What follows belongs to an exercise in optimizing a design on an open flow for small area, a short achievable clock period and few clock cycles; a production flow would make more cautious choices.
Where RTL was checked, it was by simulation tests only, not by an equivalence proof against the original.
The series may have gaps, and a smaller design here may also do less where the tests do not look.
Only the layout flow was run in runs 3 to 6 and 9 to 12; the RTL was not checked for function there.

File: flow/design.v
`timescale 1ns/100ps
`default_nettype none
module M1 (
   input  logic         Clock,
   input  logic         Resetn,
   input  logic         start,
   output logic         done,
   input  logic  [15:0] SRAM_read_data,
   output logic  [17:0] SRAM_address,
   output logic  [15:0] SRAM_write_data,
   output logic         SRAM_we_n
);
localparam [17:0] BASE_U   = 18'd13824;
localparam [17:0] BASE_V   = 18'd20736;
localparam [17:0] BASE_RGB = 18'd220672;
localparam [1:0] S_IDLE = 2'd0, S_FILL = 2'd1, S_RUN = 2'd2;
logic [1:0]  state;
logic [2:0]  ph;         
logic [6:0]  mc;         
logic [4:0]  fo;         
logic [13:0] YP;         
logic [12:0] CP;         
logic [17:0] WP;         
logic [7:0]  win [0:19];
logic [15:0] UB;
logic [7:0]  VB;
logic [15:0] Yr;
logic [7:0]  Up, Vp, B0h;
logic [8:0]  fs0, fs1, fs2, fs3, fs4;
logic [9:0]  fs24;
logic [21:0] Fs;
logic [7:0]  Fc;
assign fs0 = {1'b0, win[0]} + {1'b0, win[18]};
assign fs1 = {1'b0, win[2]} + {1'b0, win[16]};
assign fs2 = {1'b0, win[4]} + {1'b0, win[14]};
assign fs3 = {1'b0, win[6]} + {1'b0, win[12]};
assign fs4 = {1'b0, win[8]} + {1'b0, win[10]};
assign fs24 = {1'b0, fs2} + {1'b0, fs4};
logic [8:0]  nfs0, nfs1, nfs3, nfs4;
logic [9:0]  nfs24;
assign nfs0 = ~fs0;
assign nfs1 = ~fs1;
assign nfs3 = ~fs3;
assign nfs4 = ~fs4;
assign nfs24 = ~fs24;
logic fl1, fl2, fl3, fl4, fl5, fl6, fl7, fl8, fl9, fl10, fl11, fl12, fl13, fl14, fl15, fl16;
logic fl17, fl18, fl19, fl20, fl21, fl22, fl23, fl24, fl25, fl26, fl27, fl28, fl29, fl30, fl31, fl32;
logic fl33, fl34, fl35, fl36, fl37, fl38, fl39, fl40, fl41, fl42, fl43, fl44, fl45, fl46, fl47, fl48;
logic fl49, fl50, fl51, fl52, fl53, fl54, fl55, fl56, fl57, fl58, fl59, fl60, fl61, fl62, fl63, fl64;
logic fl65, fl66, fl67, fl68, fl69, fl70, fl71, fl72, fl73, fl74, fl75, fl76, fl77, fl78, fl79, fl80;
logic fl81, fl82, fl83, fl84, fl85, fl86, fl87, fl88, fl89, fl90, fl91, fl92, fl93, fl94, fl95, fl96;
logic fl97, fl98, fl99, fl100, fl101, fl102, fl103, fl104, fl105, fl106, fl107, fl108, fl109, fl110, fl111, fl112;
logic fl113, fl114, fl115, fl116, fl117, fl118, fl119, fl120, fl121, fl122, fl123, fl124, fl125, fl126, fl127, fl128;
logic fl129, fl130, fl131, fl132, fl133, fl134, fl135, fl136, fl137, fl138, fl139, fl140, fl141, fl142, fl143, fl144;
logic fl145, fl146, fl147, fl148, fl149, fl150, fl151, fl152, fl153, fl154, fl155, fl156, fl157, fl158, fl159, fl160;
logic fl161, fl162, fl163, fl164, fl165, fl166, fl167, fl168, fl169, fl170, fl171, fl172, fl173, fl174, fl175, fl176;
logic fl177, fl178, fl179, fl180, fl181, fl182, fl183, fl184, fl185, fl186, fl187, fl188, fl189, fl190;
assign fl1 = fs0[4] ^ fs0[1];
assign fl2 = fs0[4] & fs0[1];
assign fl3 = fs0[5] ^ fs0[2];
assign fl4 = fs0[5] & fs0[2];
assign fl5 = fs0[6] ^ fs0[3] ^ nfs1[7];
assign fl6 = (fs0[6] & fs0[3]) | (nfs1[7] & (fs0[6] ^ fs0[3]));
assign fl7 = nfs1[3] ^ nfs1[2];
assign fl8 = nfs1[3] & nfs1[2];
assign fl9 = fs0[7] ^ fs0[4] ^ nfs1[8];
assign fl10 = (fs0[7] & fs0[4]) | (nfs1[8] & (fs0[7] ^ fs0[4]));
assign fl11 = nfs1[4] ^ nfs1[3] ^ nfs24[9];
assign fl12 = (nfs1[4] & nfs1[3]) | (nfs24[9] & (nfs1[4] ^ nfs1[3]));
assign fl13 = fs0[8] ^ fs0[5] ^ nfs1[5];
assign fl14 = (fs0[8] & fs0[5]) | (nfs1[5] & (fs0[8] ^ fs0[5]));
assign fl15 = fs0[6] ^ nfs1[6];
assign fl16 = fs0[6] & nfs1[6];
assign fl17 = fs0[7] ^ nfs1[7];
assign fl18 = fs0[7] & nfs1[7];
assign fl19 = fs0[3] ^ fs0[0] ^ nfs1[4];
assign fl20 = (fs0[3] & fs0[0]) | (nfs1[4] & (fs0[3] ^ fs0[0]));
assign fl21 = nfs1[0] ^ nfs24[5];
assign fl22 = nfs1[0] & nfs24[5];
assign fl23 = fl1 ^ nfs1[5] ^ nfs1[1];
assign fl24 = (fl1 & nfs1[5]) | (nfs1[1] & (fl1 ^ nfs1[5]));
assign fl25 = nfs1[0] ^ nfs24[6] ^ nfs24[3];
assign fl26 = (nfs1[0] & nfs24[6]) | (nfs24[3] & (nfs1[0] ^ nfs24[6]));
assign fl27 = fs24[1] ^ fs3[2];
assign fl28 = fs24[1] & fs3[2];
assign fl29 = fl3 ^ nfs1[6] ^ nfs1[2];
assign fl30 = (fl3 & nfs1[6]) | (nfs1[2] & (fl3 ^ nfs1[6]));
assign fl31 = nfs1[1] ^ nfs24[7] ^ nfs24[4];
assign fl32 = (nfs1[1] & nfs24[7]) | (nfs24[4] & (nfs1[1] ^ nfs24[7]));
assign fl33 = fs24[2] ^ fs3[3] ^ fl2;
assign fl34 = (fs24[2] & fs3[3]) | (fl2 & (fs24[2] ^ fs3[3]));
assign fl35 = fl5 ^ fl7 ^ nfs24[8];
assign fl36 = (fl5 & fl7) | (nfs24[8] & (fl5 ^ fl7));
assign fl37 = nfs24[5] ^ fs24[3] ^ nfs24[0];
assign fl38 = (nfs24[5] & fs24[3]) | (nfs24[0] & (nfs24[5] ^ fs24[3]));
assign fl39 = fs3[4] ^ fl4 ^ fl30;
assign fl40 = (fs3[4] & fl4) | (fl30 & (fs3[4] ^ fl4));
assign fl41 = fl9 ^ fl11 ^ nfs24[6];
assign fl42 = (fl9 & fl11) | (nfs24[6] & (fl9 ^ fl11));
assign fl43 = fs24[4] ^ nfs24[1] ^ fs3[5];
assign fl44 = (fs24[4] & nfs24[1]) | (fs3[5] & (fs24[4] ^ nfs24[1]));
assign fl45 = fs3[0] ^ fl6 ^ fl8;
assign fl46 = (fs3[0] & fl6) | (fl8 & (fs3[0] ^ fl6));
assign fl47 = fl13 ^ nfs1[4] ^ nfs24[7];
assign fl48 = (fl13 & nfs1[4]) | (nfs24[7] & (fl13 ^ nfs1[4]));
assign fl49 = fs24[5] ^ nfs24[2] ^ fs3[6];
assign fl50 = (fs24[5] & nfs24[2]) | (fs3[6] & (fs24[5] ^ nfs24[2]));
assign fl51 = fs3[1] ^ fl10 ^ fl12;
assign fl52 = (fs3[1] & fl10) | (fl12 & (fs3[1] ^ fl10));
assign fl53 = fl15 ^ nfs1[5] ^ nfs24[8];
assign fl54 = (fl15 & nfs1[5]) | (nfs24[8] & (fl15 ^ nfs1[5]));
assign fl55 = fs24[6] ^ nfs24[3] ^ fs3[7];
assign fl56 = (fs24[6] & nfs24[3]) | (fs3[7] & (fs24[6] ^ nfs24[3]));
assign fl57 = fs3[2] ^ fs4[0] ^ fl14;
assign fl58 = (fs3[2] & fs4[0]) | (fl14 & (fs3[2] ^ fs4[0]));
assign fl59 = fl17 ^ nfs1[6] ^ nfs24[9];
assign fl60 = (fl17 & nfs1[6]) | (nfs24[9] & (fl17 ^ nfs1[6]));
assign fl61 = fs24[7] ^ nfs24[4] ^ fs3[8];
assign fl62 = (fs24[7] & nfs24[4]) | (fs3[8] & (fs24[7] ^ nfs24[4]));
assign fl63 = fs3[3] ^ fs4[1] ^ fl16;
assign fl64 = (fs3[3] & fs4[1]) | (fl16 & (fs3[3] ^ fs4[1]));
assign fl65 = fs0[8] ^ nfs1[8] ^ nfs1[7];
assign fl66 = (fs0[8] & nfs1[8]) | (nfs1[7] & (fs0[8] ^ nfs1[8]));
assign fl67 = fs24[8] ^ nfs24[5] ^ fs3[4];
assign fl68 = (fs24[8] & nfs24[5]) | (fs3[4] & (fs24[8] ^ nfs24[5]));
assign fl69 = fs4[2] ^ fl18 ^ fl60;
assign fl70 = (fs4[2] & fl18) | (fl60 & (fs4[2] ^ fl18));
assign fl71 = nfs1[8] ^ fs24[9] ^ nfs24[6];
assign fl72 = (nfs1[8] & fs24[9]) | (nfs24[6] & (nfs1[8] ^ fs24[9]));
assign fl73 = fs0[1] ^ nfs1[2];
assign fl74 = fs0[1] & nfs1[2];
assign fl75 = fs0[2] ^ nfs1[3] ^ nfs24[4];
assign fl76 = (fs0[2] & nfs1[3]) | (nfs24[4] & (fs0[2] ^ nfs1[3]));
assign fl77 = fl19 ^ fl21 ^ nfs24[2];
assign fl78 = (fl19 & fl21) | (nfs24[2] & (fl19 ^ fl21));
assign fl79 = fs24[0] ^ fs3[1];
assign fl80 = fs24[0] & fs3[1];
assign fl81 = fl23 ^ fl25 ^ fl27;
assign fl82 = (fl23 & fl25) | (fl27 & (fl23 ^ fl25));
assign fl83 = fl20 ^ fl22 ^ fl78;
assign fl84 = (fl20 & fl22) | (fl78 & (fl20 ^ fl22));
assign fl85 = fl29 ^ fl31 ^ fl33;
assign fl86 = (fl29 & fl31) | (fl33 & (fl29 ^ fl31));
assign fl87 = fl24 ^ fl26 ^ fl28;
assign fl88 = (fl24 & fl26) | (fl28 & (fl24 ^ fl26));
assign fl89 = fl35 ^ fl37 ^ fl39;
assign fl90 = (fl35 & fl37) | (fl39 & (fl35 ^ fl37));
assign fl91 = fl32 ^ fl34 ^ fl86;
assign fl92 = (fl32 & fl34) | (fl86 & (fl32 ^ fl34));
assign fl93 = fl41 ^ fl43 ^ fl45;
assign fl94 = (fl41 & fl43) | (fl45 & (fl41 ^ fl43));
assign fl95 = fl36 ^ fl38 ^ fl40;
assign fl96 = (fl36 & fl38) | (fl40 & (fl36 ^ fl38));
assign fl97 = fl47 ^ fl49 ^ fl51;
assign fl98 = (fl47 & fl49) | (fl51 & (fl47 ^ fl49));
assign fl99 = fl42 ^ fl44 ^ fl46;
assign fl100 = (fl42 & fl44) | (fl46 & (fl42 ^ fl44));
assign fl101 = fl53 ^ fl55 ^ fl57;
assign fl102 = (fl53 & fl55) | (fl57 & (fl53 ^ fl55));
assign fl103 = fl48 ^ fl50 ^ fl52;
assign fl104 = (fl48 & fl50) | (fl52 & (fl48 ^ fl50));
assign fl105 = fl59 ^ fl61 ^ fl63;
assign fl106 = (fl59 & fl61) | (fl63 & (fl59 ^ fl61));
assign fl107 = fl54 ^ fl56 ^ fl58;
assign fl108 = (fl54 & fl56) | (fl58 & (fl54 ^ fl56));
assign fl109 = fl65 ^ fl67 ^ fl69;
assign fl110 = (fl65 & fl67) | (fl69 & (fl65 ^ fl67));
assign fl111 = fl62 ^ fl64 ^ fl106;
assign fl112 = (fl62 & fl64) | (fl106 & (fl62 ^ fl64));
assign fl113 = fl71 ^ fs3[5] ^ fs4[3];
assign fl114 = (fl71 & fs3[5]) | (fs4[3] & (fl71 ^ fs3[5]));
assign fl115 = fl66 ^ fl68 ^ fl70;
assign fl116 = (fl66 & fl68) | (fl70 & (fl66 ^ fl68));
assign fl117 = nfs24[7] ^ fs3[6] ^ fs4[4];
assign fl118 = (nfs24[7] & fs3[6]) | (fs4[4] & (nfs24[7] ^ fs3[6]));
assign fl119 = nfs24[8] ^ fs3[7];
assign fl120 = nfs24[8] & fs3[7];
assign fl121 = nfs24[9] ^ fs3[8];
assign fl122 = nfs24[9] & fs3[8];
assign fl123 = fl73 ^ nfs24[3];
assign fl124 = fl73 & nfs24[3];
assign fl125 = fl75 ^ nfs24[1] ^ fs3[0];
assign fl126 = (fl75 & nfs24[1]) | (fs3[0] & (fl75 ^ nfs24[1]));
assign fl127 = fl77 ^ fl79 ^ fl76;
assign fl128 = (fl77 & fl79) | (fl76 & (fl77 ^ fl79));
assign fl129 = fl81 ^ fl83 ^ fl80;
assign fl130 = (fl81 & fl83) | (fl80 & (fl81 ^ fl83));
assign fl131 = fl85 ^ fl87 ^ fl82;
assign fl132 = (fl85 & fl87) | (fl82 & (fl85 ^ fl87));
assign fl133 = fl89 ^ fl91 ^ fl88;
assign fl134 = (fl89 & fl91) | (fl88 & (fl89 ^ fl91));
assign fl135 = fl93 ^ fl95 ^ fl90;
assign fl136 = (fl93 & fl95) | (fl90 & (fl93 ^ fl95));
assign fl137 = fl97 ^ fl99 ^ fl94;
assign fl138 = (fl97 & fl99) | (fl94 & (fl97 ^ fl99));
assign fl139 = fl101 ^ fl103 ^ fl98;
assign fl140 = (fl101 & fl103) | (fl98 & (fl101 ^ fl103));
assign fl141 = fl105 ^ fl107 ^ fl102;
assign fl142 = (fl105 & fl107) | (fl102 & (fl105 ^ fl107));
assign fl143 = fl109 ^ fl111 ^ fl108;
assign fl144 = (fl109 & fl111) | (fl108 & (fl109 ^ fl111));
assign fl145 = fl113 ^ fl115 ^ fl110;
assign fl146 = (fl113 & fl115) | (fl110 & (fl113 ^ fl115));
assign fl147 = fl117 ^ fl72 ^ fl114;
assign fl148 = (fl117 & fl72) | (fl114 & (fl117 ^ fl72));
assign fl149 = fl119 ^ fs4[5] ^ fl118;
assign fl150 = (fl119 & fs4[5]) | (fl118 & (fl119 ^ fs4[5]));
assign fl151 = fl121 ^ fs4[6] ^ fl120;
assign fl152 = (fl121 & fs4[6]) | (fl120 & (fl121 ^ fs4[6]));
assign fl153 = nfs1[0] ^ nfs24[1];
assign fl154 = nfs1[0] & nfs24[1];
assign fl155 = fs0[0] ^ nfs1[1] ^ nfs24[2];
assign fl156 = (fs0[0] & nfs1[1]) | (nfs24[2] & (fs0[0] ^ nfs1[1]));
assign fl157 = fl123 ^ nfs24[0] ^ fl156;
assign fl158 = (fl123 & nfs24[0]) | (fl156 & (fl123 ^ nfs24[0]));
assign fl159 = fl125 ^ fl74 ^ fl124;
assign fl160 = (fl125 & fl74) | (fl124 & (fl125 ^ fl74));
assign fl161 = fl127 ^ fl126 ^ fl160;
assign fl162 = (fl127 & fl126) | (fl160 & (fl127 ^ fl126));
assign fl163 = fl129 ^ fl128 ^ fl162;
assign fl164 = (fl129 & fl128) | (fl162 & (fl129 ^ fl128));
assign fl165 = fl131 ^ fl84 ^ fl130;
assign fl166 = (fl131 & fl84) | (fl130 & (fl131 ^ fl84));
assign fl167 = fl133 ^ fl132 ^ fl166;
assign fl168 = (fl133 & fl132) | (fl166 & (fl133 ^ fl132));
assign fl169 = fl135 ^ fl92 ^ fl134;
assign fl170 = (fl135 & fl92) | (fl134 & (fl135 ^ fl92));
assign fl171 = fl137 ^ fl96 ^ fl136;
assign fl172 = (fl137 & fl96) | (fl136 & (fl137 ^ fl96));
assign fl173 = fl139 ^ fl100 ^ fl138;
assign fl174 = (fl139 & fl100) | (fl138 & (fl139 ^ fl100));
assign fl175 = fl141 ^ fl104 ^ fl140;
assign fl176 = (fl141 & fl104) | (fl140 & (fl141 ^ fl104));
assign fl177 = fl143 ^ fl142 ^ fl176;
assign fl178 = (fl143 & fl142) | (fl176 & (fl143 ^ fl142));
assign fl179 = fl145 ^ fl112 ^ fl144;
assign fl180 = (fl145 & fl112) | (fl144 & (fl145 ^ fl112));
assign fl181 = fl147 ^ fl116 ^ fl146;
assign fl182 = (fl147 & fl116) | (fl146 & (fl147 ^ fl116));
assign fl183 = fl149 ^ fl148 ^ fl182;
assign fl184 = (fl149 & fl148) | (fl182 & (fl149 ^ fl148));
assign fl185 = fl151 ^ fl150 ^ fl184;
assign fl186 = (fl151 & fl150) | (fl184 & (fl151 ^ fl150));
assign fl187 = fs4[7] ^ fl122 ^ fl152;
assign fl188 = (fs4[7] & fl122) | (fl152 & (fs4[7] ^ fl122));
assign fl189 = fs4[8] ^ fl188;
assign fl190 = fs4[8] & fl188;
assign Fs = {1'b1, fl190, fl189, fl187, fl185, fl183, fl181, fl179, fl177, fl175, fl173, fl171, fl169, fl167, fl165, fl163, fl161, fl159, fl157, fl155, fl153, nfs24[0]} + {1'b0, 1'b1, 1'b1, fl186, 1'b1, 1'b1, fl180, fl178, 1'b1, fl174, fl172, fl170, fl168, 1'b1, fl164, 1'b1, 1'b1, fl158, 1'b1, fl154, 1'b1, 1'b1};
assign Fc = Fs[21] ? 8'h00 : Fs[20] ? 8'hFF : Fs[19:12];
logic        odd_sel;
logic [7:0]  Yi, Ui, Vi;
logic [24:0] Rs, Gs;
logic [25:0] Bs;
logic [7:0]  Rc, Gc, Bc;
assign Yi = odd_sel ? Yr[7:0] : Yr[15:8];
assign Ui = odd_sel ? Up : win[7];
assign Vi = odd_sel ? Vp : win[8];
logic [7:0]  nYi, nUi, nVi;
assign nYi = ~Yi;
assign nUi = ~Ui;
assign nVi = ~Vi;
logic px1, px2, px3, px4, px5, px6, px7, px8, px9, px10, px11, px12, px13, px14, px15, px16;
logic px17, px18, px19, px20, px21, px22, px23, px24, px25, px26, px27, px28, px29, px30, px31, px32;
logic px33, px34, px35, px36, px37, px38, px39, px40, px41, px42, px43, px44, px45, px46, px47, px48;
logic px49, px50, px51, px52, px53, px54, px55, px56, px57, px58, px59, px60, px61, px62, px63, px64;
logic px65, px66, px67, px68, px69, px70, px71, px72, px73, px74, px75, px76, px77, px78, px79, px80;
logic px81, px82, px83, px84, px85, px86, px87, px88, px89, px90, px91, px92, px93, px94, px95, px96;
logic px97, px98, px99, px100, px101, px102, px103, px104, px105, px106, px107, px108, px109, px110, px111, px112;
logic px113, px114, px115, px116, px117, px118, px119, px120, px121, px122, px123, px124, px125, px126, px127, px128;
logic px129, px130, px131, px132, px133, px134, px135, px136, px137, px138, px139, px140, px141, px142, px143, px144;
logic px145, px146, px147, px148, px149, px150, px151, px152, px153, px154, px155, px156, px157, px158, px159, px160;
logic px161, px162, px163, px164, px165, px166, px167, px168, px169, px170, px171, px172, px173, px174, px175, px176;
logic px177, px178, px179, px180, px181, px182, px183, px184, px185, px186, px187, px188, px189, px190, px191, px192;
logic px193, px194, px195, px196, px197, px198, px199, px200, px201, px202, px203, px204, px205, px206, px207, px208;
logic px209, px210, px211, px212, px213, px214, px215, px216, px217, px218, px219, px220, px221, px222, px223, px224;
logic px225, px226, px227, px228, px229, px230, px231, px232, px233, px234, px235, px236, px237, px238, px239, px240;
logic px241, px242, px243, px244, px245, px246, px247, px248, px249, px250, px251, px252, px253, px254, px255, px256;
logic px257, px258, px259, px260, px261, px262, px263, px264, px265, px266, px267, px268, px269, px270, px271, px272;
logic px273, px274, px275, px276, px277, px278, px279, px280, px281, px282, px283, px284, px285, px286, px287, px288;
logic px289, px290, px291, px292, px293, px294, px295, px296, px297, px298, px299, px300, px301, px302, px303, px304;
logic px305, px306, px307, px308, px309, px310, px311, px312, px313, px314, px315, px316, px317, px318, px319, px320;
logic px321, px322, px323, px324, px325, px326, px327, px328, px329, px330, px331, px332, px333, px334, px335, px336;
logic px337, px338, px339, px340, px341, px342, px343, px344, px345, px346, px347, px348, px349, px350, px351, px352;
logic px353, px354, px355, px356, px357, px358, px359, px360, px361, px362, px363, px364, px365, px366, px367, px368;
logic px369, px370, px371, px372, px373, px374, px375, px376, px377, px378, px379, px380, px381, px382, px383, px384;
logic px385, px386, px387, px388, px389, px390, px391, px392, px393, px394, px395, px396, px397, px398, px399, px400;
logic px401, px402, px403, px404, px405, px406, px407, px408, px409, px410, px411, px412, px413, px414, px415, px416;
logic px417, px418, px419, px420, px421, px422, px423, px424, px425, px426, px427, px428, px429, px430, px431, px432;
logic px433, px434, px435, px436, px437, px438;
assign px1 = Yi[7] ^ Yi[5];
assign px2 = Yi[7] & Yi[5];
assign px3 = Yi[6] ^ Yi[4];
assign px4 = Yi[6] & Yi[4];
assign px5 = Yi[7] ^ Yi[5];
assign px6 = Yi[7] & Yi[5];
assign px7 = Yi[4] ^ Yi[2];
assign px8 = Yi[4] & Yi[2];
assign px9 = Yi[5] ^ Yi[3] ^ Yi[1];
assign px10 = (Yi[5] & Yi[3]) | (Yi[1] & (Yi[5] ^ Yi[3]));
assign px11 = Yi[6] ^ Yi[4] ^ Yi[2];
assign px12 = (Yi[6] & Yi[4]) | (Yi[2] & (Yi[6] ^ Yi[4]));
assign px13 = px1 ^ Yi[3] ^ Yi[0];
assign px14 = (px1 & Yi[3]) | (Yi[0] & (px1 ^ Yi[3]));
assign px15 = px3 ^ Yi[1] ^ px2;
assign px16 = (px3 & Yi[1]) | (px2 & (px3 ^ Yi[1]));
assign px17 = px5 ^ Yi[2] ^ px4;
assign px18 = (px5 & Yi[2]) | (px4 & (px5 ^ Yi[2]));
assign px19 = Yi[6] ^ Yi[3] ^ px6;
assign px20 = (Yi[6] & Yi[3]) | (px6 & (Yi[6] ^ Yi[3]));
assign px21 = Yi[7] ^ Yi[4];
assign px22 = Yi[7] & Yi[4];
assign px23 = Yi[2] ^ Yi[0];
assign px24 = Yi[2] & Yi[0];
assign px25 = Yi[3] ^ Yi[1] ^ px24;
assign px26 = (Yi[3] & Yi[1]) | (px24 & (Yi[3] ^ Yi[1]));
assign px27 = px7 ^ Yi[0] ^ px26;
assign px28 = (px7 & Yi[0]) | (px26 & (px7 ^ Yi[0]));
assign px29 = px9 ^ px8 ^ px28;
assign px30 = (px9 & px8) | (px28 & (px9 ^ px8));
assign px31 = px11 ^ px10 ^ px30;
assign px32 = (px11 & px10) | (px30 & (px11 ^ px10));
assign px33 = px13 ^ px12 ^ px32;
assign px34 = (px13 & px12) | (px32 & (px13 ^ px12));
assign px35 = px15 ^ px14 ^ px34;
assign px36 = (px15 & px14) | (px34 & (px15 ^ px14));
assign px37 = px17 ^ px16 ^ px36;
assign px38 = (px17 & px16) | (px36 & (px17 ^ px16));
assign px39 = px19 ^ px18 ^ px38;
assign px40 = (px19 & px18) | (px38 & (px19 ^ px18));
assign px41 = px21 ^ px20 ^ px40;
assign px42 = (px21 & px20) | (px40 & (px21 ^ px20));
assign px43 = Yi[5] ^ px22 ^ px42;
assign px44 = (Yi[5] & px22) | (px42 & (Yi[5] ^ px22));
assign px45 = Yi[6] ^ px44;
assign px46 = Yi[6] & px44;
assign px47 = Yi[7] ^ px46;
assign px48 = Yi[7] & px46;
assign px49 = nYi[7] ^ Yi[0] ^ Vi[7];
assign px50 = (nYi[7] & Yi[0]) | (Vi[7] & (nYi[7] ^ Yi[0]));
assign px51 = px25 ^ Vi[5];
assign px52 = px25 & Vi[5];
assign px53 = px27 ^ Vi[6];
assign px54 = px27 & Vi[6];
assign px55 = px29 ^ Vi[7];
assign px56 = px29 & Vi[7];
assign px57 = px31 ^ Vi[4] ^ Vi[3];
assign px58 = (px31 & Vi[4]) | (Vi[3] & (px31 ^ Vi[4]));
assign px59 = px33 ^ Vi[5] ^ Vi[4];
assign px60 = (px33 & Vi[5]) | (Vi[4] & (px33 ^ Vi[5]));
assign px61 = Vi[1] ^ Vi[0];
assign px62 = Vi[1] & Vi[0];
assign px63 = px35 ^ Vi[6] ^ Vi[5];
assign px64 = (px35 & Vi[6]) | (Vi[5] & (px35 ^ Vi[6]));
assign px65 = Vi[2] ^ Vi[1];
assign px66 = Vi[2] & Vi[1];
assign px67 = px37 ^ Vi[7] ^ Vi[6];
assign px68 = (px37 & Vi[7]) | (Vi[6] & (px37 ^ Vi[7]));
assign px69 = Vi[3] ^ Vi[2];
assign px70 = Vi[3] & Vi[2];
assign px71 = px39 ^ Vi[7] ^ Vi[4];
assign px72 = (px39 & Vi[7]) | (Vi[4] & (px39 ^ Vi[7]));
assign px73 = nYi[4] ^ Vi[4];
assign px74 = nYi[4] & Vi[4];
assign px75 = nYi[5] ^ Vi[5] ^ Vi[3];
assign px76 = (nYi[5] & Vi[5]) | (Vi[3] & (nYi[5] ^ Vi[5]));
assign px77 = nYi[6] ^ Vi[6] ^ Vi[4];
assign px78 = (nYi[6] & Vi[6]) | (Vi[4] & (nYi[6] ^ Vi[6]));
assign px79 = px49 ^ Vi[5] ^ Vi[2];
assign px80 = (px49 & Vi[5]) | (Vi[2] & (px49 ^ Vi[5]));
assign px81 = Yi[1] ^ Vi[6] ^ Vi[3];
assign px82 = (Yi[1] & Vi[6]) | (Vi[3] & (Yi[1] ^ Vi[6]));
assign px83 = px23 ^ Vi[7] ^ Vi[4];
assign px84 = (px23 & Vi[7]) | (Vi[4] & (px23 ^ Vi[7]));
assign px85 = px51 ^ Vi[1] ^ Vi[0];
assign px86 = (px51 & Vi[1]) | (Vi[0] & (px51 ^ Vi[1]));
assign px87 = px53 ^ Vi[2] ^ Vi[1];
assign px88 = (px53 & Vi[2]) | (Vi[1] & (px53 ^ Vi[2]));
assign px89 = px55 ^ Vi[3] ^ Vi[2];
assign px90 = (px55 & Vi[3]) | (Vi[2] & (px55 ^ Vi[3]));
assign px91 = px57 ^ Vi[0] ^ px56;
assign px92 = (px57 & Vi[0]) | (px56 & (px57 ^ Vi[0]));
assign px93 = px59 ^ px61 ^ px58;
assign px94 = (px59 & px61) | (px58 & (px59 ^ px61));
assign px95 = px63 ^ px65 ^ px60;
assign px96 = (px63 & px65) | (px60 & (px63 ^ px65));
assign px97 = px67 ^ px69 ^ px64;
assign px98 = (px67 & px69) | (px64 & (px67 ^ px69));
assign px99 = px71 ^ Vi[3] ^ px68;
assign px100 = (px71 & Vi[3]) | (px68 & (px71 ^ Vi[3]));
assign px101 = px41 ^ Vi[5] ^ Vi[4];
assign px102 = (px41 & Vi[5]) | (Vi[4] & (px41 ^ Vi[5]));
assign px103 = px43 ^ Vi[6] ^ Vi[5];
assign px104 = (px43 & Vi[6]) | (Vi[5] & (px43 ^ Vi[6]));
assign px105 = px45 ^ Vi[7];
assign px106 = px45 & Vi[7];
assign px107 = nYi[0] ^ Vi[0];
assign px108 = nYi[0] & Vi[0];
assign px109 = nYi[1] ^ Vi[1];
assign px110 = nYi[1] & Vi[1];
assign px111 = nYi[2] ^ Vi[2] ^ Vi[0];
assign px112 = (nYi[2] & Vi[2]) | (Vi[0] & (nYi[2] ^ Vi[2]));
assign px113 = nYi[3] ^ Vi[3] ^ Vi[1];
assign px114 = (nYi[3] & Vi[3]) | (Vi[1] & (nYi[3] ^ Vi[3]));
assign px115 = px73 ^ Vi[2] ^ px114;
assign px116 = (px73 & Vi[2]) | (px114 & (px73 ^ Vi[2]));
assign px117 = px75 ^ Vi[0] ^ px74;
assign px118 = (px75 & Vi[0]) | (px74 & (px75 ^ Vi[0]));
assign px119 = px77 ^ Vi[1] ^ px76;
assign px120 = (px77 & Vi[1]) | (px76 & (px77 ^ Vi[1]));
assign px121 = px79 ^ px78 ^ px120;
assign px122 = (px79 & px78) | (px120 & (px79 ^ px78));
assign px123 = px81 ^ px50 ^ px80;
assign px124 = (px81 & px50) | (px80 & (px81 ^ px50));
assign px125 = px83 ^ Vi[0] ^ px82;
assign px126 = (px83 & Vi[0]) | (px82 & (px83 ^ Vi[0]));
assign px127 = px85 ^ px84 ^ px126;
assign px128 = (px85 & px84) | (px126 & (px85 ^ px84));
assign px129 = px87 ^ px52 ^ px86;
assign px130 = (px87 & px52) | (px86 & (px87 ^ px52));
assign px131 = px89 ^ px54 ^ px88;
assign px132 = (px89 & px54) | (px88 & (px89 ^ px54));
assign px133 = px91 ^ px90 ^ px132;
assign px134 = (px91 & px90) | (px132 & (px91 ^ px90));
assign px135 = px93 ^ px92 ^ px134;
assign px136 = (px93 & px92) | (px134 & (px93 ^ px92));
assign px137 = px95 ^ px62 ^ px94;
assign px138 = (px95 & px62) | (px94 & (px95 ^ px62));
assign px139 = px97 ^ px66 ^ px96;
assign px140 = (px97 & px66) | (px96 & (px97 ^ px66));
assign px141 = px99 ^ px70 ^ px98;
assign px142 = (px99 & px70) | (px98 & (px99 ^ px70));
assign px143 = px101 ^ px72 ^ px100;
assign px144 = (px101 & px72) | (px100 & (px101 ^ px72));
assign px145 = px103 ^ px102 ^ px144;
assign px146 = (px103 & px102) | (px144 & (px103 ^ px102));
assign px147 = px105 ^ Vi[6] ^ px104;
assign px148 = (px105 & Vi[6]) | (px104 & (px105 ^ Vi[6]));
assign px149 = px47 ^ Vi[7] ^ px106;
assign px150 = (px47 & Vi[7]) | (px106 & (px47 ^ Vi[7]));
assign px151 = px48 ^ px150;
assign px152 = px48 & px150;
assign px153 = nYi[5] ^ nUi[6];
assign px154 = nYi[5] & nUi[6];
assign px155 = nYi[6] ^ nUi[7] ^ nUi[5];
assign px156 = (nYi[6] & nUi[7]) | (nUi[5] & (nYi[6] ^ nUi[7]));
assign px157 = nYi[7] ^ Yi[0] ^ nUi[6];
assign px158 = (nYi[7] & Yi[0]) | (nUi[6] & (nYi[7] ^ Yi[0]));
assign px159 = Yi[1] ^ nUi[7];
assign px160 = Yi[1] & nUi[7];
assign px161 = px29 ^ nUi[4];
assign px162 = px29 & nUi[4];
assign px163 = px31 ^ nUi[5] ^ nUi[2];
assign px164 = (px31 & nUi[5]) | (nUi[2] & (px31 ^ nUi[5]));
assign px165 = nUi[1] ^ nVi[3];
assign px166 = nUi[1] & nVi[3];
assign px167 = px33 ^ nUi[6] ^ nUi[3];
assign px168 = (px33 & nUi[6]) | (nUi[3] & (px33 ^ nUi[6]));
assign px169 = nUi[2] ^ nVi[4];
assign px170 = nUi[2] & nVi[4];
assign px171 = px35 ^ nUi[7] ^ nUi[4];
assign px172 = (px35 & nUi[7]) | (nUi[4] & (px35 ^ nUi[7]));
assign px173 = nUi[3] ^ nVi[5];
assign px174 = nUi[3] & nVi[5];
assign px175 = px37 ^ nUi[5] ^ nUi[4];
assign px176 = (px37 & nUi[5]) | (nUi[4] & (px37 ^ nUi[5]));
assign px177 = nVi[6] ^ nVi[4];
assign px178 = nVi[6] & nVi[4];
assign px179 = px39 ^ nUi[6] ^ nUi[5];
assign px180 = (px39 & nUi[6]) | (nUi[5] & (px39 ^ nUi[6]));
assign px181 = px41 ^ nUi[7];
assign px182 = px41 & nUi[7];
assign px183 = nYi[2] ^ nUi[3];
assign px184 = nYi[2] & nUi[3];
assign px185 = nYi[3] ^ nUi[4] ^ nUi[2];
assign px186 = (nYi[3] & nUi[4]) | (nUi[2] & (nYi[3] ^ nUi[4]));
assign px187 = nUi[1] ^ nVi[0];
assign px188 = nUi[1] & nVi[0];
assign px189 = nYi[4] ^ nUi[5] ^ nUi[3];
assign px190 = (nYi[4] & nUi[5]) | (nUi[3] & (nYi[4] ^ nUi[5]));
assign px191 = nUi[2] ^ nUi[0] ^ nVi[1];
assign px192 = (nUi[2] & nUi[0]) | (nVi[1] & (nUi[2] ^ nUi[0]));
assign px193 = px153 ^ nUi[4] ^ nUi[3];
assign px194 = (px153 & nUi[4]) | (nUi[3] & (px153 ^ nUi[4]));
assign px195 = nUi[1] ^ nVi[2] ^ px190;
assign px196 = (nUi[1] & nVi[2]) | (px190 & (nUi[1] ^ nVi[2]));
assign px197 = px155 ^ nUi[4] ^ nUi[2];
assign px198 = (px155 & nUi[4]) | (nUi[2] & (px155 ^ nUi[4]));
assign px199 = nVi[3] ^ px154 ^ px194;
assign px200 = (nVi[3] & px154) | (px194 & (nVi[3] ^ px154));
assign px201 = px157 ^ nUi[5] ^ nUi[3];
assign px202 = (px157 & nUi[5]) | (nUi[3] & (px157 ^ nUi[5]));
assign px203 = nVi[4] ^ px156 ^ px198;
assign px204 = (nVi[4] & px156) | (px198 & (nVi[4] ^ px156));
assign px205 = px159 ^ nUi[6] ^ nUi[4];
assign px206 = (px159 & nUi[6]) | (nUi[4] & (px159 ^ nUi[6]));
assign px207 = nUi[0] ^ nVi[5] ^ px158;
assign px208 = (nUi[0] & nVi[5]) | (px158 & (nUi[0] ^ nVi[5]));
assign px209 = px23 ^ nUi[7] ^ nUi[5];
assign px210 = (px23 & nUi[7]) | (nUi[5] & (px23 ^ nUi[7]));
assign px211 = nUi[1] ^ nVi[6] ^ px160;
assign px212 = (nUi[1] & nVi[6]) | (px160 & (nUi[1] ^ nVi[6]));
assign px213 = px25 ^ nUi[6] ^ nUi[2];
assign px214 = (px25 & nUi[6]) | (nUi[2] & (px25 ^ nUi[6]));
assign px215 = nVi[7] ^ nVi[0] ^ px210;
assign px216 = (nVi[7] & nVi[0]) | (px210 & (nVi[7] ^ nVi[0]));
assign px217 = px27 ^ nUi[7] ^ nUi[3];
assign px218 = (px27 & nUi[7]) | (nUi[3] & (px27 ^ nUi[7]));
assign px219 = nUi[0] ^ nVi[1];
assign px220 = nUi[0] & nVi[1];
assign px221 = px161 ^ nUi[1] ^ nUi[0];
assign px222 = (px161 & nUi[1]) | (nUi[0] & (px161 ^ nUi[1]));
assign px223 = nVi[2] ^ nVi[0] ^ px218;
assign px224 = (nVi[2] & nVi[0]) | (px218 & (nVi[2] ^ nVi[0]));
assign px225 = px163 ^ px165 ^ nVi[1];
assign px226 = (px163 & px165) | (nVi[1] & (px163 ^ px165));
assign px227 = nVi[0] ^ px162 ^ px222;
assign px228 = (nVi[0] & px162) | (px222 & (nVi[0] ^ px162));
assign px229 = px167 ^ px169 ^ nVi[2];
assign px230 = (px167 & px169) | (nVi[2] & (px167 ^ px169));
assign px231 = nVi[1] ^ px164 ^ px166;
assign px232 = (nVi[1] & px164) | (px166 & (nVi[1] ^ px164));
assign px233 = px171 ^ px173 ^ nVi[3];
assign px234 = (px171 & px173) | (nVi[3] & (px171 ^ px173));
assign px235 = nVi[2] ^ px168 ^ px170;
assign px236 = (nVi[2] & px168) | (px170 & (nVi[2] ^ px168));
assign px237 = px175 ^ px177 ^ nVi[3];
assign px238 = (px175 & px177) | (nVi[3] & (px175 ^ px177));
assign px239 = px172 ^ px174 ^ px234;
assign px240 = (px172 & px174) | (px234 & (px172 ^ px174));
assign px241 = px179 ^ nVi[7] ^ nVi[5];
assign px242 = (px179 & nVi[7]) | (nVi[5] & (px179 ^ nVi[7]));
assign px243 = nVi[4] ^ px176 ^ px178;
assign px244 = (nVi[4] & px176) | (px178 & (nVi[4] ^ px176));
assign px245 = px181 ^ nUi[6] ^ nVi[6];
assign px246 = (px181 & nUi[6]) | (nVi[6] & (px181 ^ nUi[6]));
assign px247 = nVi[5] ^ px180 ^ px242;
assign px248 = (nVi[5] & px180) | (px242 & (nVi[5] ^ px180));
assign px249 = px43 ^ nUi[7] ^ nVi[7];
assign px250 = (px43 & nUi[7]) | (nVi[7] & (px43 ^ nUi[7]));
assign px251 = nVi[6] ^ px182;
assign px252 = nVi[6] & px182;
assign px253 = px45 ^ nVi[7];
assign px254 = px45 & nVi[7];
assign px255 = nYi[1] ^ nUi[2];
assign px256 = nYi[1] & nUi[2];
assign px257 = px183 ^ nUi[1] ^ nUi[0];
assign px258 = (px183 & nUi[1]) | (nUi[0] & (px183 ^ nUi[1]));
assign px259 = px185 ^ px187 ^ px184;
assign px260 = (px185 & px187) | (px184 & (px185 ^ px187));
assign px261 = px189 ^ px191 ^ px186;
assign px262 = (px189 & px191) | (px186 & (px189 ^ px191));
assign px263 = px193 ^ px195 ^ px192;
assign px264 = (px193 & px195) | (px192 & (px193 ^ px195));
assign px265 = px197 ^ px199 ^ px196;
assign px266 = (px197 & px199) | (px196 & (px197 ^ px199));
assign px267 = px201 ^ px203 ^ px200;
assign px268 = (px201 & px203) | (px200 & (px201 ^ px203));
assign px269 = px205 ^ px207 ^ px202;
assign px270 = (px205 & px207) | (px202 & (px205 ^ px207));
assign px271 = px209 ^ px211 ^ px206;
assign px272 = (px209 & px211) | (px206 & (px209 ^ px211));
assign px273 = px213 ^ px215 ^ px212;
assign px274 = (px213 & px215) | (px212 & (px213 ^ px215));
assign px275 = px217 ^ px219 ^ px214;
assign px276 = (px217 & px219) | (px214 & (px217 ^ px219));
assign px277 = px221 ^ px223 ^ px220;
assign px278 = (px221 & px223) | (px220 & (px221 ^ px223));
assign px279 = px225 ^ px227 ^ px224;
assign px280 = (px225 & px227) | (px224 & (px225 ^ px227));
assign px281 = px229 ^ px231 ^ px226;
assign px282 = (px229 & px231) | (px226 & (px229 ^ px231));
assign px283 = px233 ^ px235 ^ px230;
assign px284 = (px233 & px235) | (px230 & (px233 ^ px235));
assign px285 = px237 ^ px239 ^ px236;
assign px286 = (px237 & px239) | (px236 & (px237 ^ px239));
assign px287 = px241 ^ px243 ^ px238;
assign px288 = (px241 & px243) | (px238 & (px241 ^ px243));
assign px289 = px245 ^ px247 ^ px244;
assign px290 = (px245 & px247) | (px244 & (px245 ^ px247));
assign px291 = px249 ^ px251 ^ px246;
assign px292 = (px249 & px251) | (px246 & (px249 ^ px251));
assign px293 = px253 ^ px250 ^ px252;
assign px294 = (px253 & px250) | (px252 & (px253 ^ px250));
assign px295 = nYi[0] ^ nUi[1];
assign px296 = nYi[0] & nUi[1];
assign px297 = px255 ^ nUi[0] ^ px296;
assign px298 = (px255 & nUi[0]) | (px296 & (px255 ^ nUi[0]));
assign px299 = px257 ^ px256 ^ px298;
assign px300 = (px257 & px256) | (px298 & (px257 ^ px256));
assign px301 = px259 ^ px258 ^ px300;
assign px302 = (px259 & px258) | (px300 & (px259 ^ px258));
assign px303 = px261 ^ px188 ^ px260;
assign px304 = (px261 & px188) | (px260 & (px261 ^ px188));
assign px305 = px263 ^ px262 ^ px304;
assign px306 = (px263 & px262) | (px304 & (px263 ^ px262));
assign px307 = px265 ^ px264 ^ px306;
assign px308 = (px265 & px264) | (px306 & (px265 ^ px264));
assign px309 = px267 ^ px266 ^ px308;
assign px310 = (px267 & px266) | (px308 & (px267 ^ px266));
assign px311 = px269 ^ px204 ^ px268;
assign px312 = (px269 & px204) | (px268 & (px269 ^ px204));
assign px313 = px271 ^ px208 ^ px270;
assign px314 = (px271 & px208) | (px270 & (px271 ^ px208));
assign px315 = px273 ^ px272 ^ px314;
assign px316 = (px273 & px272) | (px314 & (px273 ^ px272));
assign px317 = px275 ^ px216 ^ px274;
assign px318 = (px275 & px216) | (px274 & (px275 ^ px216));
assign px319 = px277 ^ px276 ^ px318;
assign px320 = (px277 & px276) | (px318 & (px277 ^ px276));
assign px321 = px279 ^ px278 ^ px320;
assign px322 = (px279 & px278) | (px320 & (px279 ^ px278));
assign px323 = px281 ^ px228 ^ px280;
assign px324 = (px281 & px228) | (px280 & (px281 ^ px228));
assign px325 = px283 ^ px232 ^ px282;
assign px326 = (px283 & px232) | (px282 & (px283 ^ px232));
assign px327 = px285 ^ px284 ^ px326;
assign px328 = (px285 & px284) | (px326 & (px285 ^ px284));
assign px329 = px287 ^ px240 ^ px286;
assign px330 = (px287 & px240) | (px286 & (px287 ^ px240));
assign px331 = px289 ^ px288 ^ px330;
assign px332 = (px289 & px288) | (px330 & (px289 ^ px288));
assign px333 = px291 ^ px248 ^ px290;
assign px334 = (px291 & px248) | (px290 & (px291 ^ px248));
assign px335 = px293 ^ px292 ^ px334;
assign px336 = (px293 & px292) | (px334 & (px293 ^ px292));
assign px337 = px47 ^ px254 ^ px294;
assign px338 = (px47 & px254) | (px294 & (px47 ^ px254));
assign px339 = px48 ^ px338;
assign px340 = px48 & px338;
assign px341 = nYi[4] ^ Ui[5] ^ Ui[3];
assign px342 = (nYi[4] & Ui[5]) | (Ui[3] & (nYi[4] ^ Ui[5]));
assign px343 = nYi[5] ^ Ui[6] ^ Ui[4];
assign px344 = (nYi[5] & Ui[6]) | (Ui[4] & (nYi[5] ^ Ui[6]));
assign px345 = nYi[6] ^ Ui[7] ^ Ui[5];
assign px346 = (nYi[6] & Ui[7]) | (Ui[5] & (nYi[6] ^ Ui[7]));
assign px347 = Ui[4] ^ Ui[2];
assign px348 = Ui[4] & Ui[2];
assign px349 = nYi[7] ^ Yi[0] ^ Ui[6];
assign px350 = (nYi[7] & Yi[0]) | (Ui[6] & (nYi[7] ^ Yi[0]));
assign px351 = Ui[5] ^ Ui[3] ^ px346;
assign px352 = (Ui[5] & Ui[3]) | (px346 & (Ui[5] ^ Ui[3]));
assign px353 = Yi[1] ^ Ui[7] ^ Ui[6];
assign px354 = (Yi[1] & Ui[7]) | (Ui[6] & (Yi[1] ^ Ui[7]));
assign px355 = Ui[4] ^ Ui[0] ^ px350;
assign px356 = (Ui[4] & Ui[0]) | (px350 & (Ui[4] ^ Ui[0]));
assign px357 = px23 ^ Ui[7] ^ Ui[5];
assign px358 = (px23 & Ui[7]) | (Ui[5] & (px23 ^ Ui[7]));
assign px359 = Ui[1] ^ px354;
assign px360 = Ui[1] & px354;
assign px361 = px25 ^ Ui[6];
assign px362 = px25 & Ui[6];
assign px363 = px27 ^ Ui[7];
assign px364 = px27 & Ui[7];
assign px365 = nYi[2] ^ Ui[3];
assign px366 = nYi[2] & Ui[3];
assign px367 = nYi[3] ^ Ui[4] ^ Ui[2];
assign px368 = (nYi[3] & Ui[4]) | (Ui[2] & (nYi[3] ^ Ui[4]));
assign px369 = px341 ^ Ui[2] ^ Ui[0];
assign px370 = (px341 & Ui[2]) | (Ui[0] & (px341 ^ Ui[2]));
assign px371 = px343 ^ Ui[3] ^ Ui[1];
assign px372 = (px343 & Ui[3]) | (Ui[1] & (px343 ^ Ui[3]));
assign px373 = px345 ^ px347 ^ px344;
assign px374 = (px345 & px347) | (px344 & (px345 ^ px347));
assign px375 = px349 ^ px351 ^ px348;
assign px376 = (px349 & px351) | (px348 & (px349 ^ px351));
assign px377 = px353 ^ px355 ^ px352;
assign px378 = (px353 & px355) | (px352 & (px353 ^ px355));
assign px379 = px357 ^ px359 ^ px356;
assign px380 = (px357 & px359) | (px356 & (px357 ^ px359));
assign px381 = px361 ^ Ui[2] ^ px358;
assign px382 = (px361 & Ui[2]) | (px358 & (px361 ^ Ui[2]));
assign px383 = px363 ^ Ui[3] ^ px362;
assign px384 = (px363 & Ui[3]) | (px362 & (px363 ^ Ui[3]));
assign px385 = px29 ^ Ui[4];
assign px386 = px29 & Ui[4];
assign px387 = px31 ^ Ui[5];
assign px388 = px31 & Ui[5];
assign px389 = px33 ^ Ui[6];
assign px390 = px33 & Ui[6];
assign px391 = px35 ^ Ui[7] ^ Ui[0];
assign px392 = (px35 & Ui[7]) | (Ui[0] & (px35 ^ Ui[7]));
assign px393 = nYi[0] ^ Ui[1];
assign px394 = nYi[0] & Ui[1];
assign px395 = nYi[1] ^ Ui[2] ^ Ui[0];
assign px396 = (nYi[1] & Ui[2]) | (Ui[0] & (nYi[1] ^ Ui[2]));
assign px397 = px365 ^ Ui[1] ^ Ui[0];
assign px398 = (px365 & Ui[1]) | (Ui[0] & (px365 ^ Ui[1]));
assign px399 = px367 ^ Ui[1] ^ px366;
assign px400 = (px367 & Ui[1]) | (px366 & (px367 ^ Ui[1]));
assign px401 = px369 ^ px368 ^ px400;
assign px402 = (px369 & px368) | (px400 & (px369 ^ px368));
assign px403 = px371 ^ px342 ^ px370;
assign px404 = (px371 & px342) | (px370 & (px371 ^ px342));
assign px405 = px373 ^ px372 ^ px404;
assign px406 = (px373 & px372) | (px404 & (px373 ^ px372));
assign px407 = px375 ^ px374 ^ px406;
assign px408 = (px375 & px374) | (px406 & (px375 ^ px374));
assign px409 = px377 ^ px376 ^ px408;
assign px410 = (px377 & px376) | (px408 & (px377 ^ px376));
assign px411 = px379 ^ px378 ^ px410;
assign px412 = (px379 & px378) | (px410 & (px379 ^ px378));
assign px413 = px381 ^ px360 ^ px380;
assign px414 = (px381 & px360) | (px380 & (px381 ^ px360));
assign px415 = px383 ^ px382 ^ px414;
assign px416 = (px383 & px382) | (px414 & (px383 ^ px382));
assign px417 = px385 ^ px364 ^ px384;
assign px418 = (px385 & px364) | (px384 & (px385 ^ px364));
assign px419 = px387 ^ px386 ^ px418;
assign px420 = (px387 & px386) | (px418 & (px387 ^ px386));
assign px421 = px389 ^ px388 ^ px420;
assign px422 = (px389 & px388) | (px420 & (px389 ^ px388));
assign px423 = px391 ^ px390 ^ px422;
assign px424 = (px391 & px390) | (px422 & (px391 ^ px390));
assign px425 = px37 ^ Ui[1] ^ px392;
assign px426 = (px37 & Ui[1]) | (px392 & (px37 ^ Ui[1]));
assign px427 = px39 ^ Ui[2] ^ px426;
assign px428 = (px39 & Ui[2]) | (px426 & (px39 ^ Ui[2]));
assign px429 = px41 ^ Ui[3];
assign px430 = px41 & Ui[3];
assign px431 = px43 ^ Ui[4] ^ px430;
assign px432 = (px43 & Ui[4]) | (px430 & (px43 ^ Ui[4]));
assign px433 = px45 ^ Ui[5] ^ px432;
assign px434 = (px45 & Ui[5]) | (px432 & (px45 ^ Ui[5]));
assign px435 = px47 ^ Ui[6] ^ px434;
assign px436 = (px47 & Ui[6]) | (px434 & (px47 ^ Ui[6]));
assign px437 = px48 ^ Ui[7];
assign px438 = px48 & Ui[7];
assign Rs = {px152, px151, px149, px147, px145, px143, px141, px139, px137, px135, px133, px131, px129, px127, px125, px123, px121, px119, px117, px115, px113, px111, px109, px107, 1'b0} + {1'b1, 1'b1, px148, px146, 1'b1, px142, px140, px138, px136, 1'b1, 1'b1, px130, px128, 1'b1, px124, px122, 1'b1, px118, px116, 1'b1, px112, px110, px108, 1'b1, 1'b0};
assign Gs = {px340, px339, px337, px335, px333, px331, px329, px327, px325, px323, px321, px319, px317, px315, px313, px311, px309, px307, px305, px303, px301, px299, px297, px295, nUi[0]} + {1'b1, 1'b1, px336, 1'b1, px332, 1'b1, px328, 1'b1, px324, px322, 1'b1, 1'b1, px316, 1'b1, px312, px310, 1'b1, 1'b1, 1'b1, px302, 1'b1, 1'b1, 1'b1, 1'b1, 1'b1};
assign Bs = {1'b1, px438, px437, px435, px433, px431, px429, px427, px425, px423, px421, px419, px417, px415, px413, px411, px409, px407, px405, px403, px401, px399, px397, px395, px393, Ui[0]} + {1'b0, 1'b1, px436, 1'b1, 1'b1, 1'b1, px428, 1'b1, px424, 1'b1, 1'b1, 1'b1, px416, 1'b1, px412, 1'b1, 1'b1, 1'b1, 1'b1, px402, 1'b1, px398, px396, px394, 1'b1, 1'b0};
assign Rc = Rs[24] ? 8'h00 : Rs[23] ? 8'hFF : Rs[22:15];
assign Gc = Gs[24] ? 8'h00 : Gs[23] ? 8'hFF : Gs[22:15];
assign Bc = Bs[25] ? 8'h00 : (Bs[24] | Bs[23]) ? 8'hFF : Bs[22:15];
logic run, fill;
logic m_neg;           
logic m_odd;           
logic [6:0] m;         
logic last_row;
assign run   = (state == S_RUN);
assign fill  = (state == S_FILL);
assign m_neg = (mc == 7'd0);
assign m     = mc - 7'd1;
assign m_odd = ~mc[0];
assign last_row = CP[12] & CP[11] & CP[9] & CP[8];    
localparam [2:0] SH_NONE = 3'd0, SH_BUS = 3'd1, SH_UBH = 3'd2, SH_UBL = 3'd3,
                 SH_VB = 3'd4, SH_CLAMP = 3'd5;
logic [2:0] sh;
logic ub_ld, vb_ld, y_ld, up_ld, vp_ld;
always_comb begin
   sh = SH_NONE;
   ub_ld = 1'b0; vb_ld = 1'b0; y_ld = 1'b0; up_ld = 1'b0; vp_ld = 1'b0;
   odd_sel = 1'b1;
   if (run) begin
      case (ph)
         3'd1: odd_sel = 1'b0;
         3'd2: begin
            if (mc == 7'd96) begin               
               sh = SH_BUS; ub_ld = 1'b1;
            end else if (!m_odd && m <= 7'd88 && !m_neg) begin
               sh = SH_BUS; vb_ld = 1'b1;
            end else if (m_odd && (m_neg || m <= 7'd89)) begin
               sh = SH_VB;
            end else
               sh = SH_CLAMP;
            if (m_odd && (m_neg || m <= 7'd87)) ub_ld = 1'b1;
         end
         3'd3: begin
            y_ld = 1'b1; up_ld = 1'b1;
            if (mc == 7'd96) begin               
               sh = SH_BUS; vb_ld = 1'b1;
            end else if (m_odd && (m_neg || m <= 7'd87))
               sh = SH_UBH;
            else if (!m_odd && m <= 7'd88)
               sh = SH_UBL;
            else
               sh = SH_CLAMP;
         end
         3'd4: begin
            vp_ld = 1'b1;
            if (mc == 7'd96) sh = SH_CLAMP;      
         end
         default: ;
      endcase
   end else if (fill) begin
      case (fo)
         5'd2:  begin sh = SH_BUS; ub_ld = 1'b1; end    
         5'd3:  begin sh = SH_BUS; vb_ld = 1'b1; end    
         5'd12: sh = SH_UBL;                            
         5'd13: sh = SH_VB;                             
         5'd14: begin sh = SH_BUS; ub_ld = 1'b1; end    
         5'd15: begin sh = SH_BUS; vb_ld = 1'b1; end    
         5'd16: sh = SH_UBL;                            
         5'd17: sh = SH_VB;                             
         5'd18: begin sh = SH_BUS; ub_ld = 1'b1; end    
         5'd19: begin sh = SH_BUS; vb_ld = 1'b1; end    
         5'd20: sh = SH_UBL;                            
         default: if (fo >= 5'd4) sh = SH_CLAMP;
      endcase
   end
end
logic [7:0] sh_in;
always_comb begin
   case (sh)
      SH_BUS:  sh_in = SRAM_read_data[15:8];
      SH_UBH:  sh_in = UB[15:8];
      SH_UBL:  sh_in = UB[7:0];
      SH_VB:   sh_in = VB;
      default: sh_in = win[18];
   endcase
end
always_ff @(posedge Clock) begin
   if (sh != SH_NONE) begin
      for (int i = 0; i < 19; i++) win[i] <= win[i+1];
      win[19] <= sh_in;
   end
   if (ub_ld) UB <= SRAM_read_data;
   if (vb_ld) VB <= SRAM_read_data[7:0];
   if (y_ld)  Yr <= SRAM_read_data;
   if (up_ld) Up <= Fc;
   if (vp_ld) Vp <= Fc;
   B0h <= Bc;
   case (ph)
      3'd1:    SRAM_write_data <= {Rc, Gc};
      3'd2:    SRAM_write_data <= {B0h, Rc};
      default: SRAM_write_data <= {Gc, Bc};
   endcase
end
always_ff @(posedge Clock or negedge Resetn) begin
   if (~Resetn) begin
      state <= S_IDLE;
      done <= 1'b0;
      SRAM_we_n <= 1'b1;
   end else begin
      SRAM_we_n <= 1'b1;
      case (state)
         S_IDLE: if (start) begin
            done <= 1'b0;
            state <= S_FILL;
         end
         S_FILL: if (fo == 5'd20) state <= S_RUN;
         default: begin  
            if ((ph == 3'd1 || ph == 3'd2 || ph == 3'd3) && !m_neg) SRAM_we_n <= 1'b0;
            if (ph == 3'd4 && mc == 7'd96) begin
               if (last_row) begin
                  state <= S_IDLE;
                  done <= 1'b1;
               end else
                  state <= S_FILL;
            end
         end
      endcase
   end
end
always_ff @(posedge Clock) begin
   case (state)
      S_IDLE: begin
         if (start) begin
            fo <= 5'd0;
            YP <= 14'd0;
            CP <= 13'd0;
            WP <= BASE_RGB;
            SRAM_address <= BASE_U;               
         end
      end
      S_FILL: begin
         fo <= fo + 5'd1;
         case (fo)
            5'd0:  begin SRAM_address <= BASE_V + CP; CP <= CP + 13'd1; end
            5'd11: SRAM_address <= BASE_U + CP;
            5'd12: begin SRAM_address <= BASE_V + CP; CP <= CP + 13'd1; end
            5'd15: SRAM_address <= BASE_U + CP;
            5'd16: begin SRAM_address <= BASE_V + CP; CP <= CP + 13'd1; end
            5'd20: SRAM_address <= BASE_U + CP;   
            default: ;
         endcase
         ph <= 3'd0;
         mc <= 7'd0;
      end
      default: begin  
         ph <= (ph == 3'd4) ? 3'd0 : ph + 3'd1;
         case (ph)
            3'd0: begin
               if (mc != 7'd96) begin
                  SRAM_address <= {4'd0, YP};
                  YP <= YP + 14'd1;
               end else if (!last_row) begin
                  SRAM_address <= BASE_V + CP;
                  CP <= CP + 13'd1;
               end
            end
            3'd1, 3'd2, 3'd3: begin
               if (!m_neg) begin
                  SRAM_address <= WP;
                  WP <= WP + 18'd1;
               end
            end
            default: begin  
               if (mc == 7'd96) begin
                  fo <= 5'd5;
               end else begin
                  mc <= mc + 7'd1;
                  if (mc == 7'd95) begin
                     if (!last_row) SRAM_address <= BASE_U + CP;    
                  end else if (mc[0] && mc <= 7'd87) begin
                     SRAM_address <= BASE_U + CP;                   
                  end else if (!mc[0] && mc <= 7'd88) begin
                     SRAM_address <= BASE_V + CP;                   
                     CP <= CP + 13'd1;
                  end
               end
            end
         endcase
      end
   endcase
end
endmodule
File: flow/run.sh
#!/bin/bash
# synth_recipe.tcl (not shown) runs the flow's synth.tcl, then flattens the netlist and writes it again
# the make line also repeats each setting of config.mk as NAME=value (left out here)
make -C /OpenROAD-flow-scripts/flow DESIGN_CONFIG=/design/flow/config.mk WORK_HOME=/design/flow/orfs CLKGATE_MAP_FILE= SYNTH_SCRIPT=/design/flow/synth_recipe.tcl finish
File: flow/config.mk
export PLATFORM = sky130hd
export DESIGN_NAME = M1
export DESIGN_NICKNAME = M1
export VERILOG_FILES = /design/flow/design.v
export SDC_FILE = /design/flow/constraint.sdc
export NUM_CORES = 4
export LEC_CHECK = 0
export ABC_CLOCK_PERIOD_IN_PS = 4000
export CAP_MARGIN = 20
export CORE_MARGIN = 2
export CORE_UTILIZATION = 55
export SETUP_SLACK_MARGIN = 5
export SLEW_MARGIN = 20
File: flow/constraint.sdc
create_clock -name core_clock -period 14.0 [get_ports {Clock}]
set_input_delay 2.8000 -clock core_clock [delete_from_list [all_inputs] [get_ports {Clock}]]
set_output_delay 2.8000 -clock core_clock [all_outputs]
set_load 0.01 [all_outputs]
==> metrics.yaml, run 1 <==
start_util_pct: 56.06
synth_fa_ha_area_share_pct: 30.89
met2_length_microns: 29430
synth_cell_type_count: 83
vias: 15840
synthXorXnorAreaFrac_pct: 3.575
multi_input_gates: 1326
crit_buf_inv: 5
maxSlewViolCount: 0
final_area_sq_mm: 0.02740
met3_usage_pct: 4.360
top_regs: "win (160), SRAM_address (18), WP (18)"
r2r-end: "SRAM_write_data[6]"
min_from: "win[19][7]"
critPathMaxFanout: 8
fin_worst_skew_ps: 14.82
synth-compound-area-share_pct: 9.859
largest_register: "win"
synth.area.top_cells: "edfxtp_1 36%, fa_1 22%, ha_1 8.8%"
cpMostUsedCell: "fa_2"
layout_worst_path_cycle_share_pct: 62.46
routed.top_layer: "met4"
crit_cells: 30
cp_top_family: "adder cells"
synth_largest_area_cell: "edfxtp_1"
synth_area_sq_mm: 0.02425
grt_max_degree: 88
grt_busiest_layer: "met2"
dr_wl_met3_microns: 2837
worstPathRequired_ps: 14420
cts_buffers: 38
cts_sinks: 322
inv_count: 395
cts_root_buf: "clkbuf_16"
drive_gt1_share_pct: 9.222
syn_nets: 2548
met2_usage_pct: 45.12
drcViolationCount: 0
syn_avg_cell_area_sq_um: 11.60
largest_cell_class: "multi-input combinational cells"
async_flop_share_pct: 1.242
endpoint: "SRAM_write_data[6]"
multi_input_area_share_pct: 49.20
ys_ff_latch: 322
dp_cells: 2708
r2r_start: "ph[0]"
fin_cells: 2808
cts_tree: "done"
yosysWarnings: 2
status: "complete, no violations"
fmax_mhz: 114.4
finalHoldViolCount: 0
yosys-top-cells-count: "394 x inv_1, 294 x edfxtp_1, 268 x fa_1, 170 x ha_1, 116 x nor2_1"
reg2reg_depth: 30
area_growth_pct: 12.98
ant_nets: 0
synth_top_area_share_pct: 36.40
hold_path_depth: 0
first_iter_violations: 1206
grt_util_met1_pct: 35.80
tightest_slew_ps: 1061
gp_routability_congestion: 0.9422
regToRegSetupSlack_ps: 5250
drt_pass1_iterations: 5
rsz0062_at_grt: "no"
clockBufferDepth: 3
crit_type: "reg -> reg"
synth_simple_gate_area_share_pct: 8.027
synth.mux.area_fraction_pct: 1.775
finalSetupViolations: 0
nNonClkBuffers: 114
synth.most_common_cell: "inv_1"
htreeDepth: 2
die_w_microns: 214.0
clkbuf_count: 52
slowest_stage: "fa_2"
wl_microns: 59980
viasPerCell: 5.642
startpoint: "ph[0]"
largest_register_ff_count: 160
multi_input_area_sq_mm: 0.01348
clk_pin_slew_ps: 60
Testbench counts for the RTL of run 1, summed over its fixed seeds: cycles 432,900.
[run 1: cells in the final DEF, fill, tap and decap left out, types with 10 or more instances in the layout]
cell,Yosys,final
nor3_1,24,23
o21ai_0,73,72
and3_1,14,14
nand2_1,91,90
nand3_1,34,34
a211oi_1,20,19
fa_2,0,12
a222oi_1,10,10
xor2_1,42,40
buf_4,1,55
xnor2_1,57,55
nor2_1,116,112
nor2b_1,14,13
a21oi_1,83,79
nand2b_1,14,14
nand4_1,10,10
o211ai_1,14,14
dfxtp_1,24,24
or3_1,19,19
clkdlybuf4s50_1,0,54
o21bai_1,22,22
mux2i_1,31,22
fa_1,268,256
inv_1,394,388
clkbuf_16,0,40
a21o_1,19,19
ha_1,170,166
nor4_1,17,17
edfxtp_1,294,294
a31oi_1,11,10
Fig. 1: run 1, power grid
Scale: 2 px per micron. Pins as bars on the die edge. Tap cells in gray.
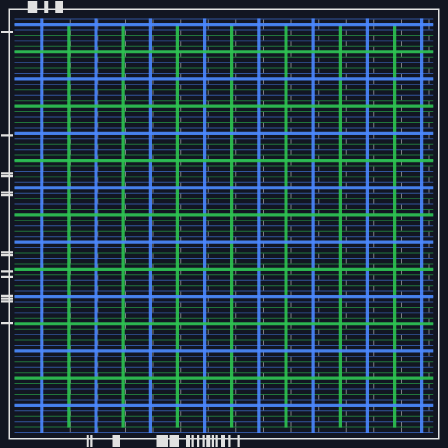
Blue stands for VSS. Green stands for VDD.
15 straps on met5. 15 straps on met4. 55 signal pins sit on the boundary. The core has 76 rows. 585 tap cells.

Fig. 2: run 1, cell placement
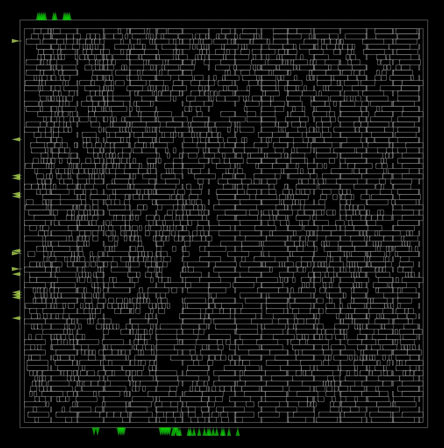
n_taps: 585
total core area: 0.04327 sq mm
row cnt: 76
Final Util: 63.33%
FILL cells: 3460

Fig. 3: run 1, sequential cells grouped by signal name
Scale: 2 px per micron.
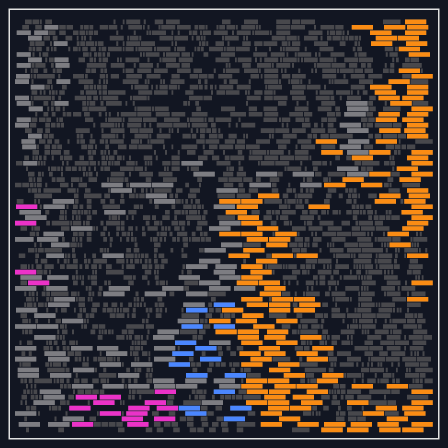
Magenta stands for SRAM_address, flops 18. Blue stands for UB, flops 16, where south. Orange stands for win, flops 160.
FF+latch area: 0.009415 sq mm
sequential cell area share: 34.36%

Fig. 4: run 1, gate-type map
Scale: 3 px per micron.
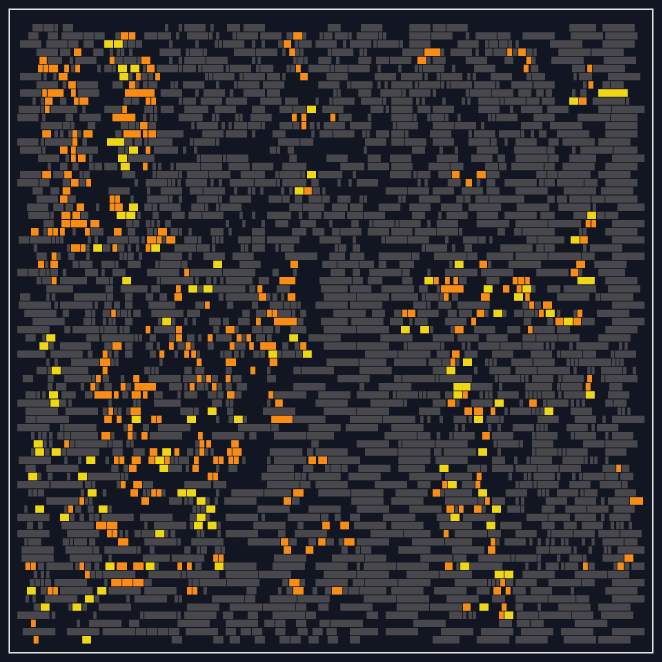

==> inputs of run 2 (changes only) <==
==> flow/config.mk (replaced) <==
export PLATFORM = sky130hd
export DESIGN_NAME = M1
export DESIGN_NICKNAME = M1
export VERILOG_FILES = /design/flow/design.v
export SDC_FILE = /design/flow/constraint.sdc
export NUM_CORES = 4
export LEC_CHECK = 0
export CAP_MARGIN = 20
export CORE_MARGIN = 2
export CORE_UTILIZATION = 40
export SLEW_MARGIN = 20
Fig. 5: run 2, gate-type map
Scale: 3 px per micron.
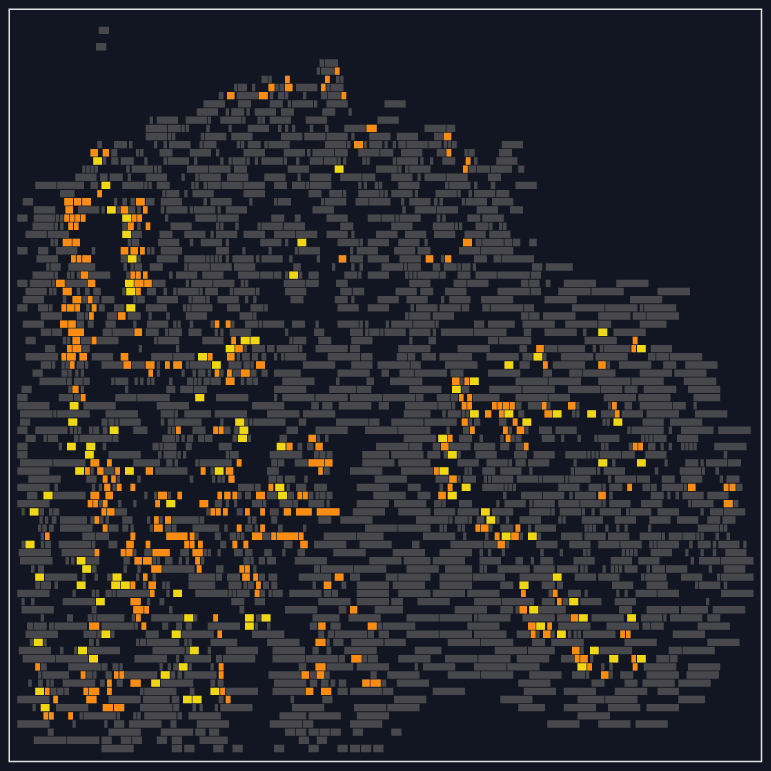
Yellow stands for xor and xnor cells, cells 99. Orange stands for aoi and oai cells, cells 299.

Fig. 6: run 2, power grid
Scale: 2 px per micron. Pins as bars on the die edge. Tap cells in gray.
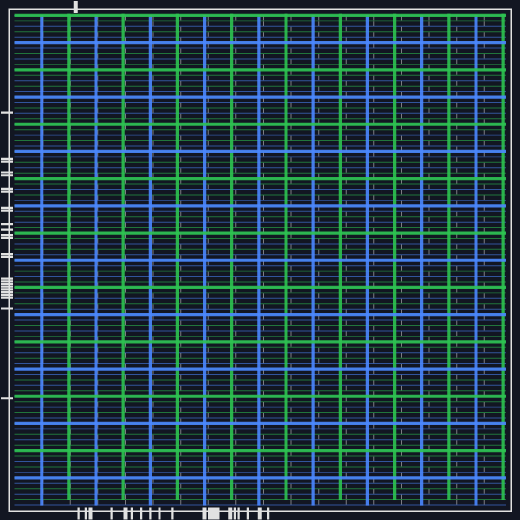
Green stands for VDD. Blue stands for VSS.
The core has 90 rows. 782 tap cells. 18 straps on met4.

==> run 2 against run 1 <==
Compared with the run above: worst hold slack improved by 2.9 ps; fmax shrank 17%; via count shrank 1.6%; global-route usage down 7.9 points; critical path type unchanged; highest routed layer unchanged; first-iteration DRC count fell by 22%; final area down 1.6%; clock skew increased by 3.6 ps; die area increased by 37%.
==> metrics.yaml, run 2 <==
fp.dieH_microns: 250.2
largest_register_ff_count: 160
synth_edf_count: 294
met2_usage_pct: 32.27
dr_wl_met3_microns: 2171
crit_path_end_kind: "register"
dp_cells: 2904
cpMostUsedCell: "fa_1"
port_buffers: 54
clk-insertion-delay-late_ps: 550
grt_pass1_wl_microns: 92850
cp_top_family: "adder cells"
rsz0062_at_grt: "no"
worstPathRequired_ps: 14460
postSynthCellCount: 2091
layout.nets: 2617
synth_top_area_share_pct: 36.40
crit_type: "reg -> reg"
drcViolationCount: 0
clk_pin_slew_ps: 60
multi_input_gates: 1325
die_w_microns: 250.2
drive_gt1_share_pct: 5.032
inv_count: 395
status: "complete, no violations"
relSlewSlack_pct: 27.08
rows: 90
area_growth_pct: 11.18
finalSetupViolations: 0
mostFrequentLayoutCell: "inv_1"
multi_input_area_share_pct: 48.95
core_sq_mm: 0.06013
synth_cell_type_count: 83
hold_ws_ps: 416.4
gp_routability_congestion: 0.8844
top_regs: "win (160), SRAM_address (18), WP (18)"
diodes: 0
fin_worst_skew_ps: 18.42
clkbuf_count: 52
place_ws_ps: 3566
synth_seq_area_share_pct: 38.80
vias: 15590
final_cell_mix: "394 x inv_1, 294 x edfxtp_1, 268 x fa_1, 170 x ha_1, 115 x nor2_1"
r2r_start: "state[1]"
hold_class: "reg -> reg"
cts_tree: "done"
synth.most_common_cell: "inv_1"
tap_cells: 782
ant_nets: 0
seq_share_pct: 34.90
cts_root_buf: "clkbuf_16"
yosysWarnings: 2
finalHoldViolCount: 0
grt_pass1_vias: 16660
start_util_pct: 40.33
dp_hpwl_microns: 45340
crit_buf_inv: 6
final_area_sq_mm: 0.02696
cts-hold-fix-buffers: 0
multi_input_area_sq_mm: 0.01320
bufAreaShareNonClock_pct: 2.728
clk_share_pct: 4.292
worstPathArrival_ps: 10970
drt_pass1_iterations: 6
critPathMaxFanout: 25
slowest_stage: "dfrtp_1"
grt_util_met1_pct: 25.26
postCtsSetupRepairBufs: 0
yosys-top-cells-count: "394 x inv_1, 294 x edfxtp_1, 268 x fa_1, 170 x ha_1, 116 x nor2_1"
overflow: 0
synth_largest_area_cell: "edfxtp_1"
largest_cell_class: "multi-input combinational cells"
place_area_sq_mm: 0.02578
seqCellArea_sq_mm: 0.009410
synth.area.top_cells: "edfxtp_1 36%, fa_1 22%, ha_1 8.8%"
first_iter_violations: 942
antenna_found_initial: 0
routed.top_layer: "met4"
routedWlPerCell_microns: 19.48
synth_area_sq_mm: 0.02425
nFillCells: 5600
startpoint: "state[1]"
syn_nets: 2548
wl_microns: 57830
cts_buffers: 36
cts_sinks: 322
met2_length_microns: 28500
clockBufferDepth: 3
wl_met1_microns: 25610
syn_avg_cell_area_sq_um: 11.60
tightest_slew_ps: 1090
seq_cell_count: 322
grt_busiest_layer: "met2"
slowest_delay_ps: 820
startpoint_type: "register"
layout_worst_path_cycle_share_pct: 75.12
met3_usage_pct: 2.432
maxSlewViolCount: 0
async_flop_share_pct: 1.242
grt_max_degree: 84
htreeDepth: 2
nNonClkBuffers: 80
ys_ff_latch: 322
die-area_sq_mm: 0.06262
min_from: "win[3][4]"
largest_register: "win"
io_pins: 55
viasPerCell: 5.253
grtUsageTotal_pct: 18.93
fmax_mhz: 95.09
cts_resized: 0
drv_cap: 0
synth_top_flop_cell: "edfxtp_1"
Fig. 7: run 2, path with the least slack
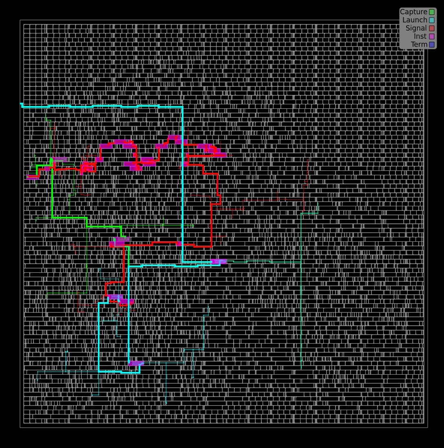
non-filler instance count after layout: 2968
Final Util: 44.84%
Final min period: 10520 ps
min setup slack post-route: 3484 ps
sum of negative setup slack: 0 ps

run 2: changes by cell type in the layout (fill, tap and decap cells not counted), moves of 5 or more:
| cell | delta |
|---|---|
| buf_4 | -29 |
| mux2i_1 | +6 |
| inv_1 | +6 |
| fa_2 | -12 |
| mux2i_2 | -5 |
| inv_2 | -5 |
| fa_1 | +12 |
run 2: cell families after synthesis:
family                     Yosys count  synth area share, %
adders and majority gates          438                30.89
muxes                               40                1.775
xor gates and xnor gates            99                3.575
AOI/OAI and AO/OA                  353                9.859
and+or+nand+nor                    395                8.027
buffers and inverters              444                7.073
DFF                                322                38.80
run 2: worst paths after layout:
check                                           end  slack, ps  cells after the start
worst max-delay path            SRAM_write_data[13]       3480                     29
worst min-delay path                      win[2][4]        420                      0
worst max register to register  SRAM_write_data[13]       3480                     29
worst min register to register            win[2][4]        420                      0
max in group asynchronous                 SRAM_we_n      11250                      1
min in group asynchronous                      done       2490                      1
Fig. 8: run 2, cell placement
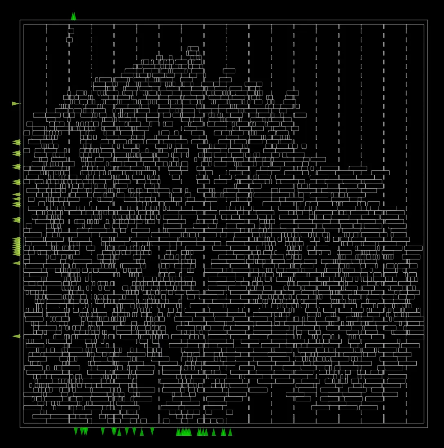

--- run 3 (changed files replaced; the others as in run 2) ---
==> flow/design.v <==
`timescale 1ns/100ps
`default_nettype none
module M1 (
   input  logic         Clock,
   input  logic         Resetn,
   input  logic         start,
   output logic         done,
   input  logic  [15:0] SRAM_read_data,
   output logic  [17:0] SRAM_address,
   output logic  [15:0] SRAM_write_data,
   output logic         SRAM_we_n
);
localparam [17:0] BASE_U   = 18'd13824;
localparam [17:0] BASE_V   = 18'd20736;
localparam [17:0] BASE_RGB = 18'd220672;
localparam [1:0] S_IDLE = 2'd0, S_FILL = 2'd1, S_RUN = 2'd2;
logic [1:0]  state;
logic [2:0]  ph;         
logic [6:0]  mc;         
logic [4:0]  fo;         
logic [13:0] YP;         
logic [12:0] CP;         
logic [17:0] WP;         
logic [7:0]  win [0:19];
logic [15:0] UB;
logic [7:0]  VB;
logic [15:0] Yr;
logic [7:0]  Up, Vp, B0h;
logic [8:0]  fs0, fs1, fs2, fs3, fs4;
logic [9:0]  fs24;
logic [21:0] Fs;
logic [7:0]  Fc;
assign fs0 = {1'b0, win[0]} + {1'b0, win[18]};
assign fs1 = {1'b0, win[2]} + {1'b0, win[16]};
assign fs2 = {1'b0, win[4]} + {1'b0, win[14]};
assign fs3 = {1'b0, win[6]} + {1'b0, win[12]};
assign fs4 = {1'b0, win[8]} + {1'b0, win[10]};
assign fs24 = {1'b0, fs2} + {1'b0, fs4};
logic [8:0]  nfs0, nfs1, nfs3, nfs4;
logic [9:0]  nfs24;
assign nfs0 = ~fs0;
assign nfs1 = ~fs1;
assign nfs3 = ~fs3;
assign nfs4 = ~fs4;
assign nfs24 = ~fs24;
logic fl1, fl2, fl3, fl4, fl5, fl6, fl7, fl8, fl9, fl10, fl11, fl12, fl13, fl14, fl15, fl16;
logic fl17, fl18, fl19, fl20, fl21, fl22, fl23, fl24, fl25, fl26, fl27, fl28, fl29, fl30, fl31, fl32;
logic fl33, fl34, fl35, fl36, fl37, fl38, fl39, fl40, fl41, fl42, fl43, fl44, fl45, fl46, fl47, fl48;
logic fl49, fl50, fl51, fl52, fl53, fl54, fl55, fl56, fl57, fl58, fl59, fl60, fl61, fl62, fl63, fl64;
logic fl65, fl66, fl67, fl68, fl69, fl70, fl71, fl72, fl73, fl74, fl75, fl76, fl77, fl78, fl79, fl80;
logic fl81, fl82, fl83, fl84, fl85, fl86, fl87, fl88, fl89, fl90, fl91, fl92, fl93, fl94, fl95, fl96;
logic fl97, fl98, fl99, fl100, fl101, fl102, fl103, fl104, fl105, fl106, fl107, fl108, fl109, fl110, fl111, fl112;
logic fl113, fl114, fl115, fl116, fl117, fl118, fl119, fl120, fl121, fl122, fl123, fl124, fl125, fl126, fl127, fl128;
logic fl129, fl130, fl131, fl132, fl133, fl134, fl135, fl136, fl137, fl138, fl139, fl140, fl141, fl142, fl143, fl144;
logic fl145, fl146, fl147, fl148, fl149, fl150, fl151, fl152, fl153, fl154, fl155, fl156, fl157, fl158, fl159, fl160;
logic fl161, fl162, fl163, fl164, fl165, fl166, fl167, fl168, fl169, fl170, fl171, fl172, fl173, fl174, fl175, fl176;
logic fl177, fl178, fl179, fl180, fl181, fl182, fl183, fl184, fl185, fl186, fl187, fl188, fl189, fl190;
assign fl1 = fs0[4] ^ fs0[1];
assign fl2 = fs0[4] & fs0[1];
assign fl3 = fs0[5] ^ fs0[2];
assign fl4 = fs0[5] & fs0[2];
assign fl5 = fs0[6] ^ fs0[3] ^ nfs1[7];
assign fl6 = (fs0[6] & fs0[3]) | (nfs1[7] & (fs0[6] ^ fs0[3]));
assign fl7 = nfs1[3] ^ nfs1[2];
assign fl8 = nfs1[3] & nfs1[2];
assign fl9 = fs0[7] ^ fs0[4] ^ nfs1[8];
assign fl10 = (fs0[7] & fs0[4]) | (nfs1[8] & (fs0[7] ^ fs0[4]));
assign fl11 = nfs1[4] ^ nfs1[3] ^ nfs24[9];
assign fl12 = (nfs1[4] & nfs1[3]) | (nfs24[9] & (nfs1[4] ^ nfs1[3]));
assign fl13 = fs0[8] ^ fs0[5] ^ nfs1[5];
assign fl14 = (fs0[8] & fs0[5]) | (nfs1[5] & (fs0[8] ^ fs0[5]));
assign fl15 = fs0[6] ^ nfs1[6];
assign fl16 = fs0[6] & nfs1[6];
assign fl17 = fs0[7] ^ nfs1[7];
assign fl18 = fs0[7] & nfs1[7];
assign fl19 = fs0[3] ^ fs0[0] ^ nfs1[4];
assign fl20 = (fs0[3] & fs0[0]) | (nfs1[4] & (fs0[3] ^ fs0[0]));
assign fl21 = nfs1[0] ^ nfs24[5];
assign fl22 = nfs1[0] & nfs24[5];
assign fl23 = fl1 ^ nfs1[5] ^ nfs1[1];
assign fl24 = (fl1 & nfs1[5]) | (nfs1[1] & (fl1 ^ nfs1[5]));
assign fl25 = nfs1[0] ^ nfs24[6] ^ nfs24[3];
assign fl26 = (nfs1[0] & nfs24[6]) | (nfs24[3] & (nfs1[0] ^ nfs24[6]));
assign fl27 = fs24[1] ^ fs3[2];
assign fl28 = fs24[1] & fs3[2];
assign fl29 = fl3 ^ nfs1[6] ^ nfs1[2];
assign fl30 = (fl3 & nfs1[6]) | (nfs1[2] & (fl3 ^ nfs1[6]));
assign fl31 = nfs1[1] ^ nfs24[7] ^ nfs24[4];
assign fl32 = (nfs1[1] & nfs24[7]) | (nfs24[4] & (nfs1[1] ^ nfs24[7]));
assign fl33 = fs24[2] ^ fs3[3] ^ fl2;
assign fl34 = (fs24[2] & fs3[3]) | (fl2 & (fs24[2] ^ fs3[3]));
assign fl35 = fl5 ^ fl7 ^ nfs24[8];
assign fl36 = (fl5 & fl7) | (nfs24[8] & (fl5 ^ fl7));
assign fl37 = nfs24[5] ^ fs24[3] ^ nfs24[0];
assign fl38 = (nfs24[5] & fs24[3]) | (nfs24[0] & (nfs24[5] ^ fs24[3]));
assign fl39 = fs3[4] ^ fl4 ^ 1'b1;
assign fl40 = (fs3[4] & fl4) | (1'b1 & (fs3[4] ^ fl4));
assign fl41 = fl9 ^ fl11 ^ nfs24[6];
assign fl42 = (fl9 & fl11) | (nfs24[6] & (fl9 ^ fl11));
assign fl43 = fs24[4] ^ nfs24[1] ^ fs3[5];
assign fl44 = (fs24[4] & nfs24[1]) | (fs3[5] & (fs24[4] ^ nfs24[1]));
assign fl45 = fs3[0] ^ fl6 ^ fl8;
assign fl46 = (fs3[0] & fl6) | (fl8 & (fs3[0] ^ fl6));
assign fl47 = fl13 ^ nfs1[4] ^ nfs24[7];
assign fl48 = (fl13 & nfs1[4]) | (nfs24[7] & (fl13 ^ nfs1[4]));
assign fl49 = fs24[5] ^ nfs24[2] ^ fs3[6];
assign fl50 = (fs24[5] & nfs24[2]) | (fs3[6] & (fs24[5] ^ nfs24[2]));
assign fl51 = fs3[1] ^ fl10 ^ fl12;
assign fl52 = (fs3[1] & fl10) | (fl12 & (fs3[1] ^ fl10));
assign fl53 = fl15 ^ nfs1[5] ^ nfs24[8];
assign fl54 = (fl15 & nfs1[5]) | (nfs24[8] & (fl15 ^ nfs1[5]));
assign fl55 = fs24[6] ^ nfs24[3] ^ fs3[7];
assign fl56 = (fs24[6] & nfs24[3]) | (fs3[7] & (fs24[6] ^ nfs24[3]));
assign fl57 = fs3[2] ^ fs4[0] ^ fl14;
assign fl58 = (fs3[2] & fs4[0]) | (fl14 & (fs3[2] ^ fs4[0]));
assign fl59 = fl17 ^ nfs1[6] ^ nfs24[9];
assign fl60 = (fl17 & nfs1[6]) | (nfs24[9] & (fl17 ^ nfs1[6]));
assign fl61 = fs24[7] ^ nfs24[4] ^ fs3[8];
assign fl62 = (fs24[7] & nfs24[4]) | (fs3[8] & (fs24[7] ^ nfs24[4]));
assign fl63 = fs3[3] ^ fs4[1] ^ fl16;
assign fl64 = (fs3[3] & fs4[1]) | (fl16 & (fs3[3] ^ fs4[1]));
assign fl65 = fs0[8] ^ nfs1[8] ^ nfs1[7];
assign fl66 = (fs0[8] & nfs1[8]) | (nfs1[7] & (fs0[8] ^ nfs1[8]));
assign fl67 = fs24[8] ^ nfs24[5] ^ fs3[4];
assign fl68 = (fs24[8] & nfs24[5]) | (fs3[4] & (fs24[8] ^ nfs24[5]));
assign fl69 = fs4[2] ^ fl18 ^ 1'b1;
assign fl70 = (fs4[2] & fl18) | (1'b1 & (fs4[2] ^ fl18));
assign fl71 = nfs1[8] ^ fs24[9] ^ nfs24[6];
assign fl72 = (nfs1[8] & fs24[9]) | (nfs24[6] & (nfs1[8] ^ fs24[9]));
assign fl73 = fs0[1] ^ nfs1[2];
assign fl74 = fs0[1] & nfs1[2];
assign fl75 = fs0[2] ^ nfs1[3] ^ nfs24[4];
assign fl76 = (fs0[2] & nfs1[3]) | (nfs24[4] & (fs0[2] ^ nfs1[3]));
assign fl77 = fl19 ^ fl21 ^ nfs24[2];
assign fl78 = (fl19 & fl21) | (nfs24[2] & (fl19 ^ fl21));
assign fl79 = fs24[0] ^ fs3[1];
assign fl80 = fs24[0] & fs3[1];
assign fl81 = fl23 ^ fl25 ^ fl27;
assign fl82 = (fl23 & fl25) | (fl27 & (fl23 ^ fl25));
assign fl83 = fl20 ^ fl22 ^ 1'b1;
assign fl84 = (fl20 & fl22) | (1'b1 & (fl20 ^ fl22));
assign fl85 = fl29 ^ fl31 ^ fl33;
assign fl86 = (fl29 & fl31) | (fl33 & (fl29 ^ fl31));
assign fl87 = fl24 ^ fl26 ^ fl28;
assign fl88 = (fl24 & fl26) | (fl28 & (fl24 ^ fl26));
assign fl89 = fl35 ^ fl37 ^ fl39;
assign fl90 = (fl35 & fl37) | (fl39 & (fl35 ^ fl37));
assign fl91 = fl30 ^ fl32 ^ fl34;
assign fl92 = (fl30 & fl32) | (fl34 & (fl30 ^ fl32));
assign fl93 = fl41 ^ fl43 ^ fl45;
assign fl94 = (fl41 & fl43) | (fl45 & (fl41 ^ fl43));
assign fl95 = fl36 ^ fl38 ^ fl40;
assign fl96 = (fl36 & fl38) | (fl40 & (fl36 ^ fl38));
assign fl97 = fl47 ^ fl49 ^ fl51;
assign fl98 = (fl47 & fl49) | (fl51 & (fl47 ^ fl49));
assign fl99 = fl42 ^ fl44 ^ fl46;
assign fl100 = (fl42 & fl44) | (fl46 & (fl42 ^ fl44));
assign fl101 = fl53 ^ fl55 ^ fl57;
assign fl102 = (fl53 & fl55) | (fl57 & (fl53 ^ fl55));
assign fl103 = fl48 ^ fl50 ^ fl52;
assign fl104 = (fl48 & fl50) | (fl52 & (fl48 ^ fl50));
assign fl105 = fl59 ^ fl61 ^ fl63;
assign fl106 = (fl59 & fl61) | (fl63 & (fl59 ^ fl61));
assign fl107 = fl54 ^ fl56 ^ fl58;
assign fl108 = (fl54 & fl56) | (fl58 & (fl54 ^ fl56));
assign fl109 = fl65 ^ fl67 ^ fl69;
assign fl110 = (fl65 & fl67) | (fl69 & (fl65 ^ fl67));
assign fl111 = fl60 ^ fl62 ^ fl64;
assign fl112 = (fl60 & fl62) | (fl64 & (fl60 ^ fl62));
assign fl113 = fl71 ^ fs3[5] ^ fs4[3];
assign fl114 = (fl71 & fs3[5]) | (fs4[3] & (fl71 ^ fs3[5]));
assign fl115 = fl66 ^ fl68 ^ fl70;
assign fl116 = (fl66 & fl68) | (fl70 & (fl66 ^ fl68));
assign fl117 = nfs24[7] ^ fs3[6] ^ fs4[4];
assign fl118 = (nfs24[7] & fs3[6]) | (fs4[4] & (nfs24[7] ^ fs3[6]));
assign fl119 = nfs24[8] ^ fs3[7];
assign fl120 = nfs24[8] & fs3[7];
assign fl121 = nfs24[9] ^ fs3[8];
assign fl122 = nfs24[9] & fs3[8];
assign fl123 = fl73 ^ nfs24[3];
assign fl124 = fl73 & nfs24[3];
assign fl125 = fl75 ^ nfs24[1] ^ fs3[0];
assign fl126 = (fl75 & nfs24[1]) | (fs3[0] & (fl75 ^ nfs24[1]));
assign fl127 = fl77 ^ fl79 ^ fl76;
assign fl128 = (fl77 & fl79) | (fl76 & (fl77 ^ fl79));
assign fl129 = fl81 ^ fl83 ^ fl78;
assign fl130 = (fl81 & fl83) | (fl78 & (fl81 ^ fl83));
assign fl131 = fl85 ^ fl87 ^ fl82;
assign fl132 = (fl85 & fl87) | (fl82 & (fl85 ^ fl87));
assign fl133 = fl89 ^ fl91 ^ fl86;
assign fl134 = (fl89 & fl91) | (fl86 & (fl89 ^ fl91));
assign fl135 = fl93 ^ fl95 ^ fl90;
assign fl136 = (fl93 & fl95) | (fl90 & (fl93 ^ fl95));
assign fl137 = fl97 ^ fl99 ^ fl94;
assign fl138 = (fl97 & fl99) | (fl94 & (fl97 ^ fl99));
assign fl139 = fl101 ^ fl103 ^ fl98;
assign fl140 = (fl101 & fl103) | (fl98 & (fl101 ^ fl103));
assign fl141 = fl105 ^ fl107 ^ fl102;
assign fl142 = (fl105 & fl107) | (fl102 & (fl105 ^ fl107));
assign fl143 = fl109 ^ fl111 ^ fl106;
assign fl144 = (fl109 & fl111) | (fl106 & (fl109 ^ fl111));
assign fl145 = fl113 ^ fl115 ^ fl110;
assign fl146 = (fl113 & fl115) | (fl110 & (fl113 ^ fl115));
assign fl147 = fl117 ^ fl72 ^ fl114;
assign fl148 = (fl117 & fl72) | (fl114 & (fl117 ^ fl72));
assign fl149 = fl119 ^ fs4[5] ^ fl118;
assign fl150 = (fl119 & fs4[5]) | (fl118 & (fl119 ^ fs4[5]));
assign fl151 = fl121 ^ fs4[6] ^ fl120;
assign fl152 = (fl121 & fs4[6]) | (fl120 & (fl121 ^ fs4[6]));
assign fl153 = nfs1[0] ^ nfs24[1];
assign fl154 = nfs1[0] & nfs24[1];
assign fl155 = fs0[0] ^ nfs1[1] ^ nfs24[2];
assign fl156 = (fs0[0] & nfs1[1]) | (nfs24[2] & (fs0[0] ^ nfs1[1]));
assign fl157 = fl123 ^ nfs24[0] ^ 1'b1;
assign fl158 = (fl123 & nfs24[0]) | (1'b1 & (fl123 ^ nfs24[0]));
assign fl159 = fl125 ^ fl74 ^ fl124;
assign fl160 = (fl125 & fl74) | (fl124 & (fl125 ^ fl74));
assign fl161 = fl127 ^ fl126 ^ 1'b1;
assign fl162 = (fl127 & fl126) | (1'b1 & (fl127 ^ fl126));
assign fl163 = fl129 ^ fl80 ^ fl128;
assign fl164 = (fl129 & fl80) | (fl128 & (fl129 ^ fl80));
assign fl165 = fl131 ^ fl84 ^ fl130;
assign fl166 = (fl131 & fl84) | (fl130 & (fl131 ^ fl84));
assign fl167 = fl133 ^ fl88 ^ fl132;
assign fl168 = (fl133 & fl88) | (fl132 & (fl133 ^ fl88));
assign fl169 = fl135 ^ fl92 ^ fl134;
assign fl170 = (fl135 & fl92) | (fl134 & (fl135 ^ fl92));
assign fl171 = fl137 ^ fl96 ^ fl136;
assign fl172 = (fl137 & fl96) | (fl136 & (fl137 ^ fl96));
assign fl173 = fl139 ^ fl100 ^ fl138;
assign fl174 = (fl139 & fl100) | (fl138 & (fl139 ^ fl100));
assign fl175 = fl141 ^ fl104 ^ fl140;
assign fl176 = (fl141 & fl104) | (fl140 & (fl141 ^ fl104));
assign fl177 = fl143 ^ fl108 ^ fl142;
assign fl178 = (fl143 & fl108) | (fl142 & (fl143 ^ fl108));
assign fl179 = fl145 ^ fl112 ^ fl144;
assign fl180 = (fl145 & fl112) | (fl144 & (fl145 ^ fl112));
assign fl181 = fl147 ^ fl116 ^ fl146;
assign fl182 = (fl147 & fl116) | (fl146 & (fl147 ^ fl116));
assign fl183 = fl149 ^ fl148 ^ 1'b1;
assign fl184 = (fl149 & fl148) | (1'b1 & (fl149 ^ fl148));
assign fl185 = fl151 ^ fl150 ^ 1'b1;
assign fl186 = (fl151 & fl150) | (1'b1 & (fl151 ^ fl150));
assign fl187 = fs4[7] ^ fl122 ^ fl152;
assign fl188 = (fs4[7] & fl122) | (fl152 & (fs4[7] ^ fl122));
assign fl189 = fs4[8] ^ 1'b1;
assign fl190 = fs4[8] & 1'b1;
assign Fs = {1'b1, 1'b1, fl189, fl187, fl185, fl183, fl181, fl179, fl177, fl175, fl173, fl171, fl169, fl167, fl165, fl163, fl161, fl159, fl157, fl155, fl153, nfs24[0]} + {1'b0, fl190, fl188, fl186, fl184, fl182, fl180, fl178, fl176, fl174, fl172, fl170, fl168, fl166, fl164, fl162, fl160, fl158, fl156, fl154, 1'b1, 1'b1};
assign Fc = Fs[21] ? 8'h00 : Fs[20] ? 8'hFF : Fs[19:12];
logic        odd_sel;
logic [7:0]  Yi, Ui, Vi;
logic [24:0] Rs, Gs;
logic [25:0] Bs;
logic [7:0]  Rc, Gc, Bc;
always_ff @(posedge Clock) begin
   Yi <= odd_sel ? Yr[7:0] : Yr[15:8];
   Ui <= odd_sel ? Up : win[7];
   Vi <= odd_sel ? Vp : win[8];
end
logic [7:0]  nYi, nUi, nVi;
assign nYi = ~Yi;
assign nUi = ~Ui;
assign nVi = ~Vi;
logic px1, px2, px3, px4, px5, px6, px7, px8, px9, px10, px11, px12, px13, px14, px15, px16;
logic px17, px18, px19, px20, px21, px22, px23, px24, px25, px26, px27, px28, px29, px30, px31, px32;
logic px33, px34, px35, px36, px37, px38, px39, px40, px41, px42, px43, px44, px45, px46, px47, px48;
logic px49, px50, px51, px52, px53, px54, px55, px56, px57, px58, px59, px60, px61, px62, px63, px64;
logic px65, px66, px67, px68, px69, px70, px71, px72, px73, px74, px75, px76, px77, px78, px79, px80;
logic px81, px82, px83, px84, px85, px86, px87, px88, px89, px90, px91, px92, px93, px94, px95, px96;
logic px97, px98, px99, px100, px101, px102, px103, px104, px105, px106, px107, px108, px109, px110, px111, px112;
logic px113, px114, px115, px116, px117, px118, px119, px120, px121, px122, px123, px124, px125, px126, px127, px128;
logic px129, px130, px131, px132, px133, px134, px135, px136, px137, px138, px139, px140, px141, px142, px143, px144;
logic px145, px146, px147, px148, px149, px150, px151, px152, px153, px154, px155, px156, px157, px158, px159, px160;
logic px161, px162, px163, px164, px165, px166, px167, px168, px169, px170, px171, px172, px173, px174, px175, px176;
logic px177, px178, px179, px180, px181, px182, px183, px184, px185, px186, px187, px188, px189, px190, px191, px192;
logic px193, px194, px195, px196, px197, px198, px199, px200, px201, px202, px203, px204, px205, px206, px207, px208;
logic px209, px210, px211, px212, px213, px214, px215, px216, px217, px218, px219, px220, px221, px222, px223, px224;
logic px225, px226, px227, px228, px229, px230, px231, px232, px233, px234, px235, px236, px237, px238, px239, px240;
logic px241, px242, px243, px244, px245, px246, px247, px248, px249, px250, px251, px252, px253, px254, px255, px256;
logic px257, px258, px259, px260, px261, px262, px263, px264, px265, px266, px267, px268, px269, px270, px271, px272;
logic px273, px274, px275, px276, px277, px278, px279, px280, px281, px282, px283, px284, px285, px286, px287, px288;
logic px289, px290, px291, px292, px293, px294, px295, px296, px297, px298, px299, px300, px301, px302, px303, px304;
logic px305, px306, px307, px308, px309, px310, px311, px312, px313, px314, px315, px316, px317, px318, px319, px320;
logic px321, px322, px323, px324, px325, px326, px327, px328, px329, px330, px331, px332, px333, px334, px335, px336;
logic px337, px338, px339, px340, px341, px342, px343, px344, px345, px346, px347, px348, px349, px350, px351, px352;
logic px353, px354, px355, px356, px357, px358, px359, px360, px361, px362, px363, px364, px365, px366, px367, px368;
logic px369, px370, px371, px372, px373, px374, px375, px376, px377, px378, px379, px380, px381, px382, px383, px384;
logic px385, px386, px387, px388, px389, px390, px391, px392, px393, px394, px395, px396, px397, px398, px399, px400;
logic px401, px402, px403, px404, px405, px406, px407, px408, px409, px410, px411, px412, px413, px414, px415, px416;
logic px417, px418, px419, px420, px421, px422, px423, px424, px425, px426, px427, px428, px429, px430, px431, px432;
logic px433, px434, px435, px436, px437, px438, px439, px440, px441, px442, px443, px444, px445, px446, px447, px448;
logic px449, px450, px451, px452, px453, px454, px455, px456, px457, px458, px459, px460, px461, px462, px463, px464;
logic px465, px466, px467, px468, px469, px470, px471, px472, px473, px474, px475, px476, px477, px478, px479, px480;
logic px481, px482, px483, px484, px485, px486, px487, px488, px489, px490, px491, px492, px493, px494, px495, px496;
logic px497, px498, px499, px500, px501, px502, px503, px504, px505, px506, px507, px508;
assign px1 = Yi[7] ^ Yi[5];
assign px2 = Yi[7] & Yi[5];
assign px3 = Yi[6] ^ Yi[4];
assign px4 = Yi[6] & Yi[4];
assign px5 = Yi[7] ^ Yi[5];
assign px6 = Yi[7] & Yi[5];
assign px7 = Yi[4] ^ Yi[2];
assign px8 = Yi[4] & Yi[2];
assign px9 = Yi[5] ^ Yi[3] ^ Yi[1];
assign px10 = (Yi[5] & Yi[3]) | (Yi[1] & (Yi[5] ^ Yi[3]));
assign px11 = Yi[6] ^ Yi[4] ^ Yi[2];
assign px12 = (Yi[6] & Yi[4]) | (Yi[2] & (Yi[6] ^ Yi[4]));
assign px13 = px1 ^ Yi[3] ^ Yi[0];
assign px14 = (px1 & Yi[3]) | (Yi[0] & (px1 ^ Yi[3]));
assign px15 = px3 ^ Yi[1] ^ px2;
assign px16 = (px3 & Yi[1]) | (px2 & (px3 ^ Yi[1]));
assign px17 = px5 ^ Yi[2] ^ px4;
assign px18 = (px5 & Yi[2]) | (px4 & (px5 ^ Yi[2]));
assign px19 = Yi[6] ^ Yi[3] ^ px6;
assign px20 = (Yi[6] & Yi[3]) | (px6 & (Yi[6] ^ Yi[3]));
assign px21 = Yi[7] ^ Yi[4];
assign px22 = Yi[7] & Yi[4];
assign px23 = Yi[2] ^ Yi[0];
assign px24 = Yi[2] & Yi[0];
assign px25 = Yi[3] ^ Yi[1] ^ 1'b1;
assign px26 = (Yi[3] & Yi[1]) | (1'b1 & (Yi[3] ^ Yi[1]));
assign px27 = px7 ^ Yi[0] ^ 1'b1;
assign px28 = (px7 & Yi[0]) | (1'b1 & (px7 ^ Yi[0]));
assign px29 = px9 ^ px8 ^ 1'b1;
assign px30 = (px9 & px8) | (1'b1 & (px9 ^ px8));
assign px31 = px11 ^ px10 ^ 1'b1;
assign px32 = (px11 & px10) | (1'b1 & (px11 ^ px10));
assign px33 = px13 ^ px12 ^ 1'b1;
assign px34 = (px13 & px12) | (1'b1 & (px13 ^ px12));
assign px35 = px15 ^ px14 ^ 1'b1;
assign px36 = (px15 & px14) | (1'b1 & (px15 ^ px14));
assign px37 = px17 ^ px16 ^ 1'b1;
assign px38 = (px17 & px16) | (1'b1 & (px17 ^ px16));
assign px39 = px19 ^ px18 ^ 1'b1;
assign px40 = (px19 & px18) | (1'b1 & (px19 ^ px18));
assign px41 = px21 ^ px20 ^ 1'b1;
assign px42 = (px21 & px20) | (1'b1 & (px21 ^ px20));
assign px43 = Yi[5] ^ px22 ^ 1'b1;
assign px44 = (Yi[5] & px22) | (1'b1 & (Yi[5] ^ px22));
assign px45 = Yi[6] ^ 1'b1;
assign px46 = Yi[6] & 1'b1;
assign px47 = Yi[7] ^ 1'b1;
assign px48 = Yi[7] & 1'b1;
assign px49 = px33 ^ px32;
assign px50 = px33 & px32;
assign px51 = px35 ^ px34;
assign px52 = px35 & px34;
assign px53 = px37 ^ px36;
assign px54 = px37 & px36;
assign px55 = nYi[7] ^ Yi[0] ^ Vi[7];
assign px56 = (nYi[7] & Yi[0]) | (Vi[7] & (nYi[7] ^ Yi[0]));
assign px57 = px25 ^ px24;
assign px58 = px25 & px24;
assign px59 = px27 ^ px26 ^ Vi[6];
assign px60 = (px27 & px26) | (Vi[6] & (px27 ^ px26));
assign px61 = Vi[2] ^ Vi[1];
assign px62 = Vi[2] & Vi[1];
assign px63 = px29 ^ px28 ^ Vi[7];
assign px64 = (px29 & px28) | (Vi[7] & (px29 ^ px28));
assign px65 = Vi[3] ^ Vi[2];
assign px66 = Vi[3] & Vi[2];
assign px67 = px31 ^ px30 ^ Vi[4];
assign px68 = (px31 & px30) | (Vi[4] & (px31 ^ px30));
assign px69 = Vi[3] ^ Vi[0] ^ 1'b1;
assign px70 = (Vi[3] & Vi[0]) | (1'b1 & (Vi[3] ^ Vi[0]));
assign px71 = px49 ^ Vi[5] ^ Vi[4];
assign px72 = (px49 & Vi[5]) | (Vi[4] & (px49 ^ Vi[5]));
assign px73 = Vi[1] ^ Vi[0] ^ 1'b1;
assign px74 = (Vi[1] & Vi[0]) | (1'b1 & (Vi[1] ^ Vi[0]));
assign px75 = px51 ^ Vi[6] ^ Vi[5];
assign px76 = (px51 & Vi[6]) | (Vi[5] & (px51 ^ Vi[6]));
assign px77 = Vi[2] ^ Vi[1] ^ px50;
assign px78 = (Vi[2] & Vi[1]) | (px50 & (Vi[2] ^ Vi[1]));
assign px79 = px53 ^ Vi[7] ^ Vi[6];
assign px80 = (px53 & Vi[7]) | (Vi[6] & (px53 ^ Vi[7]));
assign px81 = Vi[3] ^ Vi[2] ^ px52;
assign px82 = (Vi[3] & Vi[2]) | (px52 & (Vi[3] ^ Vi[2]));
assign px83 = px39 ^ px38 ^ Vi[7];
assign px84 = (px39 & px38) | (Vi[7] & (px39 ^ px38));
assign px85 = Vi[4] ^ Vi[3] ^ px54;
assign px86 = (Vi[4] & Vi[3]) | (px54 & (Vi[4] ^ Vi[3]));
assign px87 = px41 ^ px40 ^ Vi[5];
assign px88 = (px41 & px40) | (Vi[5] & (px41 ^ px40));
assign px89 = px43 ^ px42 ^ Vi[6];
assign px90 = (px43 & px42) | (Vi[6] & (px43 ^ px42));
assign px91 = px45 ^ px44;
assign px92 = px45 & px44;
assign px93 = nYi[4] ^ Vi[4];
assign px94 = nYi[4] & Vi[4];
assign px95 = nYi[5] ^ Vi[5] ^ Vi[3];
assign px96 = (nYi[5] & Vi[5]) | (Vi[3] & (nYi[5] ^ Vi[5]));
assign px97 = nYi[6] ^ Vi[6] ^ Vi[4];
assign px98 = (nYi[6] & Vi[6]) | (Vi[4] & (nYi[6] ^ Vi[6]));
assign px99 = px55 ^ Vi[5] ^ Vi[2];
assign px100 = (px55 & Vi[5]) | (Vi[2] & (px55 ^ Vi[5]));
assign px101 = Yi[1] ^ Vi[6] ^ Vi[3];
assign px102 = (Yi[1] & Vi[6]) | (Vi[3] & (Yi[1] ^ Vi[6]));
assign px103 = px23 ^ Vi[7] ^ Vi[4];
assign px104 = (px23 & Vi[7]) | (Vi[4] & (px23 ^ Vi[7]));
assign px105 = px57 ^ Vi[5] ^ Vi[1];
assign px106 = (px57 & Vi[5]) | (Vi[1] & (px57 ^ Vi[5]));
assign px107 = px59 ^ px61 ^ px58;
assign px108 = (px59 & px61) | (px58 & (px59 ^ px61));
assign px109 = px63 ^ px65 ^ px60;
assign px110 = (px63 & px65) | (px60 & (px63 ^ px65));
assign px111 = px67 ^ px69 ^ px64;
assign px112 = (px67 & px69) | (px64 & (px67 ^ px69));
assign px113 = px71 ^ px73 ^ px68;
assign px114 = (px71 & px73) | (px68 & (px71 ^ px73));
assign px115 = px75 ^ px77 ^ px72;
assign px116 = (px75 & px77) | (px72 & (px75 ^ px77));
assign px117 = px79 ^ px81 ^ px76;
assign px118 = (px79 & px81) | (px76 & (px79 ^ px81));
assign px119 = px83 ^ px85 ^ px80;
assign px120 = (px83 & px85) | (px80 & (px83 ^ px85));
assign px121 = px87 ^ Vi[4] ^ px84;
assign px122 = (px87 & Vi[4]) | (px84 & (px87 ^ Vi[4]));
assign px123 = px89 ^ Vi[5] ^ px88;
assign px124 = (px89 & Vi[5]) | (px88 & (px89 ^ Vi[5]));
assign px125 = px91 ^ Vi[7] ^ Vi[6];
assign px126 = (px91 & Vi[7]) | (Vi[6] & (px91 ^ Vi[7]));
assign px127 = px47 ^ px46 ^ Vi[7];
assign px128 = (px47 & px46) | (Vi[7] & (px47 ^ px46));
assign px129 = nYi[0] ^ Vi[0];
assign px130 = nYi[0] & Vi[0];
assign px131 = nYi[1] ^ Vi[1];
assign px132 = nYi[1] & Vi[1];
assign px133 = nYi[2] ^ Vi[2] ^ Vi[0];
assign px134 = (nYi[2] & Vi[2]) | (Vi[0] & (nYi[2] ^ Vi[2]));
assign px135 = nYi[3] ^ Vi[3] ^ Vi[1];
assign px136 = (nYi[3] & Vi[3]) | (Vi[1] & (nYi[3] ^ Vi[3]));
assign px137 = px93 ^ Vi[2] ^ 1'b1;
assign px138 = (px93 & Vi[2]) | (1'b1 & (px93 ^ Vi[2]));
assign px139 = px95 ^ Vi[0] ^ px94;
assign px140 = (px95 & Vi[0]) | (px94 & (px95 ^ Vi[0]));
assign px141 = px97 ^ Vi[1] ^ px96;
assign px142 = (px97 & Vi[1]) | (px96 & (px97 ^ Vi[1]));
assign px143 = px99 ^ px98 ^ 1'b1;
assign px144 = (px99 & px98) | (1'b1 & (px99 ^ px98));
assign px145 = px101 ^ px56 ^ px100;
assign px146 = (px101 & px56) | (px100 & (px101 ^ px56));
assign px147 = px103 ^ Vi[0] ^ px102;
assign px148 = (px103 & Vi[0]) | (px102 & (px103 ^ Vi[0]));
assign px149 = px105 ^ Vi[0] ^ px104;
assign px150 = (px105 & Vi[0]) | (px104 & (px105 ^ Vi[0]));
assign px151 = px107 ^ px106 ^ 1'b1;
assign px152 = (px107 & px106) | (1'b1 & (px107 ^ px106));
assign px153 = px109 ^ px62 ^ px108;
assign px154 = (px109 & px62) | (px108 & (px109 ^ px62));
assign px155 = px111 ^ px66 ^ px110;
assign px156 = (px111 & px66) | (px110 & (px111 ^ px66));
assign px157 = px113 ^ px70 ^ px112;
assign px158 = (px113 & px70) | (px112 & (px113 ^ px70));
assign px159 = px115 ^ px74 ^ px114;
assign px160 = (px115 & px74) | (px114 & (px115 ^ px74));
assign px161 = px117 ^ px78 ^ px116;
assign px162 = (px117 & px78) | (px116 & (px117 ^ px78));
assign px163 = px119 ^ px82 ^ px118;
assign px164 = (px119 & px82) | (px118 & (px119 ^ px82));
assign px165 = px121 ^ px86 ^ px120;
assign px166 = (px121 & px86) | (px120 & (px121 ^ px86));
assign px167 = px123 ^ px122 ^ 1'b1;
assign px168 = (px123 & px122) | (1'b1 & (px123 ^ px122));
assign px169 = px125 ^ px90 ^ px124;
assign px170 = (px125 & px90) | (px124 & (px125 ^ px90));
assign px171 = px127 ^ px92 ^ px126;
assign px172 = (px127 & px92) | (px126 & (px127 ^ px92));
assign px173 = px48 ^ px128;
assign px174 = px48 & px128;
assign px175 = nYi[5] ^ nUi[6];
assign px176 = nYi[5] & nUi[6];
assign px177 = nYi[6] ^ nUi[7] ^ nUi[5];
assign px178 = (nYi[6] & nUi[7]) | (nUi[5] & (nYi[6] ^ nUi[7]));
assign px179 = nYi[7] ^ Yi[0] ^ nUi[6];
assign px180 = (nYi[7] & Yi[0]) | (nUi[6] & (nYi[7] ^ Yi[0]));
assign px181 = Yi[1] ^ nUi[7];
assign px182 = Yi[1] & nUi[7];
assign px183 = px27 ^ px26;
assign px184 = px27 & px26;
assign px185 = px29 ^ px28 ^ nUi[4];
assign px186 = (px29 & px28) | (nUi[4] & (px29 ^ px28));
assign px187 = nUi[1] ^ nUi[0];
assign px188 = nUi[1] & nUi[0];
assign px189 = px31 ^ px30 ^ nUi[5];
assign px190 = (px31 & px30) | (nUi[5] & (px31 ^ px30));
assign px191 = nUi[2] ^ nUi[1] ^ nVi[3];
assign px192 = (nUi[2] & nUi[1]) | (nVi[3] & (nUi[2] ^ nUi[1]));
assign px193 = nVi[1] ^ nVi[0];
assign px194 = nVi[1] & nVi[0];
assign px195 = px33 ^ px32 ^ nUi[6];
assign px196 = (px33 & px32) | (nUi[6] & (px33 ^ px32));
assign px197 = nUi[3] ^ nUi[2] ^ nVi[4];
assign px198 = (nUi[3] & nUi[2]) | (nVi[4] & (nUi[3] ^ nUi[2]));
assign px199 = nVi[2] ^ nVi[1];
assign px200 = nVi[2] & nVi[1];
assign px201 = px35 ^ px34 ^ nUi[7];
assign px202 = (px35 & px34) | (nUi[7] & (px35 ^ px34));
assign px203 = nUi[4] ^ nUi[3] ^ nVi[5];
assign px204 = (nUi[4] & nUi[3]) | (nVi[5] & (nUi[4] ^ nUi[3]));
assign px205 = nVi[3] ^ nVi[2];
assign px206 = nVi[3] & nVi[2];
assign px207 = px37 ^ px36 ^ nUi[5];
assign px208 = (px37 & px36) | (nUi[5] & (px37 ^ px36));
assign px209 = nUi[4] ^ nVi[6] ^ nVi[4];
assign px210 = (nUi[4] & nVi[6]) | (nVi[4] & (nUi[4] ^ nVi[6]));
assign px211 = nVi[3] ^ 1'b1;
assign px212 = nVi[3] & 1'b1;
assign px213 = px39 ^ px38 ^ nUi[6];
assign px214 = (px39 & px38) | (nUi[6] & (px39 ^ px38));
assign px215 = nUi[5] ^ nVi[7] ^ nVi[5];
assign px216 = (nUi[5] & nVi[7]) | (nVi[5] & (nUi[5] ^ nVi[7]));
assign px217 = px41 ^ px40 ^ nUi[7];
assign px218 = (px41 & px40) | (nUi[7] & (px41 ^ px40));
assign px219 = nUi[6] ^ nVi[6];
assign px220 = nUi[6] & nVi[6];
assign px221 = px43 ^ px42;
assign px222 = px43 & px42;
assign px223 = nYi[2] ^ nUi[3];
assign px224 = nYi[2] & nUi[3];
assign px225 = nYi[3] ^ nUi[4] ^ nUi[2];
assign px226 = (nYi[3] & nUi[4]) | (nUi[2] & (nYi[3] ^ nUi[4]));
assign px227 = nUi[1] ^ nVi[0];
assign px228 = nUi[1] & nVi[0];
assign px229 = nYi[4] ^ nUi[5] ^ nUi[3];
assign px230 = (nYi[4] & nUi[5]) | (nUi[3] & (nYi[4] ^ nUi[5]));
assign px231 = nUi[2] ^ nUi[0] ^ nVi[1];
assign px232 = (nUi[2] & nUi[0]) | (nVi[1] & (nUi[2] ^ nUi[0]));
assign px233 = px175 ^ nUi[4] ^ nUi[3];
assign px234 = (px175 & nUi[4]) | (nUi[3] & (px175 ^ nUi[4]));
assign px235 = nUi[1] ^ nVi[2] ^ 1'b1;
assign px236 = (nUi[1] & nVi[2]) | (1'b1 & (nUi[1] ^ nVi[2]));
assign px237 = px177 ^ nUi[4] ^ nUi[2];
assign px238 = (px177 & nUi[4]) | (nUi[2] & (px177 ^ nUi[4]));
assign px239 = nVi[3] ^ px176 ^ 1'b1;
assign px240 = (nVi[3] & px176) | (1'b1 & (nVi[3] ^ px176));
assign px241 = px179 ^ nUi[5] ^ nUi[3];
assign px242 = (px179 & nUi[5]) | (nUi[3] & (px179 ^ nUi[5]));
assign px243 = nVi[4] ^ px178 ^ 1'b1;
assign px244 = (nVi[4] & px178) | (1'b1 & (nVi[4] ^ px178));
assign px245 = px181 ^ nUi[6] ^ nUi[4];
assign px246 = (px181 & nUi[6]) | (nUi[4] & (px181 ^ nUi[6]));
assign px247 = nUi[0] ^ nVi[5] ^ px180;
assign px248 = (nUi[0] & nVi[5]) | (px180 & (nUi[0] ^ nVi[5]));
assign px249 = px23 ^ nUi[7] ^ nUi[5];
assign px250 = (px23 & nUi[7]) | (nUi[5] & (px23 ^ nUi[7]));
assign px251 = nUi[1] ^ nVi[6] ^ px182;
assign px252 = (nUi[1] & nVi[6]) | (px182 & (nUi[1] ^ nVi[6]));
assign px253 = px25 ^ px24 ^ nUi[6];
assign px254 = (px25 & px24) | (nUi[6] & (px25 ^ px24));
assign px255 = nUi[2] ^ nVi[7] ^ nVi[0];
assign px256 = (nUi[2] & nVi[7]) | (nVi[0] & (nUi[2] ^ nVi[7]));
assign px257 = px183 ^ nUi[7] ^ nUi[3];
assign px258 = (px183 & nUi[7]) | (nUi[3] & (px183 ^ nUi[7]));
assign px259 = nUi[0] ^ nVi[1] ^ 1'b1;
assign px260 = (nUi[0] & nVi[1]) | (1'b1 & (nUi[0] ^ nVi[1]));
assign px261 = px185 ^ px187 ^ nVi[2];
assign px262 = (px185 & px187) | (nVi[2] & (px185 ^ px187));
assign px263 = nVi[0] ^ px184 ^ 1'b1;
assign px264 = (nVi[0] & px184) | (1'b1 & (nVi[0] ^ px184));
assign px265 = px189 ^ px191 ^ px193;
assign px266 = (px189 & px191) | (px193 & (px189 ^ px191));
assign px267 = px186 ^ px188 ^ 1'b1;
assign px268 = (px186 & px188) | (1'b1 & (px186 ^ px188));
assign px269 = px195 ^ px197 ^ px199;
assign px270 = (px195 & px197) | (px199 & (px195 ^ px197));
assign px271 = px190 ^ px192 ^ px194;
assign px272 = (px190 & px192) | (px194 & (px190 ^ px192));
assign px273 = px201 ^ px203 ^ px205;
assign px274 = (px201 & px203) | (px205 & (px201 ^ px203));
assign px275 = px196 ^ px198 ^ px200;
assign px276 = (px196 & px198) | (px200 & (px196 ^ px198));
assign px277 = px207 ^ px209 ^ px211;
assign px278 = (px207 & px209) | (px211 & (px207 ^ px209));
assign px279 = px202 ^ px204 ^ px206;
assign px280 = (px202 & px204) | (px206 & (px202 ^ px204));
assign px281 = px213 ^ px215 ^ nVi[4];
assign px282 = (px213 & px215) | (nVi[4] & (px213 ^ px215));
assign px283 = px208 ^ px210 ^ px212;
assign px284 = (px208 & px210) | (px212 & (px208 ^ px210));
assign px285 = px217 ^ px219 ^ nVi[5];
assign px286 = (px217 & px219) | (nVi[5] & (px217 ^ px219));
assign px287 = px214 ^ px216 ^ 1'b1;
assign px288 = (px214 & px216) | (1'b1 & (px214 ^ px216));
assign px289 = px221 ^ nUi[7] ^ nVi[7];
assign px290 = (px221 & nUi[7]) | (nVi[7] & (px221 ^ nUi[7]));
assign px291 = nVi[6] ^ px218 ^ px220;
assign px292 = (nVi[6] & px218) | (px220 & (nVi[6] ^ px218));
assign px293 = px45 ^ px44 ^ nVi[7];
assign px294 = (px45 & px44) | (nVi[7] & (px45 ^ px44));
assign px295 = px222 ^ 1'b1;
assign px296 = px222 & 1'b1;
assign px297 = nYi[1] ^ nUi[2];
assign px298 = nYi[1] & nUi[2];
assign px299 = px223 ^ nUi[1] ^ nUi[0];
assign px300 = (px223 & nUi[1]) | (nUi[0] & (px223 ^ nUi[1]));
assign px301 = px225 ^ px227 ^ px224;
assign px302 = (px225 & px227) | (px224 & (px225 ^ px227));
assign px303 = px229 ^ px231 ^ px226;
assign px304 = (px229 & px231) | (px226 & (px229 ^ px231));
assign px305 = px233 ^ px235 ^ px230;
assign px306 = (px233 & px235) | (px230 & (px233 ^ px235));
assign px307 = px237 ^ px239 ^ px234;
assign px308 = (px237 & px239) | (px234 & (px237 ^ px239));
assign px309 = px241 ^ px243 ^ px238;
assign px310 = (px241 & px243) | (px238 & (px241 ^ px243));
assign px311 = px245 ^ px247 ^ px242;
assign px312 = (px245 & px247) | (px242 & (px245 ^ px247));
assign px313 = px249 ^ px251 ^ px246;
assign px314 = (px249 & px251) | (px246 & (px249 ^ px251));
assign px315 = px253 ^ px255 ^ px250;
assign px316 = (px253 & px255) | (px250 & (px253 ^ px255));
assign px317 = px257 ^ px259 ^ px254;
assign px318 = (px257 & px259) | (px254 & (px257 ^ px259));
assign px319 = px261 ^ px263 ^ px258;
assign px320 = (px261 & px263) | (px258 & (px261 ^ px263));
assign px321 = px265 ^ px267 ^ px262;
assign px322 = (px265 & px267) | (px262 & (px265 ^ px267));
assign px323 = px269 ^ px271 ^ px266;
assign px324 = (px269 & px271) | (px266 & (px269 ^ px271));
assign px325 = px273 ^ px275 ^ px270;
assign px326 = (px273 & px275) | (px270 & (px273 ^ px275));
assign px327 = px277 ^ px279 ^ px274;
assign px328 = (px277 & px279) | (px274 & (px277 ^ px279));
assign px329 = px281 ^ px283 ^ px278;
assign px330 = (px281 & px283) | (px278 & (px281 ^ px283));
assign px331 = px285 ^ px287 ^ px282;
assign px332 = (px285 & px287) | (px282 & (px285 ^ px287));
assign px333 = px289 ^ px291 ^ px286;
assign px334 = (px289 & px291) | (px286 & (px289 ^ px291));
assign px335 = px293 ^ px295 ^ px290;
assign px336 = (px293 & px295) | (px290 & (px293 ^ px295));
assign px337 = px47 ^ px46 ^ px294;
assign px338 = (px47 & px46) | (px294 & (px47 ^ px46));
assign px339 = nYi[0] ^ nUi[1];
assign px340 = nYi[0] & nUi[1];
assign px341 = px297 ^ nUi[0] ^ 1'b1;
assign px342 = (px297 & nUi[0]) | (1'b1 & (px297 ^ nUi[0]));
assign px343 = px299 ^ px298 ^ 1'b1;
assign px344 = (px299 & px298) | (1'b1 & (px299 ^ px298));
assign px345 = px301 ^ px300 ^ 1'b1;
assign px346 = (px301 & px300) | (1'b1 & (px301 ^ px300));
assign px347 = px303 ^ px228 ^ px302;
assign px348 = (px303 & px228) | (px302 & (px303 ^ px228));
assign px349 = px305 ^ px232 ^ px304;
assign px350 = (px305 & px232) | (px304 & (px305 ^ px232));
assign px351 = px307 ^ px236 ^ px306;
assign px352 = (px307 & px236) | (px306 & (px307 ^ px236));
assign px353 = px309 ^ px240 ^ px308;
assign px354 = (px309 & px240) | (px308 & (px309 ^ px240));
assign px355 = px311 ^ px244 ^ px310;
assign px356 = (px311 & px244) | (px310 & (px311 ^ px244));
assign px357 = px313 ^ px248 ^ px312;
assign px358 = (px313 & px248) | (px312 & (px313 ^ px248));
assign px359 = px315 ^ px252 ^ px314;
assign px360 = (px315 & px252) | (px314 & (px315 ^ px252));
assign px361 = px317 ^ px256 ^ px316;
assign px362 = (px317 & px256) | (px316 & (px317 ^ px256));
assign px363 = px319 ^ px260 ^ px318;
assign px364 = (px319 & px260) | (px318 & (px319 ^ px260));
assign px365 = px321 ^ px264 ^ px320;
assign px366 = (px321 & px264) | (px320 & (px321 ^ px264));
assign px367 = px323 ^ px268 ^ px322;
assign px368 = (px323 & px268) | (px322 & (px323 ^ px268));
assign px369 = px325 ^ px272 ^ px324;
assign px370 = (px325 & px272) | (px324 & (px325 ^ px272));
assign px371 = px327 ^ px276 ^ px326;
assign px372 = (px327 & px276) | (px326 & (px327 ^ px276));
assign px373 = px329 ^ px280 ^ px328;
assign px374 = (px329 & px280) | (px328 & (px329 ^ px280));
assign px375 = px331 ^ px284 ^ px330;
assign px376 = (px331 & px284) | (px330 & (px331 ^ px284));
assign px377 = px333 ^ px288 ^ px332;
assign px378 = (px333 & px288) | (px332 & (px333 ^ px288));
assign px379 = px335 ^ px292 ^ px334;
assign px380 = (px335 & px292) | (px334 & (px335 ^ px292));
assign px381 = px337 ^ px296 ^ px336;
assign px382 = (px337 & px296) | (px336 & (px337 ^ px296));
assign px383 = px48 ^ px338;
assign px384 = px48 & px338;
assign px385 = nYi[4] ^ Ui[5] ^ Ui[3];
assign px386 = (nYi[4] & Ui[5]) | (Ui[3] & (nYi[4] ^ Ui[5]));
assign px387 = nYi[5] ^ Ui[6] ^ Ui[4];
assign px388 = (nYi[5] & Ui[6]) | (Ui[4] & (nYi[5] ^ Ui[6]));
assign px389 = nYi[6] ^ Ui[7] ^ Ui[5];
assign px390 = (nYi[6] & Ui[7]) | (Ui[5] & (nYi[6] ^ Ui[7]));
assign px391 = Ui[4] ^ Ui[2];
assign px392 = Ui[4] & Ui[2];
assign px393 = nYi[7] ^ Yi[0] ^ Ui[6];
assign px394 = (nYi[7] & Yi[0]) | (Ui[6] & (nYi[7] ^ Yi[0]));
assign px395 = Ui[5] ^ Ui[3] ^ 1'b1;
assign px396 = (Ui[5] & Ui[3]) | (1'b1 & (Ui[5] ^ Ui[3]));
assign px397 = Yi[1] ^ Ui[7] ^ Ui[6];
assign px398 = (Yi[1] & Ui[7]) | (Ui[6] & (Yi[1] ^ Ui[7]));
assign px399 = Ui[4] ^ Ui[0] ^ 1'b1;
assign px400 = (Ui[4] & Ui[0]) | (1'b1 & (Ui[4] ^ Ui[0]));
assign px401 = px23 ^ Ui[7] ^ Ui[5];
assign px402 = (px23 & Ui[7]) | (Ui[5] & (px23 ^ Ui[7]));
assign px403 = Ui[1] ^ 1'b1;
assign px404 = Ui[1] & 1'b1;
assign px405 = px25 ^ px24 ^ Ui[6];
assign px406 = (px25 & px24) | (Ui[6] & (px25 ^ px24));
assign px407 = Ui[2] ^ 1'b1;
assign px408 = Ui[2] & 1'b1;
assign px409 = px27 ^ px26 ^ Ui[7];
assign px410 = (px27 & px26) | (Ui[7] & (px27 ^ px26));
assign px411 = Ui[3] ^ 1'b1;
assign px412 = Ui[3] & 1'b1;
assign px413 = px29 ^ px28;
assign px414 = px29 & px28;
assign px415 = px31 ^ px30;
assign px416 = px31 & px30;
assign px417 = px33 ^ px32;
assign px418 = px33 & px32;
assign px419 = px35 ^ px34 ^ Ui[7];
assign px420 = (px35 & px34) | (Ui[7] & (px35 ^ px34));
assign px421 = nYi[2] ^ Ui[3];
assign px422 = nYi[2] & Ui[3];
assign px423 = nYi[3] ^ Ui[4] ^ Ui[2];
assign px424 = (nYi[3] & Ui[4]) | (Ui[2] & (nYi[3] ^ Ui[4]));
assign px425 = px385 ^ Ui[2] ^ Ui[0];
assign px426 = (px385 & Ui[2]) | (Ui[0] & (px385 ^ Ui[2]));
assign px427 = px387 ^ Ui[3] ^ Ui[1];
assign px428 = (px387 & Ui[3]) | (Ui[1] & (px387 ^ Ui[3]));
assign px429 = px389 ^ px391 ^ px388;
assign px430 = (px389 & px391) | (px388 & (px389 ^ px391));
assign px431 = px393 ^ px395 ^ px390;
assign px432 = (px393 & px395) | (px390 & (px393 ^ px395));
assign px433 = px397 ^ px399 ^ px394;
assign px434 = (px397 & px399) | (px394 & (px397 ^ px399));
assign px435 = px401 ^ px403 ^ px398;
assign px436 = (px401 & px403) | (px398 & (px401 ^ px403));
assign px437 = px405 ^ px407 ^ px402;
assign px438 = (px405 & px407) | (px402 & (px405 ^ px407));
assign px439 = px409 ^ px411 ^ px406;
assign px440 = (px409 & px411) | (px406 & (px409 ^ px411));
assign px441 = px413 ^ Ui[4] ^ px410;
assign px442 = (px413 & Ui[4]) | (px410 & (px413 ^ Ui[4]));
assign px443 = px415 ^ Ui[5] ^ px414;
assign px444 = (px415 & Ui[5]) | (px414 & (px415 ^ Ui[5]));
assign px445 = px417 ^ Ui[6] ^ px416;
assign px446 = (px417 & Ui[6]) | (px416 & (px417 ^ Ui[6]));
assign px447 = px419 ^ Ui[0] ^ px418;
assign px448 = (px419 & Ui[0]) | (px418 & (px419 ^ Ui[0]));
assign px449 = px37 ^ px36 ^ Ui[1];
assign px450 = (px37 & px36) | (Ui[1] & (px37 ^ px36));
assign px451 = px39 ^ px38 ^ Ui[2];
assign px452 = (px39 & px38) | (Ui[2] & (px39 ^ px38));
assign px453 = px41 ^ px40;
assign px454 = px41 & px40;
assign px455 = px43 ^ px42 ^ Ui[4];
assign px456 = (px43 & px42) | (Ui[4] & (px43 ^ px42));
assign px457 = px45 ^ px44 ^ Ui[5];
assign px458 = (px45 & px44) | (Ui[5] & (px45 ^ px44));
assign px459 = px47 ^ px46 ^ Ui[6];
assign px460 = (px47 & px46) | (Ui[6] & (px47 ^ px46));
assign px461 = px48 ^ Ui[7];
assign px462 = px48 & Ui[7];
assign px463 = nYi[0] ^ Ui[1];
assign px464 = nYi[0] & Ui[1];
assign px465 = nYi[1] ^ Ui[2] ^ Ui[0];
assign px466 = (nYi[1] & Ui[2]) | (Ui[0] & (nYi[1] ^ Ui[2]));
assign px467 = px421 ^ Ui[1] ^ Ui[0];
assign px468 = (px421 & Ui[1]) | (Ui[0] & (px421 ^ Ui[1]));
assign px469 = px423 ^ Ui[1] ^ px422;
assign px470 = (px423 & Ui[1]) | (px422 & (px423 ^ Ui[1]));
assign px471 = px425 ^ px424 ^ 1'b1;
assign px472 = (px425 & px424) | (1'b1 & (px425 ^ px424));
assign px473 = px427 ^ px386 ^ px426;
assign px474 = (px427 & px386) | (px426 & (px427 ^ px386));
assign px475 = px429 ^ px428 ^ 1'b1;
assign px476 = (px429 & px428) | (1'b1 & (px429 ^ px428));
assign px477 = px431 ^ px392 ^ px430;
assign px478 = (px431 & px392) | (px430 & (px431 ^ px392));
assign px479 = px433 ^ px396 ^ px432;
assign px480 = (px433 & px396) | (px432 & (px433 ^ px396));
assign px481 = px435 ^ px400 ^ px434;
assign px482 = (px435 & px400) | (px434 & (px435 ^ px400));
assign px483 = px437 ^ px404 ^ px436;
assign px484 = (px437 & px404) | (px436 & (px437 ^ px404));
assign px485 = px439 ^ px408 ^ px438;
assign px486 = (px439 & px408) | (px438 & (px439 ^ px408));
assign px487 = px441 ^ px412 ^ px440;
assign px488 = (px441 & px412) | (px440 & (px441 ^ px412));
assign px489 = px443 ^ px442 ^ 1'b1;
assign px490 = (px443 & px442) | (1'b1 & (px443 ^ px442));
assign px491 = px445 ^ px444 ^ 1'b1;
assign px492 = (px445 & px444) | (1'b1 & (px445 ^ px444));
assign px493 = px447 ^ px446 ^ 1'b1;
assign px494 = (px447 & px446) | (1'b1 & (px447 ^ px446));
assign px495 = px449 ^ px420 ^ px448;
assign px496 = (px449 & px420) | (px448 & (px449 ^ px420));
assign px497 = px451 ^ px450 ^ 1'b1;
assign px498 = (px451 & px450) | (1'b1 & (px451 ^ px450));
assign px499 = px453 ^ Ui[3] ^ px452;
assign px500 = (px453 & Ui[3]) | (px452 & (px453 ^ Ui[3]));
assign px501 = px455 ^ px454 ^ 1'b1;
assign px502 = (px455 & px454) | (1'b1 & (px455 ^ px454));
assign px503 = px457 ^ px456 ^ 1'b1;
assign px504 = (px457 & px456) | (1'b1 & (px457 ^ px456));
assign px505 = px459 ^ px458 ^ 1'b1;
assign px506 = (px459 & px458) | (1'b1 & (px459 ^ px458));
assign px507 = px461 ^ px460 ^ 1'b1;
assign px508 = (px461 & px460) | (1'b1 & (px461 ^ px460));
assign Rs = {1'b1, px173, px171, px169, px167, px165, px163, px161, px159, px157, px155, px153, px151, px149, px147, px145, px143, px141, px139, px137, px135, px133, px131, px129, 1'b0} + {px174, px172, px170, px168, px166, px164, px162, px160, px158, px156, px154, px152, px150, px148, px146, px144, px142, px140, px138, px136, px134, px132, px130, 1'b1, 1'b0};
assign Gs = {1'b1, px383, px381, px379, px377, px375, px373, px371, px369, px367, px365, px363, px361, px359, px357, px355, px353, px351, px349, px347, px345, px343, px341, px339, nUi[0]} + {px384, px382, px380, px378, px376, px374, px372, px370, px368, px366, px364, px362, px360, px358, px356, px354, px352, px350, px348, px346, px344, px342, px340, 1'b1, 1'b1};
assign Bs = {1'b1, px462, px507, px505, px503, px501, px499, px497, px495, px493, px491, px489, px487, px485, px483, px481, px479, px477, px475, px473, px471, px469, px467, px465, px463, Ui[0]} + {1'b0, px508, px506, px504, px502, px500, px498, px496, px494, px492, px490, px488, px486, px484, px482, px480, px478, px476, px474, px472, px470, px468, px466, px464, 1'b1, 1'b0};
assign Rc = Rs[24] ? 8'h00 : Rs[23] ? 8'hFF : Rs[22:15];
assign Gc = Gs[24] ? 8'h00 : Gs[23] ? 8'hFF : Gs[22:15];
assign Bc = Bs[25] ? 8'h00 : (Bs[24] | Bs[23]) ? 8'hFF : Bs[22:15];
logic run, fill;
logic m_neg;           
logic m_odd;           
logic [6:0] m;         
logic last_row;
assign run   = (state == S_RUN);
assign fill  = (state == S_FILL);
assign m_neg = (mc == 7'd0);
assign m     = mc - 7'd1;
assign m_odd = ~mc[0];
assign last_row = CP[12] & CP[11] & CP[9] & CP[8];    
localparam [2:0] SH_NONE = 3'd0, SH_BUS = 3'd1, SH_UBH = 3'd2, SH_UBL = 3'd3,
                 SH_VB = 3'd4, SH_CLAMP = 3'd5;
logic [2:0] sh;
logic ub_ld, vb_ld, y_ld, up_ld, vp_ld;
always_comb begin
   sh = SH_NONE;
   ub_ld = 1'b0; vb_ld = 1'b0; y_ld = 1'b0; up_ld = 1'b0; vp_ld = 1'b0;
   odd_sel = 1'b1;
   if (run) begin
      case (ph)
         3'd0: odd_sel = 1'b0;
         3'd2: begin
            if (mc == 7'd96) begin               
               sh = SH_BUS; ub_ld = 1'b1;
            end else if (!m_odd && m <= 7'd88 && !m_neg) begin
               sh = SH_BUS; vb_ld = 1'b1;
            end else if (m_odd && (m_neg || m <= 7'd89)) begin
               sh = SH_VB;
            end else
               sh = SH_CLAMP;
            if (m_odd && (m_neg || m <= 7'd87)) ub_ld = 1'b1;
         end
         3'd3: begin
            y_ld = 1'b1; up_ld = 1'b1;
            if (mc == 7'd96) begin               
               sh = SH_BUS; vb_ld = 1'b1;
            end else if (m_odd && (m_neg || m <= 7'd87))
               sh = SH_UBH;
            else if (!m_odd && m <= 7'd88)
               sh = SH_UBL;
            else
               sh = SH_CLAMP;
         end
         3'd4: begin
            vp_ld = 1'b1;
            if (mc == 7'd96) sh = SH_CLAMP;      
         end
         default: ;
      endcase
   end else if (fill) begin
      case (fo)
         5'd2:  begin sh = SH_BUS; ub_ld = 1'b1; end    
         5'd3:  begin sh = SH_BUS; vb_ld = 1'b1; end    
         5'd12: sh = SH_UBL;                            
         5'd13: sh = SH_VB;                             
         5'd14: begin sh = SH_BUS; ub_ld = 1'b1; end    
         5'd15: begin sh = SH_BUS; vb_ld = 1'b1; end    
         5'd16: sh = SH_UBL;                            
         5'd17: sh = SH_VB;                             
         5'd18: begin sh = SH_BUS; ub_ld = 1'b1; end    
         5'd19: begin sh = SH_BUS; vb_ld = 1'b1; end    
         5'd20: sh = SH_UBL;                            
         default: if (fo >= 5'd4) sh = SH_CLAMP;
      endcase
   end
end
logic [7:0] sh_in;
always_comb begin
   case (sh)
      SH_BUS:  sh_in = SRAM_read_data[15:8];
      SH_UBH:  sh_in = UB[15:8];
      SH_UBL:  sh_in = UB[7:0];
      SH_VB:   sh_in = VB;
      default: sh_in = win[18];
   endcase
end
always_ff @(posedge Clock) begin
   if (sh != SH_NONE) begin
      for (int i = 0; i < 19; i++) win[i] <= win[i+1];
      win[19] <= sh_in;
   end
   if (ub_ld) UB <= SRAM_read_data;
   if (vb_ld) VB <= SRAM_read_data[7:0];
   if (y_ld)  Yr <= SRAM_read_data;
   if (up_ld) Up <= Fc;
   if (vp_ld) Vp <= Fc;
   B0h <= Bc;
   case (ph)
      3'd1:    SRAM_write_data <= {Rc, Gc};
      3'd2:    SRAM_write_data <= {B0h, Rc};
      default: SRAM_write_data <= {Gc, Bc};
   endcase
end
always_ff @(posedge Clock or negedge Resetn) begin
   if (~Resetn) begin
      state <= S_IDLE;
      done <= 1'b0;
      SRAM_we_n <= 1'b1;
   end else begin
      SRAM_we_n <= 1'b1;
      case (state)
         S_IDLE: if (start) begin
            done <= 1'b0;
            state <= S_FILL;
         end
         S_FILL: if (fo == 5'd20) state <= S_RUN;
         default: begin  
            if ((ph == 3'd1 || ph == 3'd2 || ph == 3'd3) && !m_neg) SRAM_we_n <= 1'b0;
            if (ph == 3'd4 && mc == 7'd96) begin
               if (last_row) begin
                  state <= S_IDLE;
                  done <= 1'b1;
               end else
                  state <= S_FILL;
            end
         end
      endcase
   end
end
always_ff @(posedge Clock) begin
   case (state)
      S_IDLE: begin
         if (start) begin
            fo <= 5'd0;
            YP <= 14'd0;
            CP <= 13'd0;
            WP <= BASE_RGB;
            SRAM_address <= BASE_U;               
         end
      end
      S_FILL: begin
         fo <= fo + 5'd1;
         case (fo)
            5'd0:  begin SRAM_address <= BASE_V + CP; CP <= CP + 13'd1; end
            5'd11: SRAM_address <= BASE_U + CP;
            5'd12: begin SRAM_address <= BASE_V + CP; CP <= CP + 13'd1; end
            5'd15: SRAM_address <= BASE_U + CP;
            5'd16: begin SRAM_address <= BASE_V + CP; CP <= CP + 13'd1; end
            5'd20: SRAM_address <= BASE_U + CP;   
            default: ;
         endcase
         ph <= 3'd0;
         mc <= 7'd0;
      end
      default: begin  
         ph <= (ph == 3'd4) ? 3'd0 : ph + 3'd1;
         case (ph)
            3'd0: begin
               if (mc != 7'd96) begin
                  SRAM_address <= {4'd0, YP};
                  YP <= YP + 14'd1;
               end else if (!last_row) begin
                  SRAM_address <= BASE_V + CP;
                  CP <= CP + 13'd1;
               end
            end
            3'd1, 3'd2, 3'd3: begin
               if (!m_neg) begin
                  SRAM_address <= WP;
                  WP <= WP + 18'd1;
               end
            end
            default: begin  
               if (mc == 7'd96) begin
                  fo <= 5'd5;
               end else begin
                  mc <= mc + 7'd1;
                  if (mc == 7'd95) begin
                     if (!last_row) SRAM_address <= BASE_U + CP;    
                  end else if (mc[0] && mc <= 7'd87) begin
                     SRAM_address <= BASE_U + CP;                   
                  end else if (!mc[0] && mc <= 7'd88) begin
                     SRAM_address <= BASE_V + CP;                   
                     CP <= CP + 13'd1;
                  end
               end
            end
         endcase
      end
   endcase
end
endmodule
==> flow/config.mk <==
export PLATFORM = sky130hd
export DESIGN_NAME = M1
export DESIGN_NICKNAME = M1
export VERILOG_FILES = /design/flow/design.v
export SDC_FILE = /design/flow/constraint.sdc
export NUM_CORES = 4
export LEC_CHECK = 0
export ABC_CLOCK_PERIOD_IN_PS = 4000
export CAP_MARGIN = 20
export CORE_MARGIN = 2
export CORE_UTILIZATION = 55
export SETUP_SLACK_MARGIN = 5
export SLEW_MARGIN = 20
Fig. 9: run 3, cell placement
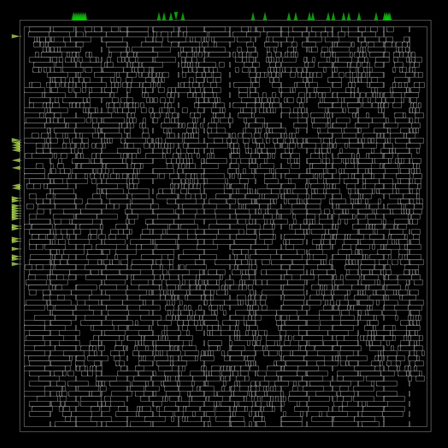
Final Util: 61.08%
FILL cells: 3842
sequential cell area share: 34.78%
total core area: 0.04656 sq mm

Fig. 10: run 3, path with the least slack
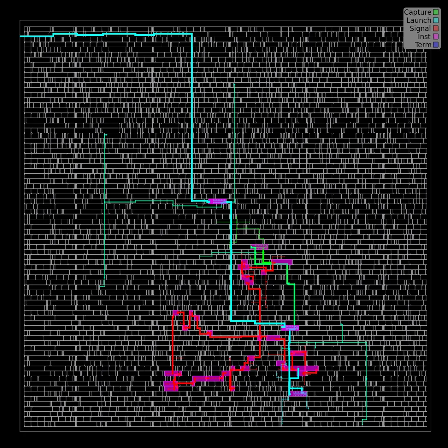
min setup slack post-route: 5521 ps
non-filler instance count after layout: 3004
Final min period: 8479 ps

==> run 3 against run 2 <==
Compared with the run above: die area shrank 22%; final area grew 5.5%; sequential share of layout area shrank 0.12 points; global-route usage grew 6.5 points; critical path depth grew 3.
==> metrics.yaml, run 3 <==
status: "complete, no violations"
ys_ff_latch: 346
synth_simple_gate_area_share_pct: 7.407
syn_avg_cell_area_sq_um: 11.25
layout_worst_path_cycle_share_pct: 60.56
async_flop_share_pct: 1.156
min_from: "win[9][1]"
seq_cell_count: 346
top_regs: "win (160), SRAM_address (18), WP (18)"
critPathMaxFanout: 7
largest_cell_class: "multi-input combinational cells"
maxSlewViolCount: 0
syn_nets: 2821
grt_busiest_layer: "met2"
crit_path_end_kind: "register"
yosys-top-cells-count: "507 x inv_1, 294 x edfxtp_1, 257 x fa_1, 241 x ha_1, 134 x nor2_1"
wl_microns: 60290
dp_hpwl_microns: 47380
endpoint: "Vp[6]"
ant_nets: 0
drive_gt1_share_pct: 5.590
synth.most_common_cell: "inv_1"
synth_cell_type_count: 87
postCtsSetupRepairBufs: 0
synth.area.top_cells: "edfxtp_1 34%, fa_1 20%, ha_1 12%"
tightest_slew_ps: 1037
cts_sinks: 346
postSynthCellCount: 2304
hold_path_depth: 0
tap_cells: 607
cpMostUsedCell: "fa_1"
die-area_sq_mm: 0.04890
cts_tree: "done"
multi_input_area_sq_mm: 0.01399
nNonClkBuffers: 67
relSlewSlack_pct: 30.90
synth-compound-area-share_pct: 9.391
area_growth_pct: 9.670
met2_usage_pct: 41.62
place_ws_ps: 5149
slowest_stage: "fa_1"
seqCellArea_sq_mm: 0.009891
slowest_delay_ps: 550
viasPerCell: 5.535
clk_pin_slew_ps: 70
hold_class: "reg -> reg"
grt_pass1_vias: 17360
largest_register: "win"
startpoint_type: "register"
largest_register_ff_count: 160
grt_max_degree: 85
cts_resized: 0
synth_fa_ha_area_share_pct: 31.47
rsz0062_at_grt: "no"
antenna_found_initial: 0
start_util_pct: 55.69
regToRegSetupSlack_ps: 5520
final_cell_mix: "507 x inv_1, 294 x edfxtp_1, 257 x fa_1, 241 x ha_1, 130 x nor2_1"
finalHoldViolCount: 0
routedWlPerCell_microns: 20.07
grt_pass1_wl_microns: 96010
die_w_microns: 221.1
bufAreaShareNonClock_pct: 2.235
worstPathArrival_ps: 8780
synthXorXnorAreaFrac_pct: 3.378
synth_top_family_by_area: "adder cells"
reg2reg_depth: 32
clk_share_pct: 4.413
htreeDepth: 2
layout.nets: 2885
synth_largest_area_cell: "edfxtp_1"
fp.dieH_microns: 221.1
multi_input_gates: 1407
Fig. 11: run 3, clock network drawn from the DEF
Scale: 2 px per micron.
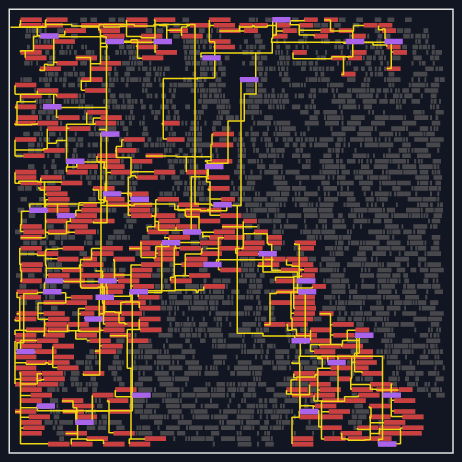
Yellow stands for clock wires, length 4570 microns. Red stands for flip-flops, count 346. Purple stands for clock-net drivers, count 39.
There are 40 routed clock nets. Position of the flops: spread over the die.
Worst-Skew Late Latency: 560 ps
Worst Skew: 11.58 ps

==> run 3: cell types whose count changed after synthesis, moves of 15 or more <==
cell     change
a21oi_1     +15
dfxtp_1     +24
ha_1        +71
inv_1      +113
mux2_2      +21
nor2_1      +18
o21ai_0     -17
==> run 3: per-layer routing <==
metal | vias to the layer above | wire length, microns
met5 | - | 0
met4 | 0 | 1481
met3 | 79 | 2600
met2 | 374 | 28710
met1 | 8354 | 27510
li1 | 7821 | -
==> run 3: through the flow <==
stage / hold slack [ps] / instances
after floorplan: 400.3 / 2304
after global placement: 400.6 / 2933
after detailed placement: 404.5 / 2934
after CTS: 414.3 / 3004
after global routing: 418.4 / 3004
final: 412.4 / 3004
==> run 3: critical path, delay by kind of cell, from the launching register on <==
family                   cells  cell delay, ps
adder cells (fa/ha/maj)     11            4640
buffers and inverters        5             260
flip-flops                   1             410
AO/OA/AOI/OAI               12            2410
AND/OR/NAND/NOR              3             340
XOR/XNOR                     1             140
Fig. 12: run 3, power grid
Scale: 2 px per micron. Pins as bars on the die edge. Tap cells in gray.
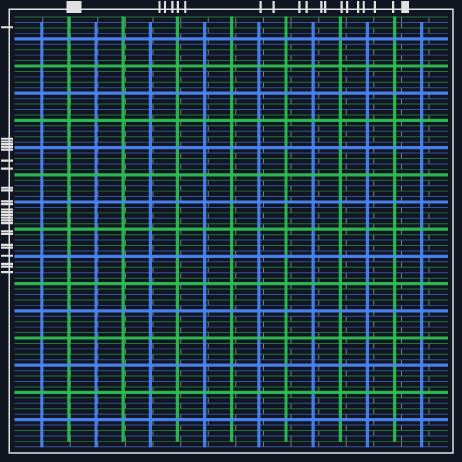

==> inputs of run 4 (changes only) <==
--- a/flow/design.v
+++ b/flow/design.v
@@ -28,7 +28,7 @@
 logic [7:0]  Up, Vp, B0h;
 logic [8:0]  fs0, fs1, fs2, fs3, fs4;
 logic [9:0]  fs24;
-logic [21:0] Fs;
+logic [21:0] Fs, FrowA, FrowB, FrA, FrB;
 logic [7:0]  Fc;
 assign fs0 = {1'b0, win[0]} + {1'b0, win[18]};
 assign fs1 = {1'b0, win[2]} + {1'b0, win[16]};
@@ -245,7 +245,13 @@
 assign fl188 = (fs4[7] & fl122) | (fl152 & (fs4[7] ^ fl122));
 assign fl189 = fs4[8] ^ 1'b1;
 assign fl190 = fs4[8] & 1'b1;
-assign Fs = {1'b1, 1'b1, fl189, fl187, fl185, fl183, fl181, fl179, fl177, fl175, fl173, fl171, fl169, fl167, fl165, fl163, fl161, fl159, fl157, fl155, fl153, nfs24[0]} + {1'b0, fl190, fl188, fl186, fl184, fl182, fl180, fl178, fl176, fl174, fl172, fl170, fl168, fl166, fl164, fl162, fl160, fl158, fl156, fl154, 1'b1, 1'b1};
+assign FrowA = {1'b1, 1'b1, fl189, fl187, fl185, fl183, fl181, fl179, fl177, fl175, fl173, fl171, fl169, fl167, fl165, fl163, fl161, fl159, fl157, fl155, fl153, nfs24[0]};
+assign FrowB = {1'b0, fl190, fl188, fl186, fl184, fl182, fl180, fl178, fl176, fl174, fl172, fl170, fl168, fl166, fl164, fl162, fl160, fl158, fl156, fl154, 1'b1, 1'b1};
+always_ff @(posedge Clock) begin
+   FrA <= FrowA;
+   FrB <= FrowB;
+end
+assign Fs = FrA + FrB;
 assign Fc = Fs[21] ? 8'h00 : Fs[20] ? 8'hFF : Fs[19:12];
 logic        odd_sel;
 logic [7:0]  Yi, Ui, Vi;
@@ -828,7 +834,7 @@
    odd_sel = 1'b1;
    if (run) begin
       case (ph)
-         3'd0: odd_sel = 1'b0;
+         3'd0: begin odd_sel = 1'b0; vp_ld = 1'b1; end
          3'd2: begin
             if (mc == 7'd96) begin               
                sh = SH_BUS; ub_ld = 1'b1;
@@ -841,7 +847,7 @@
             if (m_odd && (m_neg || m <= 7'd87)) ub_ld = 1'b1;
          end
          3'd3: begin
-            y_ld = 1'b1; up_ld = 1'b1;
+            y_ld = 1'b1;
             if (mc == 7'd96) begin               
                sh = SH_BUS; vb_ld = 1'b1;
             end else if (m_odd && (m_neg || m <= 7'd87))
@@ -852,7 +858,7 @@
                sh = SH_CLAMP;
          end
          3'd4: begin
-            vp_ld = 1'b1;
+            up_ld = 1'b1;
             if (mc == 7'd96) sh = SH_CLAMP;      
          end
          default: ;
Fig. 13: run 4, power grid
Scale: 2 px per micron. Pins as bars on the die edge. Tap cells in gray.
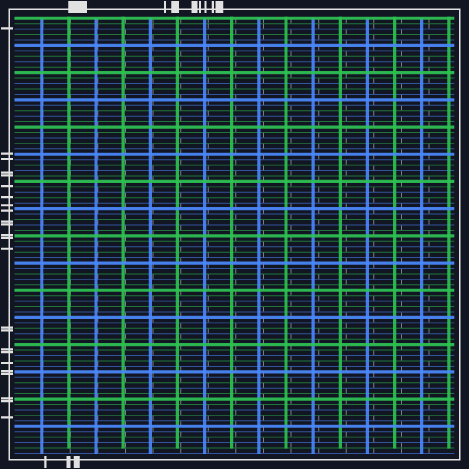
Green stands for VDD. Blue stands for VSS.
615 tap cells. 81 met1 rails follow the rows. 55 signal pins sit on the boundary.

Fig. 14: run 4, path with the least slack
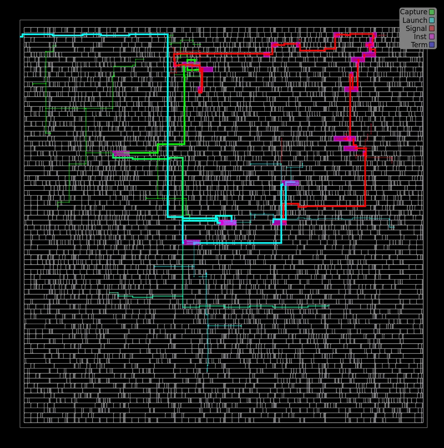
Final Util: 61.49%
min setup slack post-route: 7136 ps

Fig. 15: run 4, sequential cells grouped by signal name
Scale: 2 px per micron.
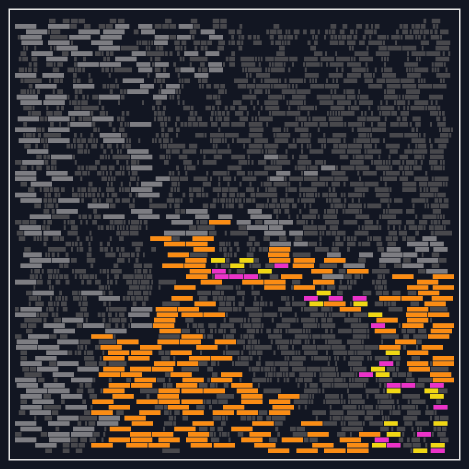
Yellow stands for FrA, flops 20, where south-east. Magenta stands for FrB, flops 19. Orange stands for win, flops 160.
Another 186 sequential cells are not colored.

==> run 4 against run 3 <==
Compared with the run above: utilization up 0.41 points; clock skew rose by 23 ps; die area increased by 3.0%.
==> metrics.yaml, run 4 <==
place_area_sq_mm: 0.02800
multi_input_area_sq_mm: 0.01393
layout_worst_path_cycle_share_pct: 49.03
htreeDepth: 2
overflow: 0
grt_pass1_vias: 17510
wl_microns: 60750
synth_top_flop_cell: "edfxtp_1"
gp_routability_congestion: 0.9206
synth_cell_type_count: 83
cts_tree: "done"
die-area_sq_mm: 0.05037
async_flop_share_pct: 1.039
hold_path_depth: 0
fp.dieH_microns: 224.4
finalHoldViolCount: 0
viasPerCell: 5.487
critPathMaxFanout: 6
worstPathRequired_ps: 14500
startpoint: "Yi[1]"
ys_ff_latch: 385
mostFrequentLayoutCell: "inv_1"
cpMostUsedCell: "fa_1"
cts_resized: 0
rsz0062_at_grt: "no"
final_area_sq_mm: 0.02942
largest_register_ff_count: 160
fin_crit_ps: 6864
finalSetupViolations: 0
synth_edf_count: 294
hold_ws_ps: 405.9
fin_cells: 3096
synth_top_area_share_pct: 33.03
nFillCells: 3940
final_cell_mix: "536 x inv_1, 294 x edfxtp_1, 257 x fa_1, 239 x ha_1, 117 x nand2_1"
min_from: "win[9][3]"
tightest_slew_ps: 1107
cts_sinks: 385
grt_max_degree: 58
syn_avg_cell_area_sq_um: 11.26
synth_area_sq_mm: 0.02673
yosysWarnings: 2
antenna_found_initial: 2
r2r_start: "Yi[1]"
port_buffers: 54
regToRegSetupSlack_ps: 7140
status: "complete, no violations"
synth.area.top_cells: "edfxtp_1 33%, fa_1 19%, ha_1 11%"
cts-hold-fix-buffers: 0
drt_pass1_iterations: 8
die_w_microns: 224.4
cp_top_family: "adder cells"
relSlewSlack_pct: 25.91
drive_gt1_share_pct: 5.403
ant_nets: 0
crit_type: "reg -> reg"
clk-insertion-delay-late_ps: 580
synth_largest_area_cell: "edfxtp_1"
dp_hpwl_microns: 47870
syn_nets: 2888
place_ws_ps: 7195
r2r-end: "SRAM_write_data[13]"
dp_cells: 3016
hold_end: "win[8][3]"
fmax_mhz: 145.7
io_pins: 55
cts_root_buf: "clkbuf_16"
cts_buffers: 43
drv_cap: 0
synth_seq_area_share_pct: 39.93
cp_cell_sequence: "inv_1, fa_1, ha_1, fa_1, inv_1, fa_1, inv_1, fa_1, fa_1, inv_1, ha_1, o21ai_0, a21oi_1, a2111oi_0, a21oi_1, o41ai_1, xnor2_1, nand2_1, o211ai_1"
reg2reg_depth: 19
vias: 16990
start_util_pct: 55.86
postCtsSetupRepairBufs: 0
clk_pin_slew_ps: 60
synth.most_common_cell: "inv_1"
largest_register: "win"
rows: 80
slowest_stage: "a2111oi_0"
crit_path_end_kind: "register"
drcViolationCount: 0
top_regs: "win (160), FrA (20), FrB (19)"
area_growth_pct: 10.08
grt_pass1_wl_microns: 97390
clockBufferDepth: 3
crit_cells: 19
seqCellArea_sq_mm: 0.01067
first_iter_violations: 1172
maxSlewViolCount: 0
layout.nets: 2961
slowest_delay_ps: 820
core_sq_mm: 0.04785
grtUsageTotal_pct: 25.16
crit_buf_inv: 4
worstPathArrival_ps: 7360
postSynthCellCount: 2373
finalSetupTns_ps: 0
hold_class: "reg -> reg"
endpoint: "SRAM_write_data[13]"
startpoint_type: "register"
fin_worst_skew_ps: 34.62
yosys-top-cells-count: "536 x inv_1, 294 x edfxtp_1, 257 x fa_1, 239 x ha_1, 118 x nor2_1"
routedWlPerCell_microns: 19.62
-- run 4: cell count changes after synthesis, moves of 12 or more --
cell,delta
inv_1,+29
dfxtp_1,+39
nand2_1,+18
nor2_1,-16
mux2i_1,-12
nor3_1,+12
-- run 4: cell families after synthesis --
kind of cell               synth area share [%]
DFF                                       39.93
adders and majority gates                 30.66
AOI/OAI and AO/OA                         9.428
xor gates and xnor gates                  3.240
buffers and inverters                     8.127
muxes                                     1.550
and+or+nand+nor                           7.064
-- run 4: routing by layer --
metal  global-route usage [%]  wire length, microns  vias up
li1                         -                     -     8078
met2                    39.70                 28000      342
met5                        0                    13        -
met3                    3.658                  2832       73
met4                    5.576                  1139        2
met1                    37.22                 28760     8492
-- run 4: layout make-up --
| cell class | count | area share (%) |
|---|---|---|
| antenna | 1 | 0.008505 |
| clock buffer | 55 | 4.019 |
| clock inverter | 24 | 0.7442 |
| inverter | 536 | 6.838 |
| multi-input combinational | 1413 | 47.34 |
| sequential | 385 | 36.27 |
| tap | 615 | 2.615 |
| timing repair buffer | 67 | 2.169 |
Fig. 16: run 4, clock network drawn from the DEF
Scale: 2 px per micron.
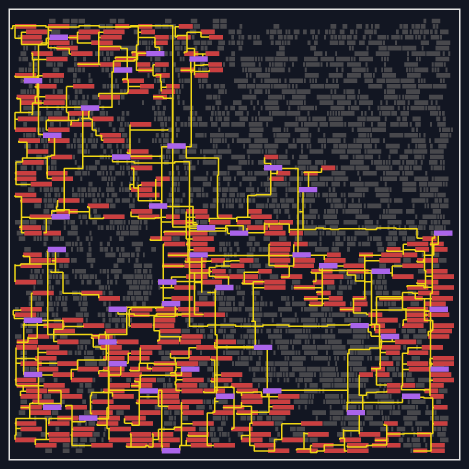

==> inputs of run 5 (changes only) <==
==> flow/flow/run.sh (new file) <==
#!/bin/bash
set -euo pipefail
bash standard.sh SETUP_SLACK_MARGIN=9 finish > standard_make.log 2>&1
==> flow/standard.sh (new file) <==
#!/bin/bash
# synth_recipe.tcl (not shown) runs the flow's synth.tcl, then flattens the netlist and writes it again
# the make line also repeats each setting of config.mk as NAME=value (left out here)
make -C /OpenROAD-flow-scripts/flow DESIGN_CONFIG=/design/flow/config.mk WORK_HOME=/design/flow/orfs CLKGATE_MAP_FILE= SYNTH_SCRIPT=/design/flow/synth_recipe.tcl "${@:-finish}"
removed: flow/run.sh
Fig. 17: run 5, clock network drawn from the DEF
Scale: 2 px per micron.
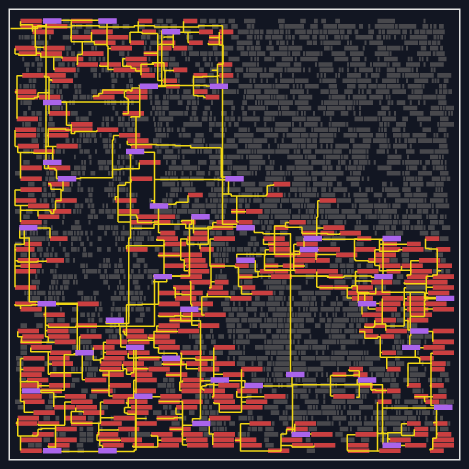
Yellow stands for clock wires, length 5090 microns. Purple stands for clock-net drivers, count 42. Red stands for flip-flops, count 385.
Position of the flops: spread over the die.
Worst-Skew Late Latency: 580 ps
Worst Skew: 28.92 ps

Fig. 18: run 5, path with the least slack
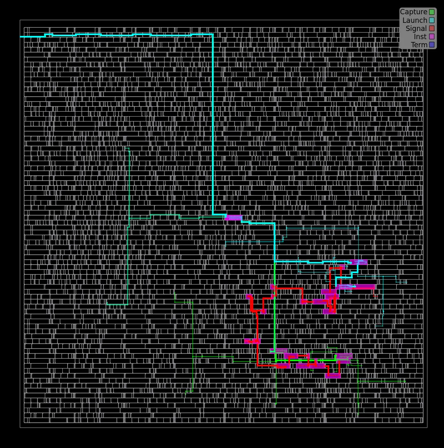
Final min period: 5925 ps
min setup slack post-route: 8075 ps
non-filler instance count after layout: 3184

==> run 5 against run 4 <==
Compared with the run above: final area up 7.2%; critical endpoint is now FrA[9]; fmax up 16%; worst hold slack better by 7.2 ps; sequential share of layout area shrank 2.3 points; setup slack improved by 940 ps; first-iteration DRC count rose by 4.6%; highest routed layer is now met4; sequential cell count unchanged.
==> metrics.yaml, run 5 <==
ys_ff_latch: 385
synth_edf_count: 294
relSlewSlack_pct: 16.47
seqCellArea_sq_mm: 0.01070
finalSetupViolations: 0
fp.dieH_microns: 224.4
tightest_slew_ps: 1250
grt_max_degree: 82
layout_worst_path_cycle_share_pct: 42.32
dp_hpwl_microns: 48550
htreeDepth: 2
mostFrequentLayoutCell: "inv_1"
rows: 80
top_regs: "win (160), FrA (20), FrB (19)"
hold_class: "reg -> reg"
slowest_delay_ps: 580
clockBufferDepth: 3
startpoint_type: "register"
grt_busiest_layer: "met2"
syn_nets: 2888
ant_nets: 0
grt_util_met1_pct: 36.74
antenna_found_initial: 1
routed.top_layer: "met4"
yosys-top-cells-count: "536 x inv_1, 294 x edfxtp_1, 257 x fa_1, 239 x ha_1, 118 x nor2_1"
cts_tree: "done"
finalSetupTns_ps: 0
synth.area.top_cells: "edfxtp_1 33%, fa_1 19%, ha_1 11%"
seq_cell_count: 385
area_growth_pct: 18.02
cts_sinks: 385
io_pins: 55
largest_register: "win"
async_flop_share_pct: 1.039
wl_microns: 64120
finalHoldViolCount: 0
met2_usage_pct: 42.36
first_iter_violations: 1226
crit_type: "reg -> reg"
nNonClkBuffers: 159
dp_cells: 3015
grt_pass1_wl_microns: 100400
synth.most_common_cell: "inv_1"
postSynthCellCount: 2373
nFillCells: 3677
synth_top_area_share_pct: 33.03
drive_gt1_share_pct: 17.17
inv_count: 536
core_sq_mm: 0.04785
cp_top_family: "adder cells"
critPathMaxFanout: 3
drv_cap: 0
dr_wl_met3_microns: 2932
final_cell_mix: "485 x inv_1, 294 x edfxtp_1, 232 x fa_1, 207 x ha_1, 111 x nand2_1"
status: "complete, no violations"
worstPathArrival_ps: 6360
met2_length_microns: 30270
grtUsageTotal_pct: 25.99
drcViolationCount: 0
largest_cell_class: "multi-input combinational cells"
slowest_stage: "fa_2"
die_w_microns: 224.4
place_area_sq_mm: 0.02837
synth_cell_type_count: 83
crit_path_end_kind: "register"
Fig. 19: run 5, cell placement
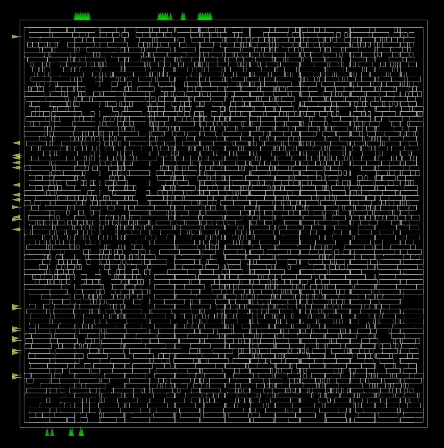
sequential cell area share: 33.93%
n_taps: 615
Final Util: 65.93%

run 5: worst register-to-register path: stages, from the launching register on:
cell	delay (ps)
edfxtp_1	440
buf_4	180
fa_2	580
inv_2	40
fa_1	470
inv_1	50
ha_2	190
fa_2	340
a21oi_2	170
nor2_2	50
nor2_1	150
o21bai_1	110
a21oi_2	180
o21bai_1	80
a21o_1	200
inv_2	70
fa_1	420
fa_1	510
inv_2	40
fa_1	540
inv_2	40
fa_2	550
fa_2	410
run 5: path summary, 6_finish.rpt:
check / startpoint / end / slack (ps) / cells past startpoint
worst max-delay path: win[8][1] / FrA[9] / 8070 / 22
worst min-delay path: win[9][7] / win[8][7] / 410 / 0
worst max register to register: win[8][1] / FrA[9] / 8070 / 22
worst min register to register: win[9][7] / win[8][7] / 410 / 0
max in group asynchronous: Resetn / SRAM_we_n / 11330 / 1
min in group asynchronous: Resetn / state[1] / 2430 / 1
run 5: logic make-up after synthesis:
logic type / synth area share (%)
fa+ha+maj: 30.66
mux: 1.550
xor+xnor: 3.240
buf+inv: 8.127
compound gates: 9.428
flops: 39.93
simple gates: 7.064
Fig. 20: run 5, sequential cells grouped by signal name
Scale: 2 px per micron.
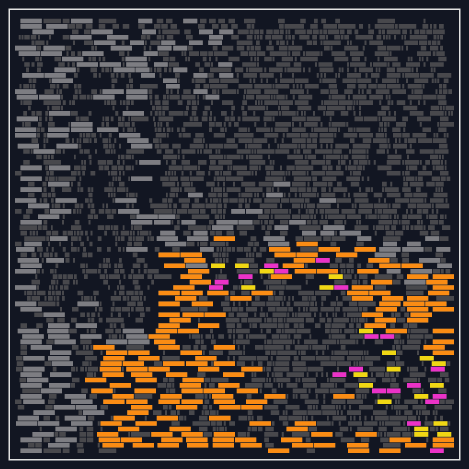

==> inputs of run 6 (changes only) <==
==> flow/flow/run.sh (replaced) <==
#!/bin/bash
set -euo pipefail
bash standard.sh SETUP_SLACK_MARGIN=7 finish > standard_make.log 2>&1
Fig. 21: run 6, sequential cells grouped by signal name
Scale: 2 px per micron.
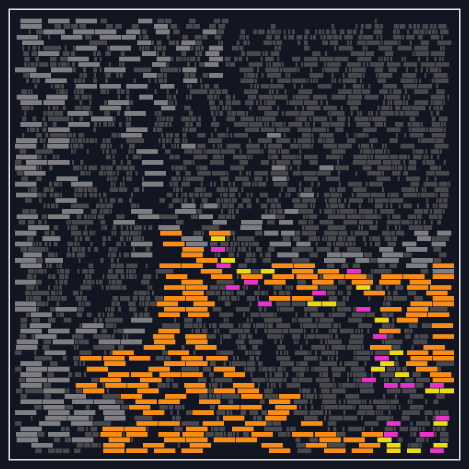
Yellow stands for FrA, flops 20, where south-east. Magenta stands for FrB, flops 19. Orange stands for win, flops 160.
Another 186 sequential cells are not colored.
sequential cell area share: 36.22%
Final Util: 61.58%
FF+latch area: 0.01067 sq mm

Fig. 22: run 6, clock network drawn from the DEF
Scale: 2 px per micron.
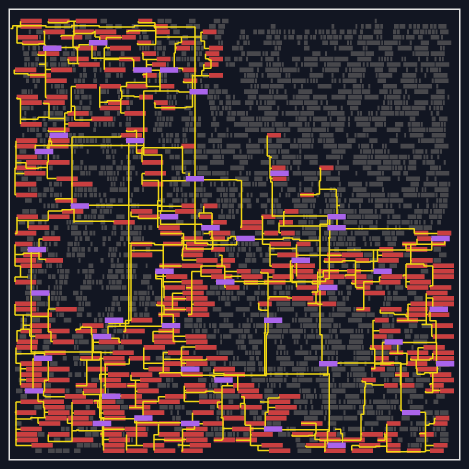
Purple stands for clock-net drivers, count 43. Red stands for flip-flops, count 385. Yellow stands for clock wires, length 5220 microns.
There are 44 routed clock nets. Position of the flops: spread over the die.

==> run 6 against run 5 <==
Compared with the run above: highest routed layer unchanged; still clean; critical path type unchanged; first-iteration DRC count grew 5.3%; final area shrank 6.6%; global-route usage shrank 0.67 points.
==> metrics.yaml, run 6 <==
status: "complete, no violations"
mostFrequentLayoutCell: "inv_1"
worstPathArrival_ps: 7030
syn_nets: 2888
synth_simple_gate_area_share_pct: 7.064
grt_pass1_vias: 17610
synth_top_flop_cell: "edfxtp_1"
final_cell_mix: "536 x inv_1, 294 x edfxtp_1, 257 x fa_1, 239 x ha_1, 117 x nand2_1"
fin_worst_skew_ps: 25.19
clk_pin_slew_ps: 60
worstPathRequired_ps: 14480
synth.mux.area_fraction_pct: 1.550
drcViolationCount: 0
grtUsageTotal_pct: 25.32
first_iter_violations: 1291
largest_register: "win"
cp_top_family: "adder cells"
largest_register_ff_count: 160
layout.nets: 2962
r2r_start: "Yi[7]"
synth_fa_ha_area_share_pct: 30.66
hold_class: "reg -> reg"
min_from: "win[11][4]"
slowest_delay_ps: 640
grt_pass1_wl_microns: 97370
port_buffers: 54
drive_gt1_share_pct: 5.482
startpoint: "Yi[7]"
crit_type: "reg -> reg"
tightest_slew_ps: 1149
viasPerCell: 5.513
cp_cell_sequence: "ha_1, fa_1, inv_1, ha_1, inv_1, fa_1, fa_1, inv_1, fa_1, inv_1, fa_1, ha_1, a21oi_1, nor2b_1, o21ai_0, a21oi_1, a221oi_1, xnor2_1, o21ai_0, o221ai_1"
synth_edf_count: 294
clk-insertion-delay-late_ps: 570
synth_top_area_share_pct: 33.03
crit_path_end_kind: "register"
start_util_pct: 55.86
cts_buffers: 43
dp_hpwl_microns: 47880
clockBufferDepth: 3
wl_microns: 61050
timing.final.ws_setup_ps: 7452
layout_worst_path_cycle_share_pct: 46.77
startpoint_type: "register"
finalSetupTns_ps: 0
grt_max_degree: 93
postCtsSetupRepairBufs: 0
drv_cap: 0
ys_ff_latch: 385
cts_resized: 0
synth_seq_area_share_pct: 39.93
finalSetupViolations: 0
async_flop_share_pct: 1.039
fp.dieH_microns: 224.4
cpMostUsedCell: "fa_1"
dp_cells: 3017
critPathMaxFanout: 10
overflow: 0
synth_cell_type_count: 83
vias: 17080
area_growth_pct: 10.25
rsz0062_at_grt: "no"
drt_pass1_iterations: 7
synth_top_family_by_area: "adder cells"
cts_tree: "done"
crit_buf_inv: 4
cts-hold-fix-buffers: 0
fmax_mhz: 152.7
synth.area.top_cells: "edfxtp_1 33%, fa_1 19%, ha_1 11%"
synthXorXnorAreaFrac_pct: 3.240
maxSlewViolCount: 0
syn_avg_cell_area_sq_um: 11.26
place_area_sq_mm: 0.02801
cts_root_buf: "clkbuf_16"
fin_crit_ps: 6548
relSlewSlack_pct: 23.13
routedWlPerCell_microns: 19.71
postSynthCellCount: 2373
synth-compound-area-share_pct: 9.428
top_regs: "win (160), FrA (20), FrB (19)"
hold_ws_ps: 409.0
yosysWarnings: 2
slowest_stage: "dfxtp_1"
cts_sinks: 385
die_w_microns: 224.4
antenna_found_initial: 2
synth.most_common_cell: "inv_1"
synth_area_sq_mm: 0.02673
ant_nets: 0
Fig. 23: run 6, cell placement
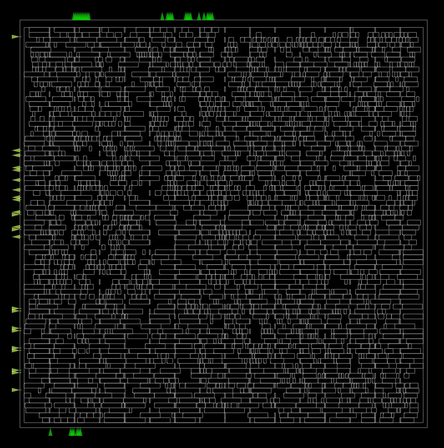
total core area: 0.04785 sq mm
non-filler instance count after layout: 3098
FILL cells: 3942
num sequential: 385
row cnt: 80

[run 6: worst paths after layout]
check | to | slack [ps] | cells after the start
max | SRAM_write_data[4] | 7450 | 20
min | win[10][4] | 410 | 0
max reg2reg | SRAM_write_data[4] | 7450 | 20
min reg2reg | win[10][4] | 410 | 0
max in group asynchronous | SRAM_we_n | 11310 | 1
min in group asynchronous | done | 2450 | 1
[run 6: layout make-up]
class	count	area, sq um	share of cell area (%)
Antenna cell	2	5.005	0.01699
Clock buffer	52	1155	3.919
Clock inverter	27	270.3	0.9172
Inverter	536	2012	6.828
Multi-Input combinational cell	1413	13930	47.29
Sequential cell	385	10670	36.22
Tap cell	615	769.5	2.611
Timing Repair Buffer	68	649.4	2.204
[run 6: per-layer routing]
metal | part of all wire [%] | vias to the layer above | track usage [%]
met5 | 0 | - | 0
met4 | 2.8 | 0 | 7.691
met3 | 6.3 | 96 | 4.768
met2 | 45 | 450 | 39.51
met1 | 46 | 8462 | 36.23
li1 | - | 8072 | -
Fig. 24: run 6, path with the least slack
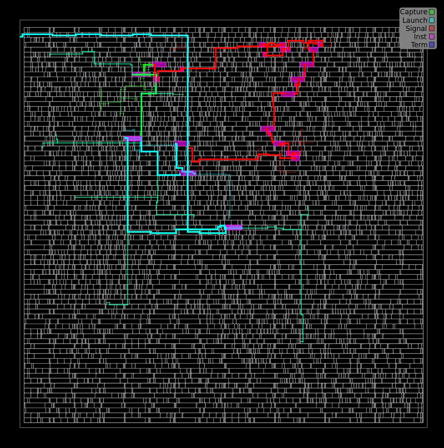

==> inputs of run 7 (changes only) <==
--- a/flow/design.v
+++ b/flow/design.v
@@ -22,20 +22,29 @@
 logic [12:0] CP;         
 logic [17:0] WP;         
 logic [7:0]  win [0:19];
-logic [15:0] UB;
-logic [7:0]  VB;
+logic [7:0]  UB;
+logic [15:0] VB;
 logic [15:0] Yr;
 logic [7:0]  Up, Vp, B0h;
-logic [8:0]  fs0, fs1, fs2, fs3, fs4;
+logic [8:0]  ps0, ps1, ps2, ps3, ps4;
+logic [9:0]  ps24;
+logic [8:0]  fs0, fs1, fs3, fs4;
 logic [9:0]  fs24;
 logic [21:0] Fs, FrowA, FrowB, FrA, FrB;
 logic [7:0]  Fc;
-assign fs0 = {1'b0, win[0]} + {1'b0, win[18]};
-assign fs1 = {1'b0, win[2]} + {1'b0, win[16]};
-assign fs2 = {1'b0, win[4]} + {1'b0, win[14]};
-assign fs3 = {1'b0, win[6]} + {1'b0, win[12]};
-assign fs4 = {1'b0, win[8]} + {1'b0, win[10]};
-assign fs24 = {1'b0, fs2} + {1'b0, fs4};
+assign ps0 = {1'b0, win[1]} + {1'b0, win[19]};
+assign ps1 = {1'b0, win[3]} + {1'b0, win[17]};
+assign ps2 = {1'b0, win[5]} + {1'b0, win[15]};
+assign ps3 = {1'b0, win[7]} + {1'b0, win[13]};
+assign ps4 = {1'b0, win[9]} + {1'b0, win[11]};
+assign ps24 = {1'b0, ps2} + {1'b0, ps4};
+always_ff @(posedge Clock) begin
+   fs0 <= ps0;
+   fs1 <= ps1;
+   fs3 <= ps3;
+   fs4 <= ps4;
+   fs24 <= ps24;
+end
 logic [8:0]  nfs0, nfs1, nfs3, nfs4;
 logic [9:0]  nfs24;
 assign nfs0 = ~fs0;
@@ -257,11 +266,13 @@
 logic [7:0]  Yi, Ui, Vi;
 logic [24:0] Rs, Gs;
 logic [25:0] Bs;
+logic [9:0]  Rr, Gr;
+logic [10:0] Br;
 logic [7:0]  Rc, Gc, Bc;
 always_ff @(posedge Clock) begin
    Yi <= odd_sel ? Yr[7:0] : Yr[15:8];
-   Ui <= odd_sel ? Up : win[7];
-   Vi <= odd_sel ? Vp : win[8];
+   Ui <= odd_sel ? Up : win[8];
+   Vi <= odd_sel ? Vp : win[7];
 end
 logic [7:0]  nYi, nUi, nVi;
 assign nYi = ~Yi;
@@ -810,9 +821,14 @@
 assign Rs = {1'b1, px173, px171, px169, px167, px165, px163, px161, px159, px157, px155, px153, px151, px149, px147, px145, px143, px141, px139, px137, px135, px133, px131, px129, 1'b0} + {px174, px172, px170, px168, px166, px164, px162, px160, px158, px156, px154, px152, px150, px148, px146, px144, px142, px140, px138, px136, px134, px132, px130, 1'b1, 1'b0};
 assign Gs = {1'b1, px383, px381, px379, px377, px375, px373, px371, px369, px367, px365, px363, px361, px359, px357, px355, px353, px351, px349, px347, px345, px343, px341, px339, nUi[0]} + {px384, px382, px380, px378, px376, px374, px372, px370, px368, px366, px364, px362, px360, px358, px356, px354, px352, px350, px348, px346, px344, px342, px340, 1'b1, 1'b1};
 assign Bs = {1'b1, px462, px507, px505, px503, px501, px499, px497, px495, px493, px491, px489, px487, px485, px483, px481, px479, px477, px475, px473, px471, px469, px467, px465, px463, Ui[0]} + {1'b0, px508, px506, px504, px502, px500, px498, px496, px494, px492, px490, px488, px486, px484, px482, px480, px478, px476, px474, px472, px470, px468, px466, px464, 1'b1, 1'b0};
-assign Rc = Rs[24] ? 8'h00 : Rs[23] ? 8'hFF : Rs[22:15];
-assign Gc = Gs[24] ? 8'h00 : Gs[23] ? 8'hFF : Gs[22:15];
-assign Bc = Bs[25] ? 8'h00 : (Bs[24] | Bs[23]) ? 8'hFF : Bs[22:15];
+always_ff @(posedge Clock) begin
+   Rr <= Rs[24:15];
+   Gr <= Gs[24:15];
+   Br <= Bs[25:15];
+end
+assign Rc = Rr[9] ? 8'h00 : Rr[8] ? 8'hFF : Rr[7:0];
+assign Gc = Gr[9] ? 8'h00 : Gr[8] ? 8'hFF : Gr[7:0];
+assign Bc = Br[10] ? 8'h00 : (Br[9] | Br[8]) ? 8'hFF : Br[7:0];
 logic run, fill;
 logic m_neg;           
 logic m_odd;           
@@ -824,8 +840,8 @@
 assign m     = mc - 7'd1;
 assign m_odd = ~mc[0];
 assign last_row = CP[12] & CP[11] & CP[9] & CP[8];    
-localparam [2:0] SH_NONE = 3'd0, SH_BUS = 3'd1, SH_UBH = 3'd2, SH_UBL = 3'd3,
-                 SH_VB = 3'd4, SH_CLAMP = 3'd5;
+localparam [2:0] SH_NONE = 3'd0, SH_BUS = 3'd1, SH_VBH = 3'd2, SH_VBL = 3'd3,
+                 SH_UB = 3'd4, SH_CLAMP = 3'd5;
 logic [2:0] sh;
 logic ub_ld, vb_ld, y_ld, up_ld, vp_ld;
 always_comb begin
@@ -834,48 +850,49 @@
    odd_sel = 1'b1;
    if (run) begin
       case (ph)
-         3'd0: begin odd_sel = 1'b0; vp_ld = 1'b1; end
+         3'd0: up_ld = 1'b1;
+         3'd1: ;
          3'd2: begin
             if (mc == 7'd96) begin               
-               sh = SH_BUS; ub_ld = 1'b1;
-            end else if (!m_odd && m <= 7'd88 && !m_neg) begin
                sh = SH_BUS; vb_ld = 1'b1;
+            end else if (!m_odd && m <= 7'd88 && !m_neg) begin
+               sh = SH_BUS; ub_ld = 1'b1;
             end else if (m_odd && (m_neg || m <= 7'd89)) begin
-               sh = SH_VB;
+               sh = SH_UB;
             end else
                sh = SH_CLAMP;
-            if (m_odd && (m_neg || m <= 7'd87)) ub_ld = 1'b1;
+            if (m_odd && (m_neg || m <= 7'd87)) vb_ld = 1'b1;
          end
          3'd3: begin
             y_ld = 1'b1;
             if (mc == 7'd96) begin               
-               sh = SH_BUS; vb_ld = 1'b1;
+               sh = SH_BUS; ub_ld = 1'b1;
             end else if (m_odd && (m_neg || m <= 7'd87))
-               sh = SH_UBH;
+               sh = SH_VBH;
             else if (!m_odd && m <= 7'd88)
-               sh = SH_UBL;
+               sh = SH_VBL;
             else
                sh = SH_CLAMP;
          end
-         3'd4: begin
-            up_ld = 1'b1;
+         default: begin  
+            vp_ld = 1'b1;
+            odd_sel = 1'b0;
             if (mc == 7'd96) sh = SH_CLAMP;      
          end
-         default: ;
       endcase
    end else if (fill) begin
       case (fo)
-         5'd2:  begin sh = SH_BUS; ub_ld = 1'b1; end    
-         5'd3:  begin sh = SH_BUS; vb_ld = 1'b1; end    
-         5'd12: sh = SH_UBL;                            
-         5'd13: sh = SH_VB;                             
-         5'd14: begin sh = SH_BUS; ub_ld = 1'b1; end    
-         5'd15: begin sh = SH_BUS; vb_ld = 1'b1; end    
-         5'd16: sh = SH_UBL;                            
-         5'd17: sh = SH_VB;                             
-         5'd18: begin sh = SH_BUS; ub_ld = 1'b1; end    
-         5'd19: begin sh = SH_BUS; vb_ld = 1'b1; end    
-         5'd20: sh = SH_UBL;                            
+         5'd2:  begin sh = SH_BUS; vb_ld = 1'b1; end    
+         5'd3:  begin sh = SH_BUS; ub_ld = 1'b1; end    
+         5'd12: sh = SH_VBL;                            
+         5'd13: sh = SH_UB;                             
+         5'd14: begin sh = SH_BUS; vb_ld = 1'b1; end    
+         5'd15: begin sh = SH_BUS; ub_ld = 1'b1; end    
+         5'd16: sh = SH_VBL;                            
+         5'd17: sh = SH_UB;                             
+         5'd18: begin sh = SH_BUS; vb_ld = 1'b1; end    
+         5'd19: begin sh = SH_BUS; ub_ld = 1'b1; end    
+         5'd20: sh = SH_VBL;                            
          default: if (fo >= 5'd4) sh = SH_CLAMP;
       endcase
    end
@@ -884,9 +901,9 @@
 always_comb begin
    case (sh)
       SH_BUS:  sh_in = SRAM_read_data[15:8];
-      SH_UBH:  sh_in = UB[15:8];
-      SH_UBL:  sh_in = UB[7:0];
-      SH_VB:   sh_in = VB;
+      SH_VBH:  sh_in = VB[15:8];
+      SH_VBL:  sh_in = VB[7:0];
+      SH_UB:   sh_in = UB;
       default: sh_in = win[18];
    endcase
 end
@@ -895,8 +912,8 @@
       for (int i = 0; i < 19; i++) win[i] <= win[i+1];
       win[19] <= sh_in;
    end
-   if (ub_ld) UB <= SRAM_read_data;
-   if (vb_ld) VB <= SRAM_read_data[7:0];
+   if (ub_ld) UB <= SRAM_read_data[7:0];
+   if (vb_ld) VB <= SRAM_read_data;
    if (y_ld)  Yr <= SRAM_read_data;
    if (up_ld) Up <= Fc;
    if (vp_ld) Vp <= Fc;
@@ -941,18 +958,18 @@
             YP <= 14'd0;
             CP <= 13'd0;
             WP <= BASE_RGB;
-            SRAM_address <= BASE_U;               
+            SRAM_address <= BASE_V;               
          end
       end
       S_FILL: begin
          fo <= fo + 5'd1;
          case (fo)
-            5'd0:  begin SRAM_address <= BASE_V + CP; CP <= CP + 13'd1; end
-            5'd11: SRAM_address <= BASE_U + CP;
-            5'd12: begin SRAM_address <= BASE_V + CP; CP <= CP + 13'd1; end
-            5'd15: SRAM_address <= BASE_U + CP;
-            5'd16: begin SRAM_address <= BASE_V + CP; CP <= CP + 13'd1; end
-            5'd20: SRAM_address <= BASE_U + CP;   
+            5'd0:  begin SRAM_address <= BASE_U + CP; CP <= CP + 13'd1; end
+            5'd11: SRAM_address <= BASE_V + CP;
+            5'd12: begin SRAM_address <= BASE_U + CP; CP <= CP + 13'd1; end
+            5'd15: SRAM_address <= BASE_V + CP;
+            5'd16: begin SRAM_address <= BASE_U + CP; CP <= CP + 13'd1; end
+            5'd20: SRAM_address <= BASE_V + CP;   
             default: ;
          endcase
          ph <= 3'd0;
@@ -966,7 +983,7 @@
                   SRAM_address <= {4'd0, YP};
                   YP <= YP + 14'd1;
                end else if (!last_row) begin
-                  SRAM_address <= BASE_V + CP;
+                  SRAM_address <= BASE_U + CP;
                   CP <= CP + 13'd1;
                end
             end
@@ -982,11 +999,11 @@
                end else begin
                   mc <= mc + 7'd1;
                   if (mc == 7'd95) begin
-                     if (!last_row) SRAM_address <= BASE_U + CP;    
+                     if (!last_row) SRAM_address <= BASE_V + CP;    
                   end else if (mc[0] && mc <= 7'd87) begin
-                     SRAM_address <= BASE_U + CP;                   
-                  end else if (!mc[0] && mc <= 7'd88) begin
                      SRAM_address <= BASE_V + CP;                   
+                  end else if (!mc[0] && mc <= 7'd88) begin
+                     SRAM_address <= BASE_U + CP;                   
                      CP <= CP + 13'd1;
                   end
                end
==> flow/run.sh (new file) <==
#!/bin/bash
# synth_recipe.tcl (not shown) runs the flow's synth.tcl, then flattens the netlist and writes it again
# the make line also repeats each setting of config.mk as NAME=value (left out here)
make -C /OpenROAD-flow-scripts/flow DESIGN_CONFIG=/design/flow/config.mk WORK_HOME=/design/flow/orfs CLKGATE_MAP_FILE= SYNTH_SCRIPT=/design/flow/synth_recipe.tcl finish
removed: flow/flow/run.sh
removed: flow/standard.sh
Fig. 25: run 7, path with the least slack
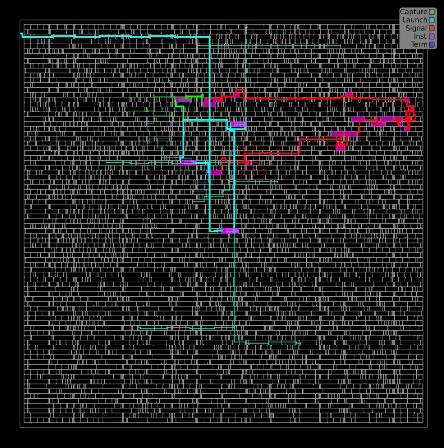
non-filler instance count after layout: 3205
Final min period: 6273 ps

Fig. 26: run 7, cell placement
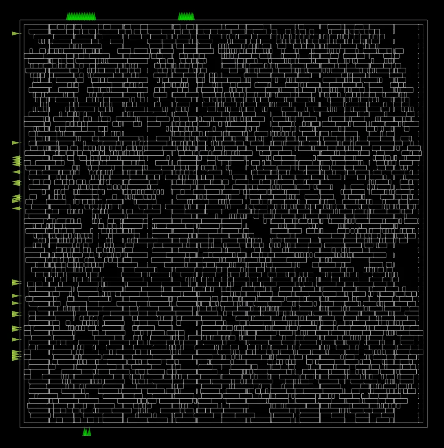
n_taps: 672
num sequential: 454
sequential cell area share: 39.20%

Fig. 27: run 7, gate-type map
Scale: 3 px per micron.
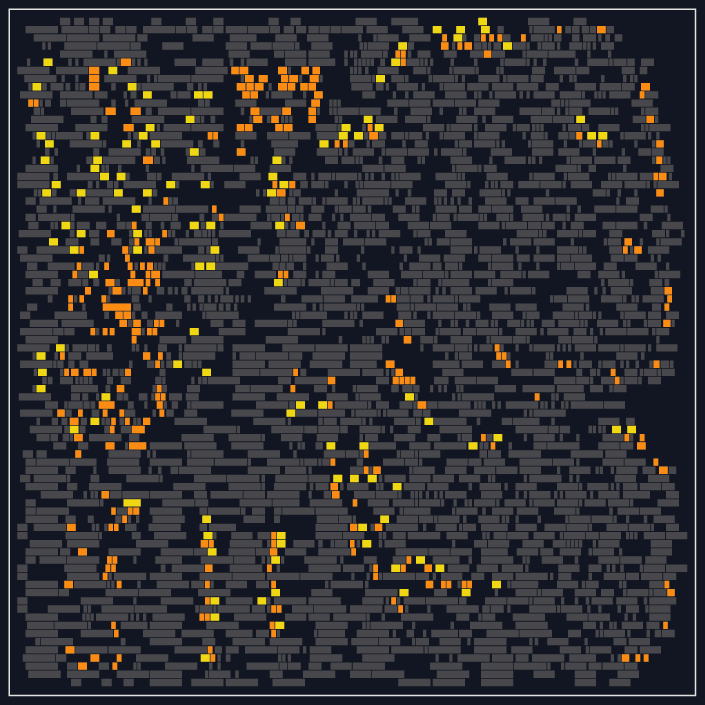
Yellow stands for xor and xnor cells, cells 112. Orange stands for aoi and oai cells, cells 265, where spread over the die.

==> run 7 against run 6 <==
Compared with the run above: via count decreased by 1.2%; sequential cell count increased by 69; worst hold slack worse by 52 ps; critical path type unchanged; largest cell class unchanged; highest routed layer is now met5.
==> metrics.yaml, run 7 <==
status: "complete, no violations"
gp_routability_congestion: 0.9480
seqCellArea_sq_mm: 0.01197
cts_sinks: 454
utilization_pct: 61.26
rsz0062_at_grt: "no"
synth_seq_area_share_pct: 43.29
final_area_sq_mm: 0.03055
drive_gt1_share_pct: 4.224
hold_class: "reg -> reg"
cts_root_buf: "clkbuf_16"
r2r-end: "Gr[9]"
synth_top_area_share_pct: 31.06
hold_end: "FrB[20]"
synth.most_common_cell: "inv_1"
finalSetupViolations: 0
die_w_microns: 228.2
synth_cell_type_count: 73
grtUsageTotal_pct: 24.50
start_util_pct: 55.46
port_buffers: 54
area_growth_pct: 10.46
dp_cells: 3111
synth_top_flop_cell: "edfxtp_1"
cts_buffers: 50
antenna_found_initial: 1
hold_path_depth: 0
maxSlewViolCount: 0
wl_microns: 61140
diodes: 0
grt_util_met1_pct: 35.22
first_iter_violations: 1224
grt_pass1_vias: 17740
synth_largest_area_cell: "edfxtp_1"
cp_cell_sequence: "inv_1, fa_1, ha_1, inv_1, fa_1, fa_1, inv_1, fa_1, fa_1, inv_1, ha_1, o211ai_1, nor2_1, o211ai_1, o31ai_1, a221o_1, a41oi_1, a21oi_1, a21oi_1, xor2_1"
met2_usage_pct: 38.58
vias: 16870
startpoint: "Yi[6]"
finalHoldViolCount: 0
slowest_delay_ps: 550
cts_resized: 0
min_from: "fs4[8]"
startpoint_type: "register"
worstPathRequired_ps: 14470
crit_path_end_kind: "register"
met3_usage_pct: 4.275
cp_top_family: "adder cells"
synth_area_sq_mm: 0.02765
drcViolationCount: 0
layout_worst_path_cycle_share_pct: 44.81
rows: 82
fin_worst_skew_ps: 23.34
async_flop_share_pct: 0.8811
postCtsSetupRepairBufs: 0
syn_avg_cell_area_sq_um: 11.40
die-area_sq_mm: 0.05209
place_area_sq_mm: 0.02894
largest_register: "win"
hold_ws_ps: 356.9
synth_edf_count: 286
clockBufferDepth: 3
grt_pass1_wl_microns: 98340
reg2reg_depth: 20
io_pins: 55
synth.area.top_cells: "edfxtp_1 31%, fa_1 19%, dfxtp_1 12%"
dp_hpwl_microns: 47630
critPathMaxFanout: 8
fmax_mhz: 159.4
postSynthCellCount: 2426
clk_pin_slew_ps: 60
largest_register_ff_count: 152
syn_nets: 2941
relSlewSlack_pct: 32.90
timing.final.ws_setup_ps: 7727
cpMostUsedCell: "fa_1"
final_cell_mix: "542 x inv_1, 286 x edfxtp_1, 257 x fa_1, 239 x ha_1, 164 x dfxtp_1"
cts-hold-fix-buffers: 0
drv_cap: 0
drt_pass1_iterations: 5
tightest_slew_ps: 1003
worstPathArrival_ps: 6740
htreeDepth: 2
crit_cells: 20
viasPerCell: 5.264
clk-insertion-delay-late_ps: 600
grt_max_degree: 55
fp.dieH_microns: 228.2
yosysWarnings: 2
cts_tree: "done"
place_ws_ps: 7777
layout.nets: 3006
finalSetupTns_ps: 0
yosys-top-cells-count: "542 x inv_1, 286 x edfxtp_1, 257 x fa_1, 239 x ha_1, 164 x dfxtp_1"
routedWlPerCell_microns: 19.08
endpoint: "Gr[9]"
top_regs: "win (152), FrA (20), FrB (19)"
nFillCells: 4107
crit_type: "reg -> reg"
ant_nets: 0
core_sq_mm: 0.04986
crit_buf_inv: 4
mostFrequentLayoutCell: "inv_1"
regToRegSetupSlack_ps: 7730
multi_input_area_sq_mm: 0.01348
grt_busiest_layer: "met2"
overflow: 0
slowest_stage: "fa_1"
ys_ff_latch: 454
r2r_start: "Yi[6]"
Testbench counts for the RTL of run 7, summed over its fixed seeds: cycles 432,900.
[run 7: changes by cell type after synthesis, moves of 13 or more]
cell,delta
mux2_2,-25
o21bai_1,-13
a22oi_1,+14
nand2_1,+18
o32ai_1,+14
xor2_1,+16
dfxtp_1,+77
nor2_1,+29
[run 7: area by class of cell]
class | count | share of cell area, %
clock inverters | 24 | 0.5776
flip-flops and latches | 454 | 39.20
repair buffers | 63 | 2.015
clock buffers | 70 | 4.678
multi-input cells | 1380 | 44.12
inverters | 542 | 6.660
well taps | 672 | 2.753
[run 7: kinds of logic (layout without fill, tap and decap cells)]
| kind of cell | after synthesis | count (layout) | synth area share (%) |
|---|---|---|---|
| adder cells (fa/ha/maj) | 502 | 502 | 29.64 |
| buffers and inverters | 592 | 699 | 8.094 |
| AND/OR/NAND/NOR | 426 | 426 | 6.932 |
| multiplexers | 14 | 14 | 0.5158 |
| flip-flops | 454 | 454 | 43.29 |
| AO/OA/AOI/OAI | 326 | 326 | 7.954 |
| XOR/XNOR | 112 | 112 | 3.574 |
[run 7: layer usage]
layer | part of all wire (%) | up-vias
li1 | - | 8069
met1 | 47 | 8356
met2 | 45 | 350
met3 | 4.8 | 95
met4 | 2.6 | 2
met5 | 0.011 | -
Fig. 28: run 7, sequential cells grouped by signal name
Scale: 2 px per micron.
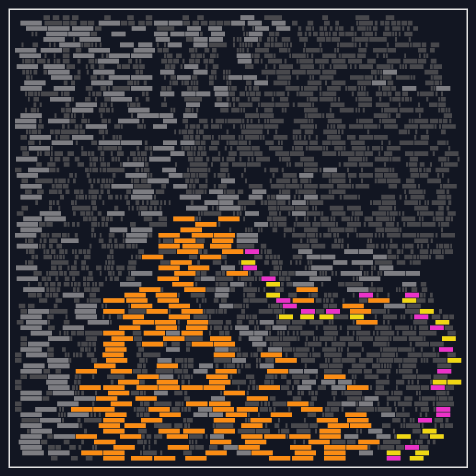

==> inputs of run 8 (changes only) <==
==> flow/flow/run.sh (new file) <==
#!/bin/bash
set -euo pipefail
bash standard.sh SETUP_SLACK_MARGIN=9 finish > standard_make.log 2>&1
==> flow/standard.sh (new file) <==
#!/bin/bash
# synth_recipe.tcl (not shown) runs the flow's synth.tcl, then flattens the netlist and writes it again
# the make line also repeats each setting of config.mk as NAME=value (left out here)
make -C /OpenROAD-flow-scripts/flow DESIGN_CONFIG=/design/flow/config.mk WORK_HOME=/design/flow/orfs CLKGATE_MAP_FILE= SYNTH_SCRIPT=/design/flow/synth_recipe.tcl "${@:-finish}"
removed: flow/run.sh
Fig. 29: run 8, sequential cells grouped by signal name
Scale: 2 px per micron.
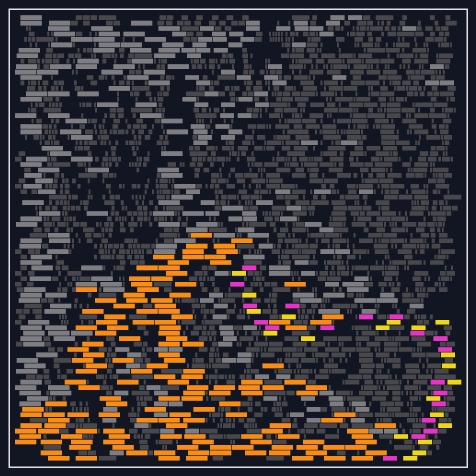
Yellow stands for FrA, flops 20. Magenta stands for FrB, flops 19. Orange stands for win, flops 152.
Final Util: 62.97%

Fig. 30: run 8, power grid
Scale: 2 px per micron. Pins as bars on the die edge. Tap cells in gray.
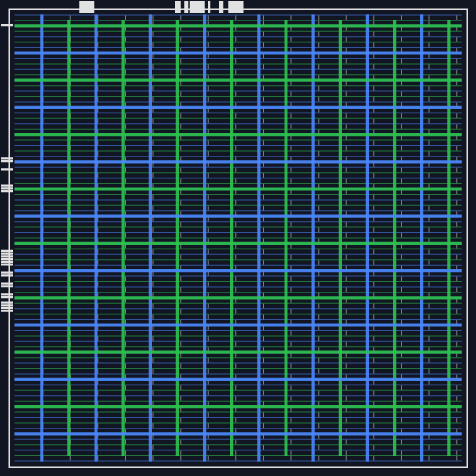
Green stands for VDD. Blue stands for VSS.
55 signal pins sit on the boundary. 83 met1 rails follow the rows. 672 tap cells.

==> run 8 against run 7 <==
Compared with the run above: first-iteration DRC count down 2.9%; die area stayed put; final area rose by 2.8%; global-route usage rose by 0.22 points; critical path type unchanged.
==> metrics.yaml, run 8 <==
status: "complete, no violations"
top_regs: "win (152), FrA (20), FrB (19)"
r2r_start: "Yi[6]"
cts-hold-fix-buffers: 0
port_buffers: 54
cp_cell_sequence: "inv_8, fa_1, ha_1, inv_2, fa_1, fa_1, inv_2, fa_1, fa_1, inv_2, ha_4, o211ai_1, nor2_2, o211ai_1, o31ai_4, a221o_1, a41oi_2, a21oi_2, a21oi_2, xor2_1"
htreeDepth: 2
tightest_slew_ps: 985.6
critPathMaxFanout: 8
min_from: "fs4[8]"
r2r-end: "Gr[9]"
gp_routability_congestion: 0.9064
layout.nets: 3049
dp_hpwl_microns: 48050
dp_cells: 3111
final_cell_mix: "519 x inv_1, 286 x edfxtp_1, 255 x fa_1, 228 x ha_1, 154 x dfxtp_1"
cpMostUsedCell: "fa_1"
first_iter_violations: 1188
synth.most_common_cell: "inv_1"
multi_input_gates: 1381
cts_root_buf: "clkbuf_16"
yosysWarnings: 2
clk-insertion-delay-late_ps: 620
place_ws_ps: 8336
postSynthCellCount: 2426
cts_sinks: 454
grt_busiest_layer: "met2"
drv_cap: 0
drcViolationCount: 0
hold_end: "FrB[20]"
synth_area_sq_mm: 0.02765
reg2reg_depth: 20
seqCellArea_sq_mm: 0.01200
vias: 17190
synth.area.top_cells: "edfxtp_1 31%, fa_1 19%, dfxtp_1 12%"
core_sq_mm: 0.04986
synth_largest_area_cell: "edfxtp_1"
drt_pass1_iterations: 5
largest_register: "win"
startpoint_type: "register"
grtUsageTotal_pct: 24.72
synthXorXnorAreaFrac_pct: 3.574
hold_ws_ps: 357.8
met3_usage_pct: 3.900
largest_cell_class: "multi-input combinational cells"
grt_pass1_wl_microns: 99100
synth_top_area_share_pct: 31.06
bufAreaShareNonClock_pct: 3.112
cts_buffers: 49
overflow: 0
maxSlewViolCount: 0
die_w_microns: 228.2
clk_pin_slew_ps: 60
rows: 82
synth_fa_ha_area_share_pct: 29.64
synth.mux.area_fraction_pct: 0.5158
start_util_pct: 55.46
layout_worst_path_cycle_share_pct: 39.26
cts_resized: 29
grt_util_met1_pct: 36.35
nNonClkBuffers: 106
viasPerCell: 5.295
grt_max_degree: 95
largest_register_ff_count: 152
endpoint: "Gr[9]"
synth_cell_type_count: 73
fp.dieH_microns: 228.2
inv_count: 542
drive_gt1_share_pct: 8.932
die-area_sq_mm: 0.05209
clockBufferDepth: 3
yosys-top-cells-count: "542 x inv_1, 286 x edfxtp_1, 257 x fa_1, 239 x ha_1, 164 x dfxtp_1"
synth_top_flop_cell: "edfxtp_1"
fmax_mhz: 181.9
seq_share_pct: 38.23
multi_input_area_sq_mm: 0.01380
syn_nets: 2941
slowest_delay_ps: 540
hold_class: "reg -> reg"
nFillCells: 4049
regToRegSetupSlack_ps: 8500
seq_cell_count: 454
area_growth_pct: 13.54
ant_nets: 0
io_pins: 55
synth_seq_area_share_pct: 43.29
routedWlPerCell_microns: 19.31
syn_avg_cell_area_sq_um: 11.40
rsz0062_at_grt: "yes"
ys_ff_latch: 454
mostFrequentLayoutCell: "inv_1"
startpoint: "Yi[6]"
postCtsSetupRepairBufs: 29
slowest_stage: "fa_1"
place_area_sq_mm: 0.02906
finalSetupTns_ps: 0
finalSetupViolations: 0
tap_cells: 672
wl_microns: 62700
diodes: 0
hold_path_depth: 0
worstPathRequired_ps: 14480
finalHoldViolCount: 0
relSlewSlack_pct: 34.29
synth_simple_gate_area_share_pct: 6.931
synth_edf_count: 286
final_area_sq_mm: 0.03140
cts_tree: "done"
async_flop_share_pct: 0.8811
crit_type: "reg -> reg"
synth_top_family_by_area: "adder cells"
fin_worst_skew_ps: 34.09
grt_pass1_vias: 17810
crit_path_end_kind: "register"
worstPathArrival_ps: 5970
multi_input_area_share_pct: 43.96
met2_usage_pct: 38.28
antenna_found_initial: 2
Fig. 31: run 8, path with the least slack
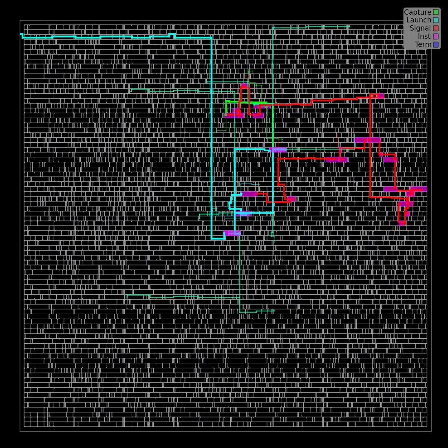
Final min period: 5497 ps
min setup slack post-route: 8503 ps
non-filler instance count after layout: 3247

## run 8: cell types whose count changed in the layout (fill, tap and decap cells not counted), sizes merged
| cell | previous run | this run |
|---|---|---|
| buf | 9 | 52 |
| clkbuf | 70 | 59 |
| clkinvlp | 1 | 8 |
| bufinv | 0 | 6 |
| inv | 545 | 541 |
| nand2 | 135 | 136 |
## run 8: logic make-up after synthesis
logic type                 after synthesis
DFF                                    454
buffers and inverters                  592
adders and majority gates              502
xor gates and xnor gates               112
AOI/OAI and AO/OA                      326
and+or+nand+nor                        426
muxes                                   14
## run 8: worst max-delay path: cells and delay by family (launching register included)
family,cells,cell delay [ps]
xor+xnor,1,160
simple gates,1,180
fa+ha+maj,7,2920
buf+inv,4,280
flops,1,370
compound gates,7,1470
## run 8: routing by layer
metal	up-vias	routed length, microns
met5	-	0
met4	0	1714
met3	102	3262
met2	392	28010
met1	8533	29720
li1	8166	-
Fig. 32: run 8, cell placement
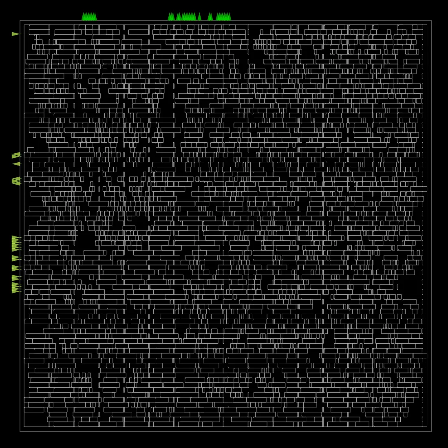

## Run 9: large edit since run 8, in outline
flow/design.v: 1015 -> 726 lines; modules unchanged: 0
  M1: edited, 1013 -> 716 lines
  m1_fa: new, 4 lines
  m1_ha: new, 4 lines
==> module m1_fa as of run 9 <==
module m1_fa (input logic a, input logic b, input logic c, output logic s, output logic co);
assign s = a ^ b ^ c;
assign co = (a & b) | (c & (a ^ b));
endmodule
==> module m1_ha as of run 9 <==
module m1_ha (input logic a, input logic b, output logic s, output logic co);
assign s = a ^ b;
assign co = a & b;
endmodule
--- a/flow/config.mk
+++ b/flow/config.mk
@@ -12,2 +12,3 @@
 export SETUP_SLACK_MARGIN = 5
 export SLEW_MARGIN = 20
+export SYNTH_HIERARCHICAL = 1
Fig. 33: run 9, cell placement
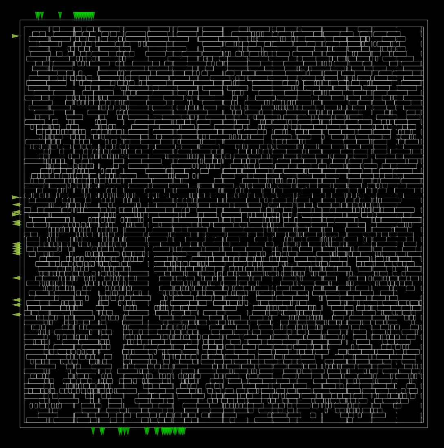
Final Util: 62.64%
row cnt: 81
n_taps: 664
FILL cells: 3872
total core area: 0.04895 sq mm

Fig. 34: run 9, power grid
Scale: 2 px per micron. Pins as bars on the die edge. Tap cells in gray.
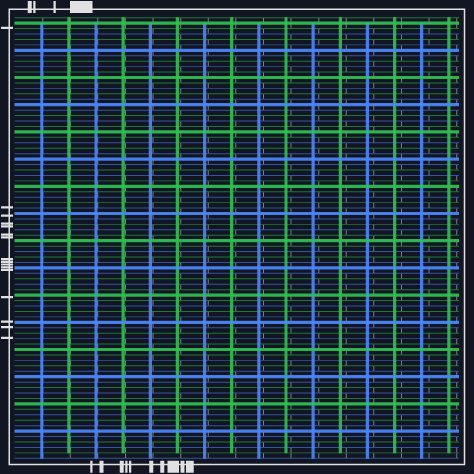
Blue stands for VSS. Green stands for VDD.
82 met1 rails follow the rows. 664 tap cells. 55 signal pins sit on the boundary. 16 straps on met4. The core has 81 rows.
Die Ht: 226.9 microns
Die Wd: 226.9 microns

Fig. 35: run 9, sequential cells grouped by signal name
Scale: 2 px per micron.
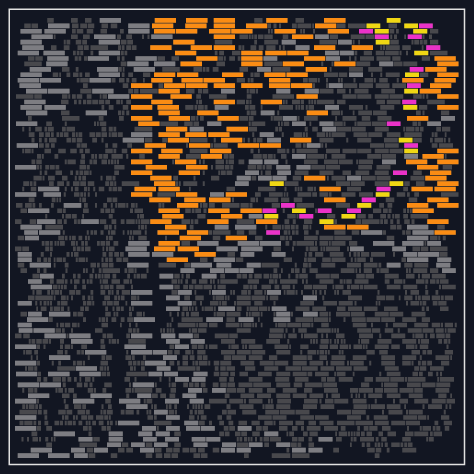
Orange stands for win, flops 152. Magenta stands for FrB, flops 19. Yellow stands for FrA, flops 20.
Another 255 sequential cells are not colored.
sequential cell area share: 37.77%
FF+latch area: 0.01158 sq mm

==> run 9 against run 8 <==
Compared with the run above: still clean; sequential cell count is 8 lower; routed wire length grew 0.74%; final cell count shrank 4.7%; sequential share of layout area shrank 0.46 points; global-route usage grew 0.73 points; clock skew shrank 0.68 ps; synthesized cell count shrank 4.8%; fmax increased by 0.14%; final area down 2.3%; synthesized area down 1.2%.
==> metrics.yaml, run 9 <==
met2_usage_pct: 40.44
yosysWarnings: 8
routed.top_layer: "met4"
postSynthCellCount: 2310
top_regs: "win (152), FrA (20), FrB (19)"
ys_ff_latch: 446
dp_hpwl_microns: 47480
synth_top_flop_cell: "edfxtp_1"
min_from: "fs4[8]"
synth.most_common_cell: "inv_1"
synth.mux.area_fraction_pct: 1.058
tightest_slew_ps: 1056
clk-insertion-delay-late_ps: 590
status: "complete, no violations"
clockBufferDepth: 3
fin_cells: 3094
synth_cell_type_count: 78
synth_top_area_share_pct: 28.69
overflow: 0
hold_end: "FrB[20]"
crit_type: "reg -> reg"
mostFrequentLayoutCell: "inv_1"
cts_tree: "done"
crit_path_end_kind: "register"
cts-hold-fix-buffers: 0
worstPathArrival_ps: 5950
relSlewSlack_pct: 29.37
cts_resized: 33
drive_gt1_share_pct: 9.259
synthXorXnorAreaFrac_pct: 3.206
fmax_mhz: 182.2
final_cell_mix: "303 x inv_1, 261 x edfxtp_1, 254 x fa_1, 229 x ha_1, 173 x dfxtp_1"
drcViolationCount: 0
vias: 17360
endpoint: "Gr[8]"
viasPerCell: 5.611
hold_class: "reg -> reg"
finalSetupTns_ps: 0
rsz0062_at_grt: "yes"
routedWlPerCell_microns: 20.42
fin_worst_skew_ps: 33.41
finalHoldViolCount: 0
async_flop_share_pct: 0.8969
reg2reg_depth: 19
synth-compound-area-share_pct: 10.90
dr_wl_met3_microns: 2836
grt_pass1_wl_microns: 100200
wl_met1_microns: 29470
grtUsageTotal_pct: 25.45
hold_path_depth: 0
synth_top_family_by_area: "adder cells"
syn_avg_cell_area_sq_um: 11.83
maxSlewViolCount: 0
largest_register: "win"
place_ws_ps: 8298
synth_seq_area_share_pct: 42.32
layout_worst_path_cycle_share_pct: 39.21
die-area_sq_mm: 0.05147
place_area_sq_mm: 0.02866
synth.area.top_cells: "edfxtp_1 29%, fa_1 19%, dfxtp_1 13%"
synth_fa_ha_area_share_pct: 29.73
grt_max_degree: 59
cts_root_buf: "clkbuf_16"
met3_usage_pct: 3.797
largest_register_ff_count: 152
cts_sinks: 446
io_pins: 55
worstPathRequired_ps: 14460
synth_edf_count: 261
startpoint_type: "register"
grt_busiest_layer: "met2"
synth_simple_gate_area_share_pct: 7.506
met2_length_microns: 29430
drt_pass1_iterations: 6
layout.nets: 2907
clk_pin_slew_ps: 60
start_util_pct: 55.81
postCtsSetupRepairBufs: 17
synth_area_sq_mm: 0.02732
startpoint: "Yi[5]"
area_growth_pct: 12.23
final_area_sq_mm: 0.03066
wl_microns: 63170
diodes: 0
critPathMaxFanout: 4
yosys-top-cells-count: "311 x inv_1, 261 x edfxtp_1, 257 x fa_1, 238 x ha_1, 181 x dfxtp_1"
synth_largest_area_cell: "edfxtp_1"
regToRegSetupSlack_ps: 8510
gp_routability_congestion: 0.8896
port_buffers: 54
fin_crit_ps: 5489
cts_buffers: 48
finalSetupViolations: 0
grt_util_met1_pct: 36.59
syn_nets: 2824
drv_cap: 0
r2r_start: "Yi[5]"
hold_ws_ps: 374.9
ant_nets: 0
antenna_found_initial: 0
r2r-end: "Gr[8]"
dp_cells: 2979
first_iter_violations: 1194
grt_pass1_vias: 18110
htreeDepth: 2
timing.final.ws_setup_ps: 8511
==> run 9: cell types whose count changed after synthesis, moves of 17 or more <==
cell | previous run | this run
mux2_2 | 1 | 23
dfxtp_1 | 164 | 181
o21ai_0 | 57 | 88
inv_1 | 542 | 311
edfxtp_1 | 286 | 261
nand2_1 | 135 | 98
o21bai_1 | 14 | 39
nor2_1 | 147 | 118
a21oi_1 | 84 | 105
==> run 9: cell type report <==
| type | count | area [sq um] |
|---|---|---|
| repair inverters | 2 | 12.51 |
| repair buffers | 98 | 893.4 |
| clock inverters | 30 | 267.8 |
| inverters | 313 | 1179 |
| flip-flops and latches | 446 | 11580 |
| fillers | 3872 | 18290 |
| well taps | 664 | 830.8 |
| clock buffers | 57 | 1286 |
| multi-input cells | 1484 | 14610 |
==> run 9: critical path: stages (launching register included) <==
cell and delay, ps:
dfxtp_4 370, ha_4 240, fa_1 510, inv_1 40, ha_1 280, inv_2 50
fa_1 520, fa_1 430, fa_1 510, fa_1 460, ha_4 260, and4_1 160
and4_1 160, a32o_2 270, a211oi_4 290, buf_6 160, o31ai_4 50, o41ai_2 290
o21ai_0 170, xor2_1 170
Fig. 36: run 9, gate-type map
Scale: 3 px per micron.
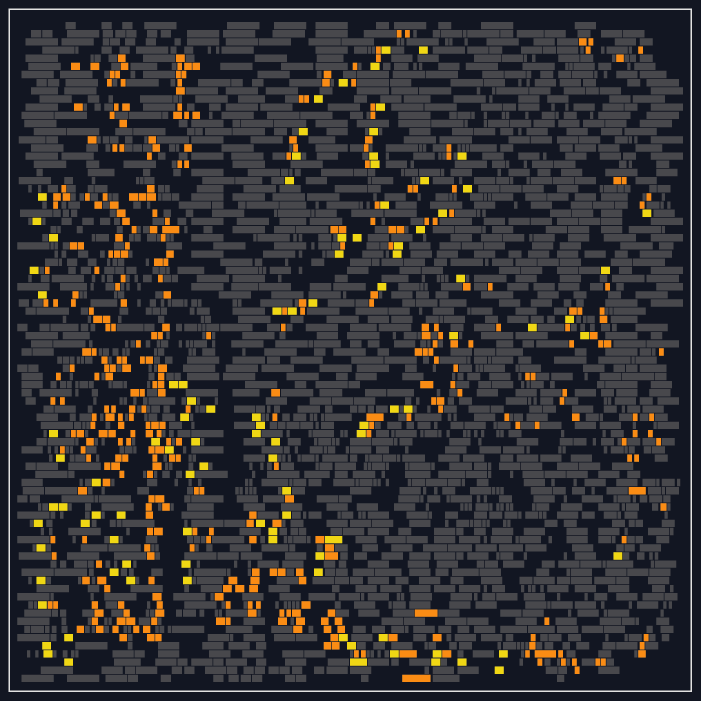

==> run 10: too many edits to list; what changed since run 9 <==
flow/design.v: 726 -> 735 lines; modules unchanged: 2
  M1: edited, 716 -> 725 lines
Fig. 37: run 10, gate-type map
Scale: 3 px per micron.
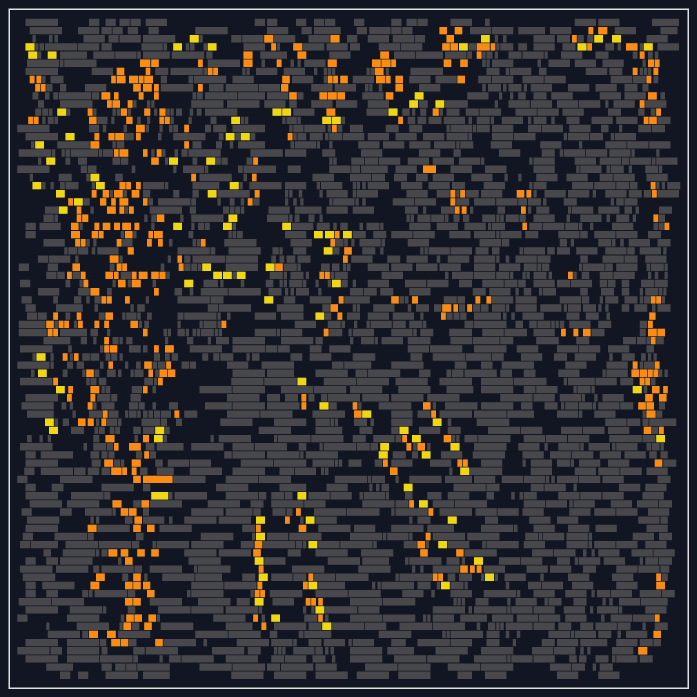
Orange stands for aoi and oai cells, cells 370, where spread over the die. Yellow stands for xor and xnor cells, cells 94, where spread over the die.

Fig. 38: run 10, clock network drawn from the DEF
Scale: 2 px per micron.
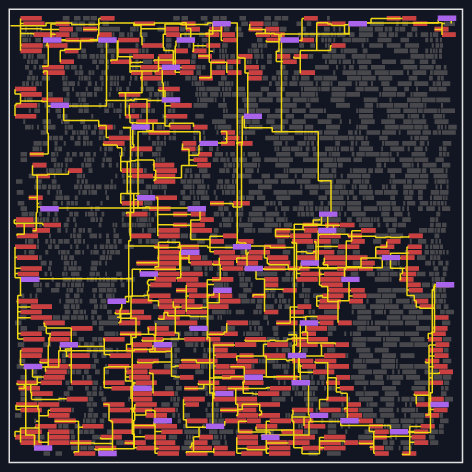
Yellow stands for clock wires, length 5790 microns. Purple stands for clock-net drivers, count 48. Red stands for flip-flops, count 446.
Position of the flops: spread over the die.
Worst-Skew Late Latency: 590 ps

==> run 10 against run 9 <==
Compared with the run above: setup slack better by 700 ps; highest routed layer unchanged; fmax is 15% higher; routed wire length is 3.3% lower; still clean on timing, DRC and antenna; largest cell class unchanged; register-to-register slack better by 700 ps; synthesized area is 0.94% lower; die area is 0.93% lower; sequential cell count stayed put.
==> metrics.yaml, run 10 <==
status: "complete, no violations"
grt_util_met1_pct: 36.08
ant_nets: 0
finalHoldViolCount: 0
r2r_start: "Yi[2]"
crit_cells: 11
multi_input_area_sq_mm: 0.01424
reg2reg_depth: 11
rsz0062_at_grt: "yes"
routedWlPerCell_microns: 20.05
crit_buf_inv: 1
routed.top_layer: "met4"
start_util_pct: 55.51
fin_worst_skew_ps: 18.85
vias: 17230
yosysWarnings: 8
inv_count: 286
fin_crit_ps: 4792
cts_resized: 6
top_regs: "win (152), FrA (20), FrB (19)"
wl_microns: 61070
syn_avg_cell_area_sq_um: 11.96
seqCellArea_sq_mm: 0.01158
drcViolationCount: 0
io_pins: 55
nFillCells: 3909
gp_routability_congestion: 0.8998
clk_share_pct: 5.476
worstPathArrival_ps: 5270
synth_cell_type_count: 80
clockBufferDepth: 3
synth_seq_area_share_pct: 42.73
finalSetupViolations: 0
bufAreaShareNonClock_pct: 2.804
cpMostUsedCell: "fa_1"
yosys-top-cells-count: "284 x inv_1, 263 x fa_1, 261 x edfxtp_1, 222 x ha_1, 181 x dfxtp_1"
min_from: "fs4[8]"
cts-hold-fix-buffers: 0
dr_wl_met3_microns: 2787
rows: 81
cp_top_family: "adder cells"
largest_register_ff_count: 152
critPathMaxFanout: 13
syn_nets: 2766
synth_simple_gate_area_share_pct: 7.342
synth_edf_count: 261
fmax_mhz: 208.7
timing.final.ws_setup_ps: 9208
cts_buffers: 48
antenna_found_initial: 1
met2_usage_pct: 39.07
postSynthCellCount: 2262
largest_cell_class: "multi-input combinational cells"
layout.nets: 2845
mostFrequentLayoutCell: "inv_1"
grt_pass1_vias: 17310
cts_sinks: 446
met3_usage_pct: 3.123
nNonClkBuffers: 94
die-area_sq_mm: 0.05099
hold_class: "reg -> reg"
clkbuf_count: 62
Fig. 39: run 10, power grid
Scale: 2 px per micron. Pins as bars on the die edge. Tap cells in gray.
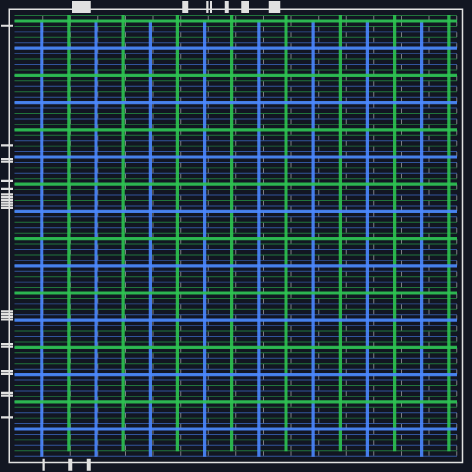
Blue stands for VSS. Green stands for VDD.
55 signal pins sit on the boundary. 82 met1 rails follow the rows.
total core area: 0.04875 sq mm

[run 10: changes by cell type after synthesis, moves of 13 or more]
cell      delta
o22ai_1     -13
nand2b_1    -13
ha_1        -16
a211oi_1    +16
inv_1       -27
[run 10: cell families after synthesis]
logic type	after synthesis
flops	446
simple gates	410
fa+ha+maj	485
mux	26
compound gates	449
buf+inv	352
xor+xnor	94
[run 10: worst max-delay path by stage]
stage                             to  slack, ps   from
after detailed placement  win[11][0]       8750  mc[0]
after floorplan                Gr[6]       9230  Yi[7]
after global routing           Gr[8]       8940  Yi[5]
final                          Rr[8]       9210  Yi[2]
after CTS                      Gr[7]       9030  Yi[5]
after global placement     win[5][0]       8900  mc[0]
[run 10: metrics by stage]
stage               util, %  instances  hold WS [ps]  instance area [sq um]
global placement      58.17       2935         347.9                  28360
CTS                   61.65       3027         362.2                  30050
global route          62.05       3045         376.5                  30250
detailed placement    58.17       2935         353.5                  28360
floorplan                 -       2262         330.8                  27070
finish                62.05       3046         363.6                  30250
Fig. 40: run 10, cell placement
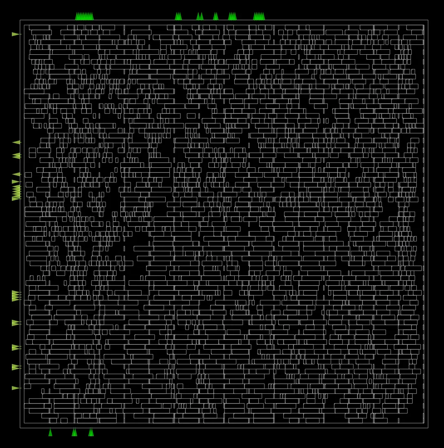

==> inputs of run 11 (changes only) <==
--- a/flow/design.v
+++ b/flow/design.v
@@ -542,16 +542,27 @@
 assign Gc = Gr[9] ? 8'h00 : Gr[8] ? 8'hFF : Gr[7:0];
 assign Bc = Br[10] ? 8'h00 : (Br[9] | Br[8]) ? 8'hFF : Br[7:0];
 logic run, fill;
-logic m_neg;           
-logic m_odd;           
-logic [6:0] m;         
 logic last_row;
 assign run   = (state == S_RUN);
 assign fill  = (state == S_FILL);
-assign m_neg = (mc == 7'd0);
-assign m     = mc - 7'd1;
-assign m_odd = ~mc[0];
 assign last_row = CP[12] & CP[11] & CP[9] & CP[8];    
+logic f_last, f_neg, f_odd, f_ubus, f_uub, f_vbh, f_vbl;
+logic [6:0] mc_new, m_new;
+logic upd_flags;
+assign mc_new = (state == S_FILL) ? 7'd0 : mc + 7'd1;
+assign m_new  = mc_new - 7'd1;
+assign upd_flags = (state == S_FILL) || (state == S_RUN && ph == 3'd4);
+always_ff @(posedge Clock) begin
+   if (upd_flags) begin
+      f_last <= (mc_new == 7'd96);
+      f_neg  <= (mc_new == 7'd0);
+      f_odd  <= ~mc_new[0];
+      f_ubus <= mc_new[0] && mc_new != 7'd0 && m_new <= 7'd88;
+      f_uub  <= ~mc_new[0] && (mc_new == 7'd0 || m_new <= 7'd89);
+      f_vbh  <= ~mc_new[0] && (mc_new == 7'd0 || m_new <= 7'd87);
+      f_vbl  <= mc_new[0] && mc_new != 7'd0 && m_new <= 7'd88;
+   end
+end
 localparam [2:0] SH_NONE = 3'd0, SH_BUS = 3'd1, SH_VBH = 3'd2, SH_VBL = 3'd3,
                  SH_UB = 3'd4, SH_CLAMP = 3'd5;
 logic [2:0] sh;
@@ -565,23 +576,23 @@
          3'd0: up_ld = 1'b1;
          3'd1: ;
          3'd2: begin
-            if (mc == 7'd96) begin               
+            if (f_last) begin                    
                sh = SH_BUS; vb_ld = 1'b1;
-            end else if (!m_odd && m <= 7'd88 && !m_neg) begin
+            end else if (f_ubus) begin
                sh = SH_BUS; ub_ld = 1'b1;
-            end else if (m_odd && (m_neg || m <= 7'd89)) begin
+            end else if (f_uub) begin
                sh = SH_UB;
             end else
                sh = SH_CLAMP;
-            if (m_odd && (m_neg || m <= 7'd87)) vb_ld = 1'b1;
+            if (f_vbh) vb_ld = 1'b1;
          end
          3'd3: begin
             y_ld = 1'b1;
-            if (mc == 7'd96) begin               
+            if (f_last) begin                    
                sh = SH_BUS; ub_ld = 1'b1;
-            end else if (m_odd && (m_neg || m <= 7'd87))
+            end else if (f_vbh)
                sh = SH_VBH;
-            else if (!m_odd && m <= 7'd88)
+            else if (f_vbl)
                sh = SH_VBL;
             else
                sh = SH_CLAMP;
@@ -589,7 +600,7 @@
          default: begin  
             vp_ld = 1'b1;
             odd_sel = 1'b0;
-            if (mc == 7'd96) sh = SH_CLAMP;      
+            if (f_last) sh = SH_CLAMP;           
          end
       endcase
    end else if (fill) begin
@@ -650,8 +661,8 @@
          end
          S_FILL: if (mc == 7'd20) state <= S_RUN;
          default: begin  
-            if ((ph == 3'd1 || ph == 3'd2 || ph == 3'd3) && !m_neg) SRAM_we_n <= 1'b0;
-            if (ph == 3'd4 && mc == 7'd96) begin
+            if ((ph == 3'd1 || ph == 3'd2 || ph == 3'd3) && !f_neg) SRAM_we_n <= 1'b0;
+            if (ph == 3'd4 && f_last) begin
                if (last_row) begin
                   state <= S_IDLE;
                   done <= 1'b1;
@@ -691,7 +702,7 @@
          ph <= (ph == 3'd4) ? 3'd0 : ph + 3'd1;
          case (ph)
             3'd0: begin
-               if (mc != 7'd96) begin
+               if (!f_last) begin
                   SRAM_address <= {4'd0, YP};
                   YP <= YP + 14'd1;
                end else if (!last_row) begin
@@ -700,13 +711,13 @@
                end
             end
             3'd1, 3'd2, 3'd3: begin
-               if (!m_neg) begin
+               if (!f_neg) begin
                   SRAM_address <= {2'b11, WP};
                   WP <= WP + 16'd1;
                end
             end
             default: begin  
-               if (mc == 7'd96) begin
+               if (f_last) begin
                   mc <= 7'd5;
                end else begin
                   mc <= mc + 7'd1;
Fig. 41: run 11, cell placement
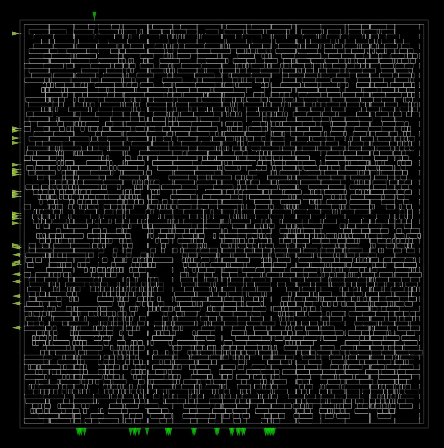
sequential cell area share: 38.21%
FILL cells: 4110
Final Util: 61.62%

Fig. 42: run 11, clock network drawn from the DEF
Scale: 2 px per micron.
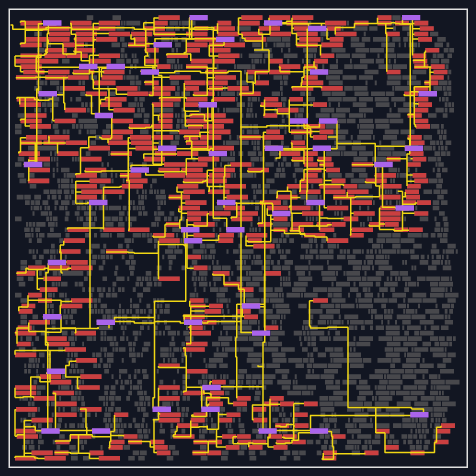
Purple stands for clock-net drivers, count 48. Red stands for flip-flops, count 451. Yellow stands for clock wires, length 5780 microns.
There are 49 routed clock nets.
Worst-Skew Late Latency: 600 ps
Worst Skew: 17.85 ps

Fig. 43: run 11, gate-type map
Scale: 3 px per micron.
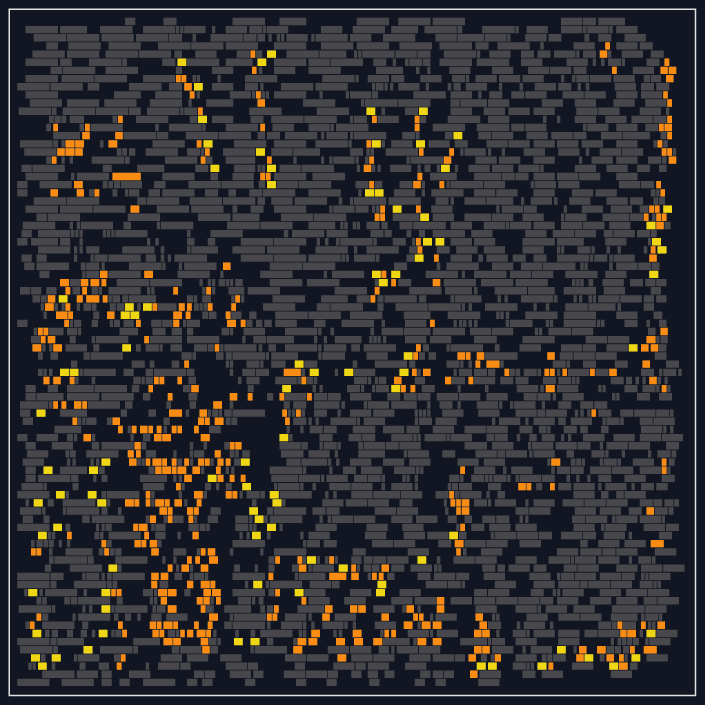
Yellow stands for xor and xnor cells, cells 95, where spread over the die. Orange stands for aoi and oai cells, cells 392, where spread over the die.

==> run 11 against run 10 <==
Compared with the run above: clock-buffer cell count fell by 4; global-route usage rose by 0.15 points; synthesized cell count rose by 4.5%; utilization fell by 0.43 points; die area rose by 2.1%; synthesized area rose by 2.2%; fmax fell by 0.85%; final area rose by 1.6%; worst hold slack got worse by 14 ps; largest cell class unchanged; highest routed layer unchanged.
==> metrics.yaml, run 11 <==
bufAreaShareNonClock_pct: 2.594
cp_top_family: "adder cells"
crit_cells: 14
finalSetupViolations: 0
hold_path_depth: 0
met3_usage_pct: 3.138
core_sq_mm: 0.04986
drive_gt1_share_pct: 6.561
crit_path_end_kind: "register"
synth.area.top_cells: "edfxtp_1 29%, fa_1 19%, dfxtp_1 13%"
seqCellArea_sq_mm: 0.01174
drt_pass1_iterations: 7
relSlewSlack_pct: 27.16
grt_pass1_vias: 18250
drv_cap: 0
finalHoldViolCount: 0
port_buffers: 54
io_pins: 55
overflow: 0
final_cell_mix: "267 x inv_1, 266 x edfxtp_1, 263 x fa_1, 225 x ha_1, 178 x nand2_1"
grt_max_degree: 153
synth.most_common_cell: "inv_1"
startpoint_type: "register"
crit_buf_inv: 2
syn_nets: 2870
synth_largest_area_cell: "edfxtp_1"
largest_register_ff_count: 152
seq_cell_count: 451
reg2reg_depth: 14
postSynthCellCount: 2363
multi_input_area_sq_mm: 0.01468
layout.nets: 2937
finalSetupTns_ps: 0
cts_root_buf: "clkbuf_16"
die-area_sq_mm: 0.05208
grt_pass1_wl_microns: 101000
yosys-top-cells-count: "270 x inv_1, 266 x edfxtp_1, 263 x fa_1, 225 x ha_1, 181 x dfxtp_1"
start_util_pct: 55.45
multi_input_area_share_pct: 47.77
rsz0062_at_grt: "yes"
first_iter_violations: 1461
endpoint: "Gr[9]"
dr_wl_met3_microns: 2927
cts_sinks: 451
startpoint: "Ui[5]"
ant_nets: 0
tightest_slew_ps: 1090
area_growth_pct: 11.12
cp_cell_sequence: "clkinvlp_4, buf_4, fa_1, fa_1, fa_1, fa_1, ha_1, a21oi_1, o22ai_1, o21a_1, a41oi_1, o211ai_1, a31oi_1, nor2b_1"
diodes: 0
grt_util_met1_pct: 37.21
worstPathRequired_ps: 14530
layout_worst_path_cycle_share_pct: 34.52
antenna_found_initial: 1
ys_ff_latch: 451
met2_length_microns: 28650
hold_end: "FrB[20]"
rows: 82
synth_area_sq_mm: 0.02765
cts_tree: "done"
syn_avg_cell_area_sq_um: 11.70
synth_top_flop_cell: "edfxtp_1"
maxSlewViolCount: 0
clk_pin_slew_ps: 60
routedWlPerCell_microns: 20.14
grt_busiest_layer: "met2"
hold_class: "reg -> reg"
async_flop_share_pct: 0.8869
slowest_delay_ps: 640
synth_seq_area_share_pct: 42.36
tap_cells: 672
top_regs: "win (152), FrA (20), FrB (19)"
crit_type: "reg -> reg"
min_from: "fs4[8]"
htreeDepth: 2
r2r_start: "Ui[5]"
regToRegSetupSlack_ps: 9170
die_w_microns: 228.2
nNonClkBuffers: 84
mostFrequentLayoutCell: "inv_1"
cts_buffers: 48
worstPathArrival_ps: 5360
vias: 17860
clockBufferDepth: 3
grtUsageTotal_pct: 24.68
synth_top_area_share_pct: 28.89
gp_routability_congestion: 0.8668
synth_edf_count: 266
drcViolationCount: 0
dp_hpwl_microns: 48030
fin_crit_ps: 4833
status: "complete, no violations"
fp.dieH_microns: 228.2
slowest_stage: "dfxtp_1"
critPathMaxFanout: 7
largest_cell_class: "multi-input combinational cells"
yosysWarnings: 8
wl_met1_microns: 30210
inv_count: 272
clk_share_pct: 5.339
viasPerCell: 5.687
largest_register: "win"
fmax_mhz: 206.9
met2_usage_pct: 38.19
cpMostUsedCell: "fa_1"
synth_cell_type_count: 90
r2r-end: "Gr[9]"
routed.top_layer: "met4"
multi_input_gates: 1573
clkbuf_count: 58
wl_microns: 63250
run 11: stage by stage:
step                      utilization, %  setup slack, ps  hold WS [ps]  cell area (sq um)  cells
after global placement             57.91             8541         336.5              28870   3037
after floorplan                        -             9218         330.8              27650   2363
after global routing               61.62             8938         363.2              30730   3141
after detailed placement           57.91             8383         337.6              28870   3037
after CTS                          61.26             9068         351.2              30550   3126
final                              61.62             9167         349.6              30730   3141
run 11: repair_timing:
action	4_1_cts	5_1_grt
setup buffers	0	13
cloned	0	0
pin swaps	0	1
hold buffers	0	0
gates resized for setup	11	16
endpoints found under the setup margin	19	14
run 11: cell families (layout without fill, tap and decap cells):
logic type	after synthesis	in the layout	share of synthesized area, %
xor+xnor	95	95	3.009
compound gates	464	464	11.27
mux	10	10	0.3665
fa+ha+maj	494	494	29.44
buf+inv	339	445	4.738
flops	451	451	42.36
simple gates	510	510	8.819
Fig. 44: run 11, sequential cells grouped by signal name
Scale: 2 px per micron.
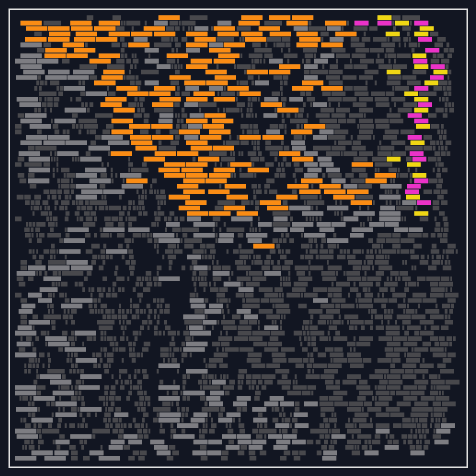

==> inputs of run 12 (changes only) <==
==> flow/flow/run.sh (replaced) <==
#!/bin/bash
set -euo pipefail
bash standard.sh SETUP_SLACK_MARGIN=10 finish > standard_make.log 2>&1
Fig. 45: run 12, sequential cells grouped by signal name
Scale: 2 px per micron.
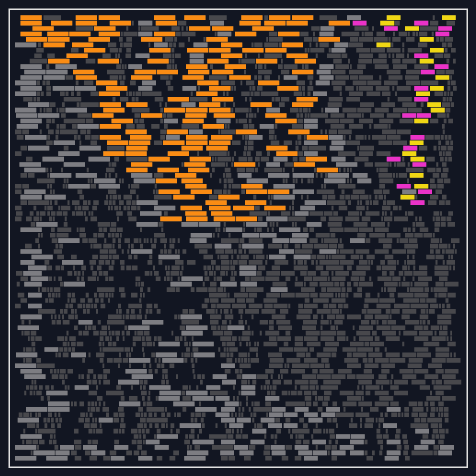
Orange stands for win, flops 152. Yellow stands for FrA, flops 20, where north-east. Magenta stands for FrB, flops 19, where north-east.
Another 260 sequential cells are not colored.

Fig. 46: run 12, path with the least slack
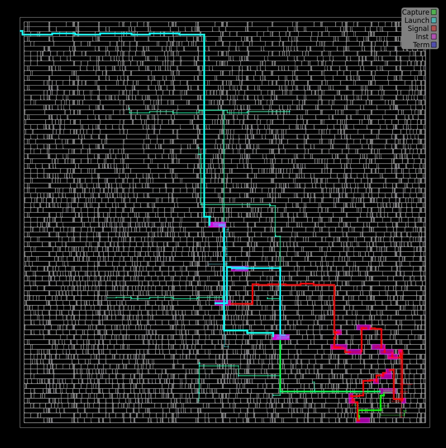
non-filler instance count after layout: 3201
Final Util: 63.64%
Final min period: 4423 ps
min setup slack post-route: 9577 ps

Fig. 47: run 12, cell placement
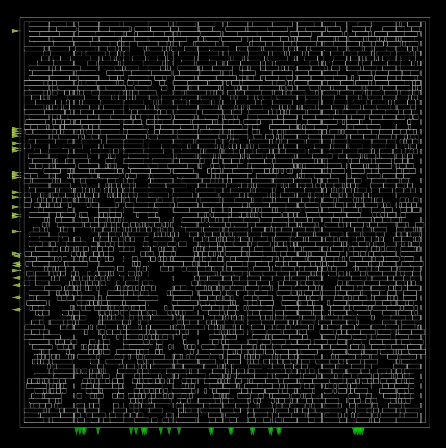
num sequential: 451
FILL cells: 3996
sequential cell area share: 37.15%
n_taps: 672

==> run 12 against run 11 <==
Compared with the run above: via count grew 2.3%; sequential share of layout area shrank 1.1 points; clock skew grew 7.4 ps; largest cell class unchanged.
==> metrics.yaml, run 12 <==
status: "complete, no violations"
slowest_delay_ps: 560
startpoint_type: "register"
crit_path_end_kind: "register"
clkbuf_count: 61
area_growth_pct: 14.76
startpoint: "Yi[7]"
cts_buffers: 48
die_w_microns: 228.2
synth_top_flop_cell: "edfxtp_1"
port_buffers: 54
grt_pass1_wl_microns: 103900
fin_worst_skew_ps: 25.21
worstPathArrival_ps: 4960
cts_tree: "done"
overflow: 0
r2r_start: "Yi[7]"
yosys-top-cells-count: "270 x inv_1, 266 x edfxtp_1, 263 x fa_1, 225 x ha_1, 181 x dfxtp_1"
grt_busiest_layer: "met1"
clk-insertion-delay-late_ps: 610
seqCellArea_sq_mm: 0.01179
clk_pin_slew_ps: 60
cp_top_family: "adder cells"
io_pins: 55
synth_cell_type_count: 90
ys_ff_latch: 451
routed.top_layer: "met5"
dp_hpwl_microns: 49050
async_flop_share_pct: 0.8869
clockBufferDepth: 3
htreeDepth: 2
antenna_found_initial: 7
rows: 82
multi_input_gates: 1573
crit_cells: 14
largest_cell_class: "multi-input combinational cells"
rsz0062_at_grt: "yes"
met2_usage_pct: 38.36
viasPerCell: 5.711
regToRegSetupSlack_ps: 9580
finalSetupViolations: 0
fmax_mhz: 226.1
gp_routability_congestion: 0.8945
cts_sinks: 451
synth_area_sq_mm: 0.02765
hold_path_depth: 0
die-area_sq_mm: 0.05208
syn_nets: 2870
mostFrequentLayoutCell: "edfxtp_1"
synth_edf_count: 266
drt_pass1_iterations: 5
synth_top_area_share_pct: 28.89
cpMostUsedCell: "fa_1"
drcViolationCount: 0
place_ws_ps: 9239
bufAreaShareNonClock_pct: 3.856
postCtsSetupRepairBufs: 65
cp_cell_sequence: "buf_4, ha_4, fa_1, fa_1, fa_1, fa_1, ha_2, a21oi_1, o22ai_1, o21a_1, a41oi_2, o211ai_1, a31oi_1, nor2b_2"
first_iter_violations: 1462
start_util_pct: 55.45
wl_met1_microns: 30860
worstPathRequired_ps: 14540
cts_resized: 145
relSlewSlack_pct: 25.56
crit_type: "reg -> reg"
nNonClkBuffers: 142
diodes: 1
synth_largest_area_cell: "edfxtp_1"
synth.area.top_cells: "edfxtp_1 29%, fa_1 19%, dfxtp_1 13%"
maxSlewViolCount: 0
slowest_stage: "fa_1"
routedWlPerCell_microns: 20.72
multi_input_area_share_pct: 47.65
ant_nets: 0
inv_count: 272
met3_usage_pct: 4.725
core_sq_mm: 0.04986
critPathMaxFanout: 7
fp.dieH_microns: 228.2
clk_share_pct: 5.359
syn_avg_cell_area_sq_um: 11.70
synth_seq_area_share_pct: 42.36
dr_wl_met3_microns: 4198
grtUsageTotal_pct: 25.75
layout.nets: 2995
cts-hold-fix-buffers: 0
largest_register: "win"
final_cell_mix: "266 x edfxtp_1, 258 x inv_1, 253 x fa_1, 214 x ha_1, 178 x nand2_1"
met2_length_microns: 29250
drive_gt1_share_pct: 12.66
endpoint: "Gr[9]"
[run 12: metrics by stage]
step / utilization (%) / cell area (sq um)
finish: 63.64 / 31730
global placement: 58.15 / 29000
detailed placement: 58.16 / 29000
global route: 63.63 / 31730
floorplan: - / 27810
CTS: 63.11 / 31470
[run 12: kinds of logic after synthesis]
family                     count (synthesis)  synth area share, %
xor gates and xnor gates                  95                3.009
muxes                                     10               0.3665
DFF                                      451                42.36
AOI/OAI and AO/OA                        464                11.27
buffers and inverters                    339                4.738
adders and majority gates                494                29.44
and+or+nand+nor                          510                8.819
[run 12: Yosys stat by module (local to each module, per instance)]
module	area [sq um]	cells inside
m1_ha	12.51	1
m1_fa	20.02	1
M1	22070	2067
[run 12: worst min path at each step]
| stage | startpoint | to | slack [ps] |
|---|---|---|---|
| 2_1_floorplan | fs4[8] | FrB[20] | 330 |
| 3_3_place_gp | fs4[8] | FrB[20] | 340 |
| 3_5_place_dp | fs4[8] | FrB[20] | 340 |
| 4_1_cts | fs4[8] | FrB[20] | 350 |
| 5_1_grt | fs4[8] | FrB[20] | 360 |
| 6_report | fs4[8] | FrB[20] | 350 |
Fig. 48: run 12, gate-type map
Scale: 3 px per micron.
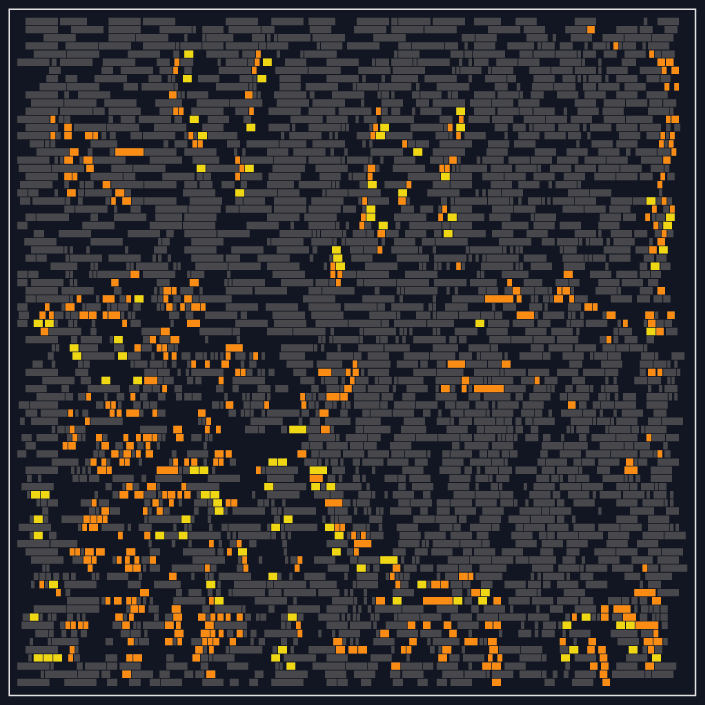

==> inputs of run 13 (changes only) <==
--- a/flow/design.v
+++ b/flow/design.v
@@ -176,8 +176,10 @@
 assign Fc = Fs[21] ? 8'h00 : Fs[20] ? 8'hFF : Fs[19:12];
 logic        odd_sel;
 logic [7:0]  Yi, Ui, Vi;
-logic [24:0] Rs, Gs;
-logic [25:0] Bs;
+logic [15:0] Rlo, Glo, Blo;
+logic [9:0]  RhA, RhB, GhA, GhB, RqA, RqB, GqA, GqB;
+logic [10:0] BhA, BhB, BqA, BqB;
+logic        Rq15, Gq15, Bq15;
 logic [9:0]  Rr, Gr;
 logic [10:0] Br;
 logic [7:0]  Rc, Gc, Bc;
@@ -530,14 +532,23 @@
 assign px525 = ~(px481 ^ px480);
 assign px526 = px481 | px480;
 m1_ha u_px527 (.a(Ui[7]), .b(px482), .s(px527), .co(px528));
-assign Rs = {1'b1, 1'b1, px183, px181, px179, px177, px175, px173, px171, px169, px167, px165, px163, px161, px159, px157, px155, px153, px151, px149, px147, px145, px143, px141, 1'b0} + {1'b0, px184, px182, px180, px178, px176, px174, px172, px170, px168, px166, px164, px162, px160, px158, px156, px154, px152, px150, px148, px146, px144, px142, 1'b1, 1'b0};
-assign Gs = {1'b1, 1'b1, px399, px397, px395, px393, px391, px389, px387, px385, px383, px381, px379, px377, px375, px373, px371, px369, px367, px365, px363, px361, px359, px357, nUi[0]} + {1'b0, px400, px398, px396, px394, px392, px390, px388, px386, px384, px382, px380, px378, px376, px374, px372, px370, px368, px366, px364, px362, px360, px358, 1'b1, 1'b1};
-assign Bs = {1'b1, 1'b1, px527, px525, px523, px521, px519, px517, px515, px513, px511, px509, px507, px505, px503, px501, px499, px497, px495, px493, px491, px489, px487, px485, px483, Ui[0]} + {1'b0, px528, px526, px524, px522, px520, px518, px516, px514, px512, px510, px508, px506, px504, px502, px500, px498, px496, px494, px492, px490, px488, px486, px484, 1'b1, 1'b0};
+assign Rlo = {1'b0, {px167, px165, px163, px161, px159, px157, px155, px153, px151, px149, px147, px145, px143, px141, 1'b0}} + {1'b0, {px166, px164, px162, px160, px158, px156, px154, px152, px150, px148, px146, px144, px142, 1'b1, 1'b0}};
+assign RhA = {1'b1, 1'b1, px183, px181, px179, px177, px175, px173, px171, px169};
+assign RhB = {1'b0, px184, px182, px180, px178, px176, px174, px172, px170, px168};
+assign Glo = {1'b0, {px383, px381, px379, px377, px375, px373, px371, px369, px367, px365, px363, px361, px359, px357, nUi[0]}} + {1'b0, {px382, px380, px378, px376, px374, px372, px370, px368, px366, px364, px362, px360, px358, 1'b1, 1'b1}};
+assign GhA = {1'b1, 1'b1, px399, px397, px395, px393, px391, px389, px387, px385};
+assign GhB = {1'b0, px400, px398, px396, px394, px392, px390, px388, px386, px384};
+assign Blo = {1'b0, {px509, px507, px505, px503, px501, px499, px497, px495, px493, px491, px489, px487, px485, px483, Ui[0]}} + {1'b0, {px508, px506, px504, px502, px500, px498, px496, px494, px492, px490, px488, px486, px484, 1'b1, 1'b0}};
+assign BhA = {1'b1, 1'b1, px527, px525, px523, px521, px519, px517, px515, px513, px511};
+assign BhB = {1'b0, px528, px526, px524, px522, px520, px518, px516, px514, px512, px510};
 always_ff @(posedge Clock) begin
-   Rr <= Rs[24:15];
-   Gr <= Gs[24:15];
-   Br <= Bs[25:15];
+   RqA <= RhA; RqB <= RhB; Rq15 <= Rlo[15];
+   GqA <= GhA; GqB <= GhB; Gq15 <= Glo[15];
+   BqA <= BhA; BqB <= BhB; Bq15 <= Blo[15];
 end
+assign Rr = RqA + RqB + {9'd0, Rq15};
+assign Gr = GqA + GqB + {9'd0, Gq15};
+assign Br = BqA + BqB + {10'd0, Bq15};
 assign Rc = Rr[9] ? 8'h00 : Rr[8] ? 8'hFF : Rr[7:0];
 assign Gc = Gr[9] ? 8'h00 : Gr[8] ? 8'hFF : Gr[7:0];
 assign Bc = Br[10] ? 8'h00 : (Br[9] | Br[8]) ? 8'hFF : Br[7:0];
Fig. 49: run 13, gate-type map
Scale: 3 px per micron.
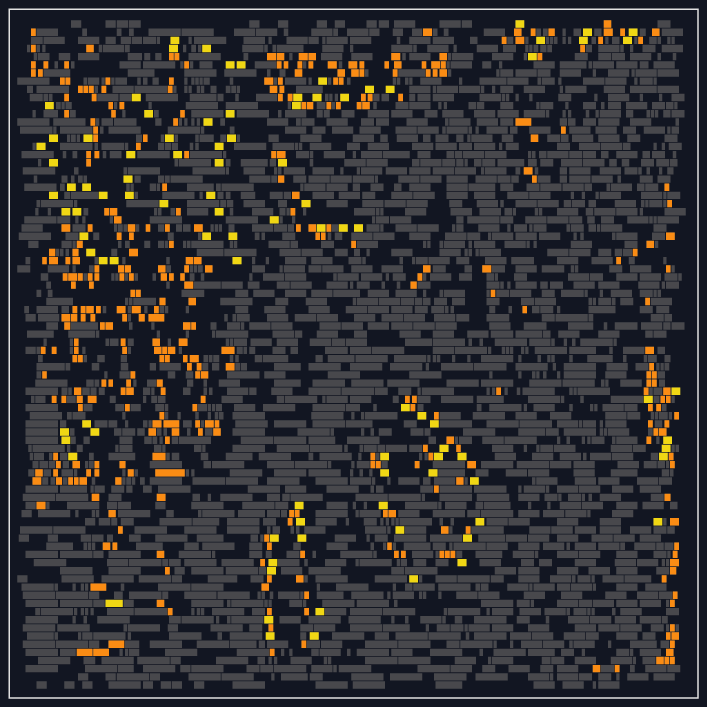
Orange stands for aoi and oai cells, cells 356, where spread over the die. Yellow stands for xor and xnor cells, cells 96, where spread over the die.
non-filler instance count after layout: 3174
multi-input gate share of total cell area: 46.07%
commonest non-fill, non-tap cell in the layout: inv_1

Fig. 50: run 13, power grid
Scale: 2 px per micron. Pins as bars on the die edge. Tap cells in gray.
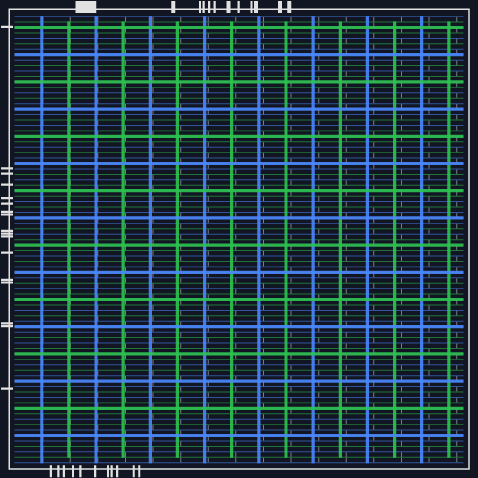
Green stands for VDD. Blue stands for VSS.
16 straps on met5. 16 straps on met4. The core has 82 rows.

==> run 13 against run 12 <==
Compared with the run above: highest routed layer is now met4; first-iteration DRC count is 0.82% lower; clock skew is 0.70 ps higher; sequential cell count is 25 higher; critical endpoint is now SRAM_we_n.
==> metrics.yaml, run 13 <==
hold_path_depth: 0
ys_ff_latch: 476
synth_top_flop_cell: "edfxtp_1"
fin_crit_ps: 4034
routed.top_layer: "met4"
worstPathArrival_ps: 1230
drt_pass1_iterations: 7
nNonClkBuffers: 105
cp_cell_sequence: "buf_6"
syn_avg_cell_area_sq_um: 11.83
seq_share_pct: 39.13
min_from: "fs4[8]"
cts_sinks: 476
port_buffers: 54
slowest_delay_ps: 530
tap_cells: 672
synth.most_common_cell: "inv_1"
yosysWarnings: 8
synth.area.top_cells: "edfxtp_1 29%, fa_1 19%, dfxtp_1 15%"
synth_largest_area_cell: "edfxtp_1"
die_w_microns: 229.1
fin_worst_skew_ps: 25.90
dp_cells: 3048
wl_met1_microns: 29540
clk_pin_slew_ps: 60
drv_cap: 0
met2_usage_pct: 38.92
crit_cells: 1
antenna_found_initial: 0
clkbuf_count: 64
r2r-end: "Gq15"
async_flop_share_pct: 0.8403
clk-insertion-delay-late_ps: 620
slowest_stage: "dfstp_2"
hold_ws_ps: 368.5
synth_edf_count: 266
drive_gt1_share_pct: 9.193
layout_worst_path_cycle_share_pct: 28.81
synth_cell_type_count: 90
grt_util_met1_pct: 35.13
largest_cell_class: "multi-input combinational cells"
finalSetupTns_ps: 0
layout.nets: 2970
clk_share_pct: 5.797
fmax_mhz: 247.9
rsz0062_at_grt: "yes"
io_pins: 55
hold_class: "reg -> reg"
maxSlewViolCount: 0
bufAreaShareNonClock_pct: 2.848
largest_register: "win"
worstPathRequired_ps: 11200
cts_tree: "done"
critPathMaxFanout: 1
grt_pass1_vias: 18270
regToRegSetupSlack_ps: 10150
viasPerCell: 5.559
relSlewSlack_pct: 31.97
met2_length_microns: 28820
area_growth_pct: 12.25
vias: 17640
htreeDepth: 2
cts_buffers: 51
tightest_slew_ps: 1005
grt_busiest_layer: "met2"
reg2reg_depth: 9
r2r_start: "Ui[6]"
die-area_sq_mm: 0.05248
hold_end: "FrB[20]"
rows: 82
overflow: 0
wl_microns: 63320
synth_area_sq_mm: 0.02786
routedWlPerCell_microns: 19.95
grt_pass1_wl_microns: 100100
multi_input_gates: 1543
endpoint: "SRAM_we_n"
cts-hold-fix-buffers: 0
final_cell_mix: "273 x inv_1, 269 x fa_1, 266 x edfxtp_1, 222 x ha_1, 191 x dfxtp_1"
finalSetupViolations: 0
dr_wl_met3_microns: 3393
dp_hpwl_microns: 47280
seqCellArea_sq_mm: 0.01224
crit_path_end_kind: "output pin"
place_area_sq_mm: 0.02917
timing.final.ws_setup_ps: 9966
grt_max_degree: 153
first_iter_violations: 1450
synth_top_area_share_pct: 28.67
place_ws_ps: 9017
startpoint: "SRAM_we_n"
top_regs: "win (152), FrA (20), FrB (19)"
crit_type: "reg -> out"
final_area_sq_mm: 0.03128
status: "complete, no violations"
cp_top_family: "flip-flops"
start_util_pct: 55.65
inv_count: 282
multi_input_area_sq_mm: 0.01441
finalHoldViolCount: 0
diodes: 0
met3_usage_pct: 4.196
grtUsageTotal_pct: 24.56
crit_buf_inv: 1
yosys-top-cells-count: "280 x inv_1, 269 x fa_1, 266 x edfxtp_1, 223 x ha_1, 206 x dfxtp_1"
cts_root_buf: "clkbuf_16"
syn_nets: 2867
gp_routability_congestion: 0.8841
clockBufferDepth: 3
ant_nets: 0
drcViolationCount: 0
startpoint_type: "register"
postSynthCellCount: 2356
largest_register_ff_count: 152
synth_seq_area_share_pct: 43.83
fp.dieH_microns: 229.1
Testbench counts for the RTL of run 13, summed over its fixed seeds: cycles 432,900.
Fig. 51: run 13, cell placement
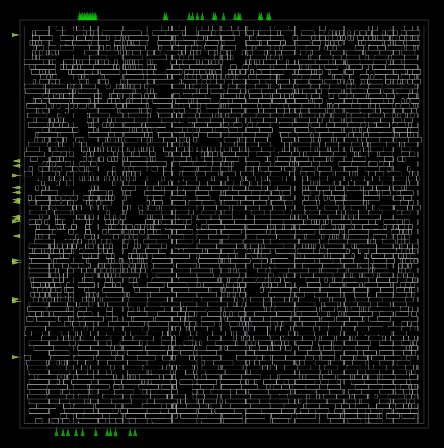
num sequential: 476
Final Util: 62.47%
total core area: 0.05007 sq mm
FILL cells: 4124

[run 13: cell types whose count changed after synthesis, moves of 10 or more]
cell      previous run  this run
inv_1              270       280
nand2_1            179       190
clkbuf_1            46        35
dfxtp_1            181       206
a221oi_1            21         7
a21oi_1             97       121
o21bai_1            22         6
a211oi_1            29        13
nand3_1             48        34
nor2_1             132       146
[run 13: logic make-up (layout without fill, tap and decap cells)]
logic type	count (synthesis)	count (layout)	synth area share (%)
muxes	21	21	0.8172
adders and majority gates	493	493	29.38
AOI/OAI and AO/OA	433	433	10.12
buffers and inverters	337	483	4.706
and+or+nand+nor	500	500	8.105
xor gates and xnor gates	96	96	3.044
DFF	476	476	43.83
[run 13: repair_timing]
| item | CTS | global route |
|---|---|---|
| setup endpoints to repair | 91 | 155 |
| gates resized for setup | 93 | 41 |
| pin swaps | 1 | 2 |
| buffers inserted | 7 | 22 |
[run 13: Yosys stat by module (local to each module, per instance)]
module | area (sq um) | copies in the design
M1 | 22280 | 1
m1_fa | 20.02 | 250
m1_ha | 12.51 | 46
Fig. 52: run 13, sequential cells grouped by signal name
Scale: 2 px per micron.
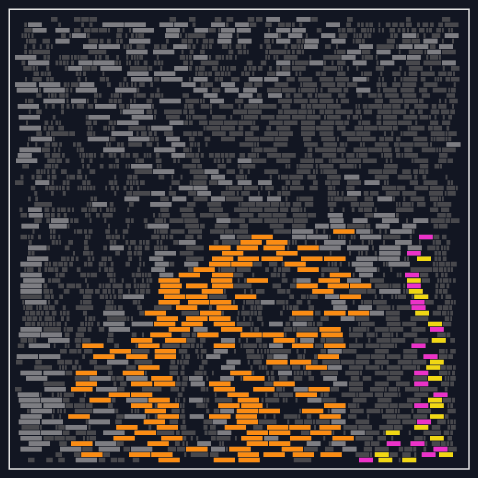

==> inputs of run 14 (changes only) <==
==> flow/flow/run.sh (replaced) <==
#!/bin/bash
set -euo pipefail
bash standard.sh SETUP_SLACK_MARGIN=11 finish > standard_make.log 2>&1
Fig. 53: run 14, sequential cells grouped by signal name
Scale: 2 px per micron.
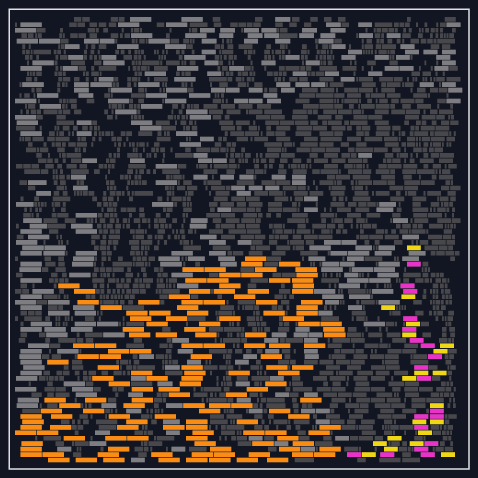
Orange stands for win, flops 152. Yellow stands for FrA, flops 20, where south-east. Magenta stands for FrB, flops 19, where south-east.

Fig. 54: run 14, power grid
Scale: 2 px per micron. Pins as bars on the die edge. Tap cells in gray.
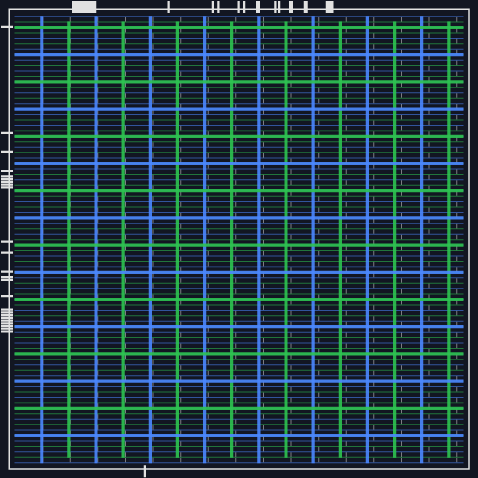
Green stands for VDD. Blue stands for VSS.
16 straps on met4. 83 met1 rails follow the rows. The core has 82 rows. 16 straps on met5.
Die Ht: 229.1 microns
Die Wd: 229.1 microns

==> run 14 against run 13 <==
Compared with the run above: via count is 3.1% higher; worst hold slack better by 14 ps; die area unchanged; clock skew fell by 3.2 ps; sequential cell count stayed put.
==> metrics.yaml, run 14 <==
vias: 18190
routed.top_layer: "met4"
cts_resized: 353
gp_routability_congestion: 0.8817
dp_hpwl_microns: 47950
multi_input_area_sq_mm: 0.01515
synth_cell_type_count: 90
ant_nets: 0
cts_buffers: 50
clockBufferDepth: 3
overflow: 0
core_sq_mm: 0.05007
wl_met1_microns: 31330
inv_count: 282
min_from: "fs4[8]"
synth.most_common_cell: "inv_1"
synth.area.top_cells: "edfxtp_1 29%, fa_1 19%, dfxtp_1 15%"
largest_cell_class: "multi-input combinational cells"
slowest_delay_ps: 530
synth_largest_area_cell: "edfxtp_1"
layout_worst_path_cycle_share_pct: 28.79
grt_pass1_vias: 18500
diodes: 0
met2_usage_pct: 40.95
reg2reg_depth: 11
dr_wl_met3_microns: 3886
final_cell_mix: "266 x edfxtp_1, 258 x inv_1, 252 x fa_1, 203 x ha_1, 181 x nand2_1"
viasPerCell: 5.596
worstPathArrival_ps: 1230
seq_share_pct: 37.52
timing.final.ws_setup_ps: 9970
drive_gt1_share_pct: 18.93
crit_path_end_kind: "output pin"
clk-insertion-delay-late_ps: 600
rows: 82
finalHoldViolCount: 0
cp_cell_sequence: "buf_6"
slowest_stage: "dfstp_2"
hold_path_depth: 0
dp_cells: 3039
finalSetupTns_ps: 0
drt_pass1_iterations: 6
async_flop_share_pct: 0.8403
antenna_found_initial: 0
status: "complete, no violations"
grt_max_degree: 54
crit_type: "reg -> out"
multi_input_gates: 1548
crit_buf_inv: 1
finalSetupViolations: 0
synth_top_flop_cell: "edfxtp_1"
r2r-end: "Gq15"
startpoint_type: "register"
clk_pin_slew_ps: 60
grtUsageTotal_pct: 25.99
synth_edf_count: 266
yosysWarnings: 8
layout.nets: 3047
clk_share_pct: 5.167
synth_seq_area_share_pct: 43.83
place_ws_ps: 9080
tap_cells: 672
syn_avg_cell_area_sq_um: 11.83
nNonClkBuffers: 178
drv_cap: 0
drcViolationCount: 0
die-area_sq_mm: 0.05248
port_buffers: 54
grt_busiest_layer: "met2"
maxSlewViolCount: 0
ys_ff_latch: 476
htreeDepth: 2
cts_root_buf: "clkbuf_16"
met3_usage_pct: 3.548
Fig. 55: run 14, clock network drawn from the DEF
Scale: 2 px per micron.
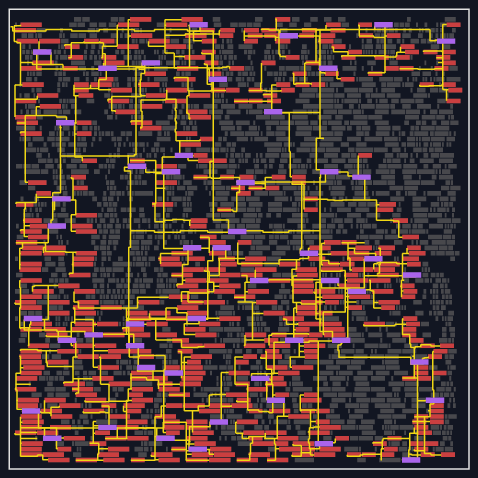
Purple stands for clock-net drivers, count 50. Yellow stands for clock wires, length 6030 microns. Red stands for flip-flops, count 476.
There are 51 routed clock nets. Position of the flops: spread over the die.
Worst Skew: 22.70 ps

## run 14: cell types whose count changed in the layout (fill, tap and decap cells not counted), sizes merged
cell / change
buf: +108
bufinv: -1
clkbuf: +3
clkdlybuf4s15: -17
clkdlybuf4s50: -8
clkinv: -11
clkinvlp: -2
dlymetal6s2s: -1
nand2: +4
or2: +1
## run 14: per-stage QoR
step | hold WS, ps | area, sq um
after CTS | 384.2 | 32420
after global placement | 360.2 | 29450
after detailed placement | 368.5 | 29450
after global routing | 391.3 | 32950
final | 382.2 | 32950
after floorplan | 330.8 | 28240
## run 14: worst max-delay path by stage
stage	end	slack [ps]	cells past startpoint
3_3_place_gp	SRAM_address[0]	9090	6
2_1_floorplan	SRAM_address[9]	10410	6
5_1_grt	SRAM_we_n	9950	1
4_1_cts	SRAM_we_n	9950	1
6_report	SRAM_we_n	9970	1
3_5_place_dp	SRAM_address[4]	9080	6
## run 14: logic make-up after synthesis
family | share of synthesized area, %
buffers and inverters | 4.706
DFF | 43.83
muxes | 0.8172
xor gates and xnor gates | 3.044
AOI/OAI and AO/OA | 10.12
adders and majority gates | 29.38
and+or+nand+nor | 8.105
Fig. 56: run 14, gate-type map
Scale: 3 px per micron.
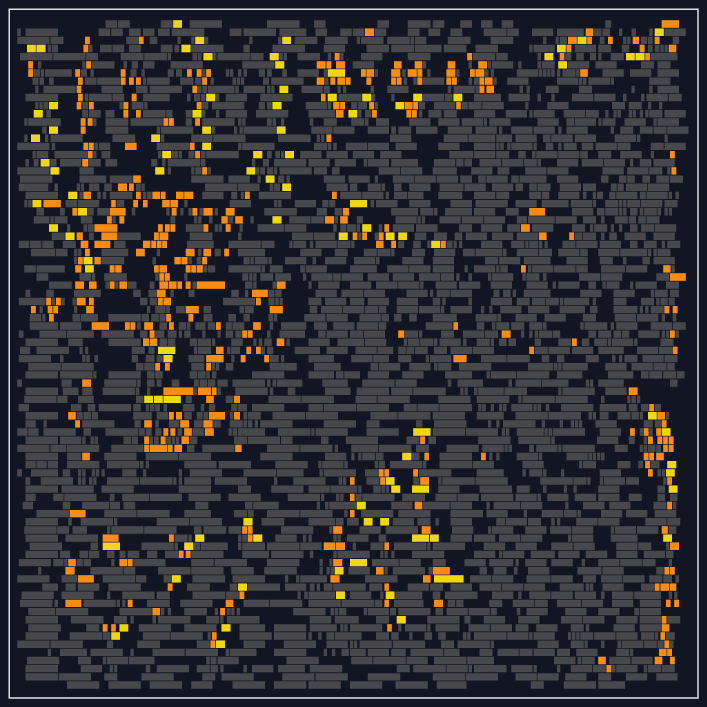

==> inputs of run 15 (changes only) <==
==> flow/flow/run.sh (replaced) <==
#!/bin/bash
set -euo pipefail
bash standard.sh SETUP_SLACK_MARGIN=9 finish > standard_make.log 2>&1
Fig. 57: run 15, gate-type map
Scale: 3 px per micron.
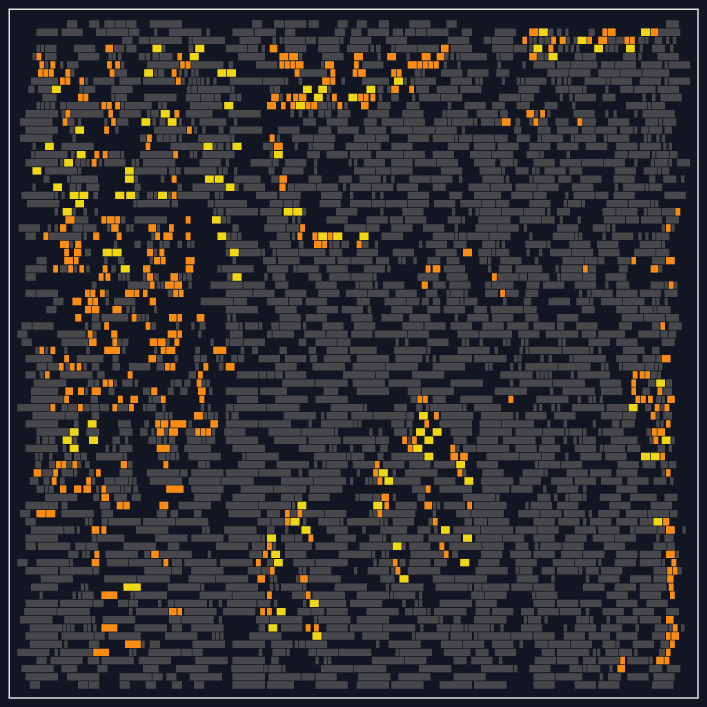
Orange stands for aoi and oai cells, cells 356, where spread over the die. Yellow stands for xor and xnor cells, cells 96, where spread over the die.

Fig. 58: run 15, clock network drawn from the DEF
Scale: 2 px per micron.
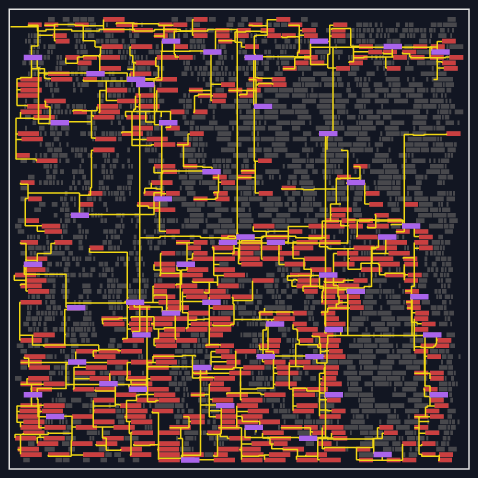
Red stands for flip-flops, count 476. Purple stands for clock-net drivers, count 51. Yellow stands for clock wires, length 6170 microns.
There are 52 routed clock nets.
Worst-Skew Late Latency: 610 ps

==> run 15 against run 14 <==
Compared with the run above: still clean; via count down 3.9%; setup slack got worse by 420 ps; utilization decreased by 4.0 points; critical path type unchanged.
==> metrics.yaml, run 15 <==
status: "complete, no violations"
cts_root_buf: "clkbuf_16"
startpoint_type: "register"
crit_type: "reg -> out"
ant_nets: 0
layout_worst_path_cycle_share_pct: 31.78
top_regs: "win (152), FrA (20), FrB (19)"
async_flop_share_pct: 0.8403
mostFrequentLayoutCell: "inv_1"
nNonClkBuffers: 78
largest_cell_class: "multi-input combinational cells"
crit_path_end_kind: "output pin"
synth_fa_ha_area_share_pct: 29.38
fin_worst_skew_ps: 18.79
die_w_microns: 229.1
final_area_sq_mm: 0.03094
synth_largest_area_cell: "edfxtp_1"
critPathMaxFanout: 1
die-area_sq_mm: 0.05248
grt_max_degree: 153
diodes: 0
bufAreaShareNonClock_pct: 2.394
slowest_stage: "dfstp_2"
cts_sinks: 476
synth.area.top_cells: "edfxtp_1 29%, fa_1 19%, dfxtp_1 15%"
worstPathRequired_ps: 11200
clkbuf_count: 80
htreeDepth: 2
hold_ws_ps: 365.0
gp_routability_congestion: 0.8954
multi_input_gates: 1543
cp_cell_sequence: "clkdlybuf4s50_1"
multi_input_area_sq_mm: 0.01436
finalSetupViolations: 0
port_buffers: 54
hold_class: "reg -> reg"
yosysWarnings: 8
synth_cell_type_count: 90
fmax_mhz: 224.8
antenna_found_initial: 0
area_growth_pct: 11.02
cts_buffers: 51
syn_nets: 2867
place_ws_ps: 9047
inv_count: 282
clk_pin_slew_ps: 60
slowest_delay_ps: 530
cp_top_family: "flip-flops"
seqCellArea_sq_mm: 0.01221
yosys-top-cells-count: "280 x inv_1, 269 x fa_1, 266 x edfxtp_1, 223 x ha_1, 206 x dfxtp_1"
dp_cells: 3050
syn_avg_cell_area_sq_um: 11.83
first_iter_violations: 1382
dp_hpwl_microns: 47660
postCtsSetupRepairBufs: 0
largest_register_ff_count: 152
synth_seq_area_share_pct: 43.83
synth-compound-area-share_pct: 10.12
start_util_pct: 55.65
crit_buf_inv: 1
rows: 82
seq_share_pct: 39.48
grt_pass1_vias: 18490
cts_resized: 0
postSynthCellCount: 2356
synth.most_common_cell: "inv_1"
multi_input_area_share_pct: 46.43
synthXorXnorAreaFrac_pct: 3.044
layout.nets: 2943
routedWlPerCell_microns: 19.97
core_sq_mm: 0.05007
synth_simple_gate_area_share_pct: 8.105
io_pins: 55
maxSlewViolCount: 0
tightest_slew_ps: 1059
seq_cell_count: 476
cts_tree: "done"
drv_cap: 0
Fig. 59: run 15, path with the least slack
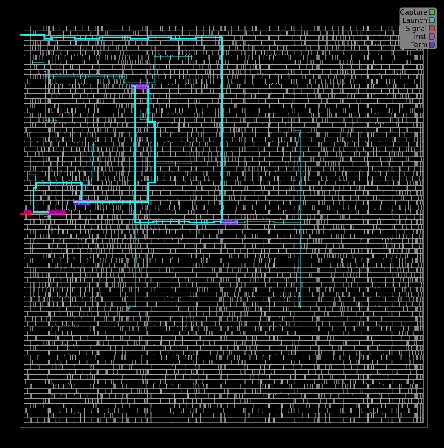
non-filler instance count after layout: 3147
Final Util: 61.79%
Final min period: 4449 ps
min setup slack post-route: 9551 ps

==> run 15: cell count changes in the layout (fill, tap and decap cells not counted), moves of 14 or more <==
cell / delta
dfxtp_2: -46
ha_1: +20
buf_4: -67
fa_1: +17
clkdlybuf4s50_1: +45
o21ai_0: +14
fa_2: -17
ha_4: -15
dfxtp_1: +71
buf_6: -49
dfxtp_4: -25
inv_1: +22
==> run 15: final timing paths <==
kind	startpoint	to	slack [ps]	depth (start not counted)
min in group asynchronous	Resetn	done	2400	1
min reg2reg	fs4[8]	FrB[20]	370	0
max	SRAM_we_n	SRAM_we_n	9550	1
max in group asynchronous	Resetn	SRAM_we_n	11360	1
max reg2reg	Ui[2]	Gq15	9800	9
min	fs4[8]	FrB[20]	370	0
==> run 15: per-module statistics from Yosys, one instance, submodules excluded <==
module	flops+latches	cell area, sq um	cells inside	times used
M1	476	22280	2060	1
m1_fa	0	20.02	1	250
m1_ha	0	12.51	1	46
==> run 15: metal layers <==
metal  part of all wire [%]  up-vias  track usage, %
met2                     46      391           39.51
met1                     46     8757           35.15
met4                    2.7        0           7.752
met5                      0        -               0
li1                       -     8223               -
met3                    4.9      106           3.698
Fig. 60: run 15, sequential cells grouped by signal name
Scale: 2 px per micron.
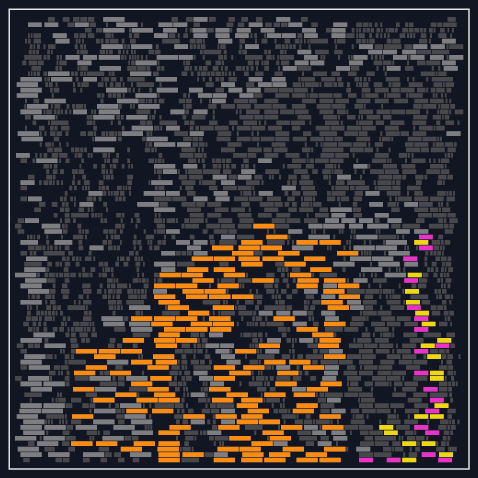

## Run 16: large edit since run 15, in outline
flow/design.v: 757 -> 761 lines; modules unchanged: 2
  M1: edited, 747 -> 751 lines
==> flow/flow/run.sh (replaced) <==
#!/bin/bash
set -euo pipefail
bash standard.sh SETUP_SLACK_MARGIN=10 finish > standard_make.log 2>&1
--- a/flow/config.mk
+++ b/flow/config.mk
@@ -10,4 +10,6 @@
 export CORE_MARGIN = 2
 export CORE_UTILIZATION = 55
+export CTS_BUF_LIST = sky130_fd_sc_hd__clkbuf_8 sky130_fd_sc_hd__clkbuf_16
+export CTS_CLUSTER_SIZE = 20
 export SETUP_SLACK_MARGIN = 5
 export SLEW_MARGIN = 20
Fig. 61: run 16, sequential cells grouped by signal name
Scale: 2 px per micron.
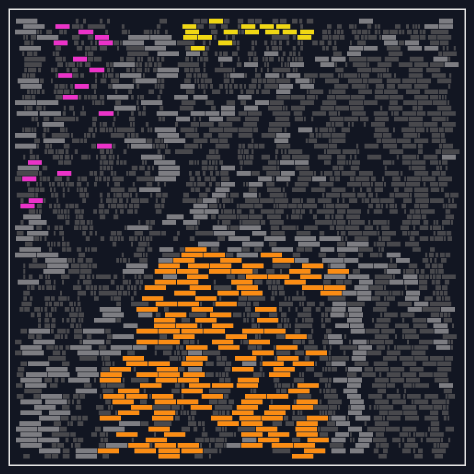
Yellow stands for SRAM_write_data, flops 16, where north. Orange stands for win, flops 152. Magenta stands for SRAM_address, flops 17, where north-west.
sequential cell area share: 37.98%
Final Util: 62.53%

Fig. 62: run 16, gate-type map
Scale: 3 px per micron.
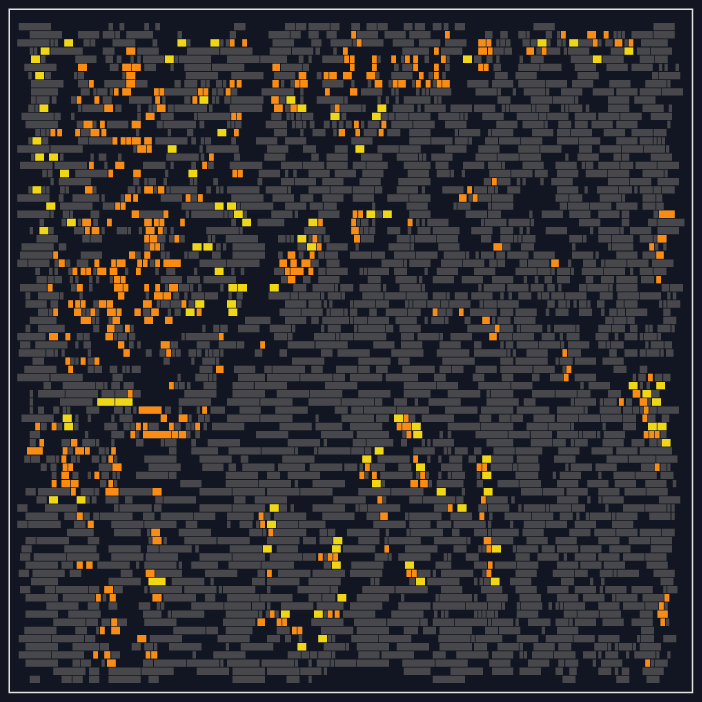
Yellow stands for xor and xnor cells, cells 91, where spread over the die. Orange stands for aoi and oai cells, cells 349, where spread over the die.
non-filler instance count after layout: 3088
multi-input gate share of total cell area: 47.20%

==> run 16 against run 15 <==
Compared with the run above: final cell count decreased by 1.9%; sequential share of layout area fell by 1.5 points; worst hold slack better by 1.4 ps; clock-buffer cell count down 25; first-iteration DRC count rose by 2.7%.
==> metrics.yaml, run 16 <==
status: "complete, no violations"
hold_class: "reg -> reg"
synth_seq_area_share_pct: 42.45
grt_max_degree: 87
core_sq_mm: 0.04905
rsz0062_at_grt: "yes"
nFillCells: 3937
crit_type: "reg -> out"
fp.dieH_microns: 227.2
cts-hold-fix-buffers: 0
final_cell_mix: "294 x inv_1, 271 x fa_1, 266 x edfxtp_1, 221 x ha_1, 167 x dfxtp_1"
io_pins: 55
grt_busiest_layer: "met2"
wl_met1_microns: 29640
layout.nets: 2899
worstPathArrival_ps: 1220
met3_usage_pct: 3.820
diodes: 1
rows: 81
port_buffers: 54
clk_pin_slew_ps: 60
cts_tree: "done"
synth_top_flop_cell: "edfxtp_1"
syn_nets: 2804
finalHoldViolCount: 0
synth_top_area_share_pct: 29.15
yosys-top-cells-count: "296 x inv_1, 271 x fa_1, 266 x edfxtp_1, 222 x ha_1, 177 x dfxtp_1"
dp_hpwl_microns: 46610
synth_top_family_by_area: "adder cells"
synth_edf_count: 266
first_iter_violations: 1419
synth-compound-area-share_pct: 10.58
grt_util_met1_pct: 37.50
largest_register_ff_count: 152
synth_largest_area_cell: "edfxtp_1"
cp_top_family: "flip-flops"
multi_input_area_sq_mm: 0.01448
antenna_found_initial: 0
seqCellArea_sq_mm: 0.01165
clockBufferDepth: 3
bufAreaShareNonClock_pct: 2.852
synth_fa_ha_area_share_pct: 30.04
regToRegSetupSlack_ps: 10020
gp_routability_congestion: 0.9076
routedWlPerCell_microns: 20.10
synth_area_sq_mm: 0.02740
cts_sinks: 447
synthXorXnorAreaFrac_pct: 2.991
postSynthCellCount: 2292
slowest_delay_ps: 530
synth_simple_gate_area_share_pct: 7.397
clk-insertion-delay-late_ps: 610
hold_ws_ps: 366.4
largest_cell_class: "multi-input combinational cells"
fin_worst_skew_ps: 32.76
slowest_stage: "dfstp_2"
grt_pass1_wl_microns: 98210
finalSetupTns_ps: 0
met2_length_microns: 27980
seq_cell_count: 447
synth.most_common_cell: "inv_1"
top_regs: "win (152), SRAM_address (17)"
Testbench counts for the RTL of run 16, summed over its fixed seeds: cycles 432,900.
Fig. 63: run 16, path with the least slack
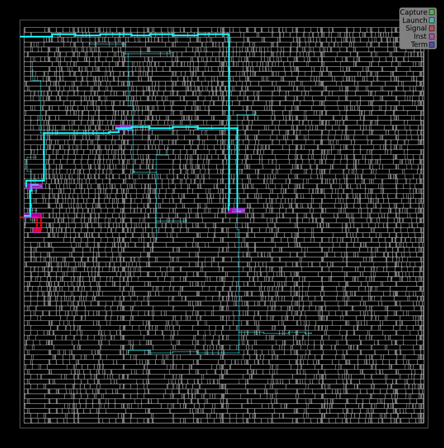
Final min period: 4019 ps
min setup slack post-route: 9981 ps

run 16: changes by cell type in the layout (fill, tap and decap cells not counted), sizes merged, moves of 16 or more:
cell / previous run / this run
buf: 24 / 53
nor2: 146 / 129
clkbuf: 80 / 64
a21oi: 122 / 100
mux2: 8 / 29
nand2: 190 / 111
clkdlybuf4s15: 0 / 18
dfxtp: 206 / 177
nand3: 34 / 50
clkdlybuf4s50: 54 / 18
inv: 283 / 301
run 16: modules after synthesis (local to each module, per instance):
module  area, sq um  cells
m1_ha         12.51      1
m1_fa         20.02      1
M1            21820   1996
run 16: final timing paths:
check                                  to  cells past startpoint       from
worst max-delay path            SRAM_we_n                      1  SRAM_we_n
min in group asynchronous        state[1]                      1     Resetn
max in group asynchronous       SRAM_we_n                      1     Resetn
worst max register to register       Fq12                     10     fs1[7]
worst min register to register     FqB[8]                      0     fs4[8]
worst min-delay path               FqB[8]                      0     fs4[8]
run 16: metrics by stage:
stage | instance area [sq um] | cells | util (%)
3_3_place_gp | 28700 | 2973 | 58.50
6_report | 30670 | 3088 | 62.53
3_5_place_dp | 28700 | 2973 | 58.50
5_1_grt | 30670 | 3087 | 62.52
2_1_floorplan | 27420 | 2292 | -
4_1_cts | 30530 | 3073 | 62.25

## afterwards: timing with drivers on the ports
In the flow no input, the clock included, has a driving cell. The finished layouts below were timed again as built, in two steps. Step 1: set_driving_cell puts a clkbuf_16 on Clock and a buf_2 on each other input, an assumption about the parent block. Step 2 times the ports against the registers' clock, not the clock port: input delays grow and output delays shrink by t, the midpoint of the rising clock arrivals with the driver on. a / b / c = ideal / step 1 / step 2; a / b = the first two.
run | shift t [ns] | slack for setup (ns) | worst setup path after step 2 | worst register clock-pin slew, ns
run 1 | 0.591 | 5.255 / 5.255 / 5.255 | register to register | 0.06 / 0.06
run 2 | 0.602 | 3.484 / 3.484 / 3.484 | register to register | 0.06 / 0.06
run 3 | 0.611 | 5.521 / 5.521 / 5.521 | register to register | 0.07 / 0.07
run 4 | 0.623 | 7.136 / 7.136 / 7.136 | register to register | 0.06 / 0.06
run 5 | 0.621 | 8.075 / 8.075 / 8.075 | register to register | 0.07 / 0.07
run 6 | 0.621 | 7.452 / 7.452 / 7.452 | register to register | 0.07 / 0.07
run 7 | 0.645 | 7.727 / 7.727 / 7.727 | register to register | 0.06 / 0.06
run 8 | 0.657 | 8.503 / 8.503 / 8.503 | register to register | 0.07 / 0.07
run 9 | 0.635 | 8.511 / 8.511 / 8.511 | register to register | 0.07 / 0.07
run 10 | 0.646 | 9.208 / 9.208 / 9.208 | register to register | 0.06 / 0.06
run 11 | 0.646 | 9.167 / 9.167 / 9.045 | input to register | 0.07 / 0.07
run 12 | 0.651 | 9.577 / 9.577 / 9.500 | input to register | 0.07 / 0.07
run 13 | 0.667 | 9.966 / 9.905 / 9.719 | input to register | 0.07 / 0.07
run 14 | 0.653 | 9.970 / 9.909 / 10.152 | input to register | 0.06 / 0.06
run 15 | 0.661 | 9.551 / 9.491 / 9.230 | input to register | 0.06 / 0.06
run 16 | 0.650 | 9.981 / 9.922 / 9.544 | input to register | 0.07 / 0.07
After both steps every run listed still meets setup and hold. The setup slack of run 16, which loses most, moves by -0.059 ns with the drivers and by -0.437 ns with both steps.
